Background: an optimization exercise with open tools, aiming at small area. Do not read the settings as production practice.
RTL that was checked went through simulation tests only; none was proved equivalent to the original.
Not every run is shown, and edits may drop behaviour that the tests do not exercise.
For runs 3 to 11, only the layout was checked, not whether the RTL still works.

run_1/clock_wires.png
Scale: 2 px per um.
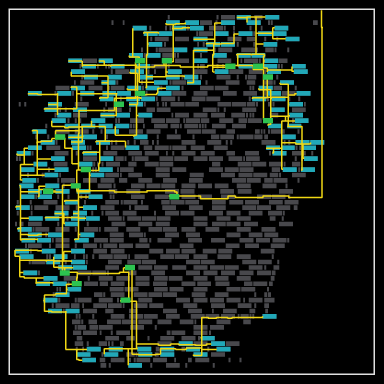
run_1/critical_path.png
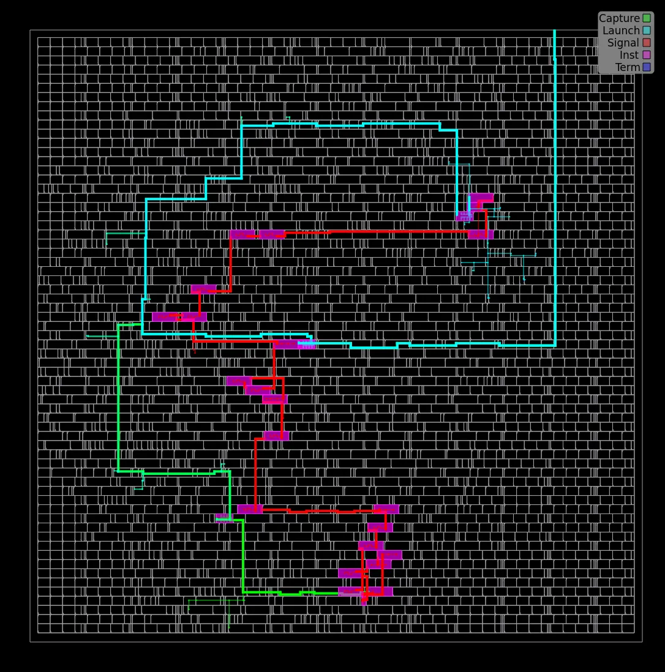
run_1/m1.png
Scale: 4 px per um. Supply wires on this layer in grey. Cells faint in the background.
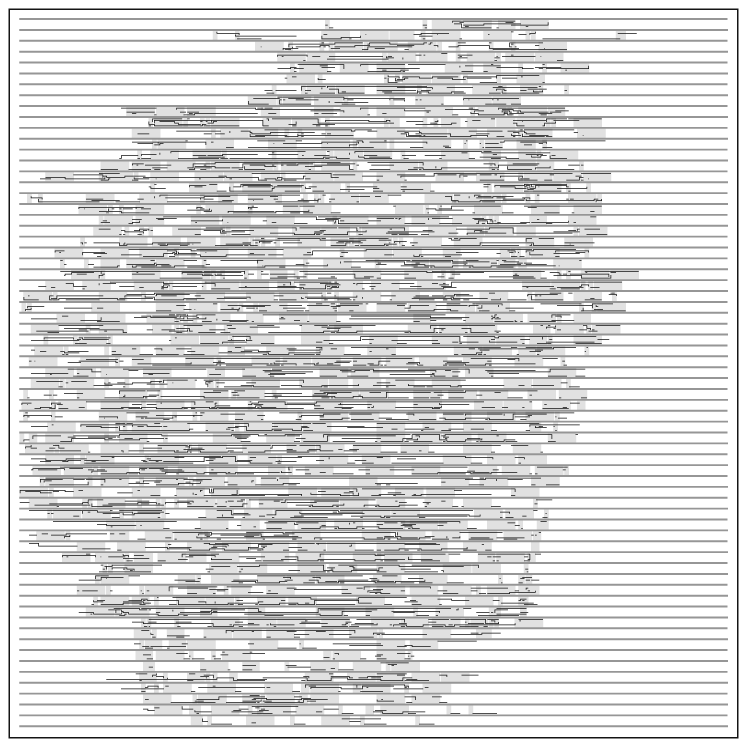
[flow/run.sh]
#!/bin/bash
# The standard layout (standard.sh) with two changes:
#  * clock tree synthesis uses clkbuf_8 and adds no dummy balancing loads;
#  * the port buffers that buffer_ports inserts are buf_1 cells.
set -e
export CTS_ARGS="-sink_clustering_enable -repair_clock_nets -dont_use_dummy_load -buf_list sky130_fd_sc_hd__clkbuf_8"
export BUFFER_PORTS_ARGS="-buffer_cell sky130_fd_sc_hd__buf_1"
bash standard.sh > standard.log 2>&1
[standard.sh]
#!/bin/bash
# synth_recipe.tcl (not shown) runs the flow's synth.tcl, then flattens the netlist and writes it again
# the make line also repeats each setting of config.mk as NAME=value (left out here)
make -C /OpenROAD-flow-scripts/flow DESIGN_CONFIG=/design/flow/config.mk WORK_HOME=/design/flow/orfs CLKGATE_MAP_FILE= SYNTH_SCRIPT=/design/flow/synth_recipe.tcl "${@:-finish}"
[config.mk]
export PLATFORM = sky130hd
export DESIGN_NAME = SRRC_filter
export DESIGN_NICKNAME = SRRC_filter
export VERILOG_FILES = /design/flow/design.v
export SDC_FILE = /design/flow/constraint.sdc
export NUM_CORES = 4
export LEC_CHECK = 0
export CAP_MARGIN = 20
export CORE_MARGIN = 2
export CORE_UTILIZATION = 40
export SLEW_MARGIN = 20
export SYNTH_HIERARCHICAL = 1
export SYNTH_MINIMUM_KEEP_SIZE = 0
[constraint.sdc]
create_clock -name core_clock -period 10.0 [get_ports {clk}]
set_input_delay 2.0000 -clock core_clock [delete_from_list [all_inputs] [get_ports {clk}]]
set_output_delay 2.0000 -clock core_clock [all_outputs]
set_load 0.01 [all_outputs]
[design.v]
module SRRC_filter (clk, reset, symb_in, symb_out);
	input clk, reset;
	input signed [7:0] symb_in;
	output signed [7:0] symb_out;
	reg [7:0] r1;
	reg [7:0] r2;
	reg [7:0] r3;
	reg [7:0] r4;
	reg [7:0] r5;
	reg [7:0] r6;
	reg [7:0] r7;
	reg [7:0] r8;
	reg [7:0] r9;
	reg [7:0] r10;
	reg [7:0] r11;
	reg [7:0] r12;
	reg [7:0] r13;
	reg [7:0] r14;
	reg [7:0] r15;
	reg [7:0] r16;
	reg [7:0] r17;
	reg [7:0] r18;
	reg [7:0] r19;
	reg [7:0] r20;
	reg [7:0] r21;
	wire [7:0] acc;
	reg rc;
	reg ra16;
	reg rb16;
	reg ra17;
	reg rb17;
	reg ra18;
	reg rb18;
	reg ra19;
	reg rb19;
	reg ra20;
	reg rb20;
	reg ra21;
	reg rb21;
	reg ra22;
	reg rb22;
	reg ra23;
	reg rb23;
	wire q16;
	wire qc16;
	wire q17;
	wire qc17;
	wire q18;
	wire qc18;
	wire q19;
	wire qc19;
	wire q20;
	wire qc20;
	wire q21;
	wire qc21;
	wire q22;
	wire qc22;
	wire nrst;
	wire [7:0] d1;
	wire [7:0] d2;
	wire [7:0] d3;
	wire [7:0] d4;
	wire [7:0] d5;
	wire [7:0] d6;
	wire [7:0] d7;
	wire [7:0] d8;
	wire [7:0] d9;
	wire [7:0] d10;
	wire [7:0] d11;
	wire [7:0] d12;
	wire [7:0] d13;
	wire [7:0] d14;
	wire [7:0] d15;
	wire [7:0] d16;
	wire [7:0] d17;
	wire [7:0] d18;
	wire [7:0] d19;
	wire [7:0] d20;
	wire [7:0] d21;
	wire s1;
	wire c2;
	wire s3;
	wire c4;
	wire s5;
	wire c6;
	wire s7;
	wire c8;
	wire s9;
	wire c10;
	wire s11;
	wire c12;
	wire s13;
	wire c14;
	wire s15;
	wire c16;
	wire s17;
	wire c18;
	wire s19;
	wire c20;
	wire s21;
	wire c22;
	wire s23;
	wire c24;
	wire s25;
	wire c26;
	wire s27;
	wire c28;
	wire s29;
	wire c30;
	wire s31;
	wire c32;
	wire s33;
	wire c34;
	wire s35;
	wire c36;
	wire s37;
	wire c38;
	wire s39;
	wire c40;
	wire s41;
	wire c42;
	wire s43;
	wire c44;
	wire s45;
	wire c46;
	wire s47;
	wire c48;
	wire s49;
	wire c50;
	wire s51;
	wire c52;
	wire s53;
	wire c54;
	wire s55;
	wire c56;
	wire s57;
	wire c58;
	wire s59;
	wire c60;
	wire s61;
	wire c62;
	wire s63;
	wire c64;
	wire s65;
	wire c66;
	wire s67;
	wire c68;
	wire s69;
	wire c70;
	wire s71;
	wire c72;
	wire s73;
	wire c74;
	wire s75;
	wire c76;
	wire s77;
	wire c78;
	wire s79;
	wire c80;
	wire s81;
	wire c82;
	wire s83;
	wire c84;
	wire s85;
	wire c86;
	wire s87;
	wire c88;
	wire s89;
	wire c90;
	wire s91;
	wire c92;
	wire s93;
	wire c94;
	wire s95;
	wire c96;
	wire s97;
	wire c98;
	wire s99;
	wire c100;
	wire s101;
	wire c102;
	wire s103;
	wire c104;
	wire s105;
	wire c106;
	wire s107;
	wire c108;
	wire s109;
	wire c110;
	wire s111;
	wire c112;
	wire s113;
	wire c114;
	wire s115;
	wire c116;
	wire s117;
	wire c118;
	wire s119;
	wire c120;
	wire s121;
	wire c122;
	wire s123;
	wire c124;
	wire s125;
	wire c126;
	wire s127;
	wire c128;
	wire s129;
	wire c130;
	wire s131;
	wire c132;
	wire s133;
	wire c134;
	wire s135;
	wire c136;
	wire s137;
	wire c138;
	wire s139;
	wire c140;
	wire s141;
	wire c142;
	wire s143;
	wire c144;
	wire n145;
	wire n146;
	wire n147;
	wire n148;
	wire n149;
	wire n150;
	wire n151;
	wire n152;
	wire n153;
	wire s154;
	wire c155;
	wire s156;
	wire c157;
	wire s158;
	wire c159;
	wire s160;
	wire c161;
	wire s162;
	wire c163;
	wire s164;
	wire c165;
	wire s166;
	wire c167;
	wire s168;
	wire c169;
	wire s170;
	wire c171;
	wire s172;
	wire c173;
	wire s174;
	wire c175;
	wire s176;
	wire c177;
	wire s178;
	wire c179;
	wire s180;
	wire c181;
	wire s182;
	wire c183;
	wire s184;
	wire c185;
	wire s186;
	wire c187;
	wire s188;
	wire c189;
	wire s190;
	wire c191;
	wire s192;
	wire c193;
	wire s194;
	wire c195;
	wire s196;
	wire c197;
	wire s198;
	wire c199;
	wire s200;
	wire c201;
	wire s202;
	wire c203;
	wire s204;
	wire c205;
	wire s206;
	wire c207;
	wire s208;
	wire c209;
	wire s210;
	wire c211;
	wire s212;
	wire c213;
	wire s214;
	wire c215;
	wire s216;
	wire c217;
	wire s218;
	wire c219;
	wire s220;
	wire c221;
	wire s222;
	wire c223;
	wire s224;
	wire c225;
	wire s226;
	wire c227;
	wire s228;
	wire c229;
	wire s230;
	wire c231;
	wire s232;
	wire c233;
	wire s234;
	wire c235;
	wire s236;
	wire c237;
	wire s238;
	wire c239;
	wire s240;
	wire c241;
	wire s242;
	wire c243;
	wire n244;
	wire n245;
	wire n246;
	wire n247;
	wire n248;
	wire n249;
	wire n250;
	wire n251;
	wire n252;
	wire s253;
	wire c254;
	wire s255;
	wire c256;
	wire s257;
	wire c258;
	wire s259;
	wire c260;
	wire s261;
	wire c262;
	wire s263;
	wire c264;
	wire s265;
	wire c266;
	wire s267;
	wire c268;
	wire s269;
	wire c270;
	wire s271;
	wire c272;
	wire s273;
	wire c274;
	wire s275;
	wire c276;
	wire s277;
	wire c278;
	wire s279;
	wire c280;
	wire s281;
	wire c282;
	wire s283;
	wire c284;
	wire s285;
	wire c286;
	wire n287;
	wire n288;
	wire n289;
	wire n290;
	wire n291;
	wire n292;
	wire n293;
	wire n294;
	wire n295;
	wire s296;
	wire c297;
	wire s298;
	wire c299;
	wire s300;
	wire c301;
	wire s302;
	wire c303;
	wire s304;
	wire c305;
	wire s306;
	wire c307;
	wire s308;
	wire c309;
	wire s310;
	wire c311;
	wire s312;
	wire c313;
	wire s314;
	wire c315;
	wire n316;
	wire s317;
	wire c318;
	wire s319;
	wire c320;
	wire s321;
	wire c322;
	wire s323;
	wire c324;
	wire s325;
	wire c326;
	wire n327;
	wire s328;
	wire c329;
	wire n330;
	wire s331;
	wire c332;
	wire s333;
	wire c334;
	wire s335;
	wire c336;
	wire s337;
	wire c338;
	wire s339;
	wire c340;
	wire s341;
	wire c342;
	wire s343;
	wire c344;
	wire n345;
	wire s346;
	wire c347;
	wire s348;
	wire c349;
	wire s350;
	wire c351;
	wire s352;
	wire c353;
	wire s354;
	wire c355;
	wire s356;
	wire c357;
	wire s358;
	wire c359;
	wire s360;
	wire c361;
	wire n362;
	wire s363;
	wire c364;
	wire s365;
	wire c366;
	wire s367;
	wire c368;
	wire s369;
	wire c370;
	wire s371;
	wire c372;
	wire s373;
	wire c374;
	wire s375;
	wire c376;
	wire s377;
	wire c378;
	wire s379;
	wire c380;
	wire s381;
	wire c382;
	wire s383;
	wire c384;
	wire n385;
	wire s386;
	wire c387;
	wire s388;
	wire c389;
	wire s390;
	wire c391;
	wire s392;
	wire c393;
	wire s394;
	wire c395;
	wire s396;
	wire c397;
	wire s398;
	wire c399;
	wire s400;
	wire c401;
	wire s402;
	wire c403;
	wire s404;
	wire c405;
	wire s406;
	wire c407;
	wire s408;
	wire c409;
	wire n410;
	wire s411;
	wire c412;
	wire s413;
	wire c414;
	wire s415;
	wire c416;
	wire s417;
	wire c418;
	wire s419;
	wire c420;
	wire s421;
	wire c422;
	wire s423;
	wire c424;
	wire s425;
	wire c426;
	wire s427;
	wire c428;
	wire s429;
	wire c430;
	wire s431;
	wire c432;
	wire s433;
	wire c434;
	wire s435;
	wire c436;
	wire s437;
	wire c438;
	wire n439;
	wire s440;
	wire c441;
	wire s442;
	wire c443;
	wire s444;
	wire c445;
	wire s446;
	wire c447;
	wire s448;
	wire c449;
	wire s450;
	wire c451;
	wire s452;
	wire c453;
	wire s454;
	wire c455;
	wire s456;
	wire c457;
	wire s458;
	wire c459;
	wire s460;
	wire c461;
	wire s462;
	wire c463;
	wire s464;
	wire c465;
	wire s466;
	wire c467;
	wire s468;
	wire c469;
	wire s470;
	wire c471;
	wire n472;
	wire s473;
	wire c474;
	wire s475;
	wire c476;
	wire s477;
	wire c478;
	wire s479;
	wire c480;
	wire s481;
	wire c482;
	wire n483;
	wire s484;
	wire c485;
	wire s486;
	wire c487;
	wire s488;
	wire c489;
	wire s490;
	wire c491;
	wire s492;
	wire c493;
	wire s494;
	wire c495;
	wire s496;
	wire c497;
	wire s498;
	wire c499;
	wire s500;
	wire c501;
	wire s502;
	wire c503;
	wire s504;
	wire c505;
	wire n506;
	wire s507;
	wire c508;
	wire s509;
	wire c510;
	wire s511;
	wire c512;
	wire s513;
	wire c514;
	wire s515;
	wire c516;
	wire s517;
	wire c518;
	wire s519;
	wire c520;
	wire s521;
	wire c522;
	wire s523;
	wire c524;
	wire s525;
	wire c526;
	wire s527;
	wire c528;
	wire s529;
	wire c530;
	wire s531;
	wire c532;
	wire s533;
	wire c534;
	wire s535;
	wire c536;
	wire s537;
	wire c538;
	wire n539;
	wire s540;
	wire c541;
	wire n542;
	wire s543;
	wire c544;
	wire s545;
	wire c546;
	wire s547;
	wire c548;
	wire s549;
	wire c550;
	wire s551;
	wire c552;
	wire s553;
	wire c554;
	wire s555;
	wire c556;
	wire s557;
	wire c558;
	wire s559;
	wire c560;
	wire s561;
	wire c562;
	wire s563;
	wire c564;
	wire s565;
	wire c566;
	wire s567;
	wire c568;
	wire s569;
	wire c570;
	wire n571;
	wire s572;
	wire c573;
	wire n574;
	wire s575;
	wire c576;
	wire s577;
	wire c578;
	wire s579;
	wire c580;
	wire s581;
	wire c582;
	wire s583;
	wire c584;
	wire s585;
	wire c586;
	wire s587;
	wire c588;
	wire s589;
	wire c590;
	wire s591;
	wire c592;
	wire s593;
	wire c594;
	wire s595;
	wire c596;
	wire s597;
	wire c598;
	wire s599;
	wire c600;
	wire s601;
	wire c602;
	wire n603;
	wire s604;
	wire c605;
	wire n606;
	wire s607;
	wire c608;
	wire n609;
	wire s610;
	wire c611;
	wire s612;
	wire c613;
	wire s614;
	wire c615;
	wire s616;
	wire c617;
	wire s618;
	wire c619;
	wire s620;
	wire c621;
	wire s622;
	wire c623;
	wire s624;
	wire c625;
	wire s626;
	wire c627;
	wire s628;
	wire c629;
	wire s630;
	wire c631;
	wire s632;
	wire c633;
	wire s634;
	wire c635;
	wire n636;
	wire s637;
	wire c638;
	wire n639;
	wire s640;
	wire c641;
	wire s642;
	wire c643;
	wire n644;
	wire s645;
	wire c646;
	wire s647;
	wire c648;
	wire s649;
	wire c650;
	wire s651;
	wire c652;
	wire s653;
	wire c654;
	wire s655;
	wire c656;
	wire s657;
	wire c658;
	wire s659;
	wire c660;
	wire s661;
	wire c662;
	wire s663;
	wire c664;
	wire s665;
	wire c666;
	wire n667;
	wire s668;
	wire c669;
	wire n670;
	wire s671;
	wire c672;
	wire s673;
	wire c674;
	wire s675;
	wire c676;
	wire s677;
	wire c678;
	wire s679;
	wire c680;
	wire s681;
	wire c682;
	wire s683;
	wire c684;
	wire s685;
	wire c686;
	wire s687;
	wire c688;
	wire s689;
	wire c690;
	wire s691;
	wire c692;
	wire s693;
	wire c694;
	wire s695;
	wire c696;
	wire s697;
	wire c698;
	wire n699;
	wire s700;
	wire c701;
	wire n702;
	wire s703;
	wire c704;
	wire s705;
	wire c706;
	wire s707;
	wire c708;
	wire s709;
	wire c710;
	wire s711;
	wire c712;
	wire s713;
	wire c714;
	wire s715;
	wire c716;
	wire s717;
	wire c718;
	wire s719;
	wire c720;
	wire s721;
	wire c722;
	wire s723;
	wire c724;
	wire s725;
	wire c726;
	wire s727;
	wire c728;
	wire n729;
	wire s730;
	wire c731;
	wire n732;
	wire s733;
	wire c734;
	wire s735;
	wire c736;
	wire s737;
	wire c738;
	wire s739;
	wire c740;
	wire s741;
	wire c742;
	wire s743;
	wire c744;
	wire s745;
	wire c746;
	wire s747;
	wire c748;
	wire s749;
	wire c750;
	wire s751;
	wire c752;
	wire s753;
	wire c754;
	wire s755;
	wire c756;
	wire n757;
	wire s758;
	wire c759;
	wire s760;
	wire c761;
	wire s762;
	wire c763;
	wire n764;
	wire s765;
	wire c766;
	wire s767;
	wire c768;
	wire s769;
	wire c770;
	wire s771;
	wire c772;
	wire s773;
	wire c774;
	wire s775;
	wire c776;
	wire n777;
	wire s778;
	wire c779;
	wire n780;
	wire s781;
	wire c782;
	wire s783;
	wire c784;
	wire s785;
	wire c786;
	wire s787;
	wire c788;
	wire s789;
	wire c790;
	wire s791;
	wire c792;
	wire s793;
	wire c794;
	wire s795;
	wire c796;
	wire n797;
	wire s798;
	wire c799;
	wire s800;
	wire c801;
	wire s802;
	wire c803;
	wire s804;
	wire c805;
	wire n806;
	wire s807;
	wire c808;
	wire s809;
	wire c810;
	wire s811;
	wire c812;
	wire n813;
	wire s814;
	wire c815;
	wire n816;
	wire s817;
	wire c818;
	wire n819;
	wire s820;
	wire c821;
	wire s822;
	wire c823;
	wire s824;
	wire c825;
	wire s826;
	wire c827;
	wire n828;
	wire s829;
	wire c830;
	wire n831;
	wire s832;
	wire c833;
	wire n834;
	wire s835;
	wire c836;
	wire n837;
	wire s838;
	wire c839;
	wire n840;
	wire s841;
	wire c842;
	wire n843;
	wire s844;
	wire c845;
	wire n846;
	wire n847;
	wire s848;
	wire c849;
	wire n850;
	wire n851;
	wire s852;
	wire c853;
	wire s854;
	wire c855;
	wire s856;
	wire c857;
	wire s858;
	wire c859;
	wire s860;
	wire c861;
	wire k862;
	wire k863;
	wire k864;
	wire k865;
	wire k866;
	wire k867;
	wire k868;
	wire k869;
	wire k870;
	wire k871;
	wire k872;
	wire k873;
	wire k874;
	wire k875;
	wire k876;
	assign nrst = ~reset;
	srrc_nand2 g1_0 (.a(nrst), .b(symb_in[0]), .y(d1[0]));
	srrc_nand2 g1_1 (.a(nrst), .b(symb_in[1]), .y(d1[1]));
	srrc_nand2 g1_2 (.a(nrst), .b(symb_in[2]), .y(d1[2]));
	srrc_nand2 g1_3 (.a(nrst), .b(symb_in[3]), .y(d1[3]));
	srrc_nand2 g1_4 (.a(nrst), .b(symb_in[4]), .y(d1[4]));
	srrc_nand2 g1_5 (.a(nrst), .b(symb_in[5]), .y(d1[5]));
	srrc_nand2 g1_6 (.a(nrst), .b(symb_in[6]), .y(d1[6]));
	assign d1[7] = nrst & symb_in[7];
	srrc_nor2 g2_0 (.a(reset), .b(r1[0]), .y(d2[0]));
	srrc_nor2 g2_1 (.a(reset), .b(r1[1]), .y(d2[1]));
	srrc_nor2 g2_2 (.a(reset), .b(r1[2]), .y(d2[2]));
	srrc_nor2 g2_3 (.a(reset), .b(r1[3]), .y(d2[3]));
	srrc_nor2 g2_4 (.a(reset), .b(r1[4]), .y(d2[4]));
	srrc_nor2 g2_5 (.a(reset), .b(r1[5]), .y(d2[5]));
	srrc_nor2 g2_6 (.a(reset), .b(r1[6]), .y(d2[6]));
	srrc_nand2 g2_7 (.a(nrst), .b(r1[7]), .y(d2[7]));
	srrc_nand2 g3_0 (.a(nrst), .b(r2[0]), .y(d3[0]));
	srrc_nand2 g3_1 (.a(nrst), .b(r2[1]), .y(d3[1]));
	srrc_nand2 g3_2 (.a(nrst), .b(r2[2]), .y(d3[2]));
	srrc_nand2 g3_3 (.a(nrst), .b(r2[3]), .y(d3[3]));
	srrc_nand2 g3_4 (.a(nrst), .b(r2[4]), .y(d3[4]));
	srrc_nand2 g3_5 (.a(nrst), .b(r2[5]), .y(d3[5]));
	srrc_nand2 g3_6 (.a(nrst), .b(r2[6]), .y(d3[6]));
	srrc_nor2 g3_7 (.a(reset), .b(r2[7]), .y(d3[7]));
	srrc_nor2 g4_0 (.a(reset), .b(r3[0]), .y(d4[0]));
	srrc_nor2 g4_1 (.a(reset), .b(r3[1]), .y(d4[1]));
	srrc_nor2 g4_2 (.a(reset), .b(r3[2]), .y(d4[2]));
	srrc_nor2 g4_3 (.a(reset), .b(r3[3]), .y(d4[3]));
	srrc_nor2 g4_4 (.a(reset), .b(r3[4]), .y(d4[4]));
	srrc_nor2 g4_5 (.a(reset), .b(r3[5]), .y(d4[5]));
	srrc_nor2 g4_6 (.a(reset), .b(r3[6]), .y(d4[6]));
	srrc_nand2 g4_7 (.a(nrst), .b(r3[7]), .y(d4[7]));
	srrc_nand2 g5_0 (.a(nrst), .b(r4[0]), .y(d5[0]));
	srrc_nand2 g5_1 (.a(nrst), .b(r4[1]), .y(d5[1]));
	srrc_nand2 g5_2 (.a(nrst), .b(r4[2]), .y(d5[2]));
	srrc_nand2 g5_3 (.a(nrst), .b(r4[3]), .y(d5[3]));
	srrc_nand2 g5_4 (.a(nrst), .b(r4[4]), .y(d5[4]));
	srrc_nand2 g5_5 (.a(nrst), .b(r4[5]), .y(d5[5]));
	srrc_nand2 g5_6 (.a(nrst), .b(r4[6]), .y(d5[6]));
	srrc_nor2 g5_7 (.a(reset), .b(r4[7]), .y(d5[7]));
	srrc_nor2 g6_0 (.a(reset), .b(r5[0]), .y(d6[0]));
	srrc_nor2 g6_1 (.a(reset), .b(r5[1]), .y(d6[1]));
	srrc_nor2 g6_2 (.a(reset), .b(r5[2]), .y(d6[2]));
	srrc_nor2 g6_3 (.a(reset), .b(r5[3]), .y(d6[3]));
	srrc_nor2 g6_4 (.a(reset), .b(r5[4]), .y(d6[4]));
	srrc_nor2 g6_5 (.a(reset), .b(r5[5]), .y(d6[5]));
	srrc_nor2 g6_6 (.a(reset), .b(r5[6]), .y(d6[6]));
	srrc_nand2 g6_7 (.a(nrst), .b(r5[7]), .y(d6[7]));
	srrc_nand2 g7_0 (.a(nrst), .b(r6[0]), .y(d7[0]));
	srrc_nand2 g7_1 (.a(nrst), .b(r6[1]), .y(d7[1]));
	srrc_nand2 g7_2 (.a(nrst), .b(r6[2]), .y(d7[2]));
	srrc_nand2 g7_3 (.a(nrst), .b(r6[3]), .y(d7[3]));
	srrc_nand2 g7_4 (.a(nrst), .b(r6[4]), .y(d7[4]));
	srrc_nand2 g7_5 (.a(nrst), .b(r6[5]), .y(d7[5]));
	srrc_nand2 g7_6 (.a(nrst), .b(r6[6]), .y(d7[6]));
	srrc_nor2 g7_7 (.a(reset), .b(r6[7]), .y(d7[7]));
	srrc_nor2 g8_0 (.a(reset), .b(r7[0]), .y(d8[0]));
	srrc_nor2 g8_1 (.a(reset), .b(r7[1]), .y(d8[1]));
	srrc_nor2 g8_2 (.a(reset), .b(r7[2]), .y(d8[2]));
	srrc_nor2 g8_3 (.a(reset), .b(r7[3]), .y(d8[3]));
	srrc_nor2 g8_4 (.a(reset), .b(r7[4]), .y(d8[4]));
	srrc_nor2 g8_5 (.a(reset), .b(r7[5]), .y(d8[5]));
	srrc_nor2 g8_6 (.a(reset), .b(r7[6]), .y(d8[6]));
	srrc_nand2 g8_7 (.a(nrst), .b(r7[7]), .y(d8[7]));
	srrc_nand2 g9_0 (.a(nrst), .b(r8[0]), .y(d9[0]));
	srrc_nand2 g9_1 (.a(nrst), .b(r8[1]), .y(d9[1]));
	srrc_nand2 g9_2 (.a(nrst), .b(r8[2]), .y(d9[2]));
	srrc_nand2 g9_3 (.a(nrst), .b(r8[3]), .y(d9[3]));
	srrc_nand2 g9_4 (.a(nrst), .b(r8[4]), .y(d9[4]));
	srrc_nand2 g9_5 (.a(nrst), .b(r8[5]), .y(d9[5]));
	srrc_nand2 g9_6 (.a(nrst), .b(r8[6]), .y(d9[6]));
	srrc_nor2 g9_7 (.a(reset), .b(r8[7]), .y(d9[7]));
	srrc_nor2 g10_0 (.a(reset), .b(r9[0]), .y(d10[0]));
	srrc_nor2 g10_1 (.a(reset), .b(r9[1]), .y(d10[1]));
	srrc_nor2 g10_2 (.a(reset), .b(r9[2]), .y(d10[2]));
	srrc_nor2 g10_3 (.a(reset), .b(r9[3]), .y(d10[3]));
	srrc_nor2 g10_4 (.a(reset), .b(r9[4]), .y(d10[4]));
	srrc_nor2 g10_5 (.a(reset), .b(r9[5]), .y(d10[5]));
	srrc_nor2 g10_6 (.a(reset), .b(r9[6]), .y(d10[6]));
	srrc_nand2 g10_7 (.a(nrst), .b(r9[7]), .y(d10[7]));
	srrc_nand2 g11_0 (.a(nrst), .b(r10[0]), .y(d11[0]));
	srrc_nand2 g11_1 (.a(nrst), .b(r10[1]), .y(d11[1]));
	srrc_nand2 g11_2 (.a(nrst), .b(r10[2]), .y(d11[2]));
	srrc_nand2 g11_3 (.a(nrst), .b(r10[3]), .y(d11[3]));
	srrc_nand2 g11_4 (.a(nrst), .b(r10[4]), .y(d11[4]));
	srrc_nand2 g11_5 (.a(nrst), .b(r10[5]), .y(d11[5]));
	srrc_nand2 g11_6 (.a(nrst), .b(r10[6]), .y(d11[6]));
	srrc_nor2 g11_7 (.a(reset), .b(r10[7]), .y(d11[7]));
	srrc_nor2 g12_0 (.a(reset), .b(r11[0]), .y(d12[0]));
	srrc_nor2 g12_1 (.a(reset), .b(r11[1]), .y(d12[1]));
	srrc_nor2 g12_2 (.a(reset), .b(r11[2]), .y(d12[2]));
	srrc_nor2 g12_3 (.a(reset), .b(r11[3]), .y(d12[3]));
	srrc_nor2 g12_4 (.a(reset), .b(r11[4]), .y(d12[4]));
	srrc_nor2 g12_5 (.a(reset), .b(r11[5]), .y(d12[5]));
	srrc_nor2 g12_6 (.a(reset), .b(r11[6]), .y(d12[6]));
	srrc_nand2 g12_7 (.a(nrst), .b(r11[7]), .y(d12[7]));
	srrc_nand2 g13_0 (.a(nrst), .b(r12[0]), .y(d13[0]));
	srrc_nand2 g13_1 (.a(nrst), .b(r12[1]), .y(d13[1]));
	srrc_nand2 g13_2 (.a(nrst), .b(r12[2]), .y(d13[2]));
	srrc_nand2 g13_3 (.a(nrst), .b(r12[3]), .y(d13[3]));
	srrc_nand2 g13_4 (.a(nrst), .b(r12[4]), .y(d13[4]));
	srrc_nand2 g13_5 (.a(nrst), .b(r12[5]), .y(d13[5]));
	srrc_nand2 g13_6 (.a(nrst), .b(r12[6]), .y(d13[6]));
	srrc_nor2 g13_7 (.a(reset), .b(r12[7]), .y(d13[7]));
	srrc_nor2 g14_0 (.a(reset), .b(r13[0]), .y(d14[0]));
	srrc_nor2 g14_1 (.a(reset), .b(r13[1]), .y(d14[1]));
	srrc_nor2 g14_2 (.a(reset), .b(r13[2]), .y(d14[2]));
	srrc_nor2 g14_3 (.a(reset), .b(r13[3]), .y(d14[3]));
	srrc_nor2 g14_4 (.a(reset), .b(r13[4]), .y(d14[4]));
	srrc_nor2 g14_5 (.a(reset), .b(r13[5]), .y(d14[5]));
	srrc_nor2 g14_6 (.a(reset), .b(r13[6]), .y(d14[6]));
	srrc_nand2 g14_7 (.a(nrst), .b(r13[7]), .y(d14[7]));
	srrc_nand2 g15_0 (.a(nrst), .b(r14[0]), .y(d15[0]));
	srrc_nand2 g15_1 (.a(nrst), .b(r14[1]), .y(d15[1]));
	srrc_nand2 g15_2 (.a(nrst), .b(r14[2]), .y(d15[2]));
	srrc_nand2 g15_3 (.a(nrst), .b(r14[3]), .y(d15[3]));
	srrc_nand2 g15_4 (.a(nrst), .b(r14[4]), .y(d15[4]));
	srrc_nand2 g15_5 (.a(nrst), .b(r14[5]), .y(d15[5]));
	srrc_nand2 g15_6 (.a(nrst), .b(r14[6]), .y(d15[6]));
	srrc_nor2 g15_7 (.a(reset), .b(r14[7]), .y(d15[7]));
	srrc_nor2 g16_0 (.a(reset), .b(r15[0]), .y(d16[0]));
	srrc_nor2 g16_1 (.a(reset), .b(r15[1]), .y(d16[1]));
	srrc_nor2 g16_2 (.a(reset), .b(r15[2]), .y(d16[2]));
	srrc_nor2 g16_3 (.a(reset), .b(r15[3]), .y(d16[3]));
	srrc_nor2 g16_4 (.a(reset), .b(r15[4]), .y(d16[4]));
	srrc_nor2 g16_5 (.a(reset), .b(r15[5]), .y(d16[5]));
	srrc_nor2 g16_6 (.a(reset), .b(r15[6]), .y(d16[6]));
	srrc_nand2 g16_7 (.a(nrst), .b(r15[7]), .y(d16[7]));
	srrc_nand2 g17_0 (.a(nrst), .b(r16[0]), .y(d17[0]));
	srrc_nand2 g17_1 (.a(nrst), .b(r16[1]), .y(d17[1]));
	srrc_nand2 g17_2 (.a(nrst), .b(r16[2]), .y(d17[2]));
	srrc_nand2 g17_3 (.a(nrst), .b(r16[3]), .y(d17[3]));
	srrc_nand2 g17_4 (.a(nrst), .b(r16[4]), .y(d17[4]));
	srrc_nand2 g17_5 (.a(nrst), .b(r16[5]), .y(d17[5]));
	srrc_nand2 g17_6 (.a(nrst), .b(r16[6]), .y(d17[6]));
	srrc_nor2 g17_7 (.a(reset), .b(r16[7]), .y(d17[7]));
	srrc_nor2 g18_0 (.a(reset), .b(r17[0]), .y(d18[0]));
	srrc_nor2 g18_1 (.a(reset), .b(r17[1]), .y(d18[1]));
	srrc_nor2 g18_2 (.a(reset), .b(r17[2]), .y(d18[2]));
	srrc_nor2 g18_3 (.a(reset), .b(r17[3]), .y(d18[3]));
	srrc_nor2 g18_4 (.a(reset), .b(r17[4]), .y(d18[4]));
	srrc_nor2 g18_5 (.a(reset), .b(r17[5]), .y(d18[5]));
	srrc_nor2 g18_6 (.a(reset), .b(r17[6]), .y(d18[6]));
	srrc_nand2 g18_7 (.a(nrst), .b(r17[7]), .y(d18[7]));
	srrc_nand2 g19_0 (.a(nrst), .b(r18[0]), .y(d19[0]));
	srrc_nand2 g19_1 (.a(nrst), .b(r18[1]), .y(d19[1]));
	srrc_nand2 g19_2 (.a(nrst), .b(r18[2]), .y(d19[2]));
	srrc_nand2 g19_3 (.a(nrst), .b(r18[3]), .y(d19[3]));
	srrc_nand2 g19_4 (.a(nrst), .b(r18[4]), .y(d19[4]));
	srrc_nand2 g19_5 (.a(nrst), .b(r18[5]), .y(d19[5]));
	srrc_nand2 g19_6 (.a(nrst), .b(r18[6]), .y(d19[6]));
	srrc_nor2 g19_7 (.a(reset), .b(r18[7]), .y(d19[7]));
	srrc_nor2 g20_0 (.a(reset), .b(r19[0]), .y(d20[0]));
	srrc_nor2 g20_1 (.a(reset), .b(r19[1]), .y(d20[1]));
	srrc_nor2 g20_2 (.a(reset), .b(r19[2]), .y(d20[2]));
	srrc_nor2 g20_3 (.a(reset), .b(r19[3]), .y(d20[3]));
	srrc_nor2 g20_4 (.a(reset), .b(r19[4]), .y(d20[4]));
	srrc_nor2 g20_5 (.a(reset), .b(r19[5]), .y(d20[5]));
	srrc_nor2 g20_6 (.a(reset), .b(r19[6]), .y(d20[6]));
	srrc_nand2 g20_7 (.a(nrst), .b(r19[7]), .y(d20[7]));
	srrc_nand2 g21_0 (.a(nrst), .b(r20[0]), .y(d21[0]));
	srrc_nand2 g21_1 (.a(nrst), .b(r20[1]), .y(d21[1]));
	srrc_nand2 g21_2 (.a(nrst), .b(r20[2]), .y(d21[2]));
	srrc_nand2 g21_3 (.a(nrst), .b(r20[3]), .y(d21[3]));
	srrc_nand2 g21_4 (.a(nrst), .b(r20[4]), .y(d21[4]));
	srrc_nand2 g21_5 (.a(nrst), .b(r20[5]), .y(d21[5]));
	srrc_nand2 g21_6 (.a(nrst), .b(r20[6]), .y(d21[6]));
	srrc_nor2 g21_7 (.a(reset), .b(r20[7]), .y(d21[7]));
	always @(posedge clk) begin
		r1 <= d1;
		r2 <= d2;
		r3 <= d3;
		r4 <= d4;
		r5 <= d5;
		r6 <= d6;
		r7 <= d7;
		r8 <= d8;
		r9 <= d9;
		r10 <= d10;
		r11 <= d11;
		r12 <= d12;
		r13 <= d13;
		r14 <= d14;
		r15 <= d15;
		r16 <= d16;
		r17 <= d17;
		r18 <= d18;
		r19 <= d19;
		r20 <= d20;
		r21 <= d21;
		if (reset) begin
			rc <= 1'b0;
			ra16 <= 1'b0;
			rb16 <= 1'b0;
			ra17 <= 1'b0;
			rb17 <= 1'b0;
			ra18 <= 1'b0;
			rb18 <= 1'b0;
			ra19 <= 1'b0;
			rb19 <= 1'b0;
			ra20 <= 1'b0;
			rb20 <= 1'b0;
			ra21 <= 1'b0;
			rb21 <= 1'b0;
			ra22 <= 1'b0;
			rb22 <= 1'b0;
			ra23 <= 1'b0;
			rb23 <= 1'b0;
		end else begin
			rc <= k876;
			ra16 <= s753;
			rb16 <= n757;
			ra17 <= s778;
			rb17 <= n780;
			ra18 <= 1'b1;
			rb18 <= s798;
			ra19 <= s817;
			rb19 <= c799;
			ra20 <= s829;
			rb20 <= s854;
			ra21 <= c855;
			rb21 <= s856;
			ra22 <= s858;
			rb22 <= c857;
			ra23 <= s860;
			rb23 <= c859;
		end
	end
	srrc_ha us1 (.a(r1[0]), .b(r21[0]), .s(s1), .co(c2));
	srrc_fa us3 (.a(r1[1]), .b(r21[1]), .ci(c2), .s(s3), .co(c4));
	srrc_fa us5 (.a(r1[2]), .b(r21[2]), .ci(c4), .s(s5), .co(c6));
	srrc_fa us7 (.a(r1[3]), .b(r21[3]), .ci(c6), .s(s7), .co(c8));
	srrc_fa us9 (.a(r1[4]), .b(r21[4]), .ci(c8), .s(s9), .co(c10));
	srrc_fa us11 (.a(r1[5]), .b(r21[5]), .ci(c10), .s(s11), .co(c12));
	srrc_fa us13 (.a(r1[6]), .b(r21[6]), .ci(c12), .s(s13), .co(c14));
	srrc_fa us15 (.a(r1[7]), .b(r21[7]), .ci(c14), .s(s15), .co(c16));
	srrc_ha us17 (.a(r2[0]), .b(r20[0]), .s(s17), .co(c18));
	srrc_fa us19 (.a(r2[1]), .b(r20[1]), .ci(c18), .s(s19), .co(c20));
	srrc_fa us21 (.a(r2[2]), .b(r20[2]), .ci(c20), .s(s21), .co(c22));
	srrc_fa us23 (.a(r2[3]), .b(r20[3]), .ci(c22), .s(s23), .co(c24));
	srrc_fa us25 (.a(r2[4]), .b(r20[4]), .ci(c24), .s(s25), .co(c26));
	srrc_fa us27 (.a(r2[5]), .b(r20[5]), .ci(c26), .s(s27), .co(c28));
	srrc_fa us29 (.a(r2[6]), .b(r20[6]), .ci(c28), .s(s29), .co(c30));
	srrc_fa us31 (.a(r2[7]), .b(r20[7]), .ci(c30), .s(s31), .co(c32));
	srrc_ha us33 (.a(r3[0]), .b(r19[0]), .s(s33), .co(c34));
	srrc_fa us35 (.a(r3[1]), .b(r19[1]), .ci(c34), .s(s35), .co(c36));
	srrc_fa us37 (.a(r3[2]), .b(r19[2]), .ci(c36), .s(s37), .co(c38));
	srrc_fa us39 (.a(r3[3]), .b(r19[3]), .ci(c38), .s(s39), .co(c40));
	srrc_fa us41 (.a(r3[4]), .b(r19[4]), .ci(c40), .s(s41), .co(c42));
	srrc_fa us43 (.a(r3[5]), .b(r19[5]), .ci(c42), .s(s43), .co(c44));
	srrc_fa us45 (.a(r3[6]), .b(r19[6]), .ci(c44), .s(s45), .co(c46));
	srrc_fa us47 (.a(r3[7]), .b(r19[7]), .ci(c46), .s(s47), .co(c48));
	srrc_ha us49 (.a(r4[0]), .b(r18[0]), .s(s49), .co(c50));
	srrc_fa us51 (.a(r4[1]), .b(r18[1]), .ci(c50), .s(s51), .co(c52));
	srrc_fa us53 (.a(r4[2]), .b(r18[2]), .ci(c52), .s(s53), .co(c54));
	srrc_fa us55 (.a(r4[3]), .b(r18[3]), .ci(c54), .s(s55), .co(c56));
	srrc_fa us57 (.a(r4[4]), .b(r18[4]), .ci(c56), .s(s57), .co(c58));
	srrc_fa us59 (.a(r4[5]), .b(r18[5]), .ci(c58), .s(s59), .co(c60));
	srrc_fa us61 (.a(r4[6]), .b(r18[6]), .ci(c60), .s(s61), .co(c62));
	srrc_fa us63 (.a(r4[7]), .b(r18[7]), .ci(c62), .s(s63), .co(c64));
	srrc_ha us65 (.a(r5[0]), .b(r17[0]), .s(s65), .co(c66));
	srrc_fa us67 (.a(r5[1]), .b(r17[1]), .ci(c66), .s(s67), .co(c68));
	srrc_fa us69 (.a(r5[2]), .b(r17[2]), .ci(c68), .s(s69), .co(c70));
	srrc_fa us71 (.a(r5[3]), .b(r17[3]), .ci(c70), .s(s71), .co(c72));
	srrc_fa us73 (.a(r5[4]), .b(r17[4]), .ci(c72), .s(s73), .co(c74));
	srrc_fa us75 (.a(r5[5]), .b(r17[5]), .ci(c74), .s(s75), .co(c76));
	srrc_fa us77 (.a(r5[6]), .b(r17[6]), .ci(c76), .s(s77), .co(c78));
	srrc_fa us79 (.a(r5[7]), .b(r17[7]), .ci(c78), .s(s79), .co(c80));
	srrc_ha us81 (.a(r6[0]), .b(r16[0]), .s(s81), .co(c82));
	srrc_fa us83 (.a(r6[1]), .b(r16[1]), .ci(c82), .s(s83), .co(c84));
	srrc_fa us85 (.a(r6[2]), .b(r16[2]), .ci(c84), .s(s85), .co(c86));
	srrc_fa us87 (.a(r6[3]), .b(r16[3]), .ci(c86), .s(s87), .co(c88));
	srrc_fa us89 (.a(r6[4]), .b(r16[4]), .ci(c88), .s(s89), .co(c90));
	srrc_fa us91 (.a(r6[5]), .b(r16[5]), .ci(c90), .s(s91), .co(c92));
	srrc_fa us93 (.a(r6[6]), .b(r16[6]), .ci(c92), .s(s93), .co(c94));
	srrc_fa us95 (.a(r6[7]), .b(r16[7]), .ci(c94), .s(s95), .co(c96));
	srrc_ha us97 (.a(r8[0]), .b(r14[0]), .s(s97), .co(c98));
	srrc_fa us99 (.a(r8[1]), .b(r14[1]), .ci(c98), .s(s99), .co(c100));
	srrc_fa us101 (.a(r8[2]), .b(r14[2]), .ci(c100), .s(s101), .co(c102));
	srrc_fa us103 (.a(r8[3]), .b(r14[3]), .ci(c102), .s(s103), .co(c104));
	srrc_fa us105 (.a(r8[4]), .b(r14[4]), .ci(c104), .s(s105), .co(c106));
	srrc_fa us107 (.a(r8[5]), .b(r14[5]), .ci(c106), .s(s107), .co(c108));
	srrc_fa us109 (.a(r8[6]), .b(r14[6]), .ci(c108), .s(s109), .co(c110));
	srrc_fa us111 (.a(r8[7]), .b(r14[7]), .ci(c110), .s(s111), .co(c112));
	srrc_ha us113 (.a(r9[0]), .b(r13[0]), .s(s113), .co(c114));
	srrc_fa us115 (.a(r9[1]), .b(r13[1]), .ci(c114), .s(s115), .co(c116));
	srrc_fa us117 (.a(r9[2]), .b(r13[2]), .ci(c116), .s(s117), .co(c118));
	srrc_fa us119 (.a(r9[3]), .b(r13[3]), .ci(c118), .s(s119), .co(c120));
	srrc_fa us121 (.a(r9[4]), .b(r13[4]), .ci(c120), .s(s121), .co(c122));
	srrc_fa us123 (.a(r9[5]), .b(r13[5]), .ci(c122), .s(s123), .co(c124));
	srrc_fa us125 (.a(r9[6]), .b(r13[6]), .ci(c124), .s(s125), .co(c126));
	srrc_fa us127 (.a(r9[7]), .b(r13[7]), .ci(c126), .s(s127), .co(c128));
	srrc_ha us129 (.a(r10[0]), .b(r12[0]), .s(s129), .co(c130));
	srrc_fa us131 (.a(r10[1]), .b(r12[1]), .ci(c130), .s(s131), .co(c132));
	srrc_fa us133 (.a(r10[2]), .b(r12[2]), .ci(c132), .s(s133), .co(c134));
	srrc_fa us135 (.a(r10[3]), .b(r12[3]), .ci(c134), .s(s135), .co(c136));
	srrc_fa us137 (.a(r10[4]), .b(r12[4]), .ci(c136), .s(s137), .co(c138));
	srrc_fa us139 (.a(r10[5]), .b(r12[5]), .ci(c138), .s(s139), .co(c140));
	srrc_fa us141 (.a(r10[6]), .b(r12[6]), .ci(c140), .s(s141), .co(c142));
	srrc_fa us143 (.a(r10[7]), .b(r12[7]), .ci(c142), .s(s143), .co(c144));
	assign n145 = ~s1;
	assign n146 = ~s3;
	assign n147 = ~s5;
	assign n148 = ~s7;
	assign n149 = ~s9;
	assign n150 = ~s11;
	assign n151 = ~s13;
	assign n152 = ~s15;
	assign n153 = ~c16;
	srrc_ha us154 (.a(s51), .b(n145), .s(s154), .co(c155));
	srrc_fa us156 (.a(s53), .b(n146), .ci(c155), .s(s156), .co(c157));
	srrc_fa us158 (.a(s55), .b(n147), .ci(c157), .s(s158), .co(c159));
	srrc_fa us160 (.a(s57), .b(n148), .ci(c159), .s(s160), .co(c161));
	srrc_fa us162 (.a(s59), .b(n149), .ci(c161), .s(s162), .co(c163));
	srrc_fa us164 (.a(s61), .b(n150), .ci(c163), .s(s164), .co(c165));
	srrc_fa us166 (.a(s63), .b(n151), .ci(c165), .s(s166), .co(c167));
	srrc_fa us168 (.a(c64), .b(n152), .ci(c167), .s(s168), .co(c169));
	srrc_ha us170 (.a(n153), .b(c169), .s(s170), .co(c171));
	srrc_ha us172 (.a(s158), .b(s129), .s(s172), .co(c173));
	srrc_fa us174 (.a(s160), .b(s131), .ci(c173), .s(s174), .co(c175));
	srrc_fa us176 (.a(s162), .b(s133), .ci(c175), .s(s176), .co(c177));
	srrc_fa us178 (.a(s164), .b(s135), .ci(c177), .s(s178), .co(c179));
	srrc_fa us180 (.a(s166), .b(s137), .ci(c179), .s(s180), .co(c181));
	srrc_fa us182 (.a(s168), .b(s139), .ci(c181), .s(s182), .co(c183));
	srrc_fa us184 (.a(s170), .b(s141), .ci(c183), .s(s184), .co(c185));
	srrc_fa us186 (.a(c171), .b(s143), .ci(c185), .s(s186), .co(c187));
	srrc_ha us188 (.a(c144), .b(c187), .s(s188), .co(c189));
	srrc_ha us190 (.a(s99), .b(s81), .s(s190), .co(c191));
	srrc_fa us192 (.a(s101), .b(s83), .ci(c191), .s(s192), .co(c193));
	srrc_fa us194 (.a(s103), .b(s85), .ci(c193), .s(s194), .co(c195));
	srrc_fa us196 (.a(s105), .b(s87), .ci(c195), .s(s196), .co(c197));
	srrc_fa us198 (.a(s107), .b(s89), .ci(c197), .s(s198), .co(c199));
	srrc_fa us200 (.a(s109), .b(s91), .ci(c199), .s(s200), .co(c201));
	srrc_fa us202 (.a(s111), .b(s93), .ci(c201), .s(s202), .co(c203));
	srrc_fa us204 (.a(c112), .b(s95), .ci(c203), .s(s204), .co(c205));
	srrc_ha us206 (.a(c96), .b(c205), .s(s206), .co(c207));
	srrc_ha us208 (.a(s115), .b(s17), .s(s208), .co(c209));
	srrc_fa us210 (.a(s117), .b(s19), .ci(c209), .s(s210), .co(c211));
	srrc_fa us212 (.a(s119), .b(s21), .ci(c211), .s(s212), .co(c213));
	srrc_fa us214 (.a(s121), .b(s23), .ci(c213), .s(s214), .co(c215));
	srrc_fa us216 (.a(s123), .b(s25), .ci(c215), .s(s216), .co(c217));
	srrc_fa us218 (.a(s125), .b(s27), .ci(c217), .s(s218), .co(c219));
	srrc_fa us220 (.a(s127), .b(s29), .ci(c219), .s(s220), .co(c221));
	srrc_fa us222 (.a(c128), .b(s31), .ci(c221), .s(s222), .co(c223));
	srrc_ha us224 (.a(c32), .b(c223), .s(s224), .co(c225));
	srrc_ha us226 (.a(s192), .b(s65), .s(s226), .co(c227));
	srrc_fa us228 (.a(s194), .b(s67), .ci(c227), .s(s228), .co(c229));
	srrc_fa us230 (.a(s196), .b(s69), .ci(c229), .s(s230), .co(c231));
	srrc_fa us232 (.a(s198), .b(s71), .ci(c231), .s(s232), .co(c233));
	srrc_fa us234 (.a(s200), .b(s73), .ci(c233), .s(s234), .co(c235));
	srrc_fa us236 (.a(s202), .b(s75), .ci(c235), .s(s236), .co(c237));
	srrc_fa us238 (.a(s204), .b(s77), .ci(c237), .s(s238), .co(c239));
	srrc_fa us240 (.a(s206), .b(s79), .ci(c239), .s(s240), .co(c241));
	srrc_fa us242 (.a(c207), .b(c80), .ci(c241), .s(s242), .co(c243));
	assign n244 = ~s33;
	assign n245 = ~s35;
	assign n246 = ~s37;
	assign n247 = ~s39;
	assign n248 = ~s41;
	assign n249 = ~s43;
	assign n250 = ~s45;
	assign n251 = ~s47;
	assign n252 = ~c48;
	srrc_ha us253 (.a(s17), .b(n244), .s(s253), .co(c254));
	srrc_fa us255 (.a(s19), .b(n245), .ci(c254), .s(s255), .co(c256));
	srrc_fa us257 (.a(s21), .b(n246), .ci(c256), .s(s257), .co(c258));
	srrc_fa us259 (.a(s23), .b(n247), .ci(c258), .s(s259), .co(c260));
	srrc_fa us261 (.a(s25), .b(n248), .ci(c260), .s(s261), .co(c262));
	srrc_fa us263 (.a(s27), .b(n249), .ci(c262), .s(s263), .co(c264));
	srrc_fa us265 (.a(s29), .b(n250), .ci(c264), .s(s265), .co(c266));
	srrc_fa us267 (.a(s31), .b(n251), .ci(c266), .s(s267), .co(c268));
	srrc_fa us269 (.a(c32), .b(n252), .ci(c268), .s(s269), .co(c270));
	srrc_ha us271 (.a(s214), .b(r11[0]), .s(s271), .co(c272));
	srrc_fa us273 (.a(s216), .b(r11[1]), .ci(c272), .s(s273), .co(c274));
	srrc_fa us275 (.a(s218), .b(r11[2]), .ci(c274), .s(s275), .co(c276));
	srrc_fa us277 (.a(s220), .b(r11[3]), .ci(c276), .s(s277), .co(c278));
	srrc_fa us279 (.a(s222), .b(r11[4]), .ci(c278), .s(s279), .co(c280));
	srrc_fa us281 (.a(s224), .b(r11[5]), .ci(c280), .s(s281), .co(c282));
	srrc_fa us283 (.a(c225), .b(r11[6]), .ci(c282), .s(s283), .co(c284));
	srrc_ha us285 (.a(r11[7]), .b(c284), .s(s285), .co(c286));
	assign n287 = ~s129;
	assign n288 = ~s131;
	assign n289 = ~s133;
	assign n290 = ~s135;
	assign n291 = ~s137;
	assign n292 = ~s139;
	assign n293 = ~s141;
	assign n294 = ~s143;
	assign n295 = ~c144;
	srrc_ha us296 (.a(r11[0]), .b(n287), .s(s296), .co(c297));
	srrc_fa us298 (.a(r11[1]), .b(n288), .ci(c297), .s(s298), .co(c299));
	srrc_fa us300 (.a(r11[2]), .b(n289), .ci(c299), .s(s300), .co(c301));
	srrc_fa us302 (.a(r11[3]), .b(n290), .ci(c301), .s(s302), .co(c303));
	srrc_fa us304 (.a(r11[4]), .b(n291), .ci(c303), .s(s304), .co(c305));
	srrc_fa us306 (.a(r11[5]), .b(n292), .ci(c305), .s(s306), .co(c307));
	srrc_fa us308 (.a(r11[6]), .b(n293), .ci(c307), .s(s308), .co(c309));
	srrc_fa us310 (.a(r11[7]), .b(n294), .ci(c309), .s(s310), .co(c311));
	srrc_ha us312 (.a(n295), .b(c311), .s(s312), .co(c313));
	assign s314 = ~(s1 ^ s65);
	assign c315 = s1 | s65;
	assign n316 = ~s49;
	srrc_fa us317 (.a(n316), .b(s314), .ci(s253), .s(s317), .co(c318));
	assign s319 = ~(r11[0] ^ r7[0]);
	assign c320 = r11[0] | r7[0];
	srrc_fa us321 (.a(r15[0]), .b(s319), .ci(c315), .s(s321), .co(c322));
	srrc_fa us323 (.a(s3), .b(s67), .ci(s321), .s(s323), .co(c324));
	srrc_fa us325 (.a(c318), .b(s255), .ci(s323), .s(s325), .co(c326));
	assign n327 = ~s325;
	srrc_ha us328 (.a(s97), .b(s154), .s(s328), .co(c329));
	assign n330 = ~s328;
	srrc_fa us331 (.a(r11[1]), .b(r7[1]), .ci(r15[1]), .s(s331), .co(c332));
	srrc_fa us333 (.a(c320), .b(s113), .ci(s331), .s(s333), .co(c334));
	srrc_fa us335 (.a(s33), .b(s49), .ci(s190), .s(s335), .co(c336));
	srrc_fa us337 (.a(c322), .b(s333), .ci(s5), .s(s337), .co(c338));
	srrc_fa us339 (.a(s69), .b(c324), .ci(s337), .s(s339), .co(c340));
	srrc_fa us341 (.a(c329), .b(s335), .ci(s156), .s(s341), .co(c342));
	srrc_fa us343 (.a(s257), .b(c326), .ci(s339), .s(s343), .co(c344));
	assign n345 = ~s341;
	srrc_fa us346 (.a(r11[2]), .b(r7[2]), .ci(r15[2]), .s(s346), .co(c347));
	srrc_fa us348 (.a(c332), .b(s346), .ci(c334), .s(s348), .co(c349));
	srrc_fa us350 (.a(s296), .b(s35), .ci(s154), .s(s350), .co(c351));
	srrc_fa us352 (.a(s208), .b(s348), .ci(s7), .s(s352), .co(c353));
	srrc_fa us354 (.a(c336), .b(s350), .ci(s226), .s(s354), .co(c355));
	srrc_fa us356 (.a(s71), .b(c338), .ci(c340), .s(s356), .co(c357));
	srrc_fa us358 (.a(s158), .b(c342), .ci(s354), .s(s358), .co(c359));
	srrc_fa us360 (.a(s352), .b(s259), .ci(c344), .s(s360), .co(c361));
	assign n362 = ~s358;
	srrc_fa us363 (.a(s356), .b(n362), .ci(s360), .s(s363), .co(c364));
	assign s365 = ~(r11[3] ^ r7[3]);
	assign c366 = r11[3] | r7[3];
	srrc_fa us367 (.a(r15[3]), .b(s365), .ci(c347), .s(s367), .co(c368));
	srrc_fa us369 (.a(s49), .b(s37), .ci(s298), .s(s369), .co(c370));
	srrc_fa us371 (.a(s367), .b(c349), .ci(s210), .s(s371), .co(c372));
	srrc_fa us373 (.a(c351), .b(s156), .ci(s369), .s(s373), .co(c374));
	srrc_fa us375 (.a(s9), .b(s73), .ci(c353), .s(s375), .co(c376));
	srrc_fa us377 (.a(s371), .b(c357), .ci(s375), .s(s377), .co(c378));
	srrc_fa us379 (.a(s373), .b(c355), .ci(s160), .s(s379), .co(c380));
	srrc_fa us381 (.a(s261), .b(c361), .ci(s377), .s(s381), .co(c382));
	srrc_fa us383 (.a(s228), .b(c359), .ci(s379), .s(s383), .co(c384));
	assign n385 = ~s383;
	srrc_fa us386 (.a(c364), .b(s381), .ci(n385), .s(s386), .co(c387));
	srrc_fa us388 (.a(r11[4]), .b(r7[4]), .ci(r15[4]), .s(s388), .co(c389));
	srrc_fa us390 (.a(c366), .b(s388), .ci(c368), .s(s390), .co(c391));
	srrc_fa us392 (.a(s97), .b(s154), .ci(s39), .s(s392), .co(c393));
	srrc_fa us394 (.a(s390), .b(s212), .ci(c372), .s(s394), .co(c395));
	srrc_fa us396 (.a(s300), .b(c370), .ci(s392), .s(s396), .co(c397));
	srrc_fa us398 (.a(s11), .b(s75), .ci(c376), .s(s398), .co(c399));
	srrc_fa us400 (.a(c374), .b(s172), .ci(s396), .s(s400), .co(c401));
	srrc_fa us402 (.a(s394), .b(c378), .ci(s398), .s(s402), .co(c403));
	srrc_fa us404 (.a(s162), .b(c380), .ci(s230), .s(s404), .co(c405));
	srrc_fa us406 (.a(s263), .b(c382), .ci(s402), .s(s406), .co(c407));
	srrc_fa us408 (.a(s400), .b(c384), .ci(s404), .s(s408), .co(c409));
	assign n410 = ~s408;
	srrc_fa us411 (.a(s406), .b(c387), .ci(n410), .s(s411), .co(c412));
	assign s413 = ~(r11[5] ^ r7[5]);
	assign c414 = r11[5] | r7[5];
	srrc_fa us415 (.a(r15[5]), .b(s413), .ci(s33), .s(s415), .co(c416));
	srrc_fa us417 (.a(c389), .b(s415), .ci(c391), .s(s417), .co(c418));
	srrc_fa us419 (.a(s49), .b(s190), .ci(s156), .s(s419), .co(c420));
	srrc_fa us421 (.a(s41), .b(c393), .ci(s302), .s(s421), .co(c422));
	srrc_fa us423 (.a(s419), .b(c397), .ci(s421), .s(s423), .co(c424));
	srrc_fa us425 (.a(s417), .b(c395), .ci(s13), .s(s425), .co(c426));
	srrc_fa us427 (.a(s77), .b(c399), .ci(s271), .s(s427), .co(c428));
	srrc_fa us429 (.a(s174), .b(c401), .ci(s423), .s(s429), .co(c430));
	srrc_fa us431 (.a(c403), .b(s425), .ci(s427), .s(s431), .co(c432));
	srrc_fa us433 (.a(s164), .b(s232), .ci(c405), .s(s433), .co(c434));
	srrc_fa us435 (.a(s265), .b(c407), .ci(s431), .s(s435), .co(c436));
	srrc_fa us437 (.a(s429), .b(c409), .ci(s433), .s(s437), .co(c438));
	assign n439 = ~s437;
	srrc_fa us440 (.a(s435), .b(n439), .ci(c412), .s(s440), .co(c441));
	srrc_fa us442 (.a(r11[6]), .b(r7[6]), .ci(r15[6]), .s(s442), .co(c443));
	srrc_fa us444 (.a(c414), .b(s65), .ci(s442), .s(s444), .co(c445));
	srrc_fa us446 (.a(c416), .b(s35), .ci(s444), .s(s446), .co(c447));
	srrc_fa us448 (.a(s113), .b(s154), .ci(s192), .s(s448), .co(c449));
	srrc_fa us450 (.a(c420), .b(s448), .ci(s43), .s(s450), .co(c451));
	srrc_fa us452 (.a(s172), .b(s304), .ci(c422), .s(s452), .co(c453));
	srrc_fa us454 (.a(s450), .b(c424), .ci(s452), .s(s454), .co(c455));
	srrc_fa us456 (.a(s446), .b(c418), .ci(s15), .s(s456), .co(c457));
	srrc_fa us458 (.a(s79), .b(c426), .ci(c428), .s(s458), .co(c459));
	srrc_fa us460 (.a(s176), .b(c430), .ci(s454), .s(s460), .co(c461));
	srrc_fa us462 (.a(s273), .b(s456), .ci(c432), .s(s462), .co(c463));
	srrc_fa us464 (.a(s166), .b(s234), .ci(c434), .s(s464), .co(c465));
	srrc_fa us466 (.a(s458), .b(s267), .ci(c436), .s(s466), .co(c467));
	srrc_fa us468 (.a(s460), .b(c438), .ci(s464), .s(s468), .co(c469));
	srrc_fa us470 (.a(s462), .b(s466), .ci(c441), .s(s470), .co(c471));
	assign n472 = ~s468;
	assign s473 = ~(r11[7] ^ r7[7]);
	assign c474 = r11[7] | r7[7];
	srrc_fa us475 (.a(r15[7]), .b(s473), .ci(s97), .s(s475), .co(c476));
	srrc_fa us477 (.a(c443), .b(s67), .ci(s475), .s(s477), .co(c478));
	srrc_fa us479 (.a(c445), .b(s37), .ci(s477), .s(s479), .co(c480));
	srrc_fa us481 (.a(s208), .b(s156), .ci(s194), .s(s481), .co(c482));
	assign n483 = ~c449;
	srrc_fa us484 (.a(c447), .b(s479), .ci(n483), .s(s484), .co(c485));
	srrc_fa us486 (.a(s481), .b(s45), .ci(c451), .s(s486), .co(c487));
	srrc_fa us488 (.a(s306), .b(c453), .ci(s174), .s(s488), .co(c489));
	srrc_fa us490 (.a(s484), .b(c16), .ci(c80), .s(s490), .co(c491));
	srrc_fa us492 (.a(s486), .b(c455), .ci(s488), .s(s492), .co(c493));
	srrc_fa us494 (.a(c457), .b(s490), .ci(c459), .s(s494), .co(c495));
	srrc_fa us496 (.a(s178), .b(c461), .ci(s492), .s(s496), .co(c497));
	srrc_fa us498 (.a(s275), .b(c463), .ci(s494), .s(s498), .co(c499));
	srrc_fa us500 (.a(s168), .b(s236), .ci(c465), .s(s500), .co(c501));
	srrc_fa us502 (.a(s269), .b(c467), .ci(s498), .s(s502), .co(c503));
	srrc_fa us504 (.a(s496), .b(c469), .ci(s500), .s(s504), .co(c505));
	assign n506 = ~s504;
	srrc_fa us507 (.a(s502), .b(c471), .ci(n506), .s(s507), .co(c508));
	assign s509 = ~(r11[0] ^ c474);
	assign c510 = r11[0] | c474;
	srrc_fa us511 (.a(s509), .b(s253), .ci(c476), .s(s511), .co(c512));
	srrc_fa us513 (.a(s190), .b(s69), .ci(c478), .s(s513), .co(c514));
	srrc_fa us515 (.a(s511), .b(s39), .ci(c480), .s(s515), .co(c516));
	srrc_fa us517 (.a(s210), .b(s172), .ci(s196), .s(s517), .co(c518));
	srrc_fa us519 (.a(s513), .b(s515), .ci(c485), .s(s519), .co(c520));
	srrc_fa us521 (.a(c482), .b(s517), .ci(s47), .s(s521), .co(c522));
	srrc_fa us523 (.a(c487), .b(s308), .ci(s176), .s(s523), .co(c524));
	srrc_fa us525 (.a(c489), .b(s521), .ci(c493), .s(s525), .co(c526));
	srrc_fa us527 (.a(s519), .b(c491), .ci(c495), .s(s527), .co(c528));
	srrc_fa us529 (.a(s523), .b(s180), .ci(s170), .s(s529), .co(c530));
	srrc_fa us531 (.a(c270), .b(s277), .ci(s527), .s(s531), .co(c532));
	srrc_fa us533 (.a(s525), .b(c497), .ci(s238), .s(s533), .co(c534));
	srrc_fa us535 (.a(c499), .b(s531), .ci(c503), .s(s535), .co(c536));
	srrc_fa us537 (.a(c501), .b(s529), .ci(s533), .s(s537), .co(c538));
	assign n539 = ~s535;
	srrc_fa us540 (.a(c505), .b(n539), .ci(s537), .s(s540), .co(c541));
	assign n542 = ~s540;
	srrc_fa us543 (.a(r11[1]), .b(c510), .ci(c512), .s(s543), .co(c544));
	srrc_fa us545 (.a(s255), .b(s71), .ci(c514), .s(s545), .co(c546));
	srrc_fa us547 (.a(s543), .b(s41), .ci(s226), .s(s547), .co(c548));
	srrc_fa us549 (.a(c516), .b(s545), .ci(s547), .s(s549), .co(c550));
	srrc_fa us551 (.a(s212), .b(s198), .ci(c518), .s(s551), .co(c552));
	srrc_fa us553 (.a(s174), .b(c48), .ci(s551), .s(s553), .co(c554));
	srrc_fa us555 (.a(c522), .b(s310), .ci(s178), .s(s555), .co(c556));
	srrc_fa us557 (.a(c524), .b(s553), .ci(c171), .s(s557), .co(c558));
	srrc_fa us559 (.a(c520), .b(s549), .ci(c528), .s(s559), .co(c560));
	srrc_fa us561 (.a(c526), .b(s555), .ci(s182), .s(s561), .co(c562));
	srrc_fa us563 (.a(s279), .b(c532), .ci(s559), .s(s563), .co(c564));
	srrc_fa us565 (.a(c530), .b(s557), .ci(c534), .s(s565), .co(c566));
	srrc_fa us567 (.a(s240), .b(s561), .ci(s565), .s(s567), .co(c568));
	srrc_fa us569 (.a(c538), .b(s567), .ci(c541), .s(s569), .co(c570));
	assign n571 = ~s569;
	srrc_ha us572 (.a(c536), .b(s563), .s(s572), .co(c573));
	assign n574 = ~s81;
	assign s575 = ~(r11[2] ^ n574);
	assign c576 = r11[2] | n574;
	srrc_fa us577 (.a(s575), .b(c544), .ci(s257), .s(s577), .co(c578));
	srrc_fa us579 (.a(s73), .b(c546), .ci(s577), .s(s579), .co(c580));
	srrc_fa us581 (.a(s43), .b(c548), .ci(s228), .s(s581), .co(c582));
	srrc_fa us583 (.a(s579), .b(c550), .ci(s581), .s(s583), .co(c584));
	srrc_fa us585 (.a(s113), .b(s271), .ci(s200), .s(s585), .co(c586));
	srrc_fa us587 (.a(c552), .b(s176), .ci(c554), .s(s587), .co(c588));
	srrc_fa us589 (.a(s585), .b(s312), .ci(s180), .s(s589), .co(c590));
	srrc_fa us591 (.a(c556), .b(s587), .ci(c558), .s(s591), .co(c592));
	srrc_fa us593 (.a(s583), .b(c560), .ci(s281), .s(s593), .co(c594));
	srrc_fa us595 (.a(s589), .b(c562), .ci(s184), .s(s595), .co(c596));
	srrc_fa us597 (.a(s591), .b(s242), .ci(c566), .s(s597), .co(c598));
	srrc_fa us599 (.a(c564), .b(s593), .ci(c573), .s(s599), .co(c600));
	srrc_fa us601 (.a(s595), .b(c568), .ci(s597), .s(s601), .co(c602));
	assign n603 = ~s599;
	srrc_fa us604 (.a(n603), .b(c570), .ci(s601), .s(s604), .co(c605));
	assign n606 = ~s604;
	assign s607 = ~(r11[3] ^ s97);
	assign c608 = r11[3] | s97;
	assign n609 = ~s83;
	srrc_fa us610 (.a(s607), .b(c576), .ci(n609), .s(s610), .co(c611));
	srrc_fa us612 (.a(s610), .b(s259), .ci(c578), .s(s612), .co(c613));
	srrc_fa us614 (.a(s75), .b(c580), .ci(s612), .s(s614), .co(c615));
	srrc_fa us616 (.a(s45), .b(s230), .ci(c582), .s(s616), .co(c617));
	srrc_fa us618 (.a(s614), .b(c584), .ci(s616), .s(s618), .co(c619));
	srrc_fa us620 (.a(s115), .b(s273), .ci(s202), .s(s620), .co(c621));
	srrc_fa us622 (.a(c586), .b(s178), .ci(c313), .s(s622), .co(c623));
	srrc_fa us624 (.a(c588), .b(s620), .ci(s622), .s(s624), .co(c625));
	srrc_fa us626 (.a(s182), .b(c590), .ci(s624), .s(s626), .co(c627));
	srrc_fa us628 (.a(c592), .b(c243), .ci(s186), .s(s628), .co(c629));
	srrc_fa us630 (.a(s618), .b(s283), .ci(c594), .s(s630), .co(c631));
	srrc_fa us632 (.a(c596), .b(s626), .ci(c598), .s(s632), .co(c633));
	srrc_fa us634 (.a(s628), .b(s632), .ci(c602), .s(s634), .co(c635));
	assign n636 = ~s634;
	srrc_fa us637 (.a(s630), .b(c600), .ci(n636), .s(s637), .co(c638));
	assign n639 = ~c605;
	srrc_fa us640 (.a(r11[4]), .b(c608), .ci(s99), .s(s640), .co(c641));
	srrc_fa us642 (.a(s113), .b(s85), .ci(s117), .s(s642), .co(c643));
	assign n644 = ~s642;
	srrc_fa us645 (.a(c611), .b(s640), .ci(n644), .s(s645), .co(c646));
	srrc_fa us647 (.a(s645), .b(s261), .ci(c613), .s(s647), .co(c648));
	srrc_fa us649 (.a(s77), .b(c615), .ci(s647), .s(s649), .co(c650));
	srrc_fa us651 (.a(s47), .b(s232), .ci(c617), .s(s651), .co(c652));
	srrc_fa us653 (.a(s649), .b(c619), .ci(s651), .s(s653), .co(c654));
	srrc_fa us655 (.a(s275), .b(s204), .ci(c621), .s(s655), .co(c656));
	srrc_fa us657 (.a(s180), .b(c623), .ci(s655), .s(s657), .co(c658));
	srrc_fa us659 (.a(c625), .b(s184), .ci(s657), .s(s659), .co(c660));
	srrc_fa us661 (.a(c627), .b(s188), .ci(s659), .s(s661), .co(c662));
	srrc_fa us663 (.a(s653), .b(s285), .ci(c631), .s(s663), .co(c664));
	srrc_fa us665 (.a(c629), .b(s661), .ci(c633), .s(s665), .co(c666));
	assign n667 = ~s663;
	srrc_fa us668 (.a(n667), .b(c635), .ci(s665), .s(s668), .co(c669));
	assign n670 = ~s668;
	assign s671 = ~(r11[5] ^ s101);
	assign c672 = r11[5] | s101;
	srrc_fa us673 (.a(s296), .b(s115), .ci(s87), .s(s673), .co(c674));
	srrc_fa us675 (.a(s119), .b(c643), .ci(s673), .s(s675), .co(c676));
	srrc_fa us677 (.a(c641), .b(s671), .ci(c646), .s(s677), .co(c678));
	srrc_fa us679 (.a(s677), .b(s263), .ci(c648), .s(s679), .co(c680));
	srrc_fa us681 (.a(c48), .b(s79), .ci(c650), .s(s681), .co(c682));
	srrc_fa us683 (.a(s679), .b(s234), .ci(c652), .s(s683), .co(c684));
	srrc_fa us685 (.a(s681), .b(c654), .ci(s683), .s(s685), .co(c686));
	srrc_fa us687 (.a(s675), .b(s277), .ci(s206), .s(s687), .co(c688));
	srrc_fa us689 (.a(c656), .b(s182), .ci(s687), .s(s689), .co(c690));
	srrc_fa us691 (.a(c658), .b(s689), .ci(s186), .s(s691), .co(c692));
	srrc_fa us693 (.a(c660), .b(c189), .ci(s691), .s(s693), .co(c694));
	srrc_fa us695 (.a(s685), .b(c286), .ci(c664), .s(s695), .co(c696));
	srrc_fa us697 (.a(c662), .b(s693), .ci(c666), .s(s697), .co(c698));
	assign n699 = ~s695;
	srrc_fa us700 (.a(n699), .b(s697), .ci(c669), .s(s700), .co(c701));
	assign n702 = ~s700;
	assign s703 = ~(r11[6] ^ c672);
	assign c704 = r11[6] | c672;
	srrc_fa us705 (.a(s117), .b(s298), .ci(s89), .s(s705), .co(c706));
	srrc_fa us707 (.a(s121), .b(c674), .ci(c676), .s(s707), .co(c708));
	srrc_fa us709 (.a(s103), .b(s703), .ci(c678), .s(s709), .co(c710));
	srrc_fa us711 (.a(s709), .b(c80), .ci(s265), .s(s711), .co(c712));
	srrc_fa us713 (.a(c680), .b(c682), .ci(s711), .s(s713), .co(c714));
	srrc_fa us715 (.a(s705), .b(s707), .ci(c207), .s(s715), .co(c716));
	srrc_fa us717 (.a(s236), .b(c684), .ci(s713), .s(s717), .co(c718));
	srrc_fa us719 (.a(s279), .b(c688), .ci(s715), .s(s719), .co(c720));
	srrc_fa us721 (.a(s184), .b(c690), .ci(s719), .s(s721), .co(c722));
	srrc_fa us723 (.a(s188), .b(s721), .ci(c692), .s(s723), .co(c724));
	srrc_fa us725 (.a(c686), .b(s717), .ci(c696), .s(s725), .co(c726));
	srrc_fa us727 (.a(s723), .b(c694), .ci(c698), .s(s727), .co(c728));
	assign n729 = ~s725;
	srrc_fa us730 (.a(n729), .b(c701), .ci(s727), .s(s730), .co(c731));
	assign n732 = ~s730;
	assign s733 = ~(r11[7] ^ c704);
	assign c734 = r11[7] | c704;
	srrc_fa us735 (.a(s119), .b(s300), .ci(s91), .s(s735), .co(c736));
	srrc_fa us737 (.a(s123), .b(c706), .ci(c708), .s(s737), .co(c738));
	srrc_fa us739 (.a(s733), .b(s105), .ci(c710), .s(s739), .co(c740));
	srrc_fa us741 (.a(s739), .b(s267), .ci(c712), .s(s741), .co(c742));
	srrc_fa us743 (.a(c714), .b(s741), .ci(s238), .s(s743), .co(c744));
	srrc_fa us745 (.a(s735), .b(s737), .ci(c716), .s(s745), .co(c746));
	srrc_fa us747 (.a(s281), .b(s745), .ci(c720), .s(s747), .co(c748));
	srrc_fa us749 (.a(s186), .b(c189), .ci(s747), .s(s749), .co(c750));
	srrc_fa us751 (.a(c722), .b(s749), .ci(c724), .s(s751), .co(c752));
	srrc_fa us753 (.a(c718), .b(s743), .ci(c726), .s(s753), .co(c754));
	srrc_fa us755 (.a(s751), .b(c728), .ci(c731), .s(s755), .co(c756));
	assign n757 = ~s755;
	assign s758 = ~(c734 ^ s107);
	assign c759 = c734 | s107;
	srrc_fa us760 (.a(s121), .b(s302), .ci(s93), .s(s760), .co(c761));
	srrc_fa us762 (.a(s125), .b(c736), .ci(c738), .s(s762), .co(c763));
	assign n764 = ~s760;
	srrc_fa us765 (.a(s758), .b(c740), .ci(n764), .s(s765), .co(c766));
	srrc_fa us767 (.a(s765), .b(s269), .ci(c742), .s(s767), .co(c768));
	srrc_fa us769 (.a(s767), .b(c744), .ci(s240), .s(s769), .co(c770));
	srrc_fa us771 (.a(s762), .b(c746), .ci(s283), .s(s771), .co(c772));
	srrc_fa us773 (.a(c748), .b(s188), .ci(s771), .s(s773), .co(c774));
	srrc_fa us775 (.a(c750), .b(s773), .ci(c752), .s(s775), .co(c776));
	assign n777 = ~s775;
	srrc_fa us778 (.a(s769), .b(n777), .ci(c754), .s(s778), .co(c779));
	assign n780 = ~c756;
	srrc_fa us781 (.a(s123), .b(s304), .ci(s95), .s(s781), .co(c782));
	srrc_fa us783 (.a(s127), .b(c761), .ci(c763), .s(s783), .co(c784));
	srrc_fa us785 (.a(c759), .b(s109), .ci(c766), .s(s785), .co(c786));
	srrc_fa us787 (.a(c270), .b(s785), .ci(c768), .s(s787), .co(c788));
	srrc_fa us789 (.a(s787), .b(s242), .ci(c770), .s(s789), .co(c790));
	srrc_fa us791 (.a(s781), .b(s783), .ci(c189), .s(s791), .co(c792));
	srrc_fa us793 (.a(s285), .b(c772), .ci(s791), .s(s793), .co(c794));
	srrc_fa us795 (.a(c774), .b(s793), .ci(c776), .s(s795), .co(c796));
	assign n797 = ~s795;
	srrc_fa us798 (.a(s789), .b(n797), .ci(c779), .s(s798), .co(c799));
	srrc_fa us800 (.a(s125), .b(s306), .ci(c96), .s(s800), .co(c801));
	srrc_fa us802 (.a(c128), .b(c782), .ci(s800), .s(s802), .co(c803));
	assign s804 = ~(s111 ^ c786);
	assign c805 = s111 | c786;
	assign n806 = ~s804;
	srrc_fa us807 (.a(c784), .b(s802), .ci(n806), .s(s807), .co(c808));
	srrc_fa us809 (.a(c788), .b(c243), .ci(c790), .s(s809), .co(c810));
	srrc_fa us811 (.a(s807), .b(c286), .ci(c792), .s(s811), .co(c812));
	assign n813 = ~s809;
	srrc_fa us814 (.a(n813), .b(c794), .ci(s811), .s(s814), .co(c815));
	assign n816 = ~c799;
	srrc_ha us817 (.a(s814), .b(c796), .s(s817), .co(c818));
	assign n819 = ~s817;
	srrc_fa us820 (.a(s127), .b(s308), .ci(c801), .s(s820), .co(c821));
	assign s822 = ~(c112 ^ c805);
	assign c823 = c112 | c805;
	srrc_fa us824 (.a(s820), .b(c803), .ci(c808), .s(s824), .co(c825));
	srrc_fa us826 (.a(s824), .b(c812), .ci(c815), .s(s826), .co(c827));
	assign n828 = ~s826;
	srrc_fa us829 (.a(s822), .b(c810), .ci(n828), .s(s829), .co(c830));
	assign n831 = ~c818;
	srrc_fa us832 (.a(c128), .b(s310), .ci(c821), .s(s832), .co(c833));
	assign n834 = ~s832;
	assign s835 = ~(n834 ^ c823);
	assign c836 = n834 | c823;
	assign n837 = ~s835;
	srrc_fa us838 (.a(n837), .b(c825), .ci(c827), .s(s838), .co(c839));
	assign n840 = ~s838;
	assign s841 = ~(s312 ^ c833);
	assign c842 = s312 | c833;
	assign n843 = ~c836;
	srrc_ha us844 (.a(s841), .b(n843), .s(s844), .co(c845));
	assign n846 = ~s844;
	assign n847 = ~c839;
	srrc_ha us848 (.a(c313), .b(c842), .s(s848), .co(c849));
	assign n850 = ~s848;
	assign n851 = ~c845;
	assign s852 = ~(c638 ^ n670);
	assign c853 = c638 | n670;
	assign s854 = ~(n831 ^ n819);
	assign c855 = n831 | n819;
	assign s856 = ~(c830 ^ n840);
	assign c857 = c830 | n840;
	assign s858 = ~(n846 ^ n847);
	assign c859 = n846 | n847;
	assign s860 = ~(n850 ^ n851);
	assign c861 = n850 | n851;
	assign k862 = (n330 & s325) | (n330 & s317) | (s325 & s317);
	assign k863 = (n345 & s343) | (n345 & k862) | (s343 & k862);
	assign k864 = s363 & k863;
	assign k865 = s386 & k864;
	assign k866 = s411 & k865;
	assign k867 = s440 & k866;
	assign k868 = (n472 & s470) | (n472 & k867) | (s470 & k867);
	assign k869 = s507 | k868;
	assign k870 = (c508 & n542) | (c508 & k869) | (n542 & k869);
	assign k871 = (s572 & n571) | (s572 & k870) | (n571 & k870);
	assign k872 = n606 & k871;
	assign k873 = (n639 & s637) | (n639 & k872) | (s637 & k872);
	assign k874 = s852 & k873;
	assign k875 = (c853 & n702) | (c853 & k874) | (n702 & k874);
	assign k876 = n732 | k875;
	srrc_fa uq16 (.a(ra16), .b(rb16), .ci(rc), .s(q16), .co(qc16));
	srrc_fa uq17 (.a(ra17), .b(rb17), .ci(qc16), .s(q17), .co(qc17));
	srrc_fa uq18 (.a(ra18), .b(rb18), .ci(qc17), .s(q18), .co(qc18));
	srrc_fa uq19 (.a(ra19), .b(rb19), .ci(qc18), .s(q19), .co(qc19));
	srrc_fa uq20 (.a(ra20), .b(rb20), .ci(qc19), .s(q20), .co(qc20));
	srrc_fa uq21 (.a(ra21), .b(rb21), .ci(qc20), .s(q21), .co(qc21));
	srrc_fa uq22 (.a(ra22), .b(rb22), .ci(qc21), .s(q22), .co(qc22));
	assign acc = {ra23 ^ rb23 ^ qc22, q22, q21, q20, q19, q18, q17, q16};
	assign symb_out = acc;
endmodule
module srrc_fa (a, b, ci, s, co);
	input a, b, ci;
	output s, co;
	assign s = a ^ b ^ ci;
	assign co = (a & b) | (ci & (a ^ b));
endmodule
module srrc_ha (a, b, s, co);
	input a, b;
	output s, co;
	assign s = a ^ b;
	assign co = a & b;
endmodule
module srrc_nand2 (a, b, y);
	input a, b;
	output y;
	assign y = ~(a & b);
endmodule
module srrc_nor2 (a, b, y);
	input a, b;
	output y;
	assign y = ~(a | b);
endmodule
==> flow_metrics.tcl, run 1 <==
set metrics [dict create \
    status "finished clean" \
    gp_congestion 0.9201 \
    cp_cell_sequence "ha_1 > fa_1 > fa_1 > fa_1 > fa_1 > fa_1 > fa_1 > fa_1 > fa_1 > fa_1 > fa_1 > fa_1 > fa_1 > fa_1 > fa_1 > fa_1 > fa_1 > fa_1 > fa_1 > fa_1 > nor2_1" \
    drt.antenna.violating_nets 0 \
    hold_slack_ns 0.3803 \
    crit_path_start_kind "flop" \
    yosys.area.top_type "fa_1" \
    dpl.hpwl_mm 25.06 \
    yosysWarningCount 7 \
    dr_wl_met3_mm 1.687 \
    cts_max_level 4 \
    final_common_cell "fa_1" \
    syn_avg_cell_area_sq_um 14.14 \
    yosys_register_bits 185 \
    yosys.area.top_type_share_pct 55.74 \
    ctsHoldBuffers 0 \
    grt_pass1_vias 7349 \
    slew_viol_final 0 \
    crit_type "reg -> reg" \
    reg2reg_depth 21 \
    cp_num_buf_inv 0 \
    finalCritPeriodShare_pct 91.74 \
    async_flop_share_pct 0 \
    ys_top_cells_by_count "352 x fa_1, 185 x dfxtp_1, 96 x inv_1, 90 x nor2_1, 89 x nand2_1" \
    clockRootBuffer "clkbuf_8" \
    crit_start "r8[0]" \
    fmax_mhz 109.0 \
    path_common_cell "fa_1" \
    grt_usage_pct 18.46 \
    crit_end "rb16" \
    topRoutingLayerUsed "met4" \
    clock_path_buffers 2 \
    syn_area_sq_um 12640 \
    cts_resized 0 \
    drt-met1-wl_mm 11.84 \
    rrSetupSlack_ns 0.83 \
    worstHoldEndpoint "r19[4]" \
    tritoncts "done" \
    synthSimpleGateAreaFrac_pct 5.899 \
    max_cap_violations 0 \
    max_slew_margin_pct 50.82 \
    fill_cells 2842 \
    design_area_sq_um 13400 \
    io_pins 18 \
    drt_iter0_drc 398 \
    cts_buffers 17 \
    placed_area_sq_um 13160 \
    cts_sinks 185 \
    yosysUniqueCellTypes 25 \
    diodes 0 \
    die_h_um 181.8 \
    post_cts_buffers 0 \
    rr_startpoint "r8[0]" \
    syn_to_final_growth_pct 5.968 \
    synth_mux_area_share_pct 0 \
]
Notes on clock_wires.png above:
legend:
  green:
    item: clock-net drivers
    count: 17
  cyan:
    item: flip-flops
    count: 185
  yellow:
    item: clock wires
    length: 2230 um
flops lie: widely spread

Notes on critical_path.png above:
Final min period: 9.174 ns
final core occ: 42.79%
Final Worst Setup Slack: 0.8262 ns
fin cells: 1323
final setup TNS: 0 ns

Notes on m1.png above:
wire length on this layer: 11800 um
longest straight run: 102 um
via count: 6234
routed wire length: 27.91 mm
M1 GR Usage: 25.29%

## run 1: per-stage QoR
| step | instances | utilization, % |
|---|---|---|
| floorplan | 894 | - |
| global placement | 1306 | 42.04 |
| detailed placement | 1306 | 42.04 |
| CTS | 1323 | 42.79 |
| global route | 1323 | 42.79 |
| finish | 1323 | 42.79 |
## run 1: Yosys stat by module, one instance, submodules excluded
module	flops+latches	copies in the design	cells	cell area, sq um
srrc_nor2	0	80	1	3.754
srrc_nand2	0	87	1	3.754
SRRC_filter	185	1	347	4618
srrc_ha	0	28	1	12.51
srrc_fa	0	352	1	20.02
## run 1: routing by layer
layer	vias to the layer above	GRT usage (%)
met5	-	0
met4	0	5.724
met3	29	3.630
met2	121	29.95
met1	3369	25.29
li1	2715	-
## run 1: layout make-up
class | instances | area, sq um | area share, %
clock buffers | 17 | 234.0 | 1.747
inverters | 97 | 377.9 | 2.821
multi-input cells | 604 | 8503 | 63.47
well taps | 402 | 503.0 | 3.755
repair buffers | 18 | 75.07 | 0.5604
flip-flops and latches | 185 | 3704 | 27.65
## Run 2: what changed since run 1
==> flow/run.sh (replaced) <==
#!/bin/bash
# The standard layout (standard.sh) with two changes:
#  * clock tree synthesis uses clkbuf_4/8, clusters of up to 24 sinks and adds no dummy balancing loads;
#  * the port buffers that buffer_ports inserts are buf_1 cells.
set -e
export CTS_ARGS="-sink_clustering_enable -repair_clock_nets -dont_use_dummy_load -buf_list {sky130_fd_sc_hd__clkbuf_4 sky130_fd_sc_hd__clkbuf_8} -sink_clustering_size 24 -sink_clustering_max_diameter 80"
export BUFFER_PORTS_ARGS="-buffer_cell sky130_fd_sc_hd__buf_1"
bash standard.sh > standard.log 2>&1
run_2/class_map.png
Scale: 2 px per um.
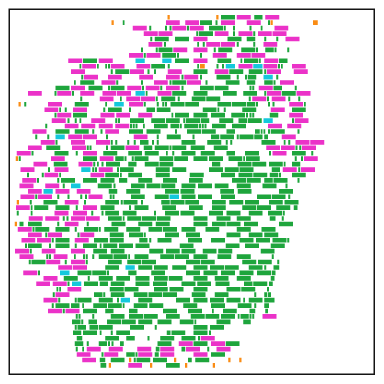
legend:
  magenta:
    class: registers
    cells: 185
    share_of_their_area: 29%
  cyan:
    class: clock-net drivers
    cells: 17
    share_of_their_area: 1.8%
  orange:
    class: remaining buffers and delay cells
    cells: 18
    share_of_their_area: 0.58%
  green:
    class: remaining logic cells
    cells: 701
    share_of_their_area: 69%

run_2/top_view.png
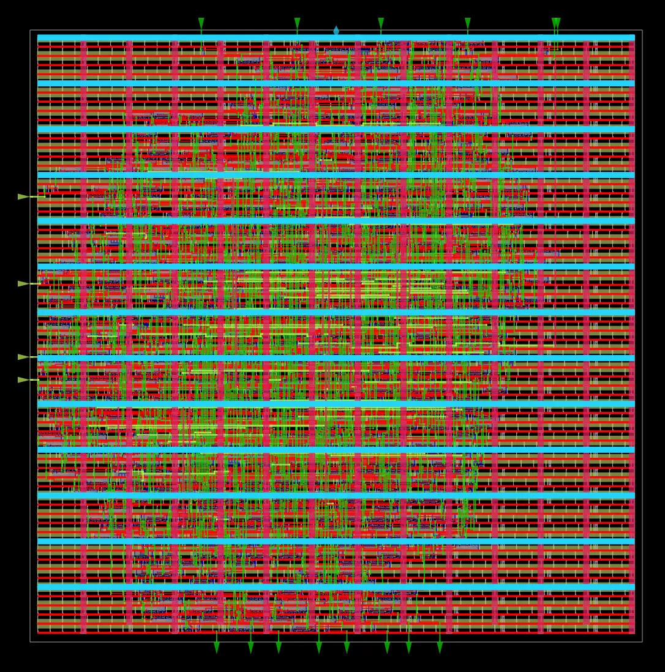
I/O Pins: 18
# rows: 65

==> run 2 against run 1 <==
Design area did not move. Clock skew did not move. Flip-flop and latch count stayed put. Critical path type unchanged. Wire length did not move. Register-to-register slack about the same. Cell count stayed put. Fmax is the same. Non-clock buffer count stayed put. Still clean on timing, DRC and antenna.
==> flow_metrics.tcl, run 2 <==
set metrics [dict create \
    status "finished clean" \
    die_h_um 181.8 \
    dpl.hpwl_mm 25.06 \
    crit_type "reg -> reg" \
    crit_path_start_kind "flop" \
    rr_startpoint "r8[0]" \
    use_met3_pct 3.630 \
    drt-met1-wl_mm 11.84 \
    cts_sinks 185 \
    clockRootBuffer "clkbuf_8" \
    diodes 0 \
    setup-tns-final_ns 0 \
    topRoutingLayerUsed "met4" \
    finalCritPeriodShare_pct 91.74 \
    final_common_cell "fa_1" \
    cts_resized 0 \
    path_common_cell "fa_1" \
    yosys.area.top_type_share_pct 55.74 \
    hold_slack_ns 0.3803 \
    worstHoldEndpoint "r19[4]" \
    grt_pass1_vias 7349 \
    cts_max_level 4 \
    instances_no_fill 1323 \
    cp_num_buf_inv 0 \
    drt.antenna.violating_nets 0 \
    cp_cell_sequence "ha_1 > fa_1 > fa_1 > fa_1 > fa_1 > fa_1 > fa_1 > fa_1 > fa_1 > fa_1 > fa_1 > fa_1 > fa_1 > fa_1 > fa_1 > fa_1 > fa_1 > fa_1 > fa_1 > fa_1 > nor2_1" \
    ctsHoldBuffers 0 \
    clock_path_buffers 2 \
    max_slew_margin_pct 50.82 \
    cts_buffers 17 \
    syn_avg_cell_area_sq_um 14.14 \
    place_inst 1306 \
    routed-via-count 6234 \
    synth_mux_area_share_pct 0 \
]
run_2/sizing.png
Scale: 4 px per um.
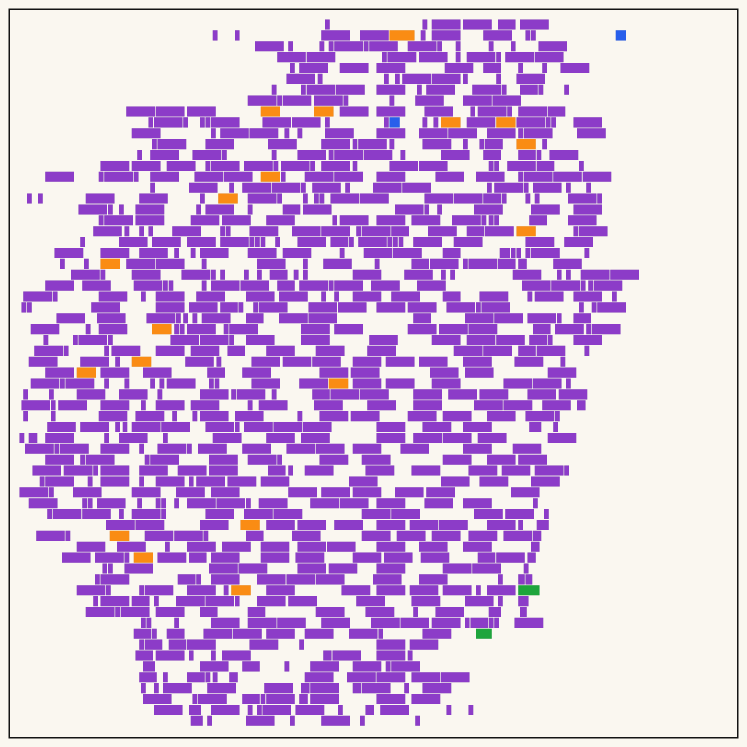
legend:
  purple:
    size: x1 and smaller
    cells: 899
    share: 98%
  blue:
    size: x3 and x4
    cells: 2
    share: 0.22%
  orange:
    size: x6 and larger
    cells: 18
    share: 2.0%
  green:
    size: x2
    cells: 2
    share: 0.22%
fin area: 13400 sq um
Area growth syn-to-layout: 5.968%
count of plain and timing-repair buffers: 18

[run 2: cell counts in the layout (fill, tap and decap cells not counted)]
Identical to the previous run, type by type.
[run 2: worst max path at each step]
stage | from | to | cells past startpoint
after floorplan | r8[0] | rb16 | 21
after global placement | r4[0] | rb16 | 21
after detailed placement | r8[0] | rb16 | 21
after CTS | r4[0] | rb16 | 21
after global routing | r4[0] | rb16 | 21
final | r8[0] | rb16 | 21
[run 2: stage by stage]
step	utilization, %	instance area, sq um	setup slack, ns
final	42.79	13400	0.8262
after CTS	42.79	13400	0.7460
after global placement	42.04	13160	0.8768
after global routing	42.79	13400	0.5541
after detailed placement	42.04	13160	0.7901
after floorplan	-	12640	1.325
[run 2: modules after synthesis, one instance, submodules excluded]
module       cells  copies in the design  flops+latches
srrc_ha          1                    28              0
srrc_nor2        1                    80              0
SRRC_filter    347                     1            185
srrc_nand2       1                    87              0
srrc_fa          1                   352              0
[run 2: final cells by class]
type / instances / area share, %
multi-input cells: 604 / 63.47
well taps: 402 / 3.755
clock buffers: 17 / 1.747
flip-flops and latches: 185 / 27.65
inverters: 97 / 2.821
repair buffers: 18 / 0.5604
==> run 3: a larger rewrite; changed files in full <==
==> design.v <==
module SRRC_filter (clk, reset, symb_in, symb_out);
	input clk, reset;
	input signed [7:0] symb_in;
	output signed [7:0] symb_out;
	reg [7:0] r1;
	reg [7:0] r2;
	reg [7:0] r3;
	reg [7:0] r4;
	reg [7:0] r5;
	reg [7:0] r6;
	reg [7:0] r7;
	reg [7:0] r8;
	reg [7:0] r9;
	reg [7:0] r10;
	reg [7:0] r11;
	reg [7:0] r12;
	reg [7:0] r13;
	reg [7:0] r14;
	reg [7:0] r15;
	reg [7:0] r16;
	reg [7:0] r17;
	reg [7:0] r18;
	reg [7:0] r19;
	reg [7:0] r20;
	reg [7:0] r21;
	wire [7:0] acc;
	reg rc;
	reg ra16;
	reg ra17;
	reg rb17;
	reg ra18;
	reg rb18;
	reg ra19;
	reg ra20;
	reg rb20;
	reg ra21;
	reg rb21;
	reg ra22;
	reg rb22;
	reg ra23;
	reg rb23;
	wire q16;
	wire qc16;
	wire q17;
	wire qc17;
	wire q18;
	wire qc18;
	wire q19;
	wire qc19;
	wire q20;
	wire qc20;
	wire q21;
	wire qc21;
	wire q22;
	wire qc22;
	wire nrst;
	wire [7:0] d1;
	wire [7:0] d2;
	wire [7:0] d3;
	wire [7:0] d4;
	wire [7:0] d5;
	wire [7:0] d6;
	wire [7:0] d7;
	wire [7:0] d8;
	wire [7:0] d9;
	wire [7:0] d10;
	wire [7:0] d11;
	wire [7:0] d12;
	wire [7:0] d13;
	wire [7:0] d14;
	wire [7:0] d15;
	wire [7:0] d16;
	wire [7:0] d17;
	wire [7:0] d18;
	wire [7:0] d19;
	wire [7:0] d20;
	wire [7:0] d21;
	wire s1;
	wire c2;
	wire s3;
	wire c4;
	wire s5;
	wire c6;
	wire s7;
	wire c8;
	wire s9;
	wire c10;
	wire s11;
	wire c12;
	wire s13;
	wire c14;
	wire s15;
	wire c16;
	wire s17;
	wire c18;
	wire s19;
	wire c20;
	wire s21;
	wire c22;
	wire s23;
	wire c24;
	wire s25;
	wire c26;
	wire s27;
	wire c28;
	wire s29;
	wire c30;
	wire s31;
	wire c32;
	wire s33;
	wire c34;
	wire s35;
	wire c36;
	wire s37;
	wire c38;
	wire s39;
	wire c40;
	wire s41;
	wire c42;
	wire s43;
	wire c44;
	wire s45;
	wire c46;
	wire s47;
	wire c48;
	wire s49;
	wire c50;
	wire s51;
	wire c52;
	wire s53;
	wire c54;
	wire s55;
	wire c56;
	wire s57;
	wire c58;
	wire s59;
	wire c60;
	wire s61;
	wire c62;
	wire s63;
	wire c64;
	wire s65;
	wire c66;
	wire s67;
	wire c68;
	wire s69;
	wire c70;
	wire s71;
	wire c72;
	wire s73;
	wire c74;
	wire s75;
	wire c76;
	wire s77;
	wire c78;
	wire s79;
	wire c80;
	wire s81;
	wire c82;
	wire s83;
	wire c84;
	wire s85;
	wire c86;
	wire s87;
	wire c88;
	wire s89;
	wire c90;
	wire s91;
	wire c92;
	wire s93;
	wire c94;
	wire s95;
	wire c96;
	wire s97;
	wire c98;
	wire s99;
	wire c100;
	wire s101;
	wire c102;
	wire s103;
	wire c104;
	wire s105;
	wire c106;
	wire s107;
	wire c108;
	wire s109;
	wire c110;
	wire s111;
	wire c112;
	wire s113;
	wire c114;
	wire s115;
	wire c116;
	wire s117;
	wire c118;
	wire s119;
	wire c120;
	wire s121;
	wire c122;
	wire s123;
	wire c124;
	wire s125;
	wire c126;
	wire s127;
	wire c128;
	wire s129;
	wire c130;
	wire s131;
	wire c132;
	wire s133;
	wire c134;
	wire s135;
	wire c136;
	wire s137;
	wire c138;
	wire s139;
	wire c140;
	wire s141;
	wire c142;
	wire s143;
	wire c144;
	wire n145;
	wire n146;
	wire n147;
	wire n148;
	wire n149;
	wire n150;
	wire n151;
	wire n152;
	wire n153;
	wire s154;
	wire c155;
	wire s156;
	wire c157;
	wire s158;
	wire c159;
	wire s160;
	wire c161;
	wire s162;
	wire c163;
	wire s164;
	wire c165;
	wire s166;
	wire c167;
	wire s168;
	wire c169;
	wire s170;
	wire c171;
	wire s172;
	wire c173;
	wire s174;
	wire c175;
	wire s176;
	wire c177;
	wire s178;
	wire c179;
	wire s180;
	wire c181;
	wire s182;
	wire c183;
	wire s184;
	wire c185;
	wire s186;
	wire c187;
	wire s188;
	wire c189;
	wire s190;
	wire c191;
	wire s192;
	wire c193;
	wire s194;
	wire c195;
	wire s196;
	wire c197;
	wire s198;
	wire c199;
	wire s200;
	wire c201;
	wire s202;
	wire c203;
	wire s204;
	wire c205;
	wire s206;
	wire c207;
	wire s208;
	wire c209;
	wire s210;
	wire c211;
	wire s212;
	wire c213;
	wire s214;
	wire c215;
	wire s216;
	wire c217;
	wire s218;
	wire c219;
	wire s220;
	wire c221;
	wire s222;
	wire c223;
	wire s224;
	wire c225;
	wire s226;
	wire c227;
	wire s228;
	wire c229;
	wire s230;
	wire c231;
	wire s232;
	wire c233;
	wire s234;
	wire c235;
	wire s236;
	wire c237;
	wire s238;
	wire c239;
	wire s240;
	wire c241;
	wire n242;
	wire n243;
	wire n244;
	wire n245;
	wire n246;
	wire n247;
	wire n248;
	wire n249;
	wire n250;
	wire s251;
	wire c252;
	wire s253;
	wire c254;
	wire s255;
	wire c256;
	wire s257;
	wire c258;
	wire s259;
	wire c260;
	wire s261;
	wire c262;
	wire s263;
	wire c264;
	wire s265;
	wire c266;
	wire s267;
	wire c268;
	wire s269;
	wire c270;
	wire s271;
	wire c272;
	wire s273;
	wire c274;
	wire s275;
	wire c276;
	wire s277;
	wire c278;
	wire s279;
	wire c280;
	wire s281;
	wire c282;
	wire s283;
	wire c284;
	wire n285;
	wire n286;
	wire n287;
	wire n288;
	wire n289;
	wire n290;
	wire n291;
	wire n292;
	wire n293;
	wire s294;
	wire c295;
	wire s296;
	wire c297;
	wire s298;
	wire c299;
	wire s300;
	wire c301;
	wire s302;
	wire c303;
	wire s304;
	wire c305;
	wire s306;
	wire c307;
	wire s308;
	wire c309;
	wire s310;
	wire c311;
	wire s312;
	wire c313;
	wire n314;
	wire s315;
	wire c316;
	wire n317;
	wire s318;
	wire c319;
	wire s320;
	wire c321;
	wire s322;
	wire c323;
	wire s324;
	wire c325;
	wire n326;
	wire s327;
	wire c328;
	wire n329;
	wire s330;
	wire c331;
	wire s332;
	wire c333;
	wire s334;
	wire c335;
	wire s336;
	wire c337;
	wire s338;
	wire c339;
	wire s340;
	wire c341;
	wire n342;
	wire s343;
	wire c344;
	wire n345;
	wire s346;
	wire c347;
	wire s348;
	wire c349;
	wire s350;
	wire c351;
	wire s352;
	wire c353;
	wire s354;
	wire c355;
	wire s356;
	wire c357;
	wire s358;
	wire c359;
	wire s360;
	wire c361;
	wire s362;
	wire c363;
	wire n364;
	wire s365;
	wire c366;
	wire s367;
	wire c368;
	wire s369;
	wire c370;
	wire s371;
	wire c372;
	wire s373;
	wire c374;
	wire s375;
	wire c376;
	wire s377;
	wire c378;
	wire s379;
	wire c380;
	wire s381;
	wire c382;
	wire s383;
	wire c384;
	wire n385;
	wire s386;
	wire c387;
	wire s388;
	wire c389;
	wire s390;
	wire c391;
	wire s392;
	wire c393;
	wire s394;
	wire c395;
	wire s396;
	wire c397;
	wire s398;
	wire c399;
	wire s400;
	wire c401;
	wire s402;
	wire c403;
	wire s404;
	wire c405;
	wire s406;
	wire c407;
	wire n408;
	wire s409;
	wire c410;
	wire s411;
	wire c412;
	wire s413;
	wire c414;
	wire s415;
	wire c416;
	wire s417;
	wire c418;
	wire s419;
	wire c420;
	wire s421;
	wire c422;
	wire s423;
	wire c424;
	wire s425;
	wire c426;
	wire s427;
	wire c428;
	wire s429;
	wire c430;
	wire s431;
	wire c432;
	wire s433;
	wire c434;
	wire n435;
	wire s436;
	wire c437;
	wire s438;
	wire c439;
	wire s440;
	wire c441;
	wire s442;
	wire c443;
	wire s444;
	wire c445;
	wire s446;
	wire c447;
	wire s448;
	wire c449;
	wire s450;
	wire c451;
	wire s452;
	wire c453;
	wire s454;
	wire c455;
	wire s456;
	wire c457;
	wire s458;
	wire c459;
	wire s460;
	wire c461;
	wire s462;
	wire c463;
	wire s464;
	wire c465;
	wire n466;
	wire s467;
	wire c468;
	wire n469;
	wire s470;
	wire c471;
	wire s472;
	wire c473;
	wire s474;
	wire c475;
	wire s476;
	wire c477;
	wire s478;
	wire c479;
	wire s480;
	wire c481;
	wire s482;
	wire c483;
	wire s484;
	wire c485;
	wire s486;
	wire c487;
	wire s488;
	wire c489;
	wire s490;
	wire c491;
	wire s492;
	wire c493;
	wire s494;
	wire c495;
	wire s496;
	wire c497;
	wire s498;
	wire c499;
	wire s500;
	wire c501;
	wire n502;
	wire s503;
	wire c504;
	wire s505;
	wire c506;
	wire s507;
	wire c508;
	wire s509;
	wire c510;
	wire s511;
	wire c512;
	wire s513;
	wire c514;
	wire s515;
	wire c516;
	wire s517;
	wire c518;
	wire s519;
	wire c520;
	wire s521;
	wire c522;
	wire s523;
	wire c524;
	wire s525;
	wire c526;
	wire s527;
	wire c528;
	wire s529;
	wire c530;
	wire s531;
	wire c532;
	wire s533;
	wire c534;
	wire n535;
	wire s536;
	wire c537;
	wire s538;
	wire c539;
	wire s540;
	wire c541;
	wire s542;
	wire c543;
	wire s544;
	wire c545;
	wire s546;
	wire c547;
	wire s548;
	wire c549;
	wire s550;
	wire c551;
	wire s552;
	wire c553;
	wire s554;
	wire c555;
	wire s556;
	wire c557;
	wire s558;
	wire c559;
	wire s560;
	wire c561;
	wire s562;
	wire c563;
	wire s564;
	wire c565;
	wire s566;
	wire c567;
	wire n568;
	wire s569;
	wire c570;
	wire s571;
	wire c572;
	wire s573;
	wire c574;
	wire s575;
	wire c576;
	wire s577;
	wire c578;
	wire s579;
	wire c580;
	wire s581;
	wire c582;
	wire s583;
	wire c584;
	wire s585;
	wire c586;
	wire s587;
	wire c588;
	wire s589;
	wire c590;
	wire s591;
	wire c592;
	wire s593;
	wire c594;
	wire s595;
	wire c596;
	wire s597;
	wire c598;
	wire n599;
	wire s600;
	wire c601;
	wire s602;
	wire c603;
	wire s604;
	wire c605;
	wire s606;
	wire c607;
	wire s608;
	wire c609;
	wire s610;
	wire c611;
	wire s612;
	wire c613;
	wire s614;
	wire c615;
	wire s616;
	wire c617;
	wire s618;
	wire c619;
	wire s620;
	wire c621;
	wire s622;
	wire c623;
	wire s624;
	wire c625;
	wire s626;
	wire c627;
	wire s628;
	wire c629;
	wire s630;
	wire c631;
	wire n632;
	wire s633;
	wire c634;
	wire n635;
	wire s636;
	wire c637;
	wire s638;
	wire c639;
	wire s640;
	wire c641;
	wire s642;
	wire c643;
	wire s644;
	wire c645;
	wire s646;
	wire c647;
	wire s648;
	wire c649;
	wire s650;
	wire c651;
	wire s652;
	wire c653;
	wire s654;
	wire c655;
	wire s656;
	wire c657;
	wire s658;
	wire c659;
	wire s660;
	wire c661;
	wire s662;
	wire c663;
	wire n664;
	wire s665;
	wire c666;
	wire n667;
	wire s668;
	wire c669;
	wire s670;
	wire c671;
	wire s672;
	wire c673;
	wire s674;
	wire c675;
	wire s676;
	wire c677;
	wire s678;
	wire c679;
	wire s680;
	wire c681;
	wire s682;
	wire c683;
	wire s684;
	wire c685;
	wire s686;
	wire c687;
	wire s688;
	wire c689;
	wire s690;
	wire c691;
	wire s692;
	wire c693;
	wire n694;
	wire s695;
	wire c696;
	wire n697;
	wire s698;
	wire c699;
	wire s700;
	wire c701;
	wire s702;
	wire c703;
	wire s704;
	wire c705;
	wire s706;
	wire c707;
	wire s708;
	wire c709;
	wire s710;
	wire c711;
	wire s712;
	wire c713;
	wire s714;
	wire c715;
	wire s716;
	wire c717;
	wire s718;
	wire c719;
	wire n720;
	wire s721;
	wire c722;
	wire n723;
	wire s724;
	wire c725;
	wire n726;
	wire s727;
	wire c728;
	wire s729;
	wire c730;
	wire s731;
	wire c732;
	wire s733;
	wire c734;
	wire s735;
	wire c736;
	wire s737;
	wire c738;
	wire s739;
	wire c740;
	wire s741;
	wire c742;
	wire s743;
	wire c744;
	wire s745;
	wire c746;
	wire n747;
	wire s748;
	wire c749;
	wire n750;
	wire s751;
	wire c752;
	wire n753;
	wire s754;
	wire c755;
	wire s756;
	wire c757;
	wire s758;
	wire c759;
	wire s760;
	wire c761;
	wire s762;
	wire c763;
	wire s764;
	wire c765;
	wire s766;
	wire c767;
	wire s768;
	wire c769;
	wire n770;
	wire s771;
	wire c772;
	wire n773;
	wire s774;
	wire c775;
	wire n776;
	wire n777;
	wire s778;
	wire c779;
	wire s780;
	wire c781;
	wire s782;
	wire c783;
	wire s784;
	wire c785;
	wire s786;
	wire c787;
	wire s788;
	wire c789;
	wire n790;
	wire s791;
	wire c792;
	wire n793;
	wire s794;
	wire c795;
	wire n796;
	wire s797;
	wire c798;
	wire s799;
	wire c800;
	wire n801;
	wire s802;
	wire c803;
	wire s804;
	wire c805;
	wire n806;
	wire s807;
	wire c808;
	wire n809;
	wire s810;
	wire c811;
	wire s812;
	wire c813;
	wire n814;
	wire s815;
	wire c816;
	wire n817;
	wire s818;
	wire c819;
	wire n820;
	wire s821;
	wire c822;
	wire n823;
	wire n824;
	wire n825;
	wire n826;
	wire k827;
	wire k828;
	wire k829;
	wire k830;
	wire k831;
	wire k832;
	wire k833;
	wire k834;
	wire k835;
	wire k836;
	wire k837;
	wire k838;
	wire k839;
	wire k840;
	assign nrst = ~reset;
	srrc_nand2 g1_0 (.a(nrst), .b(symb_in[0]), .y(d1[0]));
	srrc_nand2 g1_1 (.a(nrst), .b(symb_in[1]), .y(d1[1]));
	srrc_nand2 g1_2 (.a(nrst), .b(symb_in[2]), .y(d1[2]));
	srrc_nand2 g1_3 (.a(nrst), .b(symb_in[3]), .y(d1[3]));
	srrc_nand2 g1_4 (.a(nrst), .b(symb_in[4]), .y(d1[4]));
	srrc_nand2 g1_5 (.a(nrst), .b(symb_in[5]), .y(d1[5]));
	srrc_nand2 g1_6 (.a(nrst), .b(symb_in[6]), .y(d1[6]));
	assign d1[7] = nrst & symb_in[7];
	srrc_nor2 g2_0 (.a(reset), .b(r1[0]), .y(d2[0]));
	srrc_nor2 g2_1 (.a(reset), .b(r1[1]), .y(d2[1]));
	srrc_nor2 g2_2 (.a(reset), .b(r1[2]), .y(d2[2]));
	srrc_nor2 g2_3 (.a(reset), .b(r1[3]), .y(d2[3]));
	srrc_nor2 g2_4 (.a(reset), .b(r1[4]), .y(d2[4]));
	srrc_nor2 g2_5 (.a(reset), .b(r1[5]), .y(d2[5]));
	srrc_nor2 g2_6 (.a(reset), .b(r1[6]), .y(d2[6]));
	srrc_nand2 g2_7 (.a(nrst), .b(r1[7]), .y(d2[7]));
	srrc_nand2 g3_0 (.a(nrst), .b(r2[0]), .y(d3[0]));
	srrc_nand2 g3_1 (.a(nrst), .b(r2[1]), .y(d3[1]));
	srrc_nand2 g3_2 (.a(nrst), .b(r2[2]), .y(d3[2]));
	srrc_nand2 g3_3 (.a(nrst), .b(r2[3]), .y(d3[3]));
	srrc_nand2 g3_4 (.a(nrst), .b(r2[4]), .y(d3[4]));
	srrc_nand2 g3_5 (.a(nrst), .b(r2[5]), .y(d3[5]));
	srrc_nand2 g3_6 (.a(nrst), .b(r2[6]), .y(d3[6]));
	srrc_nor2 g3_7 (.a(reset), .b(r2[7]), .y(d3[7]));
	srrc_nor2 g4_0 (.a(reset), .b(r3[0]), .y(d4[0]));
	srrc_nor2 g4_1 (.a(reset), .b(r3[1]), .y(d4[1]));
	srrc_nor2 g4_2 (.a(reset), .b(r3[2]), .y(d4[2]));
	srrc_nor2 g4_3 (.a(reset), .b(r3[3]), .y(d4[3]));
	srrc_nor2 g4_4 (.a(reset), .b(r3[4]), .y(d4[4]));
	srrc_nor2 g4_5 (.a(reset), .b(r3[5]), .y(d4[5]));
	srrc_nor2 g4_6 (.a(reset), .b(r3[6]), .y(d4[6]));
	srrc_nand2 g4_7 (.a(nrst), .b(r3[7]), .y(d4[7]));
	srrc_nand2 g5_0 (.a(nrst), .b(r4[0]), .y(d5[0]));
	srrc_nand2 g5_1 (.a(nrst), .b(r4[1]), .y(d5[1]));
	srrc_nand2 g5_2 (.a(nrst), .b(r4[2]), .y(d5[2]));
	srrc_nand2 g5_3 (.a(nrst), .b(r4[3]), .y(d5[3]));
	srrc_nand2 g5_4 (.a(nrst), .b(r4[4]), .y(d5[4]));
	srrc_nand2 g5_5 (.a(nrst), .b(r4[5]), .y(d5[5]));
	srrc_nand2 g5_6 (.a(nrst), .b(r4[6]), .y(d5[6]));
	srrc_nor2 g5_7 (.a(reset), .b(r4[7]), .y(d5[7]));
	srrc_nor2 g6_0 (.a(reset), .b(r5[0]), .y(d6[0]));
	srrc_nor2 g6_1 (.a(reset), .b(r5[1]), .y(d6[1]));
	srrc_nor2 g6_2 (.a(reset), .b(r5[2]), .y(d6[2]));
	srrc_nor2 g6_3 (.a(reset), .b(r5[3]), .y(d6[3]));
	srrc_nor2 g6_4 (.a(reset), .b(r5[4]), .y(d6[4]));
	srrc_nor2 g6_5 (.a(reset), .b(r5[5]), .y(d6[5]));
	srrc_nor2 g6_6 (.a(reset), .b(r5[6]), .y(d6[6]));
	srrc_nand2 g6_7 (.a(nrst), .b(r5[7]), .y(d6[7]));
	srrc_nand2 g7_0 (.a(nrst), .b(r6[0]), .y(d7[0]));
	srrc_nand2 g7_1 (.a(nrst), .b(r6[1]), .y(d7[1]));
	srrc_nand2 g7_2 (.a(nrst), .b(r6[2]), .y(d7[2]));
	srrc_nand2 g7_3 (.a(nrst), .b(r6[3]), .y(d7[3]));
	srrc_nand2 g7_4 (.a(nrst), .b(r6[4]), .y(d7[4]));
	srrc_nand2 g7_5 (.a(nrst), .b(r6[5]), .y(d7[5]));
	srrc_nand2 g7_6 (.a(nrst), .b(r6[6]), .y(d7[6]));
	srrc_nor2 g7_7 (.a(reset), .b(r6[7]), .y(d7[7]));
	srrc_nor2 g8_0 (.a(reset), .b(r7[0]), .y(d8[0]));
	srrc_nor2 g8_1 (.a(reset), .b(r7[1]), .y(d8[1]));
	srrc_nor2 g8_2 (.a(reset), .b(r7[2]), .y(d8[2]));
	srrc_nor2 g8_3 (.a(reset), .b(r7[3]), .y(d8[3]));
	srrc_nor2 g8_4 (.a(reset), .b(r7[4]), .y(d8[4]));
	srrc_nor2 g8_5 (.a(reset), .b(r7[5]), .y(d8[5]));
	srrc_nor2 g8_6 (.a(reset), .b(r7[6]), .y(d8[6]));
	srrc_nand2 g8_7 (.a(nrst), .b(r7[7]), .y(d8[7]));
	srrc_nand2 g9_0 (.a(nrst), .b(r8[0]), .y(d9[0]));
	srrc_nand2 g9_1 (.a(nrst), .b(r8[1]), .y(d9[1]));
	srrc_nand2 g9_2 (.a(nrst), .b(r8[2]), .y(d9[2]));
	srrc_nand2 g9_3 (.a(nrst), .b(r8[3]), .y(d9[3]));
	srrc_nand2 g9_4 (.a(nrst), .b(r8[4]), .y(d9[4]));
	srrc_nand2 g9_5 (.a(nrst), .b(r8[5]), .y(d9[5]));
	srrc_nand2 g9_6 (.a(nrst), .b(r8[6]), .y(d9[6]));
	srrc_nor2 g9_7 (.a(reset), .b(r8[7]), .y(d9[7]));
	srrc_nor2 g10_0 (.a(reset), .b(r9[0]), .y(d10[0]));
	srrc_nor2 g10_1 (.a(reset), .b(r9[1]), .y(d10[1]));
	srrc_nor2 g10_2 (.a(reset), .b(r9[2]), .y(d10[2]));
	srrc_nor2 g10_3 (.a(reset), .b(r9[3]), .y(d10[3]));
	srrc_nor2 g10_4 (.a(reset), .b(r9[4]), .y(d10[4]));
	srrc_nor2 g10_5 (.a(reset), .b(r9[5]), .y(d10[5]));
	srrc_nor2 g10_6 (.a(reset), .b(r9[6]), .y(d10[6]));
	srrc_nand2 g10_7 (.a(nrst), .b(r9[7]), .y(d10[7]));
	srrc_nand2 g11_0 (.a(nrst), .b(r10[0]), .y(d11[0]));
	srrc_nand2 g11_1 (.a(nrst), .b(r10[1]), .y(d11[1]));
	srrc_nand2 g11_2 (.a(nrst), .b(r10[2]), .y(d11[2]));
	srrc_nand2 g11_3 (.a(nrst), .b(r10[3]), .y(d11[3]));
	srrc_nand2 g11_4 (.a(nrst), .b(r10[4]), .y(d11[4]));
	srrc_nand2 g11_5 (.a(nrst), .b(r10[5]), .y(d11[5]));
	srrc_nand2 g11_6 (.a(nrst), .b(r10[6]), .y(d11[6]));
	srrc_nor2 g11_7 (.a(reset), .b(r10[7]), .y(d11[7]));
	srrc_nor2 g12_0 (.a(reset), .b(r11[0]), .y(d12[0]));
	srrc_nor2 g12_1 (.a(reset), .b(r11[1]), .y(d12[1]));
	srrc_nor2 g12_2 (.a(reset), .b(r11[2]), .y(d12[2]));
	srrc_nor2 g12_3 (.a(reset), .b(r11[3]), .y(d12[3]));
	srrc_nor2 g12_4 (.a(reset), .b(r11[4]), .y(d12[4]));
	srrc_nor2 g12_5 (.a(reset), .b(r11[5]), .y(d12[5]));
	srrc_nor2 g12_6 (.a(reset), .b(r11[6]), .y(d12[6]));
	srrc_nand2 g12_7 (.a(nrst), .b(r11[7]), .y(d12[7]));
	srrc_nand2 g13_0 (.a(nrst), .b(r12[0]), .y(d13[0]));
	srrc_nand2 g13_1 (.a(nrst), .b(r12[1]), .y(d13[1]));
	srrc_nand2 g13_2 (.a(nrst), .b(r12[2]), .y(d13[2]));
	srrc_nand2 g13_3 (.a(nrst), .b(r12[3]), .y(d13[3]));
	srrc_nand2 g13_4 (.a(nrst), .b(r12[4]), .y(d13[4]));
	srrc_nand2 g13_5 (.a(nrst), .b(r12[5]), .y(d13[5]));
	srrc_nand2 g13_6 (.a(nrst), .b(r12[6]), .y(d13[6]));
	srrc_nor2 g13_7 (.a(reset), .b(r12[7]), .y(d13[7]));
	srrc_nor2 g14_0 (.a(reset), .b(r13[0]), .y(d14[0]));
	srrc_nor2 g14_1 (.a(reset), .b(r13[1]), .y(d14[1]));
	srrc_nor2 g14_2 (.a(reset), .b(r13[2]), .y(d14[2]));
	srrc_nor2 g14_3 (.a(reset), .b(r13[3]), .y(d14[3]));
	srrc_nor2 g14_4 (.a(reset), .b(r13[4]), .y(d14[4]));
	srrc_nor2 g14_5 (.a(reset), .b(r13[5]), .y(d14[5]));
	srrc_nor2 g14_6 (.a(reset), .b(r13[6]), .y(d14[6]));
	srrc_nand2 g14_7 (.a(nrst), .b(r13[7]), .y(d14[7]));
	srrc_nand2 g15_0 (.a(nrst), .b(r14[0]), .y(d15[0]));
	srrc_nand2 g15_1 (.a(nrst), .b(r14[1]), .y(d15[1]));
	srrc_nand2 g15_2 (.a(nrst), .b(r14[2]), .y(d15[2]));
	srrc_nand2 g15_3 (.a(nrst), .b(r14[3]), .y(d15[3]));
	srrc_nand2 g15_4 (.a(nrst), .b(r14[4]), .y(d15[4]));
	srrc_nand2 g15_5 (.a(nrst), .b(r14[5]), .y(d15[5]));
	srrc_nand2 g15_6 (.a(nrst), .b(r14[6]), .y(d15[6]));
	srrc_nor2 g15_7 (.a(reset), .b(r14[7]), .y(d15[7]));
	srrc_nor2 g16_0 (.a(reset), .b(r15[0]), .y(d16[0]));
	srrc_nor2 g16_1 (.a(reset), .b(r15[1]), .y(d16[1]));
	srrc_nor2 g16_2 (.a(reset), .b(r15[2]), .y(d16[2]));
	srrc_nor2 g16_3 (.a(reset), .b(r15[3]), .y(d16[3]));
	srrc_nor2 g16_4 (.a(reset), .b(r15[4]), .y(d16[4]));
	srrc_nor2 g16_5 (.a(reset), .b(r15[5]), .y(d16[5]));
	srrc_nor2 g16_6 (.a(reset), .b(r15[6]), .y(d16[6]));
	srrc_nand2 g16_7 (.a(nrst), .b(r15[7]), .y(d16[7]));
	srrc_nand2 g17_0 (.a(nrst), .b(r16[0]), .y(d17[0]));
	srrc_nand2 g17_1 (.a(nrst), .b(r16[1]), .y(d17[1]));
	srrc_nand2 g17_2 (.a(nrst), .b(r16[2]), .y(d17[2]));
	srrc_nand2 g17_3 (.a(nrst), .b(r16[3]), .y(d17[3]));
	srrc_nand2 g17_4 (.a(nrst), .b(r16[4]), .y(d17[4]));
	srrc_nand2 g17_5 (.a(nrst), .b(r16[5]), .y(d17[5]));
	srrc_nand2 g17_6 (.a(nrst), .b(r16[6]), .y(d17[6]));
	srrc_nor2 g17_7 (.a(reset), .b(r16[7]), .y(d17[7]));
	srrc_nor2 g18_0 (.a(reset), .b(r17[0]), .y(d18[0]));
	srrc_nor2 g18_1 (.a(reset), .b(r17[1]), .y(d18[1]));
	srrc_nor2 g18_2 (.a(reset), .b(r17[2]), .y(d18[2]));
	srrc_nor2 g18_3 (.a(reset), .b(r17[3]), .y(d18[3]));
	srrc_nor2 g18_4 (.a(reset), .b(r17[4]), .y(d18[4]));
	srrc_nor2 g18_5 (.a(reset), .b(r17[5]), .y(d18[5]));
	srrc_nor2 g18_6 (.a(reset), .b(r17[6]), .y(d18[6]));
	srrc_nand2 g18_7 (.a(nrst), .b(r17[7]), .y(d18[7]));
	srrc_nand2 g19_0 (.a(nrst), .b(r18[0]), .y(d19[0]));
	srrc_nand2 g19_1 (.a(nrst), .b(r18[1]), .y(d19[1]));
	srrc_nand2 g19_2 (.a(nrst), .b(r18[2]), .y(d19[2]));
	srrc_nand2 g19_3 (.a(nrst), .b(r18[3]), .y(d19[3]));
	srrc_nand2 g19_4 (.a(nrst), .b(r18[4]), .y(d19[4]));
	srrc_nand2 g19_5 (.a(nrst), .b(r18[5]), .y(d19[5]));
	srrc_nand2 g19_6 (.a(nrst), .b(r18[6]), .y(d19[6]));
	srrc_nor2 g19_7 (.a(reset), .b(r18[7]), .y(d19[7]));
	srrc_nor2 g20_0 (.a(reset), .b(r19[0]), .y(d20[0]));
	srrc_nor2 g20_1 (.a(reset), .b(r19[1]), .y(d20[1]));
	srrc_nor2 g20_2 (.a(reset), .b(r19[2]), .y(d20[2]));
	srrc_nor2 g20_3 (.a(reset), .b(r19[3]), .y(d20[3]));
	srrc_nor2 g20_4 (.a(reset), .b(r19[4]), .y(d20[4]));
	srrc_nor2 g20_5 (.a(reset), .b(r19[5]), .y(d20[5]));
	srrc_nor2 g20_6 (.a(reset), .b(r19[6]), .y(d20[6]));
	srrc_nand2 g20_7 (.a(nrst), .b(r19[7]), .y(d20[7]));
	srrc_nand2 g21_0 (.a(nrst), .b(r20[0]), .y(d21[0]));
	srrc_nand2 g21_1 (.a(nrst), .b(r20[1]), .y(d21[1]));
	srrc_nand2 g21_2 (.a(nrst), .b(r20[2]), .y(d21[2]));
	srrc_nand2 g21_3 (.a(nrst), .b(r20[3]), .y(d21[3]));
	srrc_nand2 g21_4 (.a(nrst), .b(r20[4]), .y(d21[4]));
	srrc_nand2 g21_5 (.a(nrst), .b(r20[5]), .y(d21[5]));
	srrc_nand2 g21_6 (.a(nrst), .b(r20[6]), .y(d21[6]));
	srrc_nor2 g21_7 (.a(reset), .b(r20[7]), .y(d21[7]));
	always @(posedge clk) begin
		r1 <= d1;
		r2 <= d2;
		r3 <= d3;
		r4 <= d4;
		r5 <= d5;
		r6 <= d6;
		r7 <= d7;
		r8 <= d8;
		r9 <= d9;
		r10 <= d10;
		r11 <= d11;
		r12 <= d12;
		r13 <= d13;
		r14 <= d14;
		r15 <= d15;
		r16 <= d16;
		r17 <= d17;
		r18 <= d18;
		r19 <= d19;
		r20 <= d20;
		r21 <= d21;
		if (reset) begin
			rc <= 1'b0;
			ra16 <= 1'b0;
			ra17 <= 1'b0;
			rb17 <= 1'b0;
			ra18 <= 1'b0;
			rb18 <= 1'b0;
			ra19 <= 1'b0;
			ra20 <= 1'b0;
			rb20 <= 1'b0;
			ra21 <= 1'b0;
			rb21 <= 1'b0;
			ra22 <= 1'b0;
			rb22 <= 1'b0;
			ra23 <= 1'b0;
			rb23 <= 1'b0;
		end else begin
			rc <= k840;
			ra16 <= n753;
			ra17 <= n776;
			rb17 <= n777;
			ra18 <= s794;
			rb18 <= n796;
			ra19 <= s810;
			ra20 <= s818;
			rb20 <= c811;
			ra21 <= c819;
			rb21 <= n823;
			ra22 <= s267;
			rb22 <= n825;
			ra23 <= n826;
			rb23 <= n824;
		end
	end
	srrc_ha us1 (.a(r1[0]), .b(r21[0]), .s(s1), .co(c2));
	srrc_fa us3 (.a(r1[1]), .b(r21[1]), .ci(c2), .s(s3), .co(c4));
	srrc_fa us5 (.a(r1[2]), .b(r21[2]), .ci(c4), .s(s5), .co(c6));
	srrc_fa us7 (.a(r1[3]), .b(r21[3]), .ci(c6), .s(s7), .co(c8));
	srrc_fa us9 (.a(r1[4]), .b(r21[4]), .ci(c8), .s(s9), .co(c10));
	srrc_fa us11 (.a(r1[5]), .b(r21[5]), .ci(c10), .s(s11), .co(c12));
	srrc_fa us13 (.a(r1[6]), .b(r21[6]), .ci(c12), .s(s13), .co(c14));
	srrc_fa us15 (.a(r1[7]), .b(r21[7]), .ci(c14), .s(s15), .co(c16));
	srrc_ha us17 (.a(r2[0]), .b(r20[0]), .s(s17), .co(c18));
	srrc_fa us19 (.a(r2[1]), .b(r20[1]), .ci(c18), .s(s19), .co(c20));
	srrc_fa us21 (.a(r2[2]), .b(r20[2]), .ci(c20), .s(s21), .co(c22));
	srrc_fa us23 (.a(r2[3]), .b(r20[3]), .ci(c22), .s(s23), .co(c24));
	srrc_fa us25 (.a(r2[4]), .b(r20[4]), .ci(c24), .s(s25), .co(c26));
	srrc_fa us27 (.a(r2[5]), .b(r20[5]), .ci(c26), .s(s27), .co(c28));
	srrc_fa us29 (.a(r2[6]), .b(r20[6]), .ci(c28), .s(s29), .co(c30));
	srrc_fa us31 (.a(r2[7]), .b(r20[7]), .ci(c30), .s(s31), .co(c32));
	srrc_ha us33 (.a(r3[0]), .b(r19[0]), .s(s33), .co(c34));
	srrc_fa us35 (.a(r3[1]), .b(r19[1]), .ci(c34), .s(s35), .co(c36));
	srrc_fa us37 (.a(r3[2]), .b(r19[2]), .ci(c36), .s(s37), .co(c38));
	srrc_fa us39 (.a(r3[3]), .b(r19[3]), .ci(c38), .s(s39), .co(c40));
	srrc_fa us41 (.a(r3[4]), .b(r19[4]), .ci(c40), .s(s41), .co(c42));
	srrc_fa us43 (.a(r3[5]), .b(r19[5]), .ci(c42), .s(s43), .co(c44));
	srrc_fa us45 (.a(r3[6]), .b(r19[6]), .ci(c44), .s(s45), .co(c46));
	srrc_fa us47 (.a(r3[7]), .b(r19[7]), .ci(c46), .s(s47), .co(c48));
	srrc_ha us49 (.a(r4[0]), .b(r18[0]), .s(s49), .co(c50));
	srrc_fa us51 (.a(r4[1]), .b(r18[1]), .ci(c50), .s(s51), .co(c52));
	srrc_fa us53 (.a(r4[2]), .b(r18[2]), .ci(c52), .s(s53), .co(c54));
	srrc_fa us55 (.a(r4[3]), .b(r18[3]), .ci(c54), .s(s55), .co(c56));
	srrc_fa us57 (.a(r4[4]), .b(r18[4]), .ci(c56), .s(s57), .co(c58));
	srrc_fa us59 (.a(r4[5]), .b(r18[5]), .ci(c58), .s(s59), .co(c60));
	srrc_fa us61 (.a(r4[6]), .b(r18[6]), .ci(c60), .s(s61), .co(c62));
	srrc_fa us63 (.a(r4[7]), .b(r18[7]), .ci(c62), .s(s63), .co(c64));
	srrc_ha us65 (.a(r5[0]), .b(r17[0]), .s(s65), .co(c66));
	srrc_fa us67 (.a(r5[1]), .b(r17[1]), .ci(c66), .s(s67), .co(c68));
	srrc_fa us69 (.a(r5[2]), .b(r17[2]), .ci(c68), .s(s69), .co(c70));
	srrc_fa us71 (.a(r5[3]), .b(r17[3]), .ci(c70), .s(s71), .co(c72));
	srrc_fa us73 (.a(r5[4]), .b(r17[4]), .ci(c72), .s(s73), .co(c74));
	srrc_fa us75 (.a(r5[5]), .b(r17[5]), .ci(c74), .s(s75), .co(c76));
	srrc_fa us77 (.a(r5[6]), .b(r17[6]), .ci(c76), .s(s77), .co(c78));
	srrc_fa us79 (.a(r5[7]), .b(r17[7]), .ci(c78), .s(s79), .co(c80));
	srrc_ha us81 (.a(r6[0]), .b(r16[0]), .s(s81), .co(c82));
	srrc_fa us83 (.a(r6[1]), .b(r16[1]), .ci(c82), .s(s83), .co(c84));
	srrc_fa us85 (.a(r6[2]), .b(r16[2]), .ci(c84), .s(s85), .co(c86));
	srrc_fa us87 (.a(r6[3]), .b(r16[3]), .ci(c86), .s(s87), .co(c88));
	srrc_fa us89 (.a(r6[4]), .b(r16[4]), .ci(c88), .s(s89), .co(c90));
	srrc_fa us91 (.a(r6[5]), .b(r16[5]), .ci(c90), .s(s91), .co(c92));
	srrc_fa us93 (.a(r6[6]), .b(r16[6]), .ci(c92), .s(s93), .co(c94));
	srrc_fa us95 (.a(r6[7]), .b(r16[7]), .ci(c94), .s(s95), .co(c96));
	srrc_ha us97 (.a(r8[0]), .b(r14[0]), .s(s97), .co(c98));
	srrc_fa us99 (.a(r8[1]), .b(r14[1]), .ci(c98), .s(s99), .co(c100));
	srrc_fa us101 (.a(r8[2]), .b(r14[2]), .ci(c100), .s(s101), .co(c102));
	srrc_fa us103 (.a(r8[3]), .b(r14[3]), .ci(c102), .s(s103), .co(c104));
	srrc_fa us105 (.a(r8[4]), .b(r14[4]), .ci(c104), .s(s105), .co(c106));
	srrc_fa us107 (.a(r8[5]), .b(r14[5]), .ci(c106), .s(s107), .co(c108));
	srrc_fa us109 (.a(r8[6]), .b(r14[6]), .ci(c108), .s(s109), .co(c110));
	srrc_fa us111 (.a(r8[7]), .b(r14[7]), .ci(c110), .s(s111), .co(c112));
	srrc_ha us113 (.a(r9[0]), .b(r13[0]), .s(s113), .co(c114));
	srrc_fa us115 (.a(r9[1]), .b(r13[1]), .ci(c114), .s(s115), .co(c116));
	srrc_fa us117 (.a(r9[2]), .b(r13[2]), .ci(c116), .s(s117), .co(c118));
	srrc_fa us119 (.a(r9[3]), .b(r13[3]), .ci(c118), .s(s119), .co(c120));
	srrc_fa us121 (.a(r9[4]), .b(r13[4]), .ci(c120), .s(s121), .co(c122));
	srrc_fa us123 (.a(r9[5]), .b(r13[5]), .ci(c122), .s(s123), .co(c124));
	srrc_fa us125 (.a(r9[6]), .b(r13[6]), .ci(c124), .s(s125), .co(c126));
	srrc_fa us127 (.a(r9[7]), .b(r13[7]), .ci(c126), .s(s127), .co(c128));
	srrc_ha us129 (.a(r10[0]), .b(r12[0]), .s(s129), .co(c130));
	srrc_fa us131 (.a(r10[1]), .b(r12[1]), .ci(c130), .s(s131), .co(c132));
	srrc_fa us133 (.a(r10[2]), .b(r12[2]), .ci(c132), .s(s133), .co(c134));
	srrc_fa us135 (.a(r10[3]), .b(r12[3]), .ci(c134), .s(s135), .co(c136));
	srrc_fa us137 (.a(r10[4]), .b(r12[4]), .ci(c136), .s(s137), .co(c138));
	srrc_fa us139 (.a(r10[5]), .b(r12[5]), .ci(c138), .s(s139), .co(c140));
	srrc_fa us141 (.a(r10[6]), .b(r12[6]), .ci(c140), .s(s141), .co(c142));
	srrc_fa us143 (.a(r10[7]), .b(r12[7]), .ci(c142), .s(s143), .co(c144));
	assign n145 = ~s1;
	assign n146 = ~s3;
	assign n147 = ~s5;
	assign n148 = ~s7;
	assign n149 = ~s9;
	assign n150 = ~s11;
	assign n151 = ~s13;
	assign n152 = ~s15;
	assign n153 = ~c16;
	srrc_ha us154 (.a(s51), .b(n145), .s(s154), .co(c155));
	srrc_fa us156 (.a(s53), .b(n146), .ci(c155), .s(s156), .co(c157));
	srrc_fa us158 (.a(s55), .b(n147), .ci(c157), .s(s158), .co(c159));
	srrc_fa us160 (.a(s57), .b(n148), .ci(c159), .s(s160), .co(c161));
	srrc_fa us162 (.a(s59), .b(n149), .ci(c161), .s(s162), .co(c163));
	srrc_fa us164 (.a(s61), .b(n150), .ci(c163), .s(s164), .co(c165));
	srrc_fa us166 (.a(s63), .b(n151), .ci(c165), .s(s166), .co(c167));
	srrc_fa us168 (.a(c64), .b(n152), .ci(c167), .s(s168), .co(c169));
	srrc_ha us170 (.a(n153), .b(c169), .s(s170), .co(c171));
	srrc_ha us172 (.a(s158), .b(s129), .s(s172), .co(c173));
	srrc_fa us174 (.a(s160), .b(s131), .ci(c173), .s(s174), .co(c175));
	srrc_fa us176 (.a(s162), .b(s133), .ci(c175), .s(s176), .co(c177));
	srrc_fa us178 (.a(s164), .b(s135), .ci(c177), .s(s178), .co(c179));
	srrc_fa us180 (.a(s166), .b(s137), .ci(c179), .s(s180), .co(c181));
	srrc_fa us182 (.a(s168), .b(s139), .ci(c181), .s(s182), .co(c183));
	srrc_fa us184 (.a(s170), .b(s141), .ci(c183), .s(s184), .co(c185));
	srrc_fa us186 (.a(c171), .b(s143), .ci(c185), .s(s186), .co(c187));
	srrc_ha us188 (.a(c144), .b(c187), .s(s188), .co(c189));
	srrc_ha us190 (.a(s99), .b(s81), .s(s190), .co(c191));
	srrc_fa us192 (.a(s101), .b(s83), .ci(c191), .s(s192), .co(c193));
	srrc_fa us194 (.a(s103), .b(s85), .ci(c193), .s(s194), .co(c195));
	srrc_fa us196 (.a(s105), .b(s87), .ci(c195), .s(s196), .co(c197));
	srrc_fa us198 (.a(s107), .b(s89), .ci(c197), .s(s198), .co(c199));
	srrc_fa us200 (.a(s109), .b(s91), .ci(c199), .s(s200), .co(c201));
	srrc_fa us202 (.a(s111), .b(s93), .ci(c201), .s(s202), .co(c203));
	srrc_fa us204 (.a(c112), .b(s95), .ci(c203), .s(s204), .co(c205));
	srrc_ha us206 (.a(c96), .b(c205), .s(s206), .co(c207));
	srrc_ha us208 (.a(s192), .b(s65), .s(s208), .co(c209));
	srrc_fa us210 (.a(s194), .b(s67), .ci(c209), .s(s210), .co(c211));
	srrc_fa us212 (.a(s196), .b(s69), .ci(c211), .s(s212), .co(c213));
	srrc_fa us214 (.a(s198), .b(s71), .ci(c213), .s(s214), .co(c215));
	srrc_fa us216 (.a(s200), .b(s73), .ci(c215), .s(s216), .co(c217));
	srrc_fa us218 (.a(s202), .b(s75), .ci(c217), .s(s218), .co(c219));
	srrc_fa us220 (.a(s204), .b(s77), .ci(c219), .s(s220), .co(c221));
	srrc_fa us222 (.a(s206), .b(s79), .ci(c221), .s(s222), .co(c223));
	srrc_fa us224 (.a(c207), .b(c80), .ci(c223), .s(s224), .co(c225));
	srrc_ha us226 (.a(s115), .b(r11[0]), .s(s226), .co(c227));
	srrc_fa us228 (.a(s117), .b(r11[1]), .ci(c227), .s(s228), .co(c229));
	srrc_fa us230 (.a(s119), .b(r11[2]), .ci(c229), .s(s230), .co(c231));
	srrc_fa us232 (.a(s121), .b(r11[3]), .ci(c231), .s(s232), .co(c233));
	srrc_fa us234 (.a(s123), .b(r11[4]), .ci(c233), .s(s234), .co(c235));
	srrc_fa us236 (.a(s125), .b(r11[5]), .ci(c235), .s(s236), .co(c237));
	srrc_fa us238 (.a(s127), .b(r11[6]), .ci(c237), .s(s238), .co(c239));
	srrc_fa us240 (.a(c128), .b(r11[7]), .ci(c239), .s(s240), .co(c241));
	assign n242 = ~s129;
	assign n243 = ~s131;
	assign n244 = ~s133;
	assign n245 = ~s135;
	assign n246 = ~s137;
	assign n247 = ~s139;
	assign n248 = ~s141;
	assign n249 = ~s143;
	assign n250 = ~c144;
	srrc_ha us251 (.a(s226), .b(n242), .s(s251), .co(c252));
	srrc_fa us253 (.a(s228), .b(n243), .ci(c252), .s(s253), .co(c254));
	srrc_fa us255 (.a(s230), .b(n244), .ci(c254), .s(s255), .co(c256));
	srrc_fa us257 (.a(s232), .b(n245), .ci(c256), .s(s257), .co(c258));
	srrc_fa us259 (.a(s234), .b(n246), .ci(c258), .s(s259), .co(c260));
	srrc_fa us261 (.a(s236), .b(n247), .ci(c260), .s(s261), .co(c262));
	srrc_fa us263 (.a(s238), .b(n248), .ci(c262), .s(s263), .co(c264));
	srrc_fa us265 (.a(s240), .b(n249), .ci(c264), .s(s265), .co(c266));
	srrc_fa us267 (.a(c241), .b(n250), .ci(c266), .s(s267), .co(c268));
	srrc_ha us269 (.a(s19), .b(r11[0]), .s(s269), .co(c270));
	srrc_fa us271 (.a(s21), .b(r11[1]), .ci(c270), .s(s271), .co(c272));
	srrc_fa us273 (.a(s23), .b(r11[2]), .ci(c272), .s(s273), .co(c274));
	srrc_fa us275 (.a(s25), .b(r11[3]), .ci(c274), .s(s275), .co(c276));
	srrc_fa us277 (.a(s27), .b(r11[4]), .ci(c276), .s(s277), .co(c278));
	srrc_fa us279 (.a(s29), .b(r11[5]), .ci(c278), .s(s279), .co(c280));
	srrc_fa us281 (.a(s31), .b(r11[6]), .ci(c280), .s(s281), .co(c282));
	srrc_fa us283 (.a(c32), .b(r11[7]), .ci(c282), .s(s283), .co(c284));
	assign n285 = ~s113;
	assign n286 = ~s115;
	assign n287 = ~s117;
	assign n288 = ~s119;
	assign n289 = ~s121;
	assign n290 = ~s123;
	assign n291 = ~s125;
	assign n292 = ~s127;
	assign n293 = ~c128;
	srrc_ha us294 (.a(s35), .b(n285), .s(s294), .co(c295));
	srrc_fa us296 (.a(s37), .b(n286), .ci(c295), .s(s296), .co(c297));
	srrc_fa us298 (.a(s39), .b(n287), .ci(c297), .s(s298), .co(c299));
	srrc_fa us300 (.a(s41), .b(n288), .ci(c299), .s(s300), .co(c301));
	srrc_fa us302 (.a(s43), .b(n289), .ci(c301), .s(s302), .co(c303));
	srrc_fa us304 (.a(s45), .b(n290), .ci(c303), .s(s304), .co(c305));
	srrc_fa us306 (.a(s47), .b(n291), .ci(c305), .s(s306), .co(c307));
	srrc_fa us308 (.a(c48), .b(n292), .ci(c307), .s(s308), .co(c309));
	srrc_ha us310 (.a(n293), .b(c309), .s(s310), .co(c311));
	srrc_fa us312 (.a(s1), .b(s65), .ci(s17), .s(s312), .co(c313));
	assign n314 = ~s312;
	srrc_fa us315 (.a(s33), .b(s49), .ci(n314), .s(s315), .co(c316));
	assign n317 = ~s315;
	assign s318 = ~(r7[0] ^ r15[0]);
	assign c319 = r7[0] | r15[0];
	srrc_fa us320 (.a(s318), .b(c313), .ci(s3), .s(s320), .co(c321));
	srrc_fa us322 (.a(s97), .b(s35), .ci(s154), .s(s322), .co(c323));
	srrc_fa us324 (.a(s67), .b(s269), .ci(s320), .s(s324), .co(c325));
	assign n326 = ~s324;
	srrc_fa us327 (.a(c316), .b(s322), .ci(n326), .s(s327), .co(c328));
	assign n329 = ~s327;
	srrc_fa us330 (.a(r7[1]), .b(r15[1]), .ci(c319), .s(s330), .co(c331));
	srrc_fa us332 (.a(s49), .b(s113), .ci(s33), .s(s332), .co(c333));
	srrc_fa us334 (.a(s330), .b(s5), .ci(s69), .s(s334), .co(c335));
	srrc_fa us336 (.a(s332), .b(s190), .ci(s37), .s(s336), .co(c337));
	srrc_fa us338 (.a(c321), .b(s271), .ci(c325), .s(s338), .co(c339));
	srrc_fa us340 (.a(c323), .b(s156), .ci(s336), .s(s340), .co(c341));
	assign n342 = ~s340;
	srrc_fa us343 (.a(s334), .b(s338), .ci(n342), .s(s343), .co(c344));
	assign n345 = ~c328;
	assign s346 = ~(r7[2] ^ r15[2]);
	assign c347 = r7[2] | r15[2];
	srrc_fa us348 (.a(s346), .b(s17), .ci(c331), .s(s348), .co(c349));
	srrc_fa us350 (.a(c333), .b(s154), .ci(s294), .s(s350), .co(c351));
	srrc_fa us352 (.a(s348), .b(s7), .ci(s71), .s(s352), .co(c353));
	srrc_fa us354 (.a(s251), .b(s39), .ci(c337), .s(s354), .co(c355));
	srrc_fa us356 (.a(c335), .b(s273), .ci(c339), .s(s356), .co(c357));
	srrc_fa us358 (.a(s350), .b(s208), .ci(s158), .s(s358), .co(c359));
	srrc_fa us360 (.a(c341), .b(s354), .ci(s358), .s(s360), .co(c361));
	srrc_fa us362 (.a(s352), .b(s356), .ci(c344), .s(s362), .co(c363));
	assign n364 = ~s360;
	srrc_fa us365 (.a(r7[3]), .b(r15[3]), .ci(c347), .s(s365), .co(c366));
	srrc_fa us367 (.a(s365), .b(s19), .ci(c349), .s(s367), .co(c368));
	srrc_fa us369 (.a(s49), .b(c351), .ci(s156), .s(s369), .co(c370));
	srrc_fa us371 (.a(s367), .b(s9), .ci(s73), .s(s371), .co(c372));
	srrc_fa us373 (.a(s296), .b(s41), .ci(c355), .s(s373), .co(c374));
	srrc_fa us375 (.a(c353), .b(s275), .ci(c357), .s(s375), .co(c376));
	srrc_fa us377 (.a(s253), .b(s369), .ci(s160), .s(s377), .co(c378));
	srrc_fa us379 (.a(c359), .b(s373), .ci(s210), .s(s379), .co(c380));
	srrc_fa us381 (.a(s371), .b(s375), .ci(c363), .s(s381), .co(c382));
	srrc_fa us383 (.a(c361), .b(s377), .ci(s379), .s(s383), .co(c384));
	assign n385 = ~s383;
	srrc_fa us386 (.a(r7[4]), .b(r15[4]), .ci(c366), .s(s386), .co(c387));
	srrc_fa us388 (.a(s386), .b(s21), .ci(c368), .s(s388), .co(c389));
	srrc_fa us390 (.a(s97), .b(s154), .ci(s298), .s(s390), .co(c391));
	srrc_fa us392 (.a(s388), .b(s11), .ci(s75), .s(s392), .co(c393));
	srrc_fa us394 (.a(c370), .b(s43), .ci(c374), .s(s394), .co(c395));
	srrc_fa us396 (.a(s172), .b(s255), .ci(s390), .s(s396), .co(c397));
	srrc_fa us398 (.a(c372), .b(s277), .ci(c376), .s(s398), .co(c399));
	srrc_fa us400 (.a(s162), .b(c378), .ci(s394), .s(s400), .co(c401));
	srrc_fa us402 (.a(s212), .b(c380), .ci(s396), .s(s402), .co(c403));
	srrc_fa us404 (.a(s392), .b(s398), .ci(c382), .s(s404), .co(c405));
	srrc_fa us406 (.a(s400), .b(c384), .ci(s402), .s(s406), .co(c407));
	assign n408 = ~s406;
	assign s409 = ~(r11[0] ^ r7[5]);
	assign c410 = r11[0] | r7[5];
	srrc_fa us411 (.a(r15[5]), .b(s409), .ci(s33), .s(s411), .co(c412));
	srrc_fa us413 (.a(s411), .b(c387), .ci(s23), .s(s413), .co(c414));
	srrc_fa us415 (.a(s49), .b(s190), .ci(s156), .s(s415), .co(c416));
	srrc_fa us417 (.a(s415), .b(s300), .ci(c391), .s(s417), .co(c418));
	srrc_fa us419 (.a(c389), .b(s413), .ci(s13), .s(s419), .co(c420));
	srrc_fa us421 (.a(s45), .b(c395), .ci(s174), .s(s421), .co(c422));
	srrc_fa us423 (.a(s257), .b(c397), .ci(s417), .s(s423), .co(c424));
	srrc_fa us425 (.a(s77), .b(c393), .ci(s279), .s(s425), .co(c426));
	srrc_fa us427 (.a(s164), .b(c401), .ci(s214), .s(s427), .co(c428));
	srrc_fa us429 (.a(c403), .b(s421), .ci(s423), .s(s429), .co(c430));
	srrc_fa us431 (.a(c399), .b(s419), .ci(s425), .s(s431), .co(c432));
	srrc_fa us433 (.a(s427), .b(c407), .ci(s429), .s(s433), .co(c434));
	assign n435 = ~s433;
	srrc_fa us436 (.a(c405), .b(s431), .ci(n435), .s(s436), .co(c437));
	srrc_fa us438 (.a(r11[1]), .b(r7[6]), .ci(r15[6]), .s(s438), .co(c439));
	srrc_fa us440 (.a(c410), .b(s65), .ci(s438), .s(s440), .co(c441));
	srrc_fa us442 (.a(c412), .b(s440), .ci(s294), .s(s442), .co(c443));
	srrc_fa us444 (.a(s442), .b(s25), .ci(c414), .s(s444), .co(c445));
	srrc_fa us446 (.a(s154), .b(s192), .ci(c416), .s(s446), .co(c447));
	srrc_fa us448 (.a(s172), .b(s446), .ci(s302), .s(s448), .co(c449));
	srrc_fa us450 (.a(s444), .b(s15), .ci(s79), .s(s450), .co(c451));
	srrc_fa us452 (.a(c418), .b(s47), .ci(s176), .s(s452), .co(c453));
	srrc_fa us454 (.a(s259), .b(c422), .ci(c424), .s(s454), .co(c455));
	srrc_fa us456 (.a(c420), .b(s281), .ci(c426), .s(s456), .co(c457));
	srrc_fa us458 (.a(s448), .b(s166), .ci(s216), .s(s458), .co(c459));
	srrc_fa us460 (.a(c428), .b(c430), .ci(s452), .s(s460), .co(c461));
	srrc_fa us462 (.a(s450), .b(c432), .ci(s456), .s(s462), .co(c463));
	srrc_fa us464 (.a(s454), .b(s458), .ci(s460), .s(s464), .co(c465));
	assign n466 = ~s462;
	srrc_fa us467 (.a(c434), .b(n466), .ci(s464), .s(s467), .co(c468));
	assign n469 = ~s467;
	srrc_fa us470 (.a(r11[2]), .b(r7[7]), .ci(r15[7]), .s(s470), .co(c471));
	srrc_fa us472 (.a(s97), .b(s17), .ci(c439), .s(s472), .co(c473));
	srrc_fa us474 (.a(s470), .b(s67), .ci(c441), .s(s474), .co(c475));
	srrc_fa us476 (.a(s472), .b(s474), .ci(c443), .s(s476), .co(c477));
	srrc_fa us478 (.a(s296), .b(s476), .ci(s27), .s(s478), .co(c479));
	srrc_fa us480 (.a(s156), .b(s194), .ci(c447), .s(s480), .co(c481));
	srrc_fa us482 (.a(c445), .b(s478), .ci(c16), .s(s482), .co(c483));
	srrc_fa us484 (.a(s174), .b(s480), .ci(c48), .s(s484), .co(c485));
	srrc_fa us486 (.a(c80), .b(c451), .ci(s482), .s(s486), .co(c487));
	srrc_fa us488 (.a(s304), .b(c449), .ci(s484), .s(s488), .co(c489));
	srrc_fa us490 (.a(s178), .b(s261), .ci(c453), .s(s490), .co(c491));
	srrc_fa us492 (.a(s283), .b(c457), .ci(s486), .s(s492), .co(c493));
	srrc_fa us494 (.a(c455), .b(s168), .ci(s488), .s(s494), .co(c495));
	srrc_fa us496 (.a(s218), .b(c459), .ci(c461), .s(s496), .co(c497));
	srrc_fa us498 (.a(s490), .b(s494), .ci(c465), .s(s498), .co(c499));
	srrc_fa us500 (.a(s496), .b(s498), .ci(c468), .s(s500), .co(c501));
	assign n502 = ~s500;
	srrc_ha us503 (.a(s492), .b(c463), .s(s503), .co(c504));
	srrc_fa us505 (.a(r11[3]), .b(c471), .ci(c473), .s(s505), .co(c506));
	srrc_fa us507 (.a(s190), .b(s269), .ci(s69), .s(s507), .co(c508));
	srrc_fa us509 (.a(c475), .b(s505), .ci(s507), .s(s509), .co(c510));
	srrc_fa us511 (.a(c477), .b(s298), .ci(s509), .s(s511), .co(c512));
	srrc_fa us513 (.a(s33), .b(s172), .ci(s196), .s(s513), .co(c514));
	srrc_fa us515 (.a(s511), .b(s29), .ci(c479), .s(s515), .co(c516));
	srrc_fa us517 (.a(c481), .b(s513), .ci(s176), .s(s517), .co(c518));
	srrc_fa us519 (.a(c485), .b(s306), .ci(s517), .s(s519), .co(c520));
	srrc_fa us521 (.a(s515), .b(c483), .ci(c284), .s(s521), .co(c522));
	srrc_fa us523 (.a(c489), .b(s180), .ci(s263), .s(s523), .co(c524));
	srrc_fa us525 (.a(c491), .b(s170), .ci(s519), .s(s525), .co(c526));
	srrc_fa us527 (.a(c487), .b(c493), .ci(s521), .s(s527), .co(c528));
	srrc_fa us529 (.a(c495), .b(s220), .ci(c497), .s(s529), .co(c530));
	srrc_fa us531 (.a(s523), .b(s525), .ci(c499), .s(s531), .co(c532));
	srrc_fa us533 (.a(s529), .b(c501), .ci(s531), .s(s533), .co(c534));
	assign n535 = ~s533;
	srrc_ha us536 (.a(c504), .b(s527), .s(s536), .co(c537));
	assign s538 = ~(r11[4] ^ c506);
	assign c539 = r11[4] | c506;
	srrc_fa us540 (.a(s538), .b(s71), .ci(c508), .s(s540), .co(c541));
	srrc_fa us542 (.a(s271), .b(s208), .ci(c510), .s(s542), .co(c543));
	srrc_fa us544 (.a(s540), .b(s300), .ci(c512), .s(s544), .co(c545));
	srrc_fa us546 (.a(s35), .b(s198), .ci(c514), .s(s546), .co(c547));
	srrc_fa us548 (.a(s542), .b(s544), .ci(s31), .s(s548), .co(c549));
	srrc_fa us550 (.a(s174), .b(s546), .ci(s178), .s(s550), .co(c551));
	srrc_fa us552 (.a(c518), .b(s308), .ci(c171), .s(s552), .co(c553));
	srrc_fa us554 (.a(c516), .b(s548), .ci(c522), .s(s554), .co(c555));
	srrc_fa us556 (.a(c520), .b(s550), .ci(s182), .s(s556), .co(c557));
	srrc_fa us558 (.a(s265), .b(c524), .ci(s552), .s(s558), .co(c559));
	srrc_fa us560 (.a(c526), .b(s222), .ci(c530), .s(s560), .co(c561));
	srrc_fa us562 (.a(c528), .b(s554), .ci(c537), .s(s562), .co(c563));
	srrc_fa us564 (.a(s556), .b(s558), .ci(c532), .s(s564), .co(c565));
	srrc_fa us566 (.a(s560), .b(s564), .ci(c534), .s(s566), .co(c567));
	assign n568 = ~s566;
	srrc_fa us569 (.a(r11[0]), .b(s81), .ci(s113), .s(s569), .co(c570));
	assign s571 = ~(r11[5] ^ c539);
	assign c572 = r11[5] | c539;
	srrc_fa us573 (.a(s571), .b(s73), .ci(c541), .s(s573), .co(c574));
	srrc_fa us575 (.a(s273), .b(c543), .ci(s573), .s(s575), .co(c576));
	srrc_fa us577 (.a(s210), .b(s302), .ci(c545), .s(s577), .co(c578));
	srrc_fa us579 (.a(s569), .b(s37), .ci(s200), .s(s579), .co(c580));
	srrc_fa us581 (.a(s575), .b(c32), .ci(s577), .s(s581), .co(c582));
	srrc_fa us583 (.a(c547), .b(s176), .ci(s579), .s(s583), .co(c584));
	srrc_fa us585 (.a(s180), .b(c551), .ci(s310), .s(s585), .co(c586));
	srrc_fa us587 (.a(c549), .b(s581), .ci(c555), .s(s587), .co(c588));
	srrc_fa us589 (.a(s583), .b(c553), .ci(s585), .s(s589), .co(c590));
	srrc_fa us591 (.a(c557), .b(s184), .ci(s267), .s(s591), .co(c592));
	srrc_fa us593 (.a(c559), .b(s589), .ci(s224), .s(s593), .co(c594));
	srrc_fa us595 (.a(c561), .b(s591), .ci(s593), .s(s595), .co(c596));
	srrc_fa us597 (.a(c565), .b(s595), .ci(c567), .s(s597), .co(c598));
	assign n599 = ~s597;
	srrc_ha us600 (.a(s587), .b(c563), .s(s600), .co(c601));
	assign s602 = ~(r11[6] ^ s97);
	assign c603 = r11[6] | s97;
	srrc_fa us604 (.a(r11[1]), .b(c570), .ci(s83), .s(s604), .co(c605));
	srrc_fa us606 (.a(s115), .b(s604), .ci(s39), .s(s606), .co(c607));
	srrc_fa us608 (.a(s602), .b(c572), .ci(s75), .s(s608), .co(c609));
	srrc_fa us610 (.a(c574), .b(s275), .ci(c576), .s(s610), .co(c611));
	srrc_fa us612 (.a(s608), .b(s212), .ci(s304), .s(s612), .co(c613));
	srrc_fa us614 (.a(s606), .b(s202), .ci(c580), .s(s614), .co(c615));
	srrc_fa us616 (.a(c578), .b(s610), .ci(s612), .s(s616), .co(c617));
	srrc_fa us618 (.a(s178), .b(c584), .ci(s614), .s(s618), .co(c619));
	srrc_fa us620 (.a(c311), .b(s182), .ci(c586), .s(s620), .co(c621));
	srrc_fa us622 (.a(c582), .b(s616), .ci(c588), .s(s622), .co(c623));
	srrc_fa us624 (.a(s618), .b(c268), .ci(s620), .s(s624), .co(c625));
	srrc_fa us626 (.a(c590), .b(c225), .ci(s186), .s(s626), .co(c627));
	srrc_fa us628 (.a(c592), .b(s624), .ci(c594), .s(s628), .co(c629));
	srrc_fa us630 (.a(s626), .b(s628), .ci(c596), .s(s630), .co(c631));
	assign n632 = ~s630;
	srrc_fa us633 (.a(s622), .b(c601), .ci(n632), .s(s633), .co(c634));
	assign n635 = ~c598;
	assign s636 = ~(r11[7] ^ c603);
	assign c637 = r11[7] | c603;
	srrc_fa us638 (.a(r11[2]), .b(s113), .ci(s85), .s(s638), .co(c639));
	srrc_fa us640 (.a(s117), .b(c605), .ci(s638), .s(s640), .co(c641));
	srrc_fa us642 (.a(s41), .b(c607), .ci(s640), .s(s642), .co(c643));
	srrc_fa us644 (.a(s99), .b(s636), .ci(s77), .s(s644), .co(c645));
	srrc_fa us646 (.a(c609), .b(s277), .ci(c611), .s(s646), .co(c647));
	srrc_fa us648 (.a(s644), .b(s214), .ci(s306), .s(s648), .co(c649));
	srrc_fa us650 (.a(s642), .b(s204), .ci(c615), .s(s650), .co(c651));
	srrc_fa us652 (.a(c613), .b(s646), .ci(c617), .s(s652), .co(c653));
	srrc_fa us654 (.a(s180), .b(s650), .ci(c619), .s(s654), .co(c655));
	srrc_fa us656 (.a(s184), .b(c621), .ci(s654), .s(s656), .co(c657));
	srrc_fa us658 (.a(s648), .b(s652), .ci(c623), .s(s658), .co(c659));
	srrc_fa us660 (.a(s188), .b(c625), .ci(s656), .s(s660), .co(c661));
	srrc_fa us662 (.a(c627), .b(s660), .ci(c629), .s(s662), .co(c663));
	assign n664 = ~s658;
	srrc_fa us665 (.a(n664), .b(c631), .ci(s662), .s(s665), .co(c666));
	assign n667 = ~s665;
	srrc_fa us668 (.a(r11[3]), .b(s251), .ci(s87), .s(s668), .co(c669));
	srrc_fa us670 (.a(s119), .b(c639), .ci(c641), .s(s670), .co(c671));
	srrc_fa us672 (.a(s668), .b(s43), .ci(c643), .s(s672), .co(c673));
	srrc_fa us674 (.a(c637), .b(s101), .ci(s79), .s(s674), .co(c675));
	srrc_fa us676 (.a(c645), .b(s279), .ci(c647), .s(s676), .co(c677));
	srrc_fa us678 (.a(s674), .b(s216), .ci(s308), .s(s678), .co(c679));
	srrc_fa us680 (.a(s670), .b(s672), .ci(s206), .s(s680), .co(c681));
	srrc_fa us682 (.a(c649), .b(s676), .ci(s678), .s(s682), .co(c683));
	srrc_fa us684 (.a(c651), .b(s182), .ci(s680), .s(s684), .co(c685));
	srrc_fa us686 (.a(c655), .b(s684), .ci(s186), .s(s686), .co(c687));
	srrc_fa us688 (.a(c657), .b(c189), .ci(s686), .s(s688), .co(c689));
	srrc_fa us690 (.a(c653), .b(s682), .ci(c659), .s(s690), .co(c691));
	srrc_fa us692 (.a(c661), .b(s688), .ci(c663), .s(s692), .co(c693));
	assign n694 = ~s690;
	srrc_fa us695 (.a(n694), .b(s692), .ci(c666), .s(s695), .co(c696));
	assign n697 = ~s695;
	srrc_fa us698 (.a(r11[4]), .b(s89), .ci(s121), .s(s698), .co(c699));
	srrc_fa us700 (.a(c669), .b(s253), .ci(c671), .s(s700), .co(c701));
	srrc_fa us702 (.a(s698), .b(s45), .ci(c673), .s(s702), .co(c703));
	srrc_fa us704 (.a(s103), .b(c80), .ci(c675), .s(s704), .co(c705));
	srrc_fa us706 (.a(s281), .b(c677), .ci(s704), .s(s706), .co(c707));
	srrc_fa us708 (.a(s700), .b(s702), .ci(c207), .s(s708), .co(c709));
	srrc_fa us710 (.a(s218), .b(s310), .ci(c679), .s(s710), .co(c711));
	srrc_fa us712 (.a(s706), .b(c683), .ci(s710), .s(s712), .co(c713));
	srrc_fa us714 (.a(c681), .b(s708), .ci(s184), .s(s714), .co(c715));
	srrc_fa us716 (.a(c685), .b(s714), .ci(s188), .s(s716), .co(c717));
	srrc_fa us718 (.a(c687), .b(s716), .ci(c689), .s(s718), .co(c719));
	assign n720 = ~s718;
	srrc_fa us721 (.a(s712), .b(c691), .ci(n720), .s(s721), .co(c722));
	assign n723 = ~s721;
	srrc_fa us724 (.a(c693), .b(n723), .ci(c696), .s(s724), .co(c725));
	assign n726 = ~s724;
	srrc_fa us727 (.a(r11[5]), .b(s91), .ci(s123), .s(s727), .co(c728));
	srrc_fa us729 (.a(c699), .b(s255), .ci(c701), .s(s729), .co(c730));
	srrc_fa us731 (.a(s727), .b(s47), .ci(c703), .s(s731), .co(c732));
	assign s733 = ~(s105 ^ c705);
	assign c734 = s105 | c705;
	srrc_fa us735 (.a(s283), .b(c311), .ci(s733), .s(s735), .co(c736));
	srrc_fa us737 (.a(s729), .b(s731), .ci(c709), .s(s737), .co(c738));
	srrc_fa us739 (.a(c707), .b(s220), .ci(s735), .s(s739), .co(c740));
	srrc_fa us741 (.a(c711), .b(s739), .ci(c713), .s(s741), .co(c742));
	srrc_fa us743 (.a(s737), .b(s186), .ci(c715), .s(s743), .co(c744));
	srrc_fa us745 (.a(c189), .b(s743), .ci(c717), .s(s745), .co(c746));
	assign n747 = ~s741;
	srrc_fa us748 (.a(n747), .b(s745), .ci(c719), .s(s748), .co(c749));
	assign n750 = ~c722;
	srrc_fa us751 (.a(s748), .b(n750), .ci(c725), .s(s751), .co(c752));
	assign n753 = ~s751;
	srrc_fa us754 (.a(r11[6]), .b(s93), .ci(s125), .s(s754), .co(c755));
	srrc_fa us756 (.a(c728), .b(s257), .ci(c48), .s(s756), .co(c757));
	srrc_fa us758 (.a(c730), .b(s754), .ci(s756), .s(s758), .co(c759));
	assign s760 = ~(s107 ^ c284);
	assign c761 = s107 | c284;
	srrc_fa us762 (.a(c734), .b(s760), .ci(c736), .s(s762), .co(c763));
	srrc_fa us764 (.a(c732), .b(s758), .ci(c738), .s(s764), .co(c765));
	srrc_fa us766 (.a(s222), .b(c740), .ci(s762), .s(s766), .co(c767));
	srrc_fa us768 (.a(s764), .b(s188), .ci(c744), .s(s768), .co(c769));
	assign n770 = ~s768;
	srrc_fa us771 (.a(s766), .b(c742), .ci(n770), .s(s771), .co(c772));
	assign n773 = ~s771;
	srrc_fa us774 (.a(c746), .b(n773), .ci(c749), .s(s774), .co(c775));
	assign n776 = ~s774;
	assign n777 = ~c752;
	srrc_fa us778 (.a(r11[7]), .b(s95), .ci(s127), .s(s778), .co(c779));
	srrc_fa us780 (.a(c755), .b(s259), .ci(c757), .s(s780), .co(c781));
	srrc_fa us782 (.a(s778), .b(s780), .ci(c759), .s(s782), .co(c783));
	assign s784 = ~(s109 ^ c761);
	assign c785 = s109 | c761;
	srrc_fa us786 (.a(s784), .b(c763), .ci(s224), .s(s786), .co(c787));
	srrc_fa us788 (.a(s782), .b(c765), .ci(c189), .s(s788), .co(c789));
	assign n790 = ~s788;
	srrc_fa us791 (.a(c767), .b(s786), .ci(n790), .s(s791), .co(c792));
	assign n793 = ~c769;
	srrc_fa us794 (.a(n793), .b(s791), .ci(c772), .s(s794), .co(c795));
	assign n796 = ~c775;
	srrc_fa us797 (.a(c96), .b(c128), .ci(c779), .s(s797), .co(c798));
	srrc_fa us799 (.a(s261), .b(c781), .ci(s797), .s(s799), .co(c800));
	assign n801 = ~c783;
	srrc_fa us802 (.a(s111), .b(c785), .ci(n801), .s(s802), .co(c803));
	srrc_fa us804 (.a(s802), .b(c225), .ci(c787), .s(s804), .co(c805));
	assign n806 = ~s804;
	srrc_fa us807 (.a(s799), .b(c789), .ci(n806), .s(s807), .co(c808));
	assign n809 = ~s807;
	srrc_fa us810 (.a(c792), .b(n809), .ci(c795), .s(s810), .co(c811));
	srrc_fa us812 (.a(c798), .b(s263), .ci(c800), .s(s812), .co(c813));
	assign n814 = ~s812;
	srrc_fa us815 (.a(c112), .b(c803), .ci(n814), .s(s815), .co(c816));
	assign n817 = ~c808;
	srrc_fa us818 (.a(s815), .b(c805), .ci(n817), .s(s818), .co(c819));
	assign n820 = ~c816;
	srrc_fa us821 (.a(s265), .b(c813), .ci(n820), .s(s821), .co(c822));
	assign n823 = ~s821;
	assign n824 = ~s267;
	assign n825 = ~c822;
	assign n826 = ~c268;
	assign k827 = s343 & n345;
	assign k828 = (s362 & n364) | (s362 & k827) | (n364 & k827);
	assign k829 = (s381 & n385) | (s381 & k828) | (n385 & k828);
	assign k830 = (s404 & n408) | (s404 & k829) | (n408 & k829);
	assign k831 = s436 & k830;
	assign k832 = (c437 & n469) | (c437 & k831) | (n469 & k831);
	assign k833 = (s503 & n502) | (s503 & k832) | (n502 & k832);
	assign k834 = (s536 & n535) | (s536 & k833) | (n535 & k833);
	assign k835 = (s562 & n568) | (s562 & k834) | (n568 & k834);
	assign k836 = (s600 & n599) | (s600 & k835) | (n599 & k835);
	assign k837 = (s633 & n635) | (s633 & k836) | (n635 & k836);
	assign k838 = (c634 & n667) | (c634 & k837) | (n667 & k837);
	assign k839 = n697 & k838;
	assign k840 = n726 & k839;
	srrc_ha uq16 (.a(ra16), .b(rc), .s(q16), .co(qc16));
	srrc_fa uq17 (.a(ra17), .b(rb17), .ci(qc16), .s(q17), .co(qc17));
	srrc_fa uq18 (.a(ra18), .b(rb18), .ci(qc17), .s(q18), .co(qc18));
	srrc_ha uq19 (.a(ra19), .b(qc18), .s(q19), .co(qc19));
	srrc_fa uq20 (.a(ra20), .b(rb20), .ci(qc19), .s(q20), .co(qc20));
	srrc_fa uq21 (.a(ra21), .b(rb21), .ci(qc20), .s(q21), .co(qc21));
	srrc_fa uq22 (.a(ra22), .b(rb22), .ci(qc21), .s(q22), .co(qc22));
	assign acc = {ra23 ^ rb23 ^ qc22, q22, q21, q20, q19, q18, q17, q16};
	assign symb_out = acc;
endmodule
module srrc_fa (a, b, ci, s, co);
	input a, b, ci;
	output s, co;
	assign s = a ^ b ^ ci;
	assign co = (a & b) | (ci & (a ^ b));
endmodule
module srrc_ha (a, b, s, co);
	input a, b;
	output s, co;
	assign s = a ^ b;
	assign co = a & b;
endmodule
module srrc_nand2 (a, b, y);
	input a, b;
	output y;
	assign y = ~(a & b);
endmodule
module srrc_nor2 (a, b, y);
	input a, b;
	output y;
	assign y = ~(a | b);
endmodule
==> flow/run.sh <==
#!/bin/bash
# The standard layout (standard.sh) with two changes:
#  * clock tree synthesis uses clkbuf_8 and adds no dummy balancing loads;
#  * the port buffers that buffer_ports inserts are buf_1 cells.
set -e
export CTS_ARGS="-sink_clustering_enable -repair_clock_nets -dont_use_dummy_load -buf_list sky130_fd_sc_hd__clkbuf_8"
export BUFFER_PORTS_ARGS="-buffer_cell sky130_fd_sc_hd__buf_1"
bash standard.sh > standard.log 2>&1
run_3/top_view.png
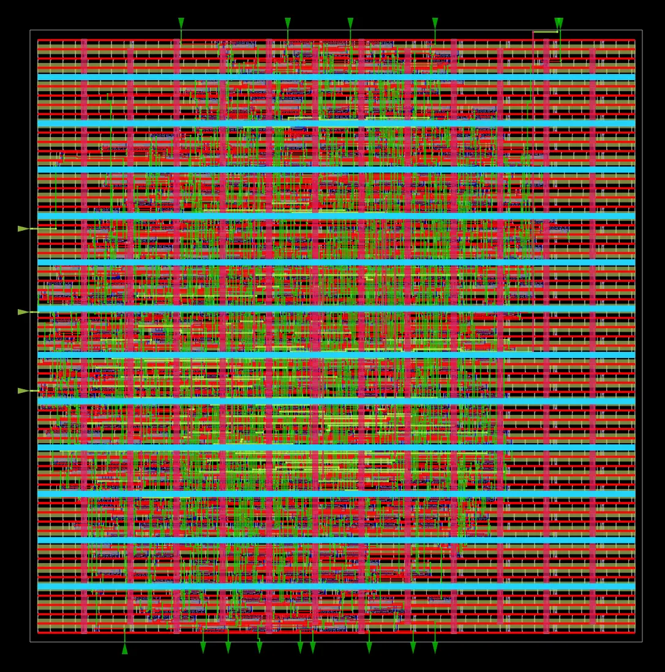
fin area: 13110 sq um
# rows: 64

run_3/class_map.png
Scale: 3 px per um.
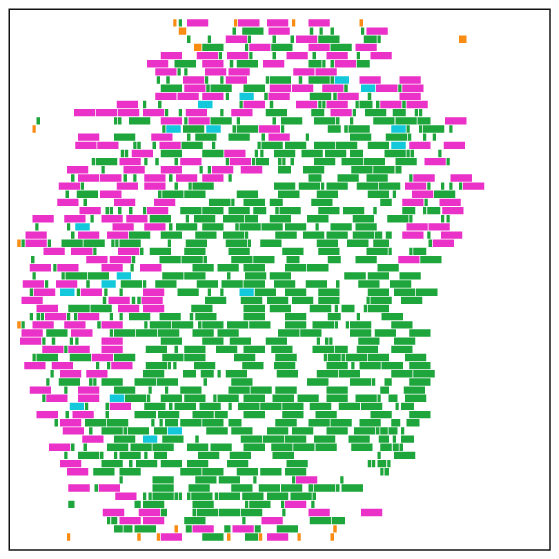
legend:
  cyan:
    class: clock-net drivers
    cells: 17
    share_of_their_area: 1.9%
  orange:
    class: remaining buffers and delay cells
    cells: 19
    share_of_their_area: 0.65%
  green:
    class: remaining logic cells
    cells: 680
    share_of_their_area: 68%
  magenta:
    class: registers
    cells: 183
    share_of_their_area: 29%
final core occ: 42.97%
Core Region: 30510 sq um
Seq/total area: 27.94%

==> run 3 against run 2 <==
Worst setup slack better by 0.15 ns. Worst hold slack better by 0.0078 ns. Critical path depth unchanged. Register-to-register slack better by 0.15 ns. First-iteration DRC count down 18%. Global-route usage up 0.37 points. Clock skew down 0.0027 ns. Utilization up 0.19 points. Via count down 1.2%. Area after synthesis down 2.3%. Largest cell class unchanged.
==> flow_metrics.tcl, run 3 <==
set metrics [dict create \
    status "finished clean" \
    reg2reg_depth 21 \
    multi_input_area_sq_um 8282 \
    async_flop_share_pct 0 \
    drt_iter0_drc 325 \
    ctsHoldBuffers 0 \
    fin_ws_ns 0.9800 \
    topRoutingLayerUsed "met4" \
    syn_to_final_growth_pct 6.117 \
    cts_max_level 4 \
    yosys_register_bits 183 \
    grt.busiest_layer "met2" \
    slew_viol_final 0 \
    final_common_cell "fa_1" \
    dr_wl_met3_mm 1.679 \
    num-nonclk-inverters 94 \
    seqCellArea_sq_um 3664 \
    tap_cells 396 \
    nNonClkBuffers 19 \
    multi_input_area_share_pct 63.17 \
    fmax_mhz 110.9 \
    cp_num_buf_inv 0 \
    finalWirelength_mm 28.40 \
    yosys.area.top_type_share_pct 56.39 \
    clkCellAreaFrac_pct 1.785 \
]
run_3/clock_wires.png
Scale: 3 px per um.
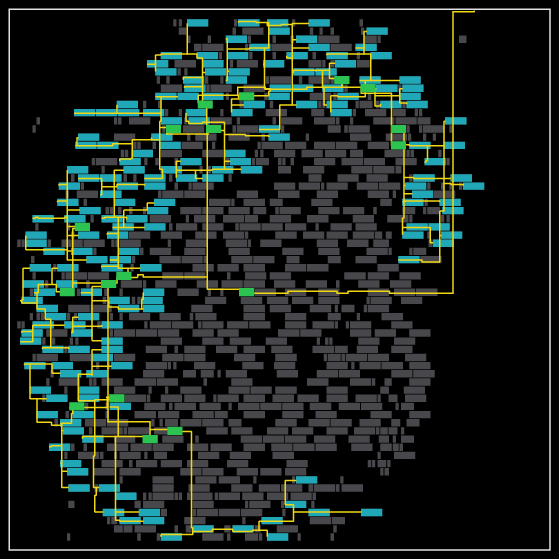
legend:
  green:
    item: clock-net drivers
    count: 17
  cyan:
    item: flip-flops
    count: 183
  yellow:
    item: clock wires
    length: 2080 um
flops lie: widely spread
routed clock nets: 18

==> run 3: kinds of logic (layout without fill, tap and decap cells) <==
logic type	Yosys count	in the layout	share of synthesized area, %
DFF	183	183	29.65
buffers and inverters	102	130	3.312
and+or+nand+nor	188	188	5.955
AOI/OAI and AO/OA	10	10	0.7191
adders and majority gates	386	386	60.22
xor gates and xnor gates	2	2	0.1418
==> run 3: per-stage QoR <==
stage | hold WS, ns | util (%) | area, sq um | std cells
floorplan | 0.3617 | - | 12350 | 871
global placement | 0.3728 | 42.20 | 12880 | 1278
detailed placement | 0.3706 | 42.20 | 12880 | 1278
CTS | 0.3949 | 42.97 | 13110 | 1295
global route | 0.4044 | 42.97 | 13110 | 1295
finish | 0.3881 | 42.97 | 13110 | 1295
==> run 4: a larger rewrite; changed files in full <==
removed: flow/run.sh
removed: standard.sh
==> design.v <==
module tap(reset, clk, data_in, data_out, coef, sum_in, sum_out);
    input reset, clk;
    input signed [7:0] data_in;
    input signed [15:0] coef;
    input signed [23:0] sum_in;
    output reg signed [7:0] data_out;
    output reg signed [23:0] sum_out;
    always@(posedge clk) begin
        if(reset) begin
			  sum_out <= 0;
			  data_out <= 0;
        end else begin
			  data_out <= data_in;
			  sum_out <= sum_in + coef * data_in;
        end
    end
endmodule
module SRRC_filter (clk, reset, symb_in, symb_out);
	input clk, reset;
	input signed[7:0] symb_in;
	output reg signed[7:0] symb_out;
	wire signed [15:0] coeff [0:20];
	wire signed [23:0] sum [0:20];
	wire signed [7:0] buffer [0:20];
	wire signed [23:0] acc;
    integer i;
    tap tap0 (reset, clk, symb_in, buffer[0], coeff[0], 0, sum[0]);
    tap tap1 (reset, clk, symb_in, buffer[1], coeff[1], sum[0], sum[1]);
    tap tap2 (reset, clk, symb_in, buffer[2], coeff[2], sum[1], sum[2]);
    tap tap3 (reset, clk, symb_in, buffer[3], coeff[3], sum[2], sum[3]);
    tap tap4 (reset, clk, symb_in, buffer[4], coeff[4], sum[3], sum[4]);
    tap tap5 (reset, clk, symb_in, buffer[5], coeff[5], sum[4], sum[5]);
    tap tap6 (reset, clk, symb_in, buffer[6], coeff[6], sum[5], sum[6]);
    tap tap7 (reset, clk, symb_in, buffer[7], coeff[7], sum[6], sum[7]);
    tap tap8 (reset, clk, symb_in, buffer[8], coeff[8], sum[7], sum[8]);
    tap tap9 (reset, clk, symb_in, buffer[9], coeff[9], sum[8], sum[9]);
    tap tap10 (reset, clk, symb_in, buffer[10], coeff[10], sum[9], sum[10]);
    tap tap11 (reset, clk, symb_in, buffer[11], coeff[11], sum[10], sum[11]);
    tap tap12 (reset, clk, symb_in, buffer[12], coeff[12], sum[11], sum[12]);
    tap tap13 (reset, clk, symb_in, buffer[13], coeff[13], sum[12], sum[13]);
    tap tap14 (reset, clk, symb_in, buffer[14], coeff[14], sum[13], sum[14]);
    tap tap15 (reset, clk, symb_in, buffer[15], coeff[15], sum[14], sum[15]);
    tap tap16 (reset, clk, symb_in, buffer[16], coeff[16], sum[15], sum[16]);
    tap tap17 (reset, clk, symb_in, buffer[17], coeff[17], sum[16], sum[17]);
    tap tap18 (reset, clk, symb_in, buffer[18], coeff[18], sum[17], sum[18]);
    tap tap19 (reset, clk, symb_in, buffer[19], coeff[19], sum[18], sum[19]);
    tap tap20 (reset, clk, symb_in, buffer[20], coeff[20], sum[19], acc);
    always @(posedge clk) begin
        if (reset) begin
            symb_out <= 8'b0;
        end else begin
				symb_out <= acc[23:16];
        end
    end
	assign coeff[0] = -16'sd 171;
	assign coeff[1] = 16'sd 265;
	assign coeff[2] = 16'sd 453;
	assign coeff[3] = -16'sd 85;
	assign coeff[4] = -16'sd 1145;
	assign coeff[5] = -16'sd 1604;
	assign coeff[6] = -16'sd 2;
	assign coeff[7] = 16'sd 4318;
	assign coeff[8] = 16'sd 10364;
	assign coeff[9] = 16'sd 15720;
	assign coeff[10] = 16'sd 17862;
	assign coeff[11] = 16'sd 15720;
	assign coeff[12] = 16'sd 10364;
	assign coeff[13] = 16'sd 4318;
	assign coeff[14] = -16'sd 2;
	assign coeff[15] = -16'sd 1604;
	assign coeff[16] = -16'sd 1145;
	assign coeff[17] = -16'sd 85;
	assign coeff[18] = 16'sd 453;
	assign coeff[19] = 16'sd 265;
	assign coeff[20] = -16'sd 171;
endmodule
==> run.sh <==
#!/bin/bash
# synth_recipe.tcl (not shown) runs the flow's synth.tcl, then flattens the netlist and writes it again
# the make line also repeats each setting of config.mk as NAME=value (left out here)
make -C /OpenROAD-flow-scripts/flow DESIGN_CONFIG=/design/flow/config.mk WORK_HOME=/design/flow/orfs CLKGATE_MAP_FILE= SYNTH_SCRIPT=/design/flow/synth_recipe.tcl finish
==> config.mk <==
export PLATFORM = sky130hd
export DESIGN_NAME = SRRC_filter
export DESIGN_NICKNAME = SRRC_filter
export VERILOG_FILES = /design/flow/design.v
export SDC_FILE = /design/flow/constraint.sdc
export NUM_CORES = 4
export LEC_CHECK = 0
export CAP_MARGIN = 20
export CORE_MARGIN = 2
export CORE_UTILIZATION = 40
export SLEW_MARGIN = 20
run_4/clock_wires.png
Scale: 1.5 px per um.
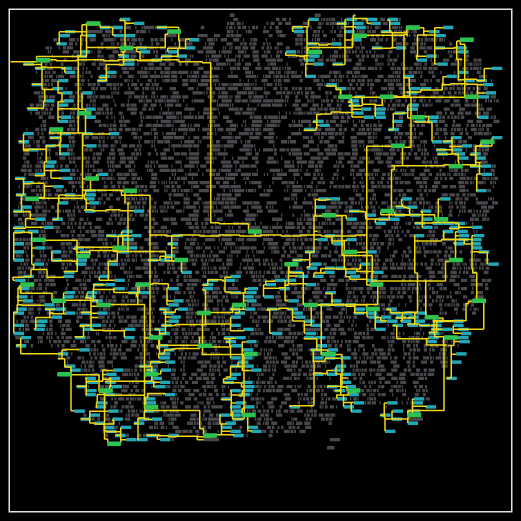
legend:
  yellow:
    item: clock wires
    length: 7390 um
  cyan:
    item: flip-flops
    count: 489
  green:
    item: clock-net drivers
    count: 56
flops lie: widely spread
routed clock nets: 57

run_4/critical_path.png
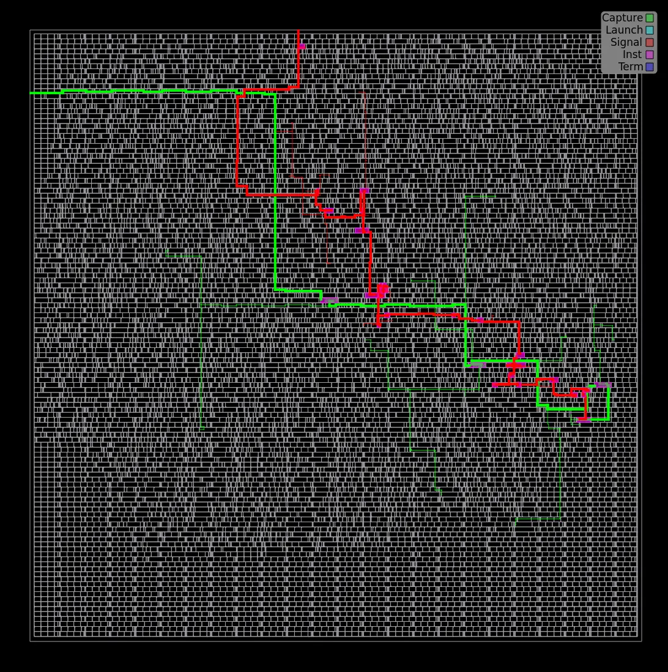
Final min period: 8.949 ns
fin cells: 6508
final core occ: 43.95%
Final Worst Setup Slack: 1.051 ns

==> run 4 against run 3 <==
Global-route usage grew 3.3 points. Area after synthesis grew to 3.5 times the previous value. Worst hold slack gained 0.046 ns. Register-to-register slack better by 5.5 ns. Critical path depth increased by 4. Synthesized cell count rose to 5.7 times the previous value. First-iteration DRC count rose to 7.2 times the previous value. Critical endpoint is now tap13.sum_out[22]. Largest cell class unchanged.
==> flow_metrics.tcl, run 4 <==
set metrics [dict create \
    yosysUniqueCellTypes 83 \
    syn_avg_cell_area_sq_um 8.720 \
    nNonClkBuffers 68 \
    seqCellArea_sq_um 9789 \
    num-nonclk-inverters 468 \
    fp.coreArea_sq_um 108400 \
    max_slew_margin_pct 28.92 \
    post_cts_buffers 0 \
    syn_to_final_growth_pct 9.370 \
    gr-usage-met1_pct 29.55 \
    nonClkBufAreaFrac_pct 1.177 \
    clock_buffers 71 \
    yosysWarningCount 2 \
    yosys.area.top_type "dfxtp_1" \
    num-multi-input-gates 3968 \
    clock_path_buffers 3 \
    finalWirelength_mm 126.0 \
    max_cap_violations 0 \
    status "finished clean" \
    fill_cells 10791 \
    cts_max_level 2 \
    cts_resized 0 \
    cts_sinks 489 \
    row_count 121 \
    topRoutingLayerUsed "met4" \
    grt_usage_pct 22.17 \
    ctsHoldBuffers 0 \
]
run_4/sizing.png
Scale: 2 px per um.
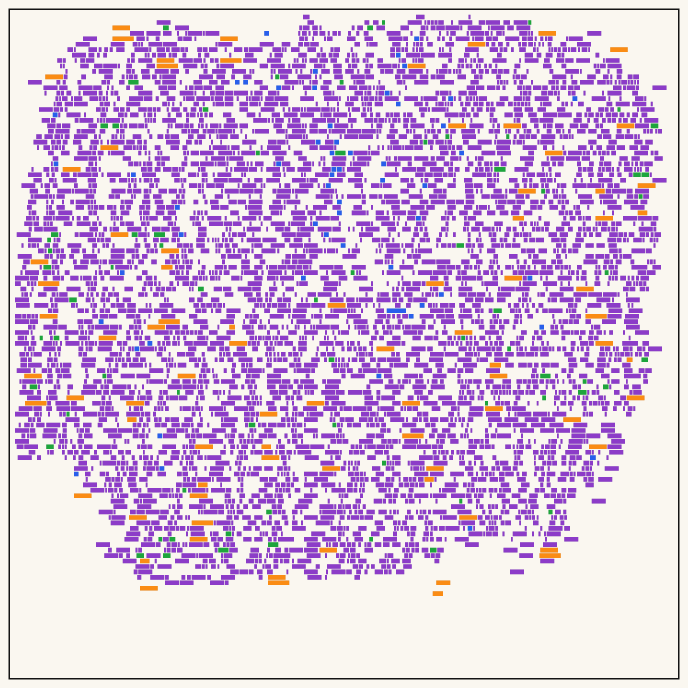
legend:
  green:
    size: x2
    cells: 70
    share: 1.4%
  blue:
    size: x3 and x4
    cells: 57
    share: 1.1%
  orange:
    size: x6 and larger
    cells: 81
    share: 1.6%
  purple:
    size: x1 and smaller
    cells: 4886
    share: 96%

## run 4: cell types whose count changed after synthesis, moves of 124 or more
cell	before	now
nor2b_1	7	147
dfxtp_1	183	489
nor2_1	89	598
nor3_1	1	125
inv_1	94	468
a21o_1	0	159
a21oi_1	0	332
ha_1	36	764
fa_1	348	182
o21ai_0	0	202
xor2_1	0	190
xnor2_1	2	264
## run 4: per-stage QoR
step                area (sq um)  utilization, %
finish                     47640           43.95
global route               47640           43.95
CTS                        47640           43.95
detailed placement         45630           42.09
global placement           45630           42.09
floorplan                  43560               -
## run 4: cell families (layout without fill, tap and decap cells)
| logic type | count (synthesis) | count (layout) | share of synthesized area, % |
|---|---|---|---|
| buffers and inverters | 538 | 637 | 4.636 |
| xor gates and xnor gates | 459 | 459 | 9.393 |
| and+or+nand+nor | 1390 | 1390 | 15.39 |
| adders and majority gates | 946 | 946 | 30.31 |
| muxes | 21 | 21 | 0.5142 |
| DFF | 489 | 489 | 22.48 |
| AOI/OAI and AO/OA | 1152 | 1152 | 17.28 |
## Run 5: files that changed since run 4, shown whole
==> design.v <==
module srrc_fa (a, b, c, s, co);
	input a, b, c;
	output s, co;
	assign s = a ^ b ^ c;
	assign co = (a & b) | (c & (a ^ b));
endmodule
module SRRC_filter (clk, reset, symb_in, symb_out);
	input clk, reset;
	input signed [7:0] symb_in;
	output reg signed [7:0] symb_out;
	reg [7:0] r1;
	reg [7:0] r2;
	reg [7:0] r3;
	reg [7:0] r4;
	reg [7:0] r5;
	reg [7:0] r6;
	reg [7:0] r7;
	reg [7:0] r8;
	reg [7:0] r9;
	reg [7:0] r10;
	reg [7:0] r11;
	reg [7:0] r12;
	reg [7:0] r13;
	reg [7:0] r14;
	reg [7:0] r15;
	reg [7:0] r16;
	reg [7:0] r17;
	reg [7:0] r18;
	reg [7:0] r19;
	reg [7:0] r20;
	reg [7:0] r21;
	wire [23:0] rowa, rowb, acc;
	wire s1;
	wire c2;
	wire s3;
	wire c4;
	wire s5;
	wire c6;
	wire s7;
	wire c8;
	wire s9;
	wire c10;
	wire s11;
	wire c12;
	wire s13;
	wire c14;
	wire s15;
	wire c16;
	wire s17;
	wire c18;
	wire s19;
	wire c20;
	wire s21;
	wire c22;
	wire s23;
	wire c24;
	wire s25;
	wire c26;
	wire s27;
	wire c28;
	wire s29;
	wire c30;
	wire s31;
	wire c32;
	wire s33;
	wire c34;
	wire s35;
	wire c36;
	wire s37;
	wire c38;
	wire s39;
	wire c40;
	wire s41;
	wire c42;
	wire s43;
	wire c44;
	wire s45;
	wire c46;
	wire s47;
	wire c48;
	wire s49;
	wire c50;
	wire s51;
	wire c52;
	wire s53;
	wire c54;
	wire s55;
	wire c56;
	wire s57;
	wire c58;
	wire s59;
	wire c60;
	wire s61;
	wire c62;
	wire s63;
	wire c64;
	wire s65;
	wire c66;
	wire s67;
	wire c68;
	wire s69;
	wire c70;
	wire s71;
	wire c72;
	wire s73;
	wire c74;
	wire s75;
	wire c76;
	wire s77;
	wire c78;
	wire s79;
	wire c80;
	wire s81;
	wire c82;
	wire s83;
	wire c84;
	wire s85;
	wire c86;
	wire s87;
	wire c88;
	wire s89;
	wire c90;
	wire s91;
	wire c92;
	wire s93;
	wire c94;
	wire s95;
	wire c96;
	wire s97;
	wire c98;
	wire s99;
	wire c100;
	wire s101;
	wire c102;
	wire s103;
	wire c104;
	wire s105;
	wire c106;
	wire s107;
	wire c108;
	wire s109;
	wire c110;
	wire s111;
	wire c112;
	wire s113;
	wire c114;
	wire s115;
	wire c116;
	wire s117;
	wire c118;
	wire s119;
	wire c120;
	wire s121;
	wire c122;
	wire s123;
	wire c124;
	wire s125;
	wire c126;
	wire s127;
	wire c128;
	wire s129;
	wire c130;
	wire s131;
	wire c132;
	wire s133;
	wire c134;
	wire s135;
	wire c136;
	wire s137;
	wire c138;
	wire s139;
	wire c140;
	wire s141;
	wire c142;
	wire s143;
	wire c144;
	wire s145;
	wire c146;
	wire n147;
	wire s148;
	wire c149;
	wire s150;
	wire c151;
	wire s152;
	wire c153;
	wire s154;
	wire c155;
	wire s156;
	wire c157;
	wire n158;
	wire s159;
	wire c160;
	wire s161;
	wire c162;
	wire s163;
	wire c164;
	wire s165;
	wire c166;
	wire s167;
	wire c168;
	wire s169;
	wire c170;
	wire s171;
	wire c172;
	wire s173;
	wire c174;
	wire s175;
	wire c176;
	wire n177;
	wire s178;
	wire c179;
	wire n180;
	wire s181;
	wire c182;
	wire s183;
	wire c184;
	wire s185;
	wire c186;
	wire s187;
	wire c188;
	wire s189;
	wire c190;
	wire s191;
	wire c192;
	wire s193;
	wire c194;
	wire s195;
	wire c196;
	wire s197;
	wire c198;
	wire s199;
	wire c200;
	wire s201;
	wire c202;
	wire s203;
	wire c204;
	wire n205;
	wire s206;
	wire c207;
	wire s208;
	wire c209;
	wire s210;
	wire c211;
	wire s212;
	wire c213;
	wire s214;
	wire c215;
	wire s216;
	wire c217;
	wire s218;
	wire c219;
	wire s220;
	wire c221;
	wire s222;
	wire c223;
	wire s224;
	wire c225;
	wire s226;
	wire c227;
	wire s228;
	wire c229;
	wire s230;
	wire c231;
	wire s232;
	wire c233;
	wire s234;
	wire c235;
	wire s236;
	wire c237;
	wire n238;
	wire s239;
	wire c240;
	wire s241;
	wire c242;
	wire s243;
	wire c244;
	wire s245;
	wire c246;
	wire s247;
	wire c248;
	wire s249;
	wire c250;
	wire s251;
	wire c252;
	wire s253;
	wire c254;
	wire s255;
	wire c256;
	wire s257;
	wire c258;
	wire s259;
	wire c260;
	wire s261;
	wire c262;
	wire s263;
	wire c264;
	wire s265;
	wire c266;
	wire s267;
	wire c268;
	wire s269;
	wire c270;
	wire s271;
	wire c272;
	wire s273;
	wire c274;
	wire s275;
	wire c276;
	wire n277;
	wire s278;
	wire c279;
	wire s280;
	wire c281;
	wire s282;
	wire c283;
	wire s284;
	wire c285;
	wire s286;
	wire c287;
	wire s288;
	wire c289;
	wire s290;
	wire c291;
	wire s292;
	wire c293;
	wire s294;
	wire c295;
	wire s296;
	wire c297;
	wire s298;
	wire c299;
	wire s300;
	wire c301;
	wire s302;
	wire c303;
	wire s304;
	wire c305;
	wire s306;
	wire c307;
	wire s308;
	wire c309;
	wire s310;
	wire c311;
	wire s312;
	wire c313;
	wire s314;
	wire c315;
	wire s316;
	wire c317;
	wire s318;
	wire c319;
	wire n320;
	wire s321;
	wire c322;
	wire n323;
	wire s324;
	wire c325;
	wire s326;
	wire c327;
	wire s328;
	wire c329;
	wire s330;
	wire c331;
	wire s332;
	wire c333;
	wire s334;
	wire c335;
	wire s336;
	wire c337;
	wire s338;
	wire c339;
	wire s340;
	wire c341;
	wire s342;
	wire c343;
	wire s344;
	wire c345;
	wire s346;
	wire c347;
	wire s348;
	wire c349;
	wire s350;
	wire c351;
	wire s352;
	wire c353;
	wire s354;
	wire c355;
	wire s356;
	wire c357;
	wire s358;
	wire c359;
	wire s360;
	wire c361;
	wire s362;
	wire c363;
	wire s364;
	wire c365;
	wire s366;
	wire c367;
	wire s368;
	wire c369;
	wire s370;
	wire c371;
	wire s372;
	wire c373;
	wire n374;
	wire s375;
	wire c376;
	wire s377;
	wire c378;
	wire s379;
	wire c380;
	wire s381;
	wire c382;
	wire s383;
	wire c384;
	wire s385;
	wire c386;
	wire s387;
	wire c388;
	wire s389;
	wire c390;
	wire s391;
	wire c392;
	wire s393;
	wire c394;
	wire s395;
	wire c396;
	wire s397;
	wire c398;
	wire s399;
	wire c400;
	wire s401;
	wire c402;
	wire s403;
	wire c404;
	wire s405;
	wire c406;
	wire s407;
	wire c408;
	wire s409;
	wire c410;
	wire s411;
	wire c412;
	wire s413;
	wire c414;
	wire s415;
	wire c416;
	wire s417;
	wire c418;
	wire s419;
	wire c420;
	wire s421;
	wire c422;
	wire s423;
	wire c424;
	wire s425;
	wire c426;
	wire s427;
	wire c428;
	wire s429;
	wire c430;
	wire n431;
	wire s432;
	wire c433;
	wire s434;
	wire c435;
	wire s436;
	wire c437;
	wire s438;
	wire c439;
	wire s440;
	wire c441;
	wire s442;
	wire c443;
	wire s444;
	wire c445;
	wire s446;
	wire c447;
	wire s448;
	wire c449;
	wire s450;
	wire c451;
	wire s452;
	wire c453;
	wire s454;
	wire c455;
	wire s456;
	wire c457;
	wire s458;
	wire c459;
	wire s460;
	wire c461;
	wire s462;
	wire c463;
	wire s464;
	wire c465;
	wire s466;
	wire c467;
	wire s468;
	wire c469;
	wire s470;
	wire c471;
	wire s472;
	wire c473;
	wire s474;
	wire c475;
	wire s476;
	wire c477;
	wire s478;
	wire c479;
	wire s480;
	wire c481;
	wire s482;
	wire c483;
	wire s484;
	wire c485;
	wire n486;
	wire s487;
	wire c488;
	wire s489;
	wire c490;
	wire s491;
	wire c492;
	wire s493;
	wire c494;
	wire s495;
	wire c496;
	wire s497;
	wire c498;
	wire s499;
	wire c500;
	wire s501;
	wire c502;
	wire s503;
	wire c504;
	wire s505;
	wire c506;
	wire s507;
	wire c508;
	wire s509;
	wire c510;
	wire s511;
	wire c512;
	wire s513;
	wire c514;
	wire s515;
	wire c516;
	wire s517;
	wire c518;
	wire s519;
	wire c520;
	wire s521;
	wire c522;
	wire s523;
	wire c524;
	wire s525;
	wire c526;
	wire s527;
	wire c528;
	wire s529;
	wire c530;
	wire s531;
	wire c532;
	wire s533;
	wire c534;
	wire s535;
	wire c536;
	wire s537;
	wire c538;
	wire s539;
	wire c540;
	wire s541;
	wire c542;
	wire n543;
	wire s544;
	wire c545;
	wire n546;
	wire s547;
	wire c548;
	wire s549;
	wire c550;
	wire s551;
	wire c552;
	wire s553;
	wire c554;
	wire s555;
	wire c556;
	wire s557;
	wire c558;
	wire s559;
	wire c560;
	wire s561;
	wire c562;
	wire s563;
	wire c564;
	wire s565;
	wire c566;
	wire s567;
	wire c568;
	wire s569;
	wire c570;
	wire s571;
	wire c572;
	wire s573;
	wire c574;
	wire s575;
	wire c576;
	wire s577;
	wire c578;
	wire s579;
	wire c580;
	wire s581;
	wire c582;
	wire s583;
	wire c584;
	wire s585;
	wire c586;
	wire s587;
	wire c588;
	wire s589;
	wire c590;
	wire s591;
	wire c592;
	wire s593;
	wire c594;
	wire s595;
	wire c596;
	wire n597;
	wire s598;
	wire c599;
	wire n600;
	wire s601;
	wire c602;
	wire s603;
	wire c604;
	wire s605;
	wire c606;
	wire s607;
	wire c608;
	wire s609;
	wire c610;
	wire s611;
	wire c612;
	wire s613;
	wire c614;
	wire s615;
	wire c616;
	wire s617;
	wire c618;
	wire s619;
	wire c620;
	wire s621;
	wire c622;
	wire s623;
	wire c624;
	wire s625;
	wire c626;
	wire s627;
	wire c628;
	wire s629;
	wire c630;
	wire s631;
	wire c632;
	wire s633;
	wire c634;
	wire s635;
	wire c636;
	wire s637;
	wire c638;
	wire s639;
	wire c640;
	wire s641;
	wire c642;
	wire s643;
	wire c644;
	wire s645;
	wire c646;
	wire s647;
	wire c648;
	wire n649;
	wire s650;
	wire c651;
	wire s652;
	wire c653;
	wire s654;
	wire c655;
	wire s656;
	wire c657;
	wire s658;
	wire c659;
	wire s660;
	wire c661;
	wire s662;
	wire c663;
	wire s664;
	wire c665;
	wire s666;
	wire c667;
	wire s668;
	wire c669;
	wire s670;
	wire c671;
	wire s672;
	wire c673;
	wire s674;
	wire c675;
	wire s676;
	wire c677;
	wire s678;
	wire c679;
	wire s680;
	wire c681;
	wire s682;
	wire c683;
	wire s684;
	wire c685;
	wire s686;
	wire c687;
	wire s688;
	wire c689;
	wire s690;
	wire c691;
	wire s692;
	wire c693;
	wire n694;
	wire s695;
	wire c696;
	wire s697;
	wire c698;
	wire s699;
	wire c700;
	wire s701;
	wire c702;
	wire s703;
	wire c704;
	wire s705;
	wire c706;
	wire s707;
	wire c708;
	wire s709;
	wire c710;
	wire s711;
	wire c712;
	wire s713;
	wire c714;
	wire s715;
	wire c716;
	wire s717;
	wire c718;
	wire s719;
	wire c720;
	wire s721;
	wire c722;
	wire s723;
	wire c724;
	wire s725;
	wire c726;
	wire s727;
	wire c728;
	wire s729;
	wire c730;
	wire s731;
	wire c732;
	wire s733;
	wire c734;
	wire s735;
	wire c736;
	wire s737;
	wire c738;
	wire n739;
	wire s740;
	wire c741;
	wire s742;
	wire c743;
	wire s744;
	wire c745;
	wire s746;
	wire c747;
	wire s748;
	wire c749;
	wire s750;
	wire c751;
	wire s752;
	wire c753;
	wire s754;
	wire c755;
	wire s756;
	wire c757;
	wire s758;
	wire c759;
	wire s760;
	wire c761;
	wire s762;
	wire c763;
	wire s764;
	wire c765;
	wire s766;
	wire c767;
	wire s768;
	wire c769;
	wire s770;
	wire c771;
	wire s772;
	wire c773;
	wire s774;
	wire c775;
	wire s776;
	wire c777;
	wire s778;
	wire c779;
	wire n780;
	wire s781;
	wire c782;
	wire s783;
	wire c784;
	wire s785;
	wire c786;
	wire s787;
	wire c788;
	wire s789;
	wire c790;
	wire s791;
	wire c792;
	wire s793;
	wire c794;
	wire s795;
	wire c796;
	wire s797;
	wire c798;
	wire s799;
	wire c800;
	wire s801;
	wire c802;
	wire s803;
	wire c804;
	wire s805;
	wire c806;
	wire s807;
	wire c808;
	wire s809;
	wire c810;
	wire s811;
	wire c812;
	wire n813;
	wire s814;
	wire c815;
	wire s816;
	wire c817;
	wire s818;
	wire c819;
	wire s820;
	wire c821;
	wire s822;
	wire c823;
	wire s824;
	wire c825;
	wire s826;
	wire c827;
	wire s828;
	wire c829;
	wire s830;
	wire c831;
	wire s832;
	wire c833;
	wire s834;
	wire c835;
	wire s836;
	wire c837;
	wire n838;
	wire s839;
	wire c840;
	wire s841;
	wire c842;
	wire s843;
	wire c844;
	wire s845;
	wire c846;
	wire s847;
	wire c848;
	wire s849;
	wire c850;
	wire s851;
	wire c852;
	wire s853;
	wire c854;
	wire s855;
	wire c856;
	wire s857;
	wire c858;
	wire n859;
	wire s860;
	wire c861;
	wire n862;
	wire s863;
	wire c864;
	wire s865;
	wire c866;
	wire s867;
	wire c868;
	wire s869;
	wire c870;
	wire s871;
	wire c872;
	wire s873;
	wire c874;
	wire n875;
	wire s876;
	wire c877;
	wire n878;
	wire s879;
	wire c880;
	wire s881;
	wire c882;
	wire s883;
	wire c884;
	wire s885;
	wire c886;
	wire n887;
	wire s888;
	wire c889;
	wire n890;
	wire s891;
	wire c892;
	wire s893;
	wire c894;
	wire s895;
	wire c896;
	wire n897;
	wire n898;
	wire s899;
	wire c900;
	wire n901;
	always @(posedge clk) begin
		if (reset) begin
			r1 <= 8'h7f;
			r2 <= 8'h80;
			r3 <= 8'h7f;
			r4 <= 8'h80;
			r5 <= 8'h7f;
			r6 <= 8'h80;
			r7 <= 8'h7f;
			r8 <= 8'h80;
			r9 <= 8'h7f;
			r10 <= 8'h80;
			r11 <= 8'h7f;
			r12 <= 8'h80;
			r13 <= 8'h7f;
			r14 <= 8'h80;
			r15 <= 8'h7f;
			r16 <= 8'h80;
			r17 <= 8'h7f;
			r18 <= 8'h80;
			r19 <= 8'h7f;
			r20 <= 8'h80;
			r21 <= 8'h7f;
			symb_out <= 8'd0;
		end else begin
			r1 <= {symb_in[7], ~symb_in[6:0]};
			r2 <= ~r1;
			r3 <= ~r2;
			r4 <= ~r3;
			r5 <= ~r4;
			r6 <= ~r5;
			r7 <= ~r6;
			r8 <= ~r7;
			r9 <= ~r8;
			r10 <= ~r9;
			r11 <= ~r10;
			r12 <= ~r11;
			r13 <= ~r12;
			r14 <= ~r13;
			r15 <= ~r14;
			r16 <= ~r15;
			r17 <= ~r16;
			r18 <= ~r17;
			r19 <= ~r18;
			r20 <= ~r19;
			r21 <= ~r20;
			symb_out <= acc[23:16];
		end
	end
	assign s1 = r1[0] ^ r21[0];
	assign c2 = r1[0] & r21[0];
	srrc_fa us3 (r1[1], r21[1], c2, s3, c4);
	srrc_fa us5 (r1[2], r21[2], c4, s5, c6);
	srrc_fa us7 (r1[3], r21[3], c6, s7, c8);
	srrc_fa us9 (r1[4], r21[4], c8, s9, c10);
	srrc_fa us11 (r1[5], r21[5], c10, s11, c12);
	srrc_fa us13 (r1[6], r21[6], c12, s13, c14);
	srrc_fa us15 (r1[7], r21[7], c14, s15, c16);
	assign s17 = r2[0] ^ r20[0];
	assign c18 = r2[0] & r20[0];
	srrc_fa us19 (r2[1], r20[1], c18, s19, c20);
	srrc_fa us21 (r2[2], r20[2], c20, s21, c22);
	srrc_fa us23 (r2[3], r20[3], c22, s23, c24);
	srrc_fa us25 (r2[4], r20[4], c24, s25, c26);
	srrc_fa us27 (r2[5], r20[5], c26, s27, c28);
	srrc_fa us29 (r2[6], r20[6], c28, s29, c30);
	srrc_fa us31 (r2[7], r20[7], c30, s31, c32);
	assign s33 = r3[0] ^ r19[0];
	assign c34 = r3[0] & r19[0];
	srrc_fa us35 (r3[1], r19[1], c34, s35, c36);
	srrc_fa us37 (r3[2], r19[2], c36, s37, c38);
	srrc_fa us39 (r3[3], r19[3], c38, s39, c40);
	srrc_fa us41 (r3[4], r19[4], c40, s41, c42);
	srrc_fa us43 (r3[5], r19[5], c42, s43, c44);
	srrc_fa us45 (r3[6], r19[6], c44, s45, c46);
	srrc_fa us47 (r3[7], r19[7], c46, s47, c48);
	assign s49 = r4[0] ^ r18[0];
	assign c50 = r4[0] & r18[0];
	srrc_fa us51 (r4[1], r18[1], c50, s51, c52);
	srrc_fa us53 (r4[2], r18[2], c52, s53, c54);
	srrc_fa us55 (r4[3], r18[3], c54, s55, c56);
	srrc_fa us57 (r4[4], r18[4], c56, s57, c58);
	srrc_fa us59 (r4[5], r18[5], c58, s59, c60);
	srrc_fa us61 (r4[6], r18[6], c60, s61, c62);
	srrc_fa us63 (r4[7], r18[7], c62, s63, c64);
	assign s65 = r5[0] ^ r17[0];
	assign c66 = r5[0] & r17[0];
	srrc_fa us67 (r5[1], r17[1], c66, s67, c68);
	srrc_fa us69 (r5[2], r17[2], c68, s69, c70);
	srrc_fa us71 (r5[3], r17[3], c70, s71, c72);
	srrc_fa us73 (r5[4], r17[4], c72, s73, c74);
	srrc_fa us75 (r5[5], r17[5], c74, s75, c76);
	srrc_fa us77 (r5[6], r17[6], c76, s77, c78);
	srrc_fa us79 (r5[7], r17[7], c78, s79, c80);
	assign s81 = r6[0] ^ r16[0];
	assign c82 = r6[0] & r16[0];
	srrc_fa us83 (r6[1], r16[1], c82, s83, c84);
	srrc_fa us85 (r6[2], r16[2], c84, s85, c86);
	srrc_fa us87 (r6[3], r16[3], c86, s87, c88);
	srrc_fa us89 (r6[4], r16[4], c88, s89, c90);
	srrc_fa us91 (r6[5], r16[5], c90, s91, c92);
	srrc_fa us93 (r6[6], r16[6], c92, s93, c94);
	srrc_fa us95 (r6[7], r16[7], c94, s95, c96);
	assign s97 = r8[0] ^ r14[0];
	assign c98 = r8[0] & r14[0];
	srrc_fa us99 (r8[1], r14[1], c98, s99, c100);
	srrc_fa us101 (r8[2], r14[2], c100, s101, c102);
	srrc_fa us103 (r8[3], r14[3], c102, s103, c104);
	srrc_fa us105 (r8[4], r14[4], c104, s105, c106);
	srrc_fa us107 (r8[5], r14[5], c106, s107, c108);
	srrc_fa us109 (r8[6], r14[6], c108, s109, c110);
	srrc_fa us111 (r8[7], r14[7], c110, s111, c112);
	assign s113 = r9[0] ^ r13[0];
	assign c114 = r9[0] & r13[0];
	srrc_fa us115 (r9[1], r13[1], c114, s115, c116);
	srrc_fa us117 (r9[2], r13[2], c116, s117, c118);
	srrc_fa us119 (r9[3], r13[3], c118, s119, c120);
	srrc_fa us121 (r9[4], r13[4], c120, s121, c122);
	srrc_fa us123 (r9[5], r13[5], c122, s123, c124);
	srrc_fa us125 (r9[6], r13[6], c124, s125, c126);
	srrc_fa us127 (r9[7], r13[7], c126, s127, c128);
	assign s129 = r10[0] ^ r12[0];
	assign c130 = r10[0] & r12[0];
	srrc_fa us131 (r10[1], r12[1], c130, s131, c132);
	srrc_fa us133 (r10[2], r12[2], c132, s133, c134);
	srrc_fa us135 (r10[3], r12[3], c134, s135, c136);
	srrc_fa us137 (r10[4], r12[4], c136, s137, c138);
	srrc_fa us139 (r10[5], r12[5], c138, s139, c140);
	srrc_fa us141 (r10[6], r12[6], c140, s141, c142);
	srrc_fa us143 (r10[7], r12[7], c142, s143, c144);
	srrc_fa us145 (s1, s33, s49, s145, c146);
	assign n147 = ~s145;
	srrc_fa us148 (s17, s65, n147, s148, c149);
	srrc_fa us150 (r7[0], r15[0], r11[0], s150, c151);
	srrc_fa us152 (s150, s19, s67, s152, c153);
	srrc_fa us154 (s97, c146, s3, s154, c155);
	srrc_fa us156 (s35, s51, s154, s156, c157);
	assign n158 = ~s156;
	srrc_fa us159 (s152, c149, n158, s159, c160);
	srrc_fa us161 (r7[1], r15[1], r11[1], s161, c162);
	srrc_fa us163 (s1, s33, s49, s163, c164);
	srrc_fa us165 (s113, c151, s161, s165, c166);
	srrc_fa us167 (s81, s99, s163, s167, c168);
	srrc_fa us169 (s165, c153, s21, s169, c170);
	srrc_fa us171 (c155, s5, s37, s171, c172);
	srrc_fa us173 (s53, s167, c157, s173, c174);
	srrc_fa us175 (s69, s169, c160, s175, c176);
	assign n177 = ~s175;
	srrc_fa us178 (s171, s173, n177, s178, c179);
	assign n180 = ~s178;
	srrc_fa us181 (r7[2], r15[2], r11[2], s181, c182);
	srrc_fa us183 (s17, s129, c162, s183, c184);
	srrc_fa us185 (r11[0], s65, c164, s185, c186);
	srrc_fa us187 (s3, s35, s51, s187, c188);
	srrc_fa us189 (s181, s115, c166, s189, c190);
	srrc_fa us191 (s83, c168, s185, s191, c192);
	srrc_fa us193 (s183, s189, c170, s193, c194);
	srrc_fa us195 (s101, s187, c172, s195, c196);
	srrc_fa us197 (s191, s7, s39, s197, c198);
	srrc_fa us199 (s23, s71, s193, s199, c200);
	srrc_fa us201 (s55, c174, s195, s201, c202);
	srrc_fa us203 (s197, s201, c179, s203, c204);
	assign n205 = ~s203;
	srrc_fa us206 (s199, c176, n205, s206, c207);
	srrc_fa us208 (r7[3], r15[3], r11[3], s208, c209);
	srrc_fa us210 (r11[1], s1, s49, s210, c211);
	srrc_fa us212 (c182, s208, s19, s212, c213);
	srrc_fa us214 (s67, s210, c186, s214, c215);
	srrc_fa us216 (s131, c184, s117, s216, c217);
	srrc_fa us218 (c188, s5, s37, s218, c219);
	srrc_fa us220 (s53, s85, c192, s220, c221);
	srrc_fa us222 (s212, c190, s216, s222, c223);
	srrc_fa us224 (s214, s103, s218, s224, c225);
	srrc_fa us226 (c196, s220, c198, s226, c227);
	srrc_fa us228 (c194, s25, s73, s228, c229);
	srrc_fa us230 (s9, s41, s57, s230, c231);
	srrc_fa us232 (s224, c202, s226, s232, c233);
	srrc_fa us234 (s222, c200, s228, s234, c235);
	srrc_fa us236 (s230, s232, c204, s236, c237);
	assign n238 = ~s236;
	srrc_fa us239 (s234, c207, n238, s239, c240);
	srrc_fa us241 (r7[4], r15[4], r11[4], s241, c242);
	srrc_fa us243 (r11[2], s97, s129, s243, c244);
	srrc_fa us245 (c211, s3, s51, s245, c246);
	srrc_fa us247 (c209, s241, c213, s247, c248);
	srrc_fa us249 (s243, s69, s245, s249, c250);
	srrc_fa us251 (s21, s133, c217, s251, c252);
	srrc_fa us253 (c215, c219, s7, s253, c254);
	srrc_fa us255 (s39, s55, s87, s255, c256);
	srrc_fa us257 (s247, s119, s251, s257, c258);
	srrc_fa us259 (s249, c221, c225, s259, c260);
	srrc_fa us261 (s105, s253, s255, s261, c262);
	srrc_fa us263 (c223, s257, c229, s263, c264);
	srrc_fa us265 (c227, c231, s259, s265, c266);
	srrc_fa us267 (s11, s43, s59, s267, c268);
	srrc_fa us269 (s27, s75, c235, s269, c270);
	srrc_fa us271 (s261, c233, s265, s271, c272);
	srrc_fa us273 (s267, s271, c237, s273, c274);
	srrc_fa us275 (s263, s269, c240, s275, c276);
	assign n277 = ~s273;
	srrc_fa us278 (r7[5], r15[5], r11[5], s278, c279);
	srrc_fa us280 (r11[3], s1, s49, s280, c281);
	srrc_fa us282 (r11[0], s33, c242, s282, c283);
	srrc_fa us284 (s81, c244, s99, s284, c285);
	srrc_fa us286 (s131, s280, c246, s286, c287);
	srrc_fa us288 (s5, s53, s284, s288, c289);
	srrc_fa us290 (s278, s282, c248, s290, c291);
	srrc_fa us292 (c250, s286, s71, s292, c293);
	srrc_fa us294 (s23, s135, c252, s294, c295);
	srrc_fa us296 (s288, c254, c256, s296, c297);
	srrc_fa us298 (s9, s41, s57, s298, c299);
	srrc_fa us300 (s290, s121, s294, s300, c301);
	srrc_fa us302 (s89, s292, c260, s302, c303);
	srrc_fa us304 (c262, s296, s107, s304, c305);
	srrc_fa us306 (c258, s300, c264, s306, c307);
	srrc_fa us308 (s298, c266, s302, s308, c309);
	srrc_fa us310 (c268, s13, s45, s310, c311);
	srrc_fa us312 (s29, s77, c270, s312, c313);
	srrc_fa us314 (s61, s304, c272, s314, c315);
	srrc_fa us316 (s308, s310, s314, s316, c317);
	srrc_fa us318 (s306, s312, c276, s318, c319);
	assign n320 = ~s318;
	srrc_fa us321 (s316, c274, n320, s321, c322);
	assign n323 = ~s321;
	srrc_fa us324 (r7[6], r15[6], r11[6], s324, c325);
	srrc_fa us326 (r11[4], s113, s129, s326, c327);
	srrc_fa us328 (r11[1], s65, c279, s328, c329);
	srrc_fa us330 (c281, s3, s51, s330, c331);
	srrc_fa us332 (s324, s35, c283, s332, c333);
	srrc_fa us334 (s83, s326, c285, s334, c335);
	srrc_fa us336 (s101, s133, s330, s336, c337);
	srrc_fa us338 (c287, c289, s334, s338, c339);
	srrc_fa us340 (s7, s55, s336, s340, c341);
	srrc_fa us342 (s328, s332, c291, s342, c343);
	srrc_fa us344 (s338, c293, s73, s344, c345);
	srrc_fa us346 (s25, s137, c295, s346, c347);
	srrc_fa us348 (s340, c297, c299, s348, c349);
	srrc_fa us350 (s11, s43, s59, s350, c351);
	srrc_fa us352 (s342, s123, c301, s352, c353);
	srrc_fa us354 (s91, s344, c303, s354, c355);
	srrc_fa us356 (c305, s348, s109, s356, c357);
	srrc_fa us358 (s346, s352, c307, s358, c359);
	srrc_fa us360 (s350, c309, s354, s360, c361);
	srrc_fa us362 (c311, s15, s47, s362, c363);
	srrc_fa us364 (s31, s79, c313, s364, c365);
	srrc_fa us366 (s63, s356, c315, s366, c367);
	srrc_fa us368 (s360, s362, c317, s368, c369);
	srrc_fa us370 (s358, s364, c319, s370, c371);
	srrc_fa us372 (s366, s368, c322, s372, c373);
	assign n374 = ~s372;
	srrc_fa us375 (r7[7], r15[7], r11[7], s375, c376);
	srrc_fa us377 (r11[2], s1, s17, s377, c378);
	srrc_fa us379 (s97, c325, s375, s379, c380);
	srrc_fa us381 (r11[5], c327, s115, s381, c382);
	srrc_fa us383 (s67, s377, c329, s383, c384);
	srrc_fa us385 (s379, s37, c333, s385, c386);
	srrc_fa us387 (s131, c331, s5, s387, c388);
	srrc_fa us389 (s53, s85, s381, s389, c390);
	srrc_fa us391 (c335, c337, s103, s391, c392);
	srrc_fa us393 (s135, s387, s389, s393, c394);
	srrc_fa us395 (c339, c341, s9, s395, c396);
	srrc_fa us397 (s57, s391, s393, s397, c398);
	srrc_fa us399 (s383, s385, c343, s399, c400);
	srrc_fa us401 (c345, s75, s395, s401, c402);
	srrc_fa us403 (s27, s139, c347, s403, c404);
	srrc_fa us405 (s397, c349, c351, s405, c406);
	srrc_fa us407 (s13, s45, s61, s407, c408);
	srrc_fa us409 (s399, s125, c353, s409, c410);
	srrc_fa us411 (s93, s401, c355, s411, c412);
	srrc_fa us413 (s403, c32, c80, s413, c414);
	srrc_fa us415 (c357, s405, c16, s415, c416);
	srrc_fa us417 (c48, c64, s111, s417, c418);
	srrc_fa us419 (s407, c361, s411, s419, c420);
	srrc_fa us421 (s409, c359, s413, s421, c422);
	srrc_fa us423 (c363, s415, s417, s423, c424);
	srrc_fa us425 (c367, s419, s423, s425, c426);
	srrc_fa us427 (c365, s421, c371, s427, c428);
	srrc_fa us429 (c369, s425, c373, s429, c430);
	assign n431 = ~s429;
	srrc_fa us432 (r11[3], r11[0], s81, s432, c433);
	srrc_fa us434 (r11[6], s33, s129, s434, c435);
	srrc_fa us436 (c376, c378, s3, s436, c437);
	srrc_fa us438 (s19, s99, s432, s438, c439);
	srrc_fa us440 (c380, s69, c384, s440, c441);
	srrc_fa us442 (s434, c382, s117, s442, c443);
	srrc_fa us444 (s436, s438, c386, s444, c445);
	srrc_fa us446 (s133, c388, c390, s446, c447);
	srrc_fa us448 (s7, s55, s87, s448, c449);
	srrc_fa us450 (s39, s440, s444, s450, c451);
	srrc_fa us452 (s442, s446, c392, s452, c453);
	srrc_fa us454 (c394, s105, s137, s454, c455);
	srrc_fa us456 (s448, c396, c398, s456, c457);
	srrc_fa us458 (s452, s11, s59, s458, c459);
	srrc_fa us460 (s454, c402, s456, s460, c461);
	srrc_fa us462 (s450, c400, s29, s462, c463);
	srrc_fa us464 (s77, s458, c406, s464, c465);
	srrc_fa us466 (s141, c404, s127, s466, c467);
	srrc_fa us468 (c408, s460, s15, s468, c469);
	srrc_fa us470 (s47, s63, s95, s470, c471);
	srrc_fa us472 (c112, c412, s464, s472, c473);
	srrc_fa us474 (s462, c410, c414, s474, c475);
	srrc_fa us476 (c416, c418, s468, s476, c477);
	srrc_fa us478 (s470, c420, s472, s478, c479);
	srrc_fa us480 (s466, c422, s474, s480, c481);
	srrc_fa us482 (c424, s476, s478, s482, c483);
	srrc_fa us484 (c426, s482, c430, s484, c485);
	assign n486 = ~s484;
	srrc_fa us487 (s480, c428, n486, s487, c488);
	srrc_fa us489 (r11[4], r11[1], s65, s489, c490);
	srrc_fa us491 (c433, s83, s489, s491, c492);
	srrc_fa us493 (r11[7], c435, s35, s493, c494);
	srrc_fa us495 (c437, c439, s5, s495, c496);
	srrc_fa us497 (s21, s101, s491, s497, c498);
	srrc_fa us499 (s131, s493, c443, s499, c500);
	srrc_fa us501 (c441, s71, s495, s501, c502);
	srrc_fa us503 (s119, s135, c447, s503, c504);
	srrc_fa us505 (s497, c445, s41, s505, c506);
	srrc_fa us507 (s499, c449, s9, s507, c508);
	srrc_fa us509 (s57, s89, s503, s509, c510);
	srrc_fa us511 (s501, c451, s505, s511, c512);
	srrc_fa us513 (c453, c455, s107, s513, c514);
	srrc_fa us515 (s139, s507, s509, s515, c516);
	srrc_fa us517 (c457, c459, s13, s517, c518);
	srrc_fa us519 (s61, s513, s515, s519, c520);
	srrc_fa us521 (s511, c463, s31, s521, c522);
	srrc_fa us523 (c461, c16, c48, s523, c524);
	srrc_fa us525 (c64, s79, c96, s525, c526);
	srrc_fa us527 (s517, c465, s519, s527, c528);
	srrc_fa us529 (c128, s143, c467, s529, c530);
	srrc_fa us531 (c469, c471, s523, s531, c532);
	srrc_fa us533 (s525, c473, s527, s533, c534);
	srrc_fa us535 (s521, c475, s529, s535, c536);
	srrc_fa us537 (c477, s531, c479, s537, c538);
	srrc_fa us539 (s533, c483, s537, s539, c540);
	srrc_fa us541 (c481, s535, c488, s541, c542);
	assign n543 = ~s541;
	srrc_fa us544 (s539, c485, n543, s544, c545);
	assign n546 = ~s544;
	srrc_fa us547 (r11[0], s81, s113, s547, c548);
	srrc_fa us549 (r11[5], r11[2], c490, s549, c550);
	srrc_fa us551 (s67, c492, s549, s551, c552);
	srrc_fa us553 (s547, c494, s37, s553, c554);
	srrc_fa us555 (s85, c496, c498, s555, c556);
	srrc_fa us557 (s551, s7, s23, s557, c558);
	srrc_fa us559 (s133, s553, c500, s559, c560);
	srrc_fa us561 (s103, s555, c502, s561, c562);
	srrc_fa us563 (s121, s137, c504, s563, c564);
	srrc_fa us565 (s73, s557, c506, s565, c566);
	srrc_fa us567 (s559, c508, s11, s567, c568);
	srrc_fa us569 (s59, s91, c510, s569, c570);
	srrc_fa us571 (s561, s43, c512, s571, c572);
	srrc_fa us573 (s563, c514, s109, s573, c574);
	srrc_fa us575 (s141, s567, c516, s575, c576);
	srrc_fa us577 (s565, s571, c32, s577, c578);
	srrc_fa us579 (s569, c518, s15, s579, c580);
	srrc_fa us581 (s63, c80, s573, s581, c582);
	srrc_fa us583 (c520, s575, c524, s583, c584);
	srrc_fa us585 (c144, c522, s577, s585, c586);
	srrc_fa us587 (c526, s579, s581, s587, c588);
	srrc_fa us589 (c528, c532, s583, s589, c590);
	srrc_fa us591 (c530, s585, c536, s591, c592);
	srrc_fa us593 (s587, c534, s589, s593, c594);
	srrc_fa us595 (c538, s593, c540, s595, c596);
	assign n597 = ~s595;
	srrc_fa us598 (s591, n597, c542, s598, c599);
	assign n600 = ~c545;
	srrc_fa us601 (r11[6], r11[3], s97, s601, c602);
	srrc_fa us603 (r11[1], c548, s83, s603, c604);
	srrc_fa us605 (s601, c550, s69, s605, c606);
	srrc_fa us607 (s115, s603, c554, s607, c608);
	srrc_fa us609 (c552, s87, s605, s609, c610);
	srrc_fa us611 (s39, s135, s607, s611, c612);
	srrc_fa us613 (c556, c558, s9, s613, c614);
	srrc_fa us615 (s25, s105, s609, s615, c616);
	srrc_fa us617 (c562, s75, s613, s617, c618);
	srrc_fa us619 (c560, s611, s123, s619, c620);
	srrc_fa us621 (s139, c564, c568, s621, c622);
	srrc_fa us623 (s615, c566, s45, s623, c624);
	srrc_fa us625 (s13, s61, s93, s625, c626);
	srrc_fa us627 (s619, c570, c574, s627, c628);
	srrc_fa us629 (s617, c572, s623, s629, c630);
	srrc_fa us631 (s621, c16, c64, s631, c632);
	srrc_fa us633 (s111, s143, s625, s633, c634);
	srrc_fa us635 (c576, c580, c582, s635, c636);
	srrc_fa us637 (s627, s631, s633, s637, c638);
	srrc_fa us639 (c578, s629, c586, s639, c640);
	srrc_fa us641 (c584, c588, s635, s641, c642);
	srrc_fa us643 (s637, c590, s641, s643, c644);
	srrc_fa us645 (c594, s643, c596, s645, c646);
	srrc_fa us647 (s639, c592, c599, s647, c648);
	assign n649 = ~s645;
	srrc_fa us650 (r11[7], r11[4], c602, s650, c651);
	srrc_fa us652 (r11[2], s113, c604, s652, c653);
	srrc_fa us654 (s99, s650, c606, s654, c655);
	srrc_fa us656 (s85, s117, s652, s656, c657);
	srrc_fa us658 (s71, s654, c610, s658, c659);
	srrc_fa us660 (c608, s656, s41, s660, c661);
	srrc_fa us662 (s89, c614, c616, s662, c663);
	srrc_fa us664 (s658, s11, s27, s664, c665);
	srrc_fa us666 (s137, c612, s660, s666, c667);
	srrc_fa us668 (s107, c618, s662, s668, c669);
	srrc_fa us670 (c620, s125, s141, s670, c671);
	srrc_fa us672 (s77, s664, c624, s672, c673);
	srrc_fa us674 (s666, c622, c626, s674, c675);
	srrc_fa us676 (s15, s63, s95, s676, c677);
	srrc_fa us678 (c112, c144, s670, s678, c679);
	srrc_fa us680 (s668, s47, c630, s680, c681);
	srrc_fa us682 (c628, c632, c634, s682, c683);
	srrc_fa us684 (s674, s676, s678, s684, c685);
	srrc_fa us686 (c636, c638, s682, s686, c687);
	srrc_fa us688 (s672, s680, c640, s688, c689);
	srrc_fa us690 (s684, c642, s686, s690, c691);
	srrc_fa us692 (c644, s690, c646, s692, c693);
	assign n694 = ~s692;
	srrc_fa us695 (s688, n694, c648, s695, c696);
	srrc_fa us697 (r11[3], r11[0], s115, s697, c698);
	srrc_fa us699 (r11[5], s129, c651, s699, c700);
	srrc_fa us701 (s697, c653, s87, s701, c702);
	srrc_fa us703 (s101, s699, c655, s703, c704);
	srrc_fa us705 (s119, c657, s701, s705, c706);
	srrc_fa us707 (s73, s703, c659, s707, c708);
	srrc_fa us709 (c661, s43, s139, s709, c710);
	srrc_fa us711 (s91, c663, s707, s711, c712);
	srrc_fa us713 (c665, s13, s29, s713, c714);
	srrc_fa us715 (s705, c667, s709, s715, c716);
	srrc_fa us717 (s109, c669, s711, s717, c718);
	srrc_fa us719 (c48, s79, s713, s719, c720);
	srrc_fa us721 (c671, c16, c64, s721, c722);
	srrc_fa us723 (c96, s127, s143, s723, c724);
	srrc_fa us725 (s715, c675, c677, s725, c726);
	srrc_fa us727 (c673, s717, s719, s727, c728);
	srrc_fa us729 (c679, s721, s723, s729, c730);
	srrc_fa us731 (c683, c685, s725, s731, c732);
	srrc_fa us733 (s729, c687, s731, s733, c734);
	srrc_fa us735 (c681, s727, c689, s735, c736);
	srrc_fa us737 (c691, s733, c693, s737, c738);
	assign n739 = ~s737;
	srrc_fa us740 (s735, n739, c696, s740, c741);
	srrc_fa us742 (r11[4], r11[1], c698, s742, c743);
	srrc_fa us744 (r11[6], s131, c700, s744, c745);
	srrc_fa us746 (s117, s742, c702, s746, c747);
	srrc_fa us748 (s103, s744, c704, s748, c749);
	srrc_fa us750 (s89, s121, c706, s750, c751);
	srrc_fa us752 (s75, s748, c708, s752, c753);
	srrc_fa us754 (s746, c710, s750, s754, c755);
	srrc_fa us756 (s93, c712, s752, s756, c757);
	srrc_fa us758 (s45, s141, c716, s758, c759);
	srrc_fa us760 (c714, s15, s31, s760, c761);
	srrc_fa us762 (s754, c128, c144, s762, c763);
	srrc_fa us764 (c80, s111, c718, s764, c765);
	srrc_fa us766 (c722, c724, s758, s766, c767);
	srrc_fa us768 (s756, c720, s760, s768, c769);
	srrc_fa us770 (s762, c726, c730, s770, c771);
	srrc_fa us772 (s764, c728, s768, s772, c773);
	srrc_fa us774 (s766, c732, s770, s774, c775);
	srrc_fa us776 (c734, s774, c738, s776, c777);
	srrc_fa us778 (s772, c736, c741, s778, c779);
	assign n780 = ~s776;
	srrc_fa us781 (r11[5], r11[2], c743, s781, c782);
	srrc_fa us783 (r11[7], s133, c745, s783, c784);
	srrc_fa us785 (s119, s781, c747, s785, c786);
	srrc_fa us787 (s105, s783, c749, s787, c788);
	srrc_fa us789 (s91, s123, c751, s789, c790);
	srrc_fa us791 (s77, s787, c753, s791, c792);
	srrc_fa us793 (s785, c755, s789, s793, c794);
	srrc_fa us795 (c16, c32, s95, s795, c796);
	srrc_fa us797 (c112, c757, s791, s797, c798);
	srrc_fa us799 (s47, s143, c759, s799, c800);
	srrc_fa us801 (c761, s795, c765, s801, c802);
	srrc_fa us803 (s793, c763, c767, s803, c804);
	srrc_fa us805 (s797, c769, s801, s805, c806);
	srrc_fa us807 (s799, c771, s803, s807, c808);
	srrc_fa us809 (c775, s807, c777, s809, c810);
	srrc_fa us811 (c773, s805, c779, s811, c812);
	assign n813 = ~s809;
	srrc_fa us814 (r11[6], r11[3], c782, s814, c815);
	srrc_fa us816 (s135, c784, s107, s816, c817);
	srrc_fa us818 (s121, s814, c786, s818, c819);
	srrc_fa us820 (s93, s125, c790, s820, c821);
	srrc_fa us822 (s816, c788, s79, s822, c823);
	srrc_fa us824 (s818, c48, c144, s824, c825);
	srrc_fa us826 (c96, c792, c796, s826, c827);
	srrc_fa us828 (c794, s820, s824, s828, c829);
	srrc_fa us830 (s822, c798, s826, s830, c831);
	srrc_fa us832 (c800, s828, c804, s832, c833);
	srrc_fa us834 (c802, s830, c806, s834, c835);
	srrc_fa us836 (c808, s832, c810, s836, c837);
	assign n838 = ~s836;
	srrc_fa us839 (s834, n838, c812, s839, c840);
	srrc_fa us841 (r11[7], r11[4], c815, s841, c842);
	srrc_fa us843 (s137, c817, s109, s843, c844);
	srrc_fa us845 (s123, s841, c819, s845, c846);
	srrc_fa us847 (s95, s127, c821, s847, c848);
	srrc_fa us849 (c80, s843, c823, s849, c850);
	srrc_fa us851 (s845, c825, s847, s851, c852);
	srrc_fa us853 (c827, s849, c831, s853, c854);
	srrc_fa us855 (c829, s851, c833, s855, c856);
	srrc_fa us857 (s853, c835, c840, s857, c858);
	assign n859 = ~s857;
	srrc_fa us860 (s855, c837, n859, s860, c861);
	assign n862 = ~s860;
	srrc_fa us863 (r11[5], c842, s125, s863, c864);
	srrc_fa us865 (s139, c844, s111, s865, c866);
	srrc_fa us867 (c96, c128, s863, s867, c868);
	srrc_fa us869 (c846, s867, c848, s869, c870);
	srrc_fa us871 (s865, c850, c854, s871, c872);
	srrc_fa us873 (c852, s869, c856, s873, c874);
	assign n875 = ~s873;
	srrc_fa us876 (s871, n875, c858, s876, c877);
	assign n878 = ~c861;
	srrc_fa us879 (r11[6], c864, s127, s879, c880);
	srrc_fa us881 (s141, c112, c866, s881, c882);
	srrc_fa us883 (c868, s879, c870, s883, c884);
	srrc_fa us885 (s881, c872, c877, s885, c886);
	assign n887 = ~s885;
	srrc_fa us888 (s883, c874, n887, s888, c889);
	assign n890 = ~s888;
	srrc_fa us891 (r11[7], c128, c880, s891, c892);
	srrc_fa us893 (s143, c882, c886, s893, c894);
	srrc_fa us895 (s891, c884, c889, s895, c896);
	assign n897 = ~s895;
	assign n898 = ~c892;
	srrc_fa us899 (c144, n898, c894, s899, c900);
	assign n901 = ~c896;
	assign rowa = {c900, s899, s893, n890, s876, n862, s839, s811, s778, s740, s695, s647, s598, n546, s487, s427, s370, n323, s275, s239, s206, n180, s159, s148};
	assign rowb = {1'b0, n901, n897, 1'b0, n878, 1'b0, 1'b0, n813, n780, 1'b0, 1'b0, n649, n600, 1'b0, 1'b0, n431, n374, 1'b0, n277, 1'b0, 1'b0, 1'b0, 1'b0, 1'b0};
	assign acc = rowa + rowb + 24'h4ab449;
endmodule
==> config.mk <==
export PLATFORM = sky130hd
export DESIGN_NAME = SRRC_filter
export DESIGN_NICKNAME = SRRC_filter
export VERILOG_FILES = /design/flow/design.v
export SDC_FILE = /design/flow/constraint.sdc
export NUM_CORES = 4
export LEC_CHECK = 0
export CAP_MARGIN = 20
export CORE_MARGIN = 2
export CORE_UTILIZATION = 40
export SLEW_MARGIN = 20
export SYNTH_HIERARCHICAL = 1
export SYNTH_MINIMUM_KEEP_SIZE = 0
run_5/class_map.png
Scale: 2 px per um.
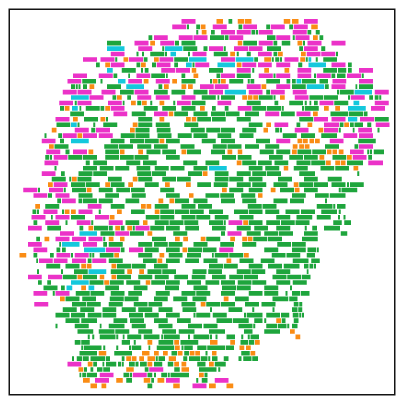
legend:
  magenta:
    class: registers
    cells: 176
    share_of_their_area: 21%
  orange:
    class: remaining buffers and delay cells
    cells: 195
    share_of_their_area: 9.3%
  cyan:
    class: clock drivers and dummy loads
    cells: 31
    share_of_their_area: 3.6%
  green:
    class: remaining logic cells
    cells: 748
    share_of_their_area: 66%

run_5/critical_path.png
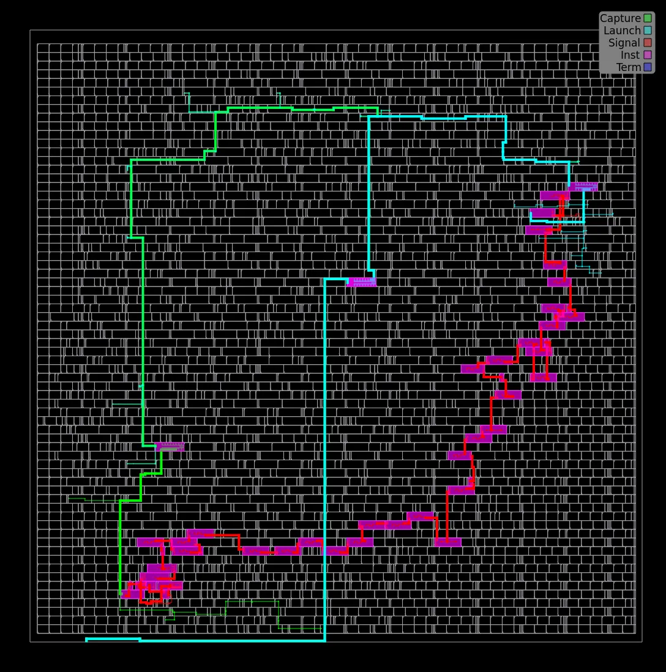
Final Worst Setup Slack: -3.276 ns
final setup TNS: -18.34 ns

==> run 5 against run 4 <==
The layout now fails its checks (setup timing). Register-to-register slack worse by 9.8 ns. Global-route usage is 0.88 points lower. Design area is 64% lower. Flip-flop and latch count is 313 lower. Utilization is 5.1 points higher. Critical path depth is 19 higher. Non-clock buffer count is 127 higher. Worst hold slack worse by 0.036 ns. Cell count is 75% lower. Wire length is 72% lower. Fmax is 33% lower. Critical endpoint is now symb_out[7].
==> flow_metrics.tcl, run 5 <==
set metrics [dict create \
    status "finished with violations" \
    so.violations "setup timing" \
    synth_mux_area_share_pct 0.1858 \
    crit_type "reg -> reg" \
    drt-met1-wl_mm 15.34 \
    gr-usage-met1_pct 29.50 \
    syn_avg_cell_area_sq_um 14.96 \
    ys_top_cells_by_count "426 x fa_1, 176 x dfxtp_1, 89 x nor2_1, 88 x nand2b_1, 39 x inv_1" \
    drt.antenna.violating_nets 0 \
    yosys.area.top_type_share_pct 60.32 \
    instances_no_fill 1605 \
    fin_ws_ns -3.276 \
    multi_input_area_share_pct 62.63 \
    crit_path_start_kind "flop" \
    rr_startpoint "r1[0]" \
    finalWirelength_mm 35.57 \
    routed-via-count 7631 \
    drt_iter0_drc 522 \
    setup_viol 8 \
    synthAdderAreaFrac_pct 63.42 \
    nonClkBufAreaFrac_pct 8.983 \
    num-nonclk-inverters 39 \
    seq_cells 176 \
    tap_cells 455 \
    cts_resized 28 \
    topRoutingLayerUsed "met4" \
    reg2reg_depth 44 \
    yosys.area.top_type "fa_1" \
    die_h_um 192.0 \
    grt.busiest_layer "met2" \
    period_needed_ns 13.28 \
    async_flop_share_pct 0 \
    hold_slack_ns 0.3986 \
    synth_compound_area_share_pct 1.956 \
    use_met3_pct 5.719 \
    cts_sinks 176 \
    clock_buffers 18 \
    seq_share_pct 20.70 \
    ctsHoldBuffers 0 \
    synth_top_family_by_area "adder cells" \
    yosysUniqueCellTypes 47 \
    yosys_register_bits 176 \
    syn_area_sq_um 14140 \
    clockRootBuffer "clkbuf_16" \
    dr_wl_met3_mm 2.478 \
    diodes 0 \
    slew_viol_final 0 \
    dpl.hpwl_mm 32.09 \
    globalRouteMet2Util_pct 33.74 \
    clkCellAreaFrac_pct 3.482 \
    post_cts_buffers 1 \
    rrSetupSlack_ns -3.28 \
]
run_5/sizing.png
Scale: 4 px per um.
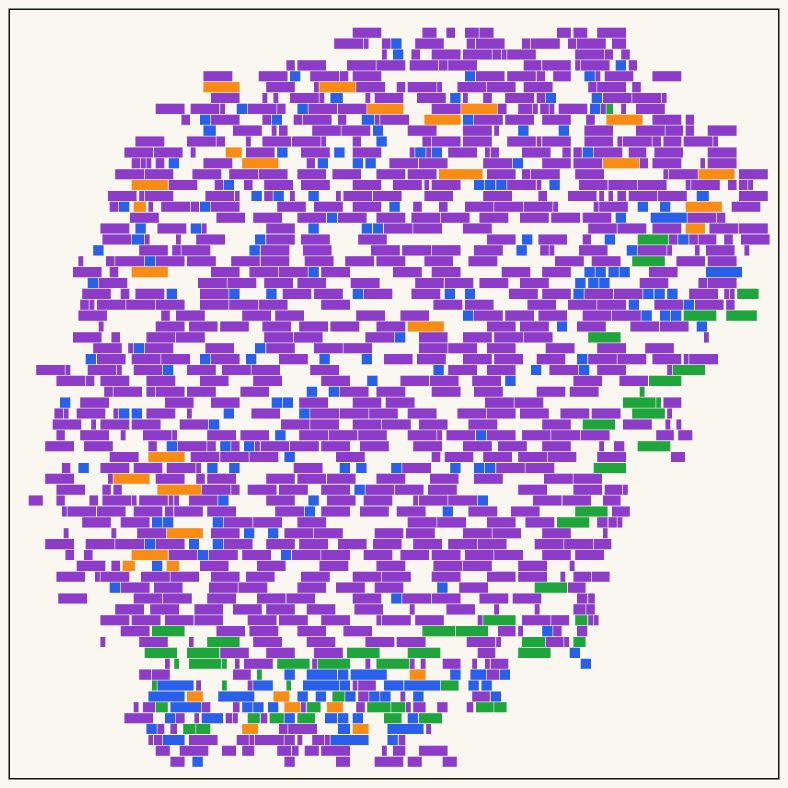
legend:
  orange:
    size: x6 and larger
    cells: 31
    share: 2.7%
  green:
    size: x2
    cells: 57
    share: 5.0%
  blue:
    size: x3 and x4
    cells: 197
    share: 17%
  purple:
    size: x1 and smaller
    cells: 865
    share: 75%
Area growth syn-to-layout: 20.48%
fin area: 17030 sq um
count of plain and timing-repair buffers: 195

-- run 5: changes by cell type in the layout (fill, tap and decap cells not counted), sizes merged, moves of 188 or more --
cell   delta
nor2    -510
fa      +244
dfxtp   -313
o21ai   -197
ha      -729
xor2    -188
inv     -427
xnor2   -261
a21oi   -325
-- run 5: worst max path at each step --
stage	from	to	slack [ns]	depth (start not counted)
finish	r1[0]	symb_out[7]	-3.28	44
global route	r1[0]	symb_out[7]	-3.67	44
CTS	r1[0]	symb_out[7]	-3.39	44
detailed placement	r3[0]	symb_out[7]	-3.46	44
global placement	r3[0]	symb_out[7]	-3.30	44
floorplan	r1[0]	symb_out[7]	-3.12	44
-- run 5: cell families (layout without fill, tap and decap cells) --
kind of cell	Yosys count	count (layout)
buffers and inverters	60	265
adder cells (fa/ha/maj)	461	461
multiplexers	2	2
XOR/XNOR	5	5
AO/OA/AOI/OAI	35	35
flip-flops	176	176
AND/OR/NAND/NOR	206	206
==> run 6: too many edits to list; what changed since run 5 <==
design.v: 1461 -> 1861 lines; modules unchanged: 0
  SRRC_filter: edited, 1455 -> 1833 lines
  srrc_fa: edited, 6 -> 6 lines
  srrc_cpa: new, 6 lines
  srrc_ha: new, 6 lines
  srrc_nand2: new, 5 lines
  srrc_nor2: new, 5 lines
==> module srrc_nand2 as of run 6 <==
module srrc_nand2 (a, b, y);
	input a, b;
	output y;
	assign y = ~(a & b);
endmodule
==> module srrc_nor2 as of run 6 <==
module srrc_nor2 (a, b, y);
	input a, b;
	output y;
	assign y = ~(a | b);
endmodule
==> module srrc_cpa as of run 6 <==
module srrc_cpa (a, b, ci, s);
	input [15:0] a, b;
	input ci;
	output [15:0] s;
	assign s = a + b + ci;
endmodule
==> module srrc_fa as of run 6 <==
module srrc_fa (a, b, ci, s, co);
	input a, b, ci;
	output s, co;
	assign s = a ^ b ^ ci;
	assign co = (a & b) | (ci & (a ^ b));
endmodule
==> module srrc_ha as of run 6 <==
module srrc_ha (a, b, s, co);
	input a, b;
	output s, co;
	assign s = a ^ b;
	assign co = a & b;
endmodule
run_6/clock_wires.png
Scale: 2 px per um.
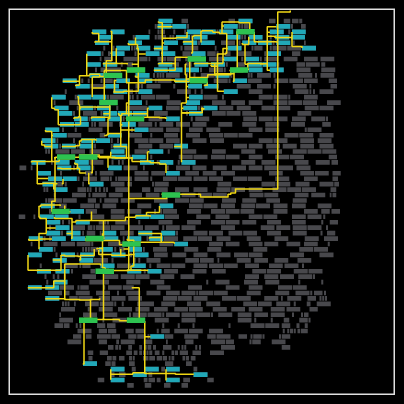
legend:
  yellow:
    item: clock wires
    length: 2150 um
  green:
    item: clock-net drivers
    count: 17
  cyan:
    item: flip-flops
    count: 176
routed clock nets: 18

run_6/critical_path.png
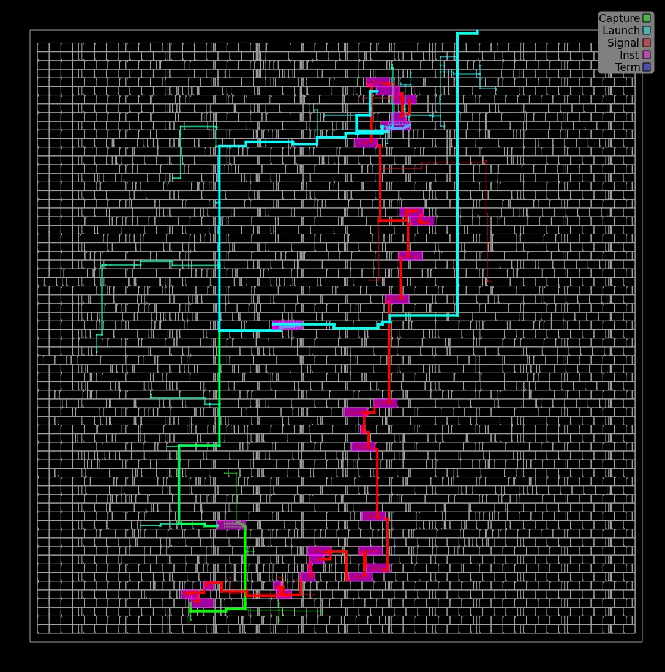
Final min period: 9.303 ns
final core occ: 44.88%
Final Worst Setup Slack: 0.6972 ns

==> run 6 against run 5 <==
The run now finishes clean. Worst hold slack got worse by 0.0074 ns. Flip-flop and latch count unchanged. First-iteration DRC count is 1.5% lower. Die area shrank 0.21%. Sequential share of layout area rose by 2.0 points. Critical path depth shrank 19. Utilization decreased by 4.2 points. Clock-buffer cell count shrank 1. Synthesized cell count up 3.7%. Design area fell by 8.8%. Critical endpoint is now symb_out[6]. Highest routed layer unchanged.
==> flow_metrics.tcl, run 6 <==
set metrics [dict create \
    nNonClkBuffers 28 \
    slowest_stage "fa_1" \
    crit_type "reg -> reg" \
    path_common_cell "fa_1" \
    fmax_mhz 107.5 \
    row_count 68 \
    nonClkBufAreaFrac_pct 1.594 \
    yosysWarningCount 7 \
    syn_area_sq_um 14110 \
    cts_resized 0 \
    syn_to_final_growth_pct 10.16 \
    dpl.hpwl_mm 28.96 \
    cts_buffers 17 \
    multi_input_area_share_pct 66.03 \
    post_cts_buffers 0 \
    max_slew_margin_pct 30.32 \
    placed_area_sq_um 14930 \
    die_h_um 191.8 \
    status "finished clean" \
    grt_pass1_vias 8609 \
    fill_cells 3072 \
    setup-tns-final_ns 0 \
    finalCritPeriodShare_pct 93.03 \
    grt_usage_pct 20.06 \
    fp.coreArea_sq_um 34630 \
    slew_viol_final 0 \
    multi_input_area_sq_um 10260 \
    max_cap_violations 0 \
    tritoncts "done" \
    top_area_cell_class "multi-input combinational cells" \
    tap_cells 455 \
    final_common_cell "fa_1" \
    routed-via-count 7418 \
    drt_iter0_drc 514 \
    clkCellAreaFrac_pct 3.913 \
    design_area_sq_um 15540 \
    diodes 0 \
    seq_share_pct 22.67 \
    num-multi-input-gates 718 \
    num-nonclk-inverters 88 \
    clockRootBuffer "clkbuf_16" \
    io_pins 18 \
    setup_viol 0 \
    gp_congestion 0.9232 \
]
run_6/sizing.png
Scale: 4 px per um.
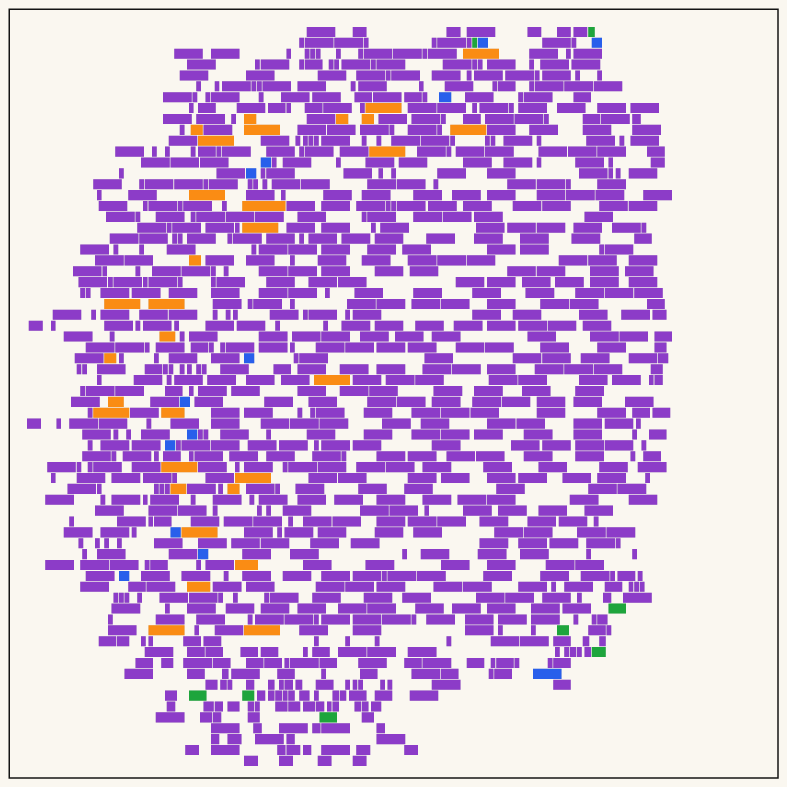
legend:
  purple:
    size: x1 and smaller
    cells: 990
    share: 95%
  green:
    size: x2
    cells: 8
    share: 0.77%
  blue:
    size: x3 and x4
    cells: 13
    share: 1.2%
  orange:
    size: x6 and larger
    cells: 31
    share: 3.0%

run 6: final timing paths:
path	cells past startpoint	slack, ns	start	endpoint
max	25	0.70	r3[0]	symb_out[6]
min reg2reg	1	0.39	r16[0]	r17[0]
max reg2reg	25	0.70	r3[0]	symb_out[6]
min	1	0.39	r16[0]	r17[0]
run 6: routing by layer:
metal  part of all wire [%]  routed length, um  up-vias  GRT usage [%]
met2                     50              16860      196          33.12
met5                      0                  0        -              0
met4                    1.2                409        0          4.142
li1                       -                  -     3097              -
met3                    5.5               1824       28          3.252
met1                     43              14370     4097          28.20
run 6: per-stage QoR:
stage / cells / hold slack (ns) / setup WS (ns)
6_report: 1497 / 0.3913 / 0.6972
5_1_grt: 1497 / 0.4119 / 0.3694
4_1_cts: 1497 / 0.3968 / 0.6382
3_5_place_dp: 1465 / 0.3755 / 0.6569
3_3_place_gp: 1465 / 0.3662 / 0.7726
2_1_floorplan: 982 / 0.3617 / 1.368
## Run 7: large edit since run 6, in outline
design.v: 1861 -> 1761 lines; modules unchanged: 4
  SRRC_filter: edited, 1833 -> 1733 lines
  srrc_cpa: edited, 6 -> 6 lines
==> module srrc_cpa as of run 7 <==
module srrc_cpa (a, b, ci, s);
	input [11:0] a, b;
	input ci;
	output [11:0] s;
	assign s = a + b + ci;
endmodule
run_7/critical_path.png
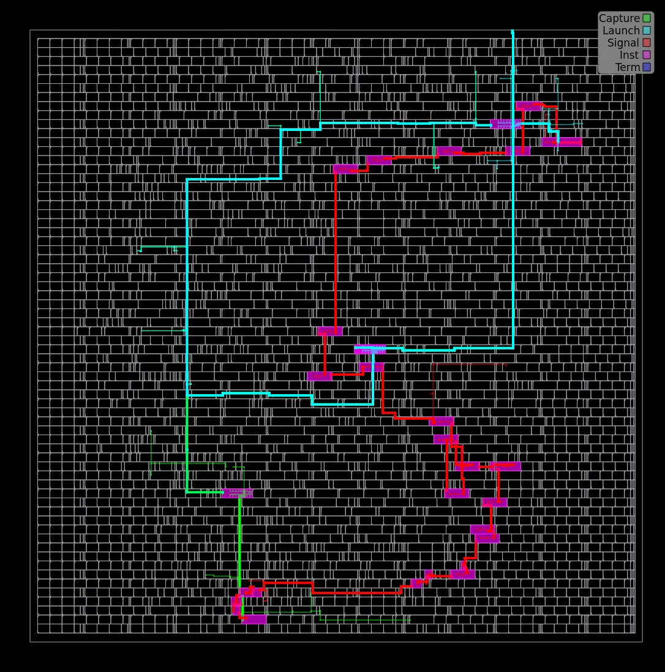
Final min period: 9.450 ns
final setup TNS: 0 ns
Final Worst Setup Slack: 0.5497 ns
fin cells: 1453
final core occ: 44.73%

run_7/m1.png
Scale: 4 px per um. Supply wires on this layer in grey. Cells faint in the background.
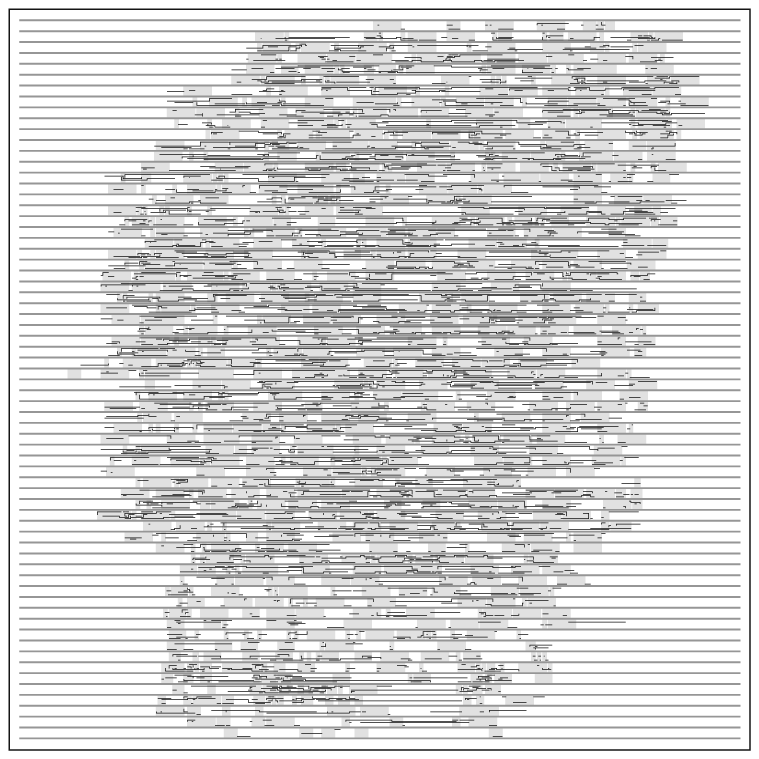
main direction: horizontal
longest straight run: 55.7 um
share of all routed wire: 43%
wire length on this layer: 12900 um

==> run 7 against run 6 <==
Still clean on timing, DRC and antenna. Critical endpoint is now symb_out[4]. First-iteration DRC count down 27%.
==> flow_metrics.tcl, run 7 <==
set metrics [dict create \
    top_area_cell_class "multi-input combinational cells" \
    max_cap_violations 0 \
    seq_share_pct 24.33 \
    routed-via-count 6885 \
    multi_input_area_share_pct 62.74 \
    pre_cts_ws_ns 0.5065 \
    path_common_cell "fa_1" \
    cts_max_level 4 \
    fp.coreArea_sq_um 32370 \
    cts_buffers 17 \
    nonClkBufAreaFrac_pct 1.452 \
    finalCritPeriodShare_pct 94.50 \
    fmax_mhz 105.8 \
    syn_avg_cell_area_sq_um 13.68 \
    max_slew_margin_pct 52.68 \
    row_count 66 \
    post_cts_buffers 0 \
    cts_resized 0 \
    ctsHoldBuffers 0 \
    io_pins 18 \
    gp_congestion 0.9382 \
    grt_pass1_vias 8060 \
    hold_slack_ns 0.3868 \
    status "finished clean" \
    syn_to_final_growth_pct 10.72 \
    num-multi-input-gates 655 \
    num-nonclk-inverters 126 \
    clock_buffers 20 \
    multi_input_area_sq_um 9085 \
    cts_sinks 176 \
    drt_iter0_drc 375 \
    tap_cells 442 \
    yosysWarningCount 7 \
    syn_area_sq_um 13080 \
    crit_path_start_kind "flop" \
    setup_viol 0 \
    seqCellArea_sq_um 3523 \
    design_area_sq_um 14480 \
    final_common_cell "fa_1" \
    clockRootBuffer "clkbuf_16" \
    clkCellAreaFrac_pct 4.390 \
]
run_7/sizing.png
Scale: 4 px per um.
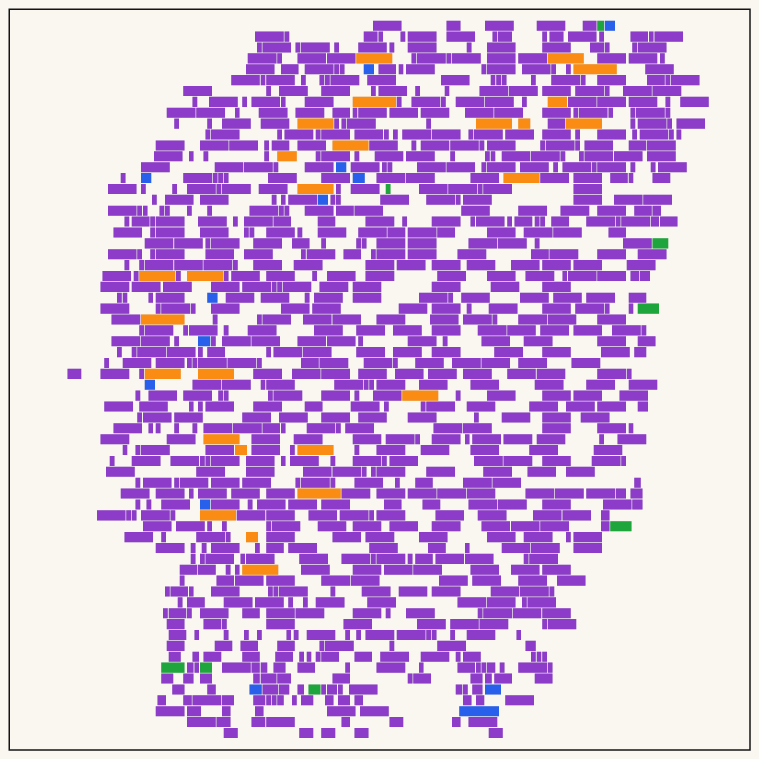
legend:
  orange:
    size: x6 and larger
    cells: 26
    share: 2.6%
  purple:
    size: x1 and smaller
    cells: 964
    share: 95%
  blue:
    size: x3 and x4
    cells: 13
    share: 1.3%
  green:
    size: x2
    cells: 8
    share: 0.79%

-- run 7: cell count changes in the layout (fill, tap and decap cells not counted), sizes merged, moves of 4 or more --
cell,before,now
fa,421,358
inv,98,129
nand2,95,88
buf,12,7
ha,57,62
nor2,80,85
o21ai,6,2
-- run 7: worst max-delay path: cells and delay by family (launching register included) --
kind,cells,cell delay (ns)
compound gates,3,0.81
xor+xnor,1,0.14
fa+ha+maj,18,7.74
buf+inv,2,0.13
flops,1,0.32
simple gates,2,0.17
-- run 7: final timing paths --
| path | from | endpoint | cells past startpoint | slack, ns |
|---|---|---|---|---|
| setup reg to reg | r4[0] | symb_out[4] | 26 | 0.55 |
| setup / recovery | r4[0] | symb_out[4] | 26 | 0.55 |
| hold reg to reg | r10[0] | r11[0] | 1 | 0.39 |
| hold / removal | r10[0] | r11[0] | 1 | 0.39 |
-- run 7: layer usage --
metal / vias up / part of all wire (%) / track usage, %
li1: 2965 / - / -
met4: 0 / 2.3 / 6.159
met1: 3710 / 43 / 26.60
met3: 39 / 4.9 / 4.090
met5: - / 0 / 0
met2: 171 / 50 / 30.56
## Run 8: what changed since run 7
--- a/config.mk
+++ b/config.mk
@@ -10,2 +10,4 @@
 export CORE_UTILIZATION = 40
+export CTS_BUF_LIST = sky130_fd_sc_hd__clkbuf_8
+export CTS_CLUSTER_SIZE = 20
 export SLEW_MARGIN = 20
run_8/class_map.png
Scale: 2 px per um.
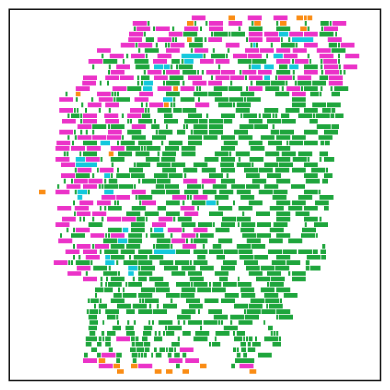
legend:
  magenta:
    class: registers
    cells: 176
    share_of_their_area: 26%
  green:
    class: remaining logic cells
    cells: 781
    share_of_their_area: 70%
  orange:
    class: remaining buffers and delay cells
    cells: 23
    share_of_their_area: 1.5%
  cyan:
    class: clock drivers and dummy loads
    cells: 31
    share_of_their_area: 3.2%

run_8/clock_wires.png
Scale: 2 px per um.
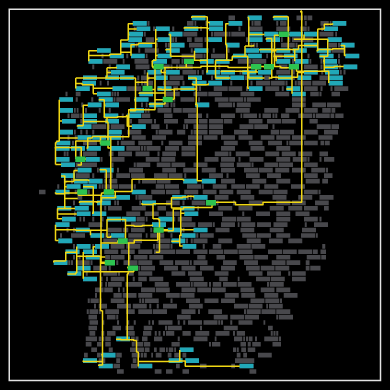
legend:
  yellow:
    item: clock wires
    length: 2190 um
  green:
    item: clock-net drivers
    count: 17
  cyan:
    item: flip-flops
    count: 176
routed clock nets: 18
Clock Skew: 0.01794 ns
worst-skew pair later-pin latency: 0.47 ns

==> run 8 against run 7 <==
Clock skew increased by 0.0075 ns. Clock-buffer cell count shrank 1. Design area is 1.3% lower. Utilization fell by 0.59 points. Worst setup slack gained 0.017 ns. First-iteration DRC count increased by 7.5%. Flip-flop and latch count is the same. Critical path type unchanged.
==> flow_metrics.tcl, run 8 <==
set metrics [dict create \
    pre_cts_ws_ns 0.5065 \
    status "finished clean" \
    instances_no_fill 1453 \
    path_delay_family "adder cells" \
    clkCellAreaFrac_pct 3.109 \
    grt_pass1_vias 8073 \
    place_inst 1422 \
    finalWirelength_mm 29.50 \
    gp_congestion 0.9382 \
    seqCellArea_sq_um 3523 \
    fp.coreArea_sq_um 32370 \
    fill_cells 2978 \
    globalRouteMet2Util_pct 30.38 \
    cts_resized 0 \
    ctsHoldBuffers 0 \
    slew_viol_final 0 \
    row_count 66 \
    gr-usage-met1_pct 26.52 \
    topRoutingLayerUsed "met4" \
    clock_path_buffers 2 \
    grt.busiest_layer "met2" \
    cts_sinks 176 \
    dpl.hpwl_mm 26.11 \
    design_area_sq_um 14290 \
    die_h_um 184.8 \
    wl_met2_mm 14.62 \
    nNonClkBuffers 23 \
    io_pins 18 \
    tap_cells 442 \
    dr_wl_met3_mm 1.568 \
    clock_buffers 19 \
    setup_viol 0 \
    finalCritPeriodShare_pct 94.33 \
    syn_to_final_growth_pct 9.261 \
    multi_input_area_sq_um 9085 \
    setup-tns-final_ns 0 \
    crit_path_start_kind "flop" \
    final_common_cell "fa_1" \
    use_met3_pct 4.011 \
    seq_share_pct 24.66 \
    period_needed_ns 9.433 \
    drt-met1-wl_mm 12.67 \
    routed-via-count 6807 \
    path_common_cell "fa_1" \
    num-nonclk-inverters 126 \
    yosysWarningCount 7 \
    num-multi-input-gates 655 \
    clockRootBuffer "clkbuf_8" \
    nonClkBufAreaFrac_pct 1.471 \
    top_area_cell_class "multi-input combinational cells" \
    cts_buffers 17 \
    slowest_stage "fa_1" \
]
run_8/sizing.png
Scale: 4 px per um.
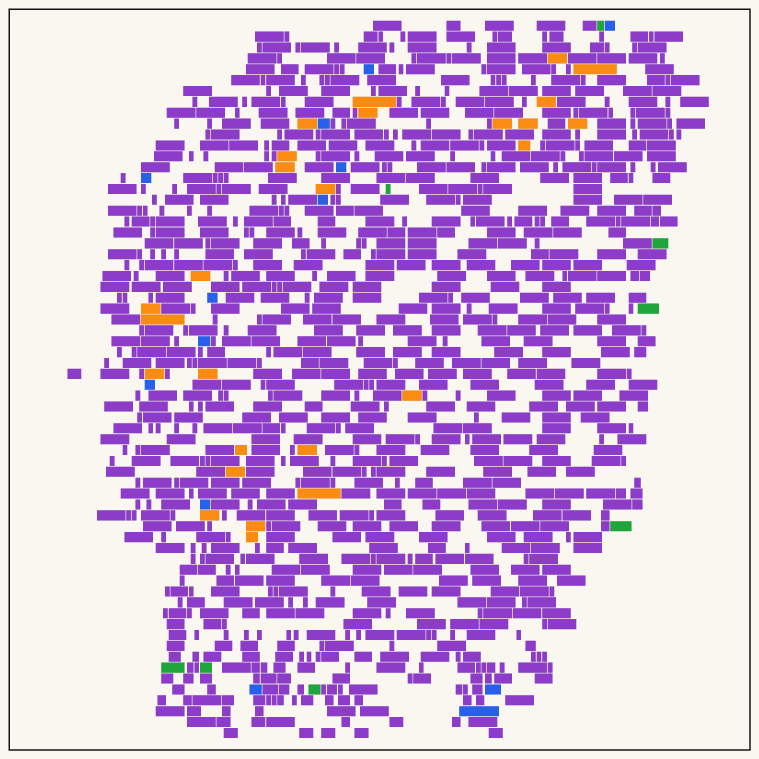
legend:
  blue:
    size: x3 and x4
    cells: 13
    share: 1.3%
  purple:
    size: x1 and smaller
    cells: 964
    share: 95%
  orange:
    size: x6 and larger
    cells: 26
    share: 2.6%
  green:
    size: x2
    cells: 8
    share: 0.79%

-- run 8: cell count changes in the layout (fill, tap and decap cells not counted) --
| cell | previous run | this run |
|---|---|---|
| clkbuf_8 | 2 | 19 |
| inv_1 | 125 | 126 |
| clkbuf_16 | 17 | 0 |
| clkbuf_1 | 1 | 0 |
-- run 8: metrics by stage --
step	hold slack (ns)	util [%]
5_1_grt	0.4019	44.14
4_1_cts	0.3867	44.14
2_1_floorplan	0.3579	-
6_report	0.3906	44.14
3_3_place_gp	0.3708	42.77
3_5_place_dp	0.3704	42.77
-- run 8: path summary, 6_finish.rpt --
kind / start / endpoint / slack (ns) / cells past startpoint
min reg2reg: r10[0] / r11[0] / 0.39 / 1
max reg2reg: r4[0] / symb_out[4] / 0.57 / 26
min: r10[0] / r11[0] / 0.39 / 1
max: r4[0] / symb_out[4] / 0.57 / 26
## Run 9: what changed since run 8
==> flow/run.sh (new file) <==
#!/bin/bash
# The standard layout (standard.sh) with two changes:
#  * clock tree synthesis adds no dummy balancing loads on the leaves;
#  * the port buffers that buffer_ports inserts are buf_1 cells.
set -e
export CTS_ARGS="-sink_clustering_enable -repair_clock_nets -dont_use_dummy_load"
export BUFFER_PORTS_ARGS="-buffer_cell sky130_fd_sc_hd__buf_1"
bash standard.sh > standard.log 2>&1
==> standard.sh (new file) <==
#!/bin/bash
# synth_recipe.tcl (not shown) runs the flow's synth.tcl, then flattens the netlist and writes it again
# the make line also repeats each setting of config.mk as NAME=value (left out here)
make -C /OpenROAD-flow-scripts/flow DESIGN_CONFIG=/design/flow/config.mk WORK_HOME=/design/flow/orfs CLKGATE_MAP_FILE= SYNTH_SCRIPT=/design/flow/synth_recipe.tcl "${@:-finish}"
--- a/config.mk
+++ b/config.mk
@@ -11,3 +11,2 @@
 export CTS_BUF_LIST = sky130_fd_sc_hd__clkbuf_8
-export CTS_CLUSTER_SIZE = 20
 export SLEW_MARGIN = 20
removed: run.sh
run_9/clock_wires.png
Scale: 2 px per um.
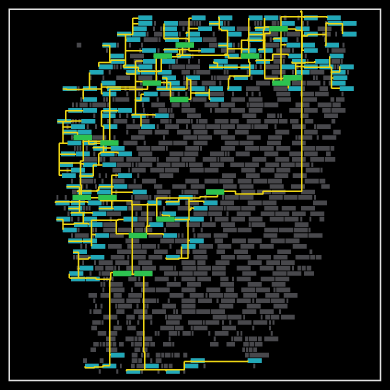
legend:
  yellow:
    item: clock wires
    length: 2020 um
  green:
    item: clock-net drivers
    count: 17
  cyan:
    item: flip-flops
    count: 176
routed clock nets: 18

run_9/top_view.png
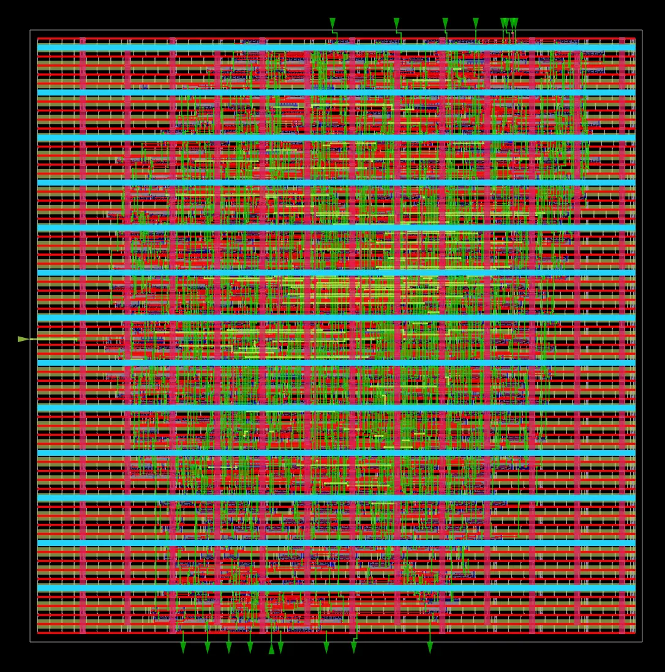
fin area: 14170 sq um
Die Area: 34160 sq um
# rows: 66
DIE WIDTH: 184.8 um

==> run 9 against run 8 <==
Critical endpoint unchanged. Non-clock buffer count did not move. Flip-flop and latch count unchanged. Via count fell by 0.54%. Design area decreased by 0.83%. Utilization is 0.37 points lower.
==> flow_metrics.tcl, run 9 <==
set metrics [dict create \
    status "finished clean" \
    fill_cells 2964 \
    period_needed_ns 9.466 \
    slowest_stage "fa_1" \
    place_inst 1422 \
    syn_avg_cell_area_sq_um 13.68 \
    cts_max_level 4 \
    crit_path_start_kind "flop" \
    yosysWarningCount 7 \
    hold_slack_ns 0.3878 \
    tritoncts "done" \
    setup-tns-final_ns 0 \
    slew_viol_final 0 \
    clockRootBuffer "clkbuf_16" \
    globalRouteMet2Util_pct 31.04 \
    cts_buffers 17 \
    fmax_mhz 105.6 \
    post_cts_buffers 0 \
    cts_resized 0 \
    grt.busiest_layer "met2" \
    drt.antenna.violating_nets 0 \
    topRoutingLayerUsed "met4" \
    crit_type "reg -> reg" \
]
run_9/class_map.png
Scale: 2 px per um.
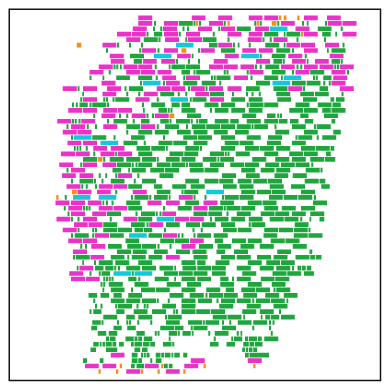
legend:
  orange:
    class: remaining buffers and delay cells
    cells: 23
    share_of_their_area: 0.81%
  green:
    class: remaining logic cells
    cells: 781
    share_of_their_area: 70%
  cyan:
    class: clock-net drivers
    cells: 17
    share_of_their_area: 3.1%
  magenta:
    class: registers
    cells: 176
    share_of_their_area: 26%

run 9: worst paths after layout:
check | startpoint | end | slack (ns) | depth (start not counted)
setup / recovery | r4[0] | symb_out[4] | 0.53 | 27
hold / removal | r8[0] | r9[0] | 0.39 | 1
hold reg to reg | r8[0] | r9[0] | 0.39 | 1
setup reg to reg | r4[0] | symb_out[4] | 0.53 | 27
run 9: critical path: cells and delay by family, from the launching register on:
| family | cells | cell delay (ns) |
|---|---|---|
| adder cells (fa/ha/maj) | 19 | 7.69 |
| flip-flops | 1 | 0.32 |
| AND/OR/NAND/NOR | 2 | 0.17 |
| AO/OA/AOI/OAI | 3 | 0.82 |
| XOR/XNOR | 1 | 0.14 |
| buffers and inverters | 2 | 0.13 |
run 9: area by class of cell:
| class | instances | share of cell area, % |
|---|---|---|
| clock buffers | 17 | 3.002 |
| well taps | 442 | 3.903 |
| multi-input cells | 655 | 64.11 |
| flip-flops and latches | 176 | 24.87 |
| repair buffers | 23 | 0.7770 |
| inverters | 126 | 3.338 |
## Run 10: what changed since run 9
--- a/config.mk
+++ b/config.mk
@@ -10,3 +10,5 @@
 export CORE_UTILIZATION = 40
-export CTS_BUF_LIST = sky130_fd_sc_hd__clkbuf_8
+export CTS_BUF_LIST = sky130_fd_sc_hd__clkbuf_4 sky130_fd_sc_hd__clkbuf_8
+export CTS_CLUSTER_DIAMETER = 100
+export CTS_CLUSTER_SIZE = 30
 export SLEW_MARGIN = 20
run_10/critical_path.png
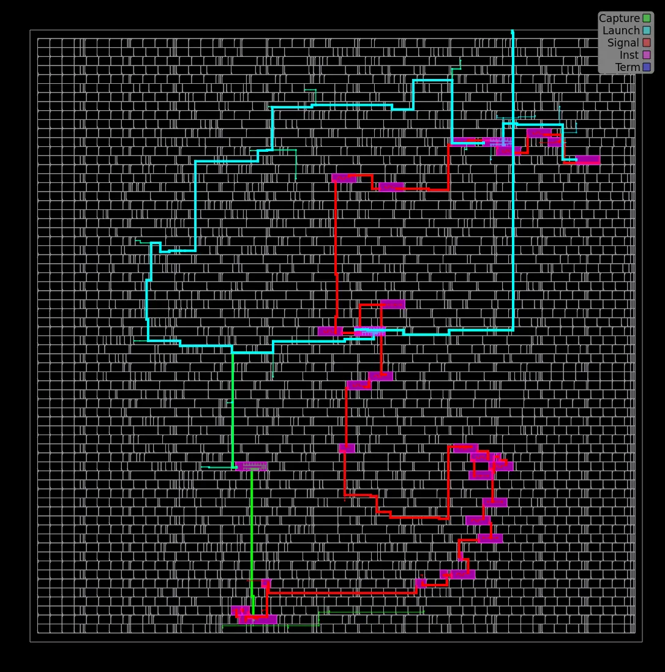
fin cells: 1439
Final min period: 9.466 ns
final core occ: 43.77%
Final Worst Setup Slack: 0.5336 ns

run_10/m1.png
Scale: 4 px per um. Supply wires on this layer in grey. Cells faint in the background.
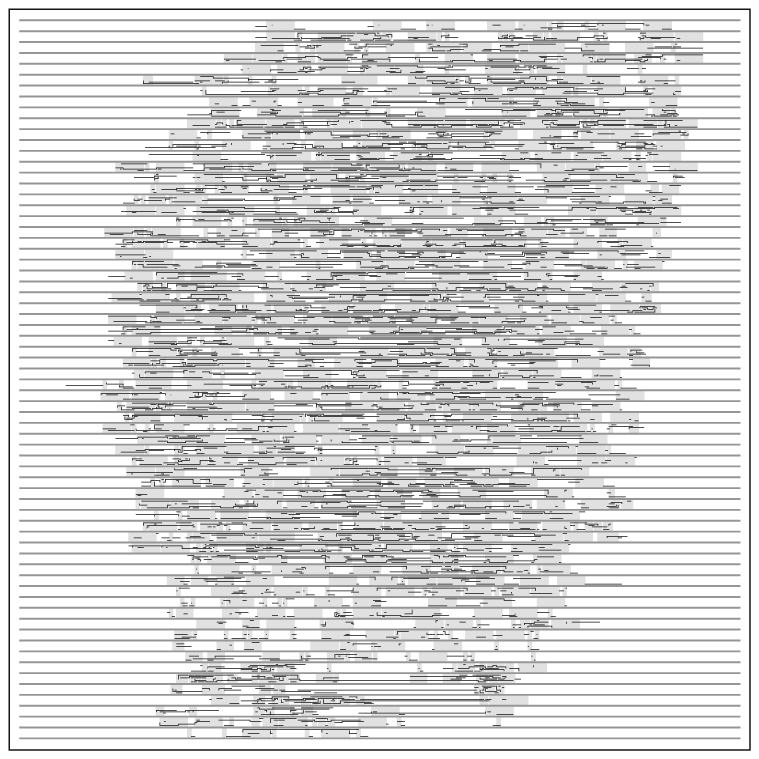
longest straight run: 57.5 um
share of all routed wire: 43%
nets with wire on the layer: 1348
main direction: horizontal

==> run 10 against run 9 <==
Still clean on timing, DRC and antenna. Synthesized cell count unchanged. Clock skew unchanged. Wire length did not move. Utilization unchanged. Largest cell class unchanged. Highest routed layer unchanged.
==> flow_metrics.tcl, run 10 <==
set metrics [dict create \
    status "finished clean" \
    drt_iter0_drc 441 \
    syn_avg_cell_area_sq_um 13.68 \
    max_cap_violations 0 \
    cts_buffers 17 \
    die_w_um 184.8 \
    routed-via-count 6770 \
    final_common_cell "fa_1" \
    gr-usage-met1_pct 25.28 \
    yosysWarningCount 7 \
    ctsHoldBuffers 0 \
    clockRootBuffer "clkbuf_16" \
    fill_cells 2964 \
    place_inst 1422 \
    fp.coreArea_sq_um 32370 \
    placed_area_sq_um 13740 \
    slew_viol_final 0 \
    io_pins 18 \
    insertion_delay_ns 0.45 \
    max_slew_margin_pct 45.38 \
    syn_area_sq_um 13080 \
    use_met3_pct 4.070 \
    grt_pass1_vias 7940 \
    clock_path_buffers 2 \
    setup_viol 0 \
    dieArea_sq_um 34160 \
    crit_path_start_kind "flop" \
    dpl.hpwl_mm 25.92 \
    setup-tns-final_ns 0 \
    grt_usage_pct 18.75 \
    tritoncts "done" \
    post_cts_buffers 0 \
    cts_resized 0 \
    cts_sinks 176 \
]
run_10/sizing.png
Scale: 4 px per um.
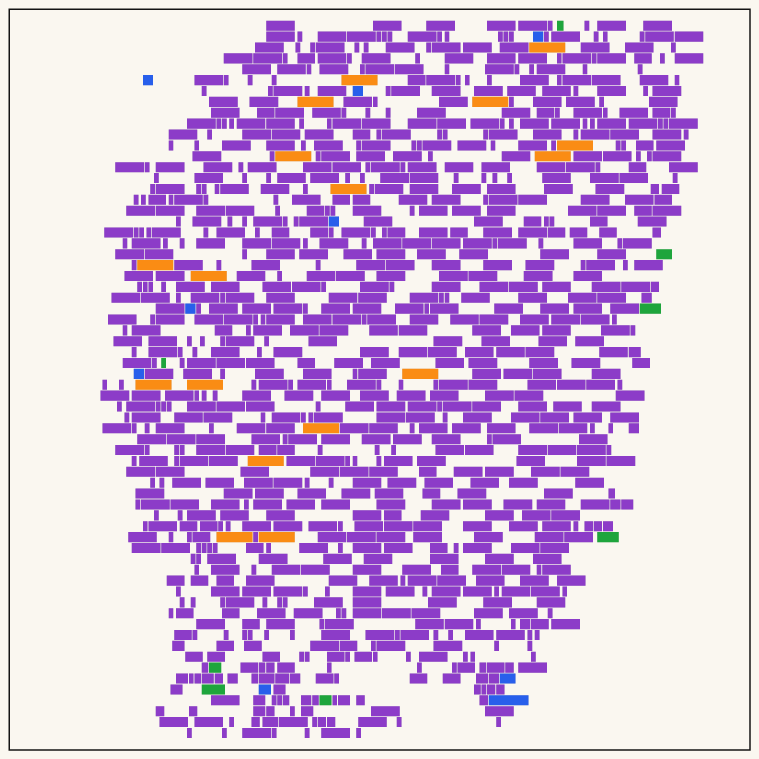
legend:
  green:
    size: x2
    cells: 8
    share: 0.80%
  blue:
    size: x3 and x4
    cells: 9
    share: 0.90%
  orange:
    size: x6 and larger
    cells: 17
    share: 1.7%
  purple:
    size: x1 and smaller
    cells: 963
    share: 97%
count of plain and timing-repair buffers: 23
Area growth syn-to-layout: 8.352%

[run 10: area by class of cell]
type	count	area (sq um)	area share, %
Multi-Input combinational cell	655	9085	64.11
Sequential cell	176	3523	24.87
Tap cell	442	553.0	3.903
Inverter	126	473.0	3.338
Clock buffer	17	425.4	3.002
Timing Repair Buffer	23	110.1	0.7770
[run 10: path summary, 6_finish.rpt]
check | cells after the start | endpoint | slack (ns) | start
worst max register to register | 27 | symb_out[4] | 0.53 | r4[0]
worst min-delay path | 1 | r9[0] | 0.39 | r8[0]
worst min register to register | 1 | r9[0] | 0.39 | r8[0]
worst max-delay path | 27 | symb_out[4] | 0.53 | r4[0]
[run 10: critical path: stages, from the launching register on]
cell,delay (ns)
dfxtp_1,0.32
ha_1,0.21
fa_1,0.38
fa_1,0.39
fa_1,0.42
fa_1,0.41
fa_1,0.44
fa_1,0.50
fa_1,0.47
fa_1,0.39
fa_1,0.39
ha_1,0.47
fa_1,0.48
fa_1,0.40
fa_1,0.51
inv_1,0.05
fa_1,0.39
fa_1,0.41
fa_1,0.46
fa_1,0.42
inv_1,0.08
fa_1,0.15
nor2b_1,0.05
o31a_1,0.29
o21a_1,0.21
o41a_1,0.32
xor2_1,0.14
nor2b_1,0.12
## Run 11: large edit since run 10, in outline
design.v: 1761 -> 1606 lines; modules unchanged: 4
  SRRC_filter: edited, 1733 -> 1584 lines
  removed: srrc_cpa
==> flow/run.sh (replaced) <==
#!/bin/bash
# The standard layout (standard.sh) with two changes:
#  * clock tree synthesis uses clkbuf_8 and adds no dummy balancing loads;
#  * the port buffers that buffer_ports inserts are buf_1 cells.
set -e
export CTS_ARGS="-sink_clustering_enable -repair_clock_nets -dont_use_dummy_load -buf_list sky130_fd_sc_hd__clkbuf_8"
export BUFFER_PORTS_ARGS="-buffer_cell sky130_fd_sc_hd__buf_1"
bash standard.sh > standard.log 2>&1
--- a/config.mk
+++ b/config.mk
@@ -9,7 +9,4 @@
 export CORE_MARGIN = 2
 export CORE_UTILIZATION = 40
-export CTS_BUF_LIST = sky130_fd_sc_hd__clkbuf_4 sky130_fd_sc_hd__clkbuf_8
-export CTS_CLUSTER_DIAMETER = 100
-export CTS_CLUSTER_SIZE = 30
 export SLEW_MARGIN = 20
 export SYNTH_HIERARCHICAL = 1
run_11/top_view.png
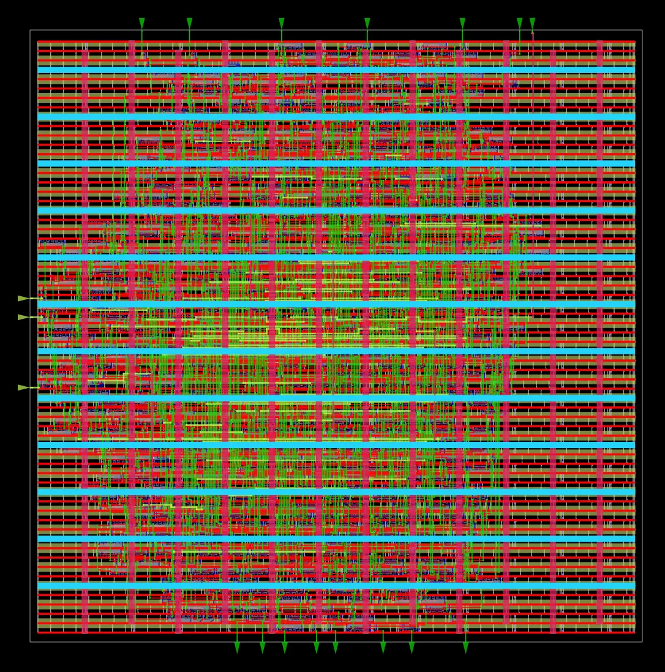
DIE WIDTH: 177.5 um
fin area: 12820 sq um
routed wire length: 27.02 mm

run_11/critical_path.png
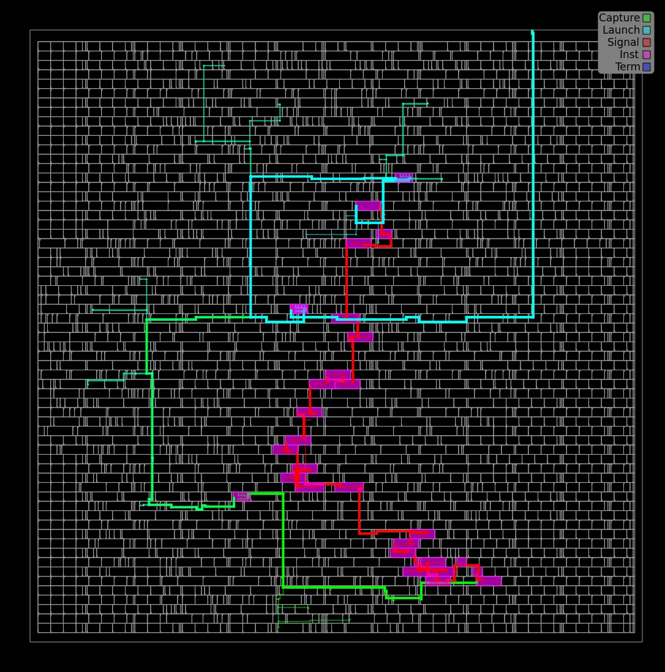
final core occ: 43.25%
Final min period: 9.615 ns

==> run 11 against run 10 <==
Still clean. Synthesized cell count down 12%. Clock-buffer cell count unchanged. Cell count down 12%. Critical path depth down 3. Clock skew down 0.011 ns. Fmax down 1.5%. Non-clock buffer count down 2. Worst hold slack better by 0.0036 ns. Wire length down 7.4%. Die area down 7.8%.
==> flow_metrics.tcl, run 11 <==
set metrics [dict create \
    reg2reg_depth 24 \
    status "finished clean" \
    dpl.hpwl_mm 24.16 \
    io_pins 18 \
    seqCellArea_sq_um 3664 \
    num-multi-input-gates 579 \
    cts_sinks 183 \
    drt_iter0_drc 341 \
    syn_to_final_growth_pct 6.508 \
    synthXorXnorAreaFrac_pct 0.2183 \
    clock_path_buffers 2 \
    placed_area_sq_um 12560 \
    clock_skew_ns 0.02422 \
    final_common_cell "fa_1" \
    grt_usage_pct 18.77 \
    nonClkBufAreaFrac_pct 0.7613 \
    max_cap_violations 0 \
    num-nonclk-inverters 72 \
    yosysWarningCount 7 \
    pre_cts_ws_ns 0.1548 \
    seq_cells 183 \
    cts_buffers 17 \
    slowest_stage "fa_1" \
    yosys_register_bits 183 \
    fp.coreArea_sq_um 29640 \
    async_flop_share_pct 0 \
    rr_startpoint "r8[0]" \
    crit_start "r8[0]" \
    yosys.area.top_type "fa_1" \
]
run_11/clock_wires.png
Scale: 3 px per um.
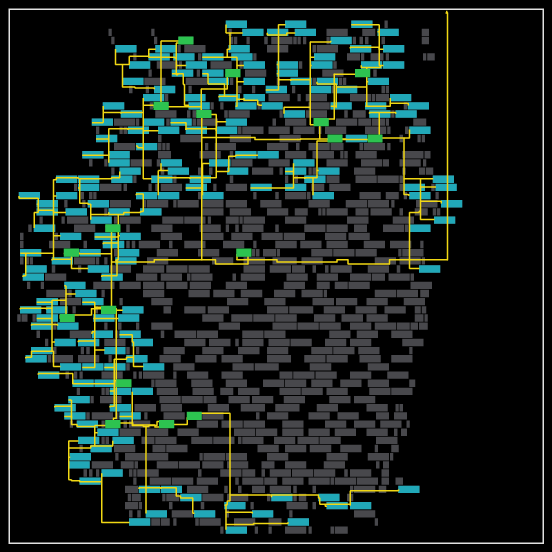
legend:
  green:
    item: clock-net drivers
    count: 17
  cyan:
    item: flip-flops
    count: 183
  yellow:
    item: clock wires
    length: 2120 um
routed clock nets: 18

## run 11: worst min-delay path by stage
stage	slack (ns)	to
after detailed placement	0.37	r3[0]
after global placement	0.37	r5[0]
final	0.39	r9[0]
after global routing	0.40	r17[0]
after CTS	0.39	r9[0]
after floorplan	0.36	r13[0]
## run 11: metal layers
metal | up-vias | track usage, % | wire length, um
li1 | 2588 | - | -
met3 | 14 | 4.970 | 1823
met4 | 0 | 4.303 | 268
met5 | - | 0 | 0
met2 | 119 | 30.09 | 13260
met1 | 3280 | 25.73 | 11670
## run 11: timing repair
item                                    in CTS  in global routing
hold buffers                                 0                  0
resized for setup                            0                  8
endpoints found under the setup margin       0                  1
## run 11: critical path, delay by kind of cell, from the launching register on
family | cells | cell delay, ns
adders and majority gates | 20 | 8.48
and+or+nand+nor | 2 | 0.58
DFF | 1 | 0.31
AOI/OAI and AO/OA | 1 | 0.12
buffers and inverters | 1 | 0.05
## run 11: Yosys stat by module (local to each module, per instance)
module       copies in the design  area (sq um)  flops+latches
SRRC_filter                     1          4317            183
srrc_fa                       333         20.02              0
srrc_nand2                     87         3.754              0
srrc_nor2                      80         3.754              0
srrc_ha                        34         12.51              0

==> port drivers added, routing unchanged <==
The results above use ideal ports. As a check the final layouts listed here were re-extracted and re-timed, cells and wires unchanged.
Step 1: set_driving_cell puts a clkbuf_16 on clk and a buf_2 on each other input, an assumption about the parent block.
Step 2 times the ports against the registers' clock, not the clock port: input delays grow and output delays shrink by t, the midpoint of the rising clock arrivals with the driver on.
Three values: no drivers, after step 1, after step 2; two values: the first two.
run	t (ns)	setup slack, ns	worst setup path at the end	worst slew at a driven data input, ns	pins driven straight from the clock port
run 1	0.499	0.826 / 0.826 / 0.826	register to register	0.03	1
run 2	0.499	0.826 / 0.826 / 0.826	register to register	0.03	1
run 3	0.500	0.980 / 0.980 / 0.980	register to register	0.03	1
run 4	0.716	1.051 / 1.099 / 0.384	input to register	0.06	1
run 5	0.487	-3.276 / -3.277 / -3.277	register to register	0.04	1
run 6	0.488	0.697 / 0.697 / 0.697	register to register	0.03	1
run 7	0.480	0.550 / 0.550 / 0.550	register to register	0.03	1
run 8	0.507	0.567 / 0.567 / 0.567	register to register	0.03	1
run 9	0.476	0.534 / 0.534 / 0.534	register to register	0.03	1
run 10	0.476	0.534 / 0.534 / 0.534	register to register	0.03	1
run 11	0.495	0.385 / 0.385 / 0.385	register to register	0.03	1
The setup slack of run 4, which loses most, moves by +0.048 ns with the drivers and by -0.667 ns with both steps.
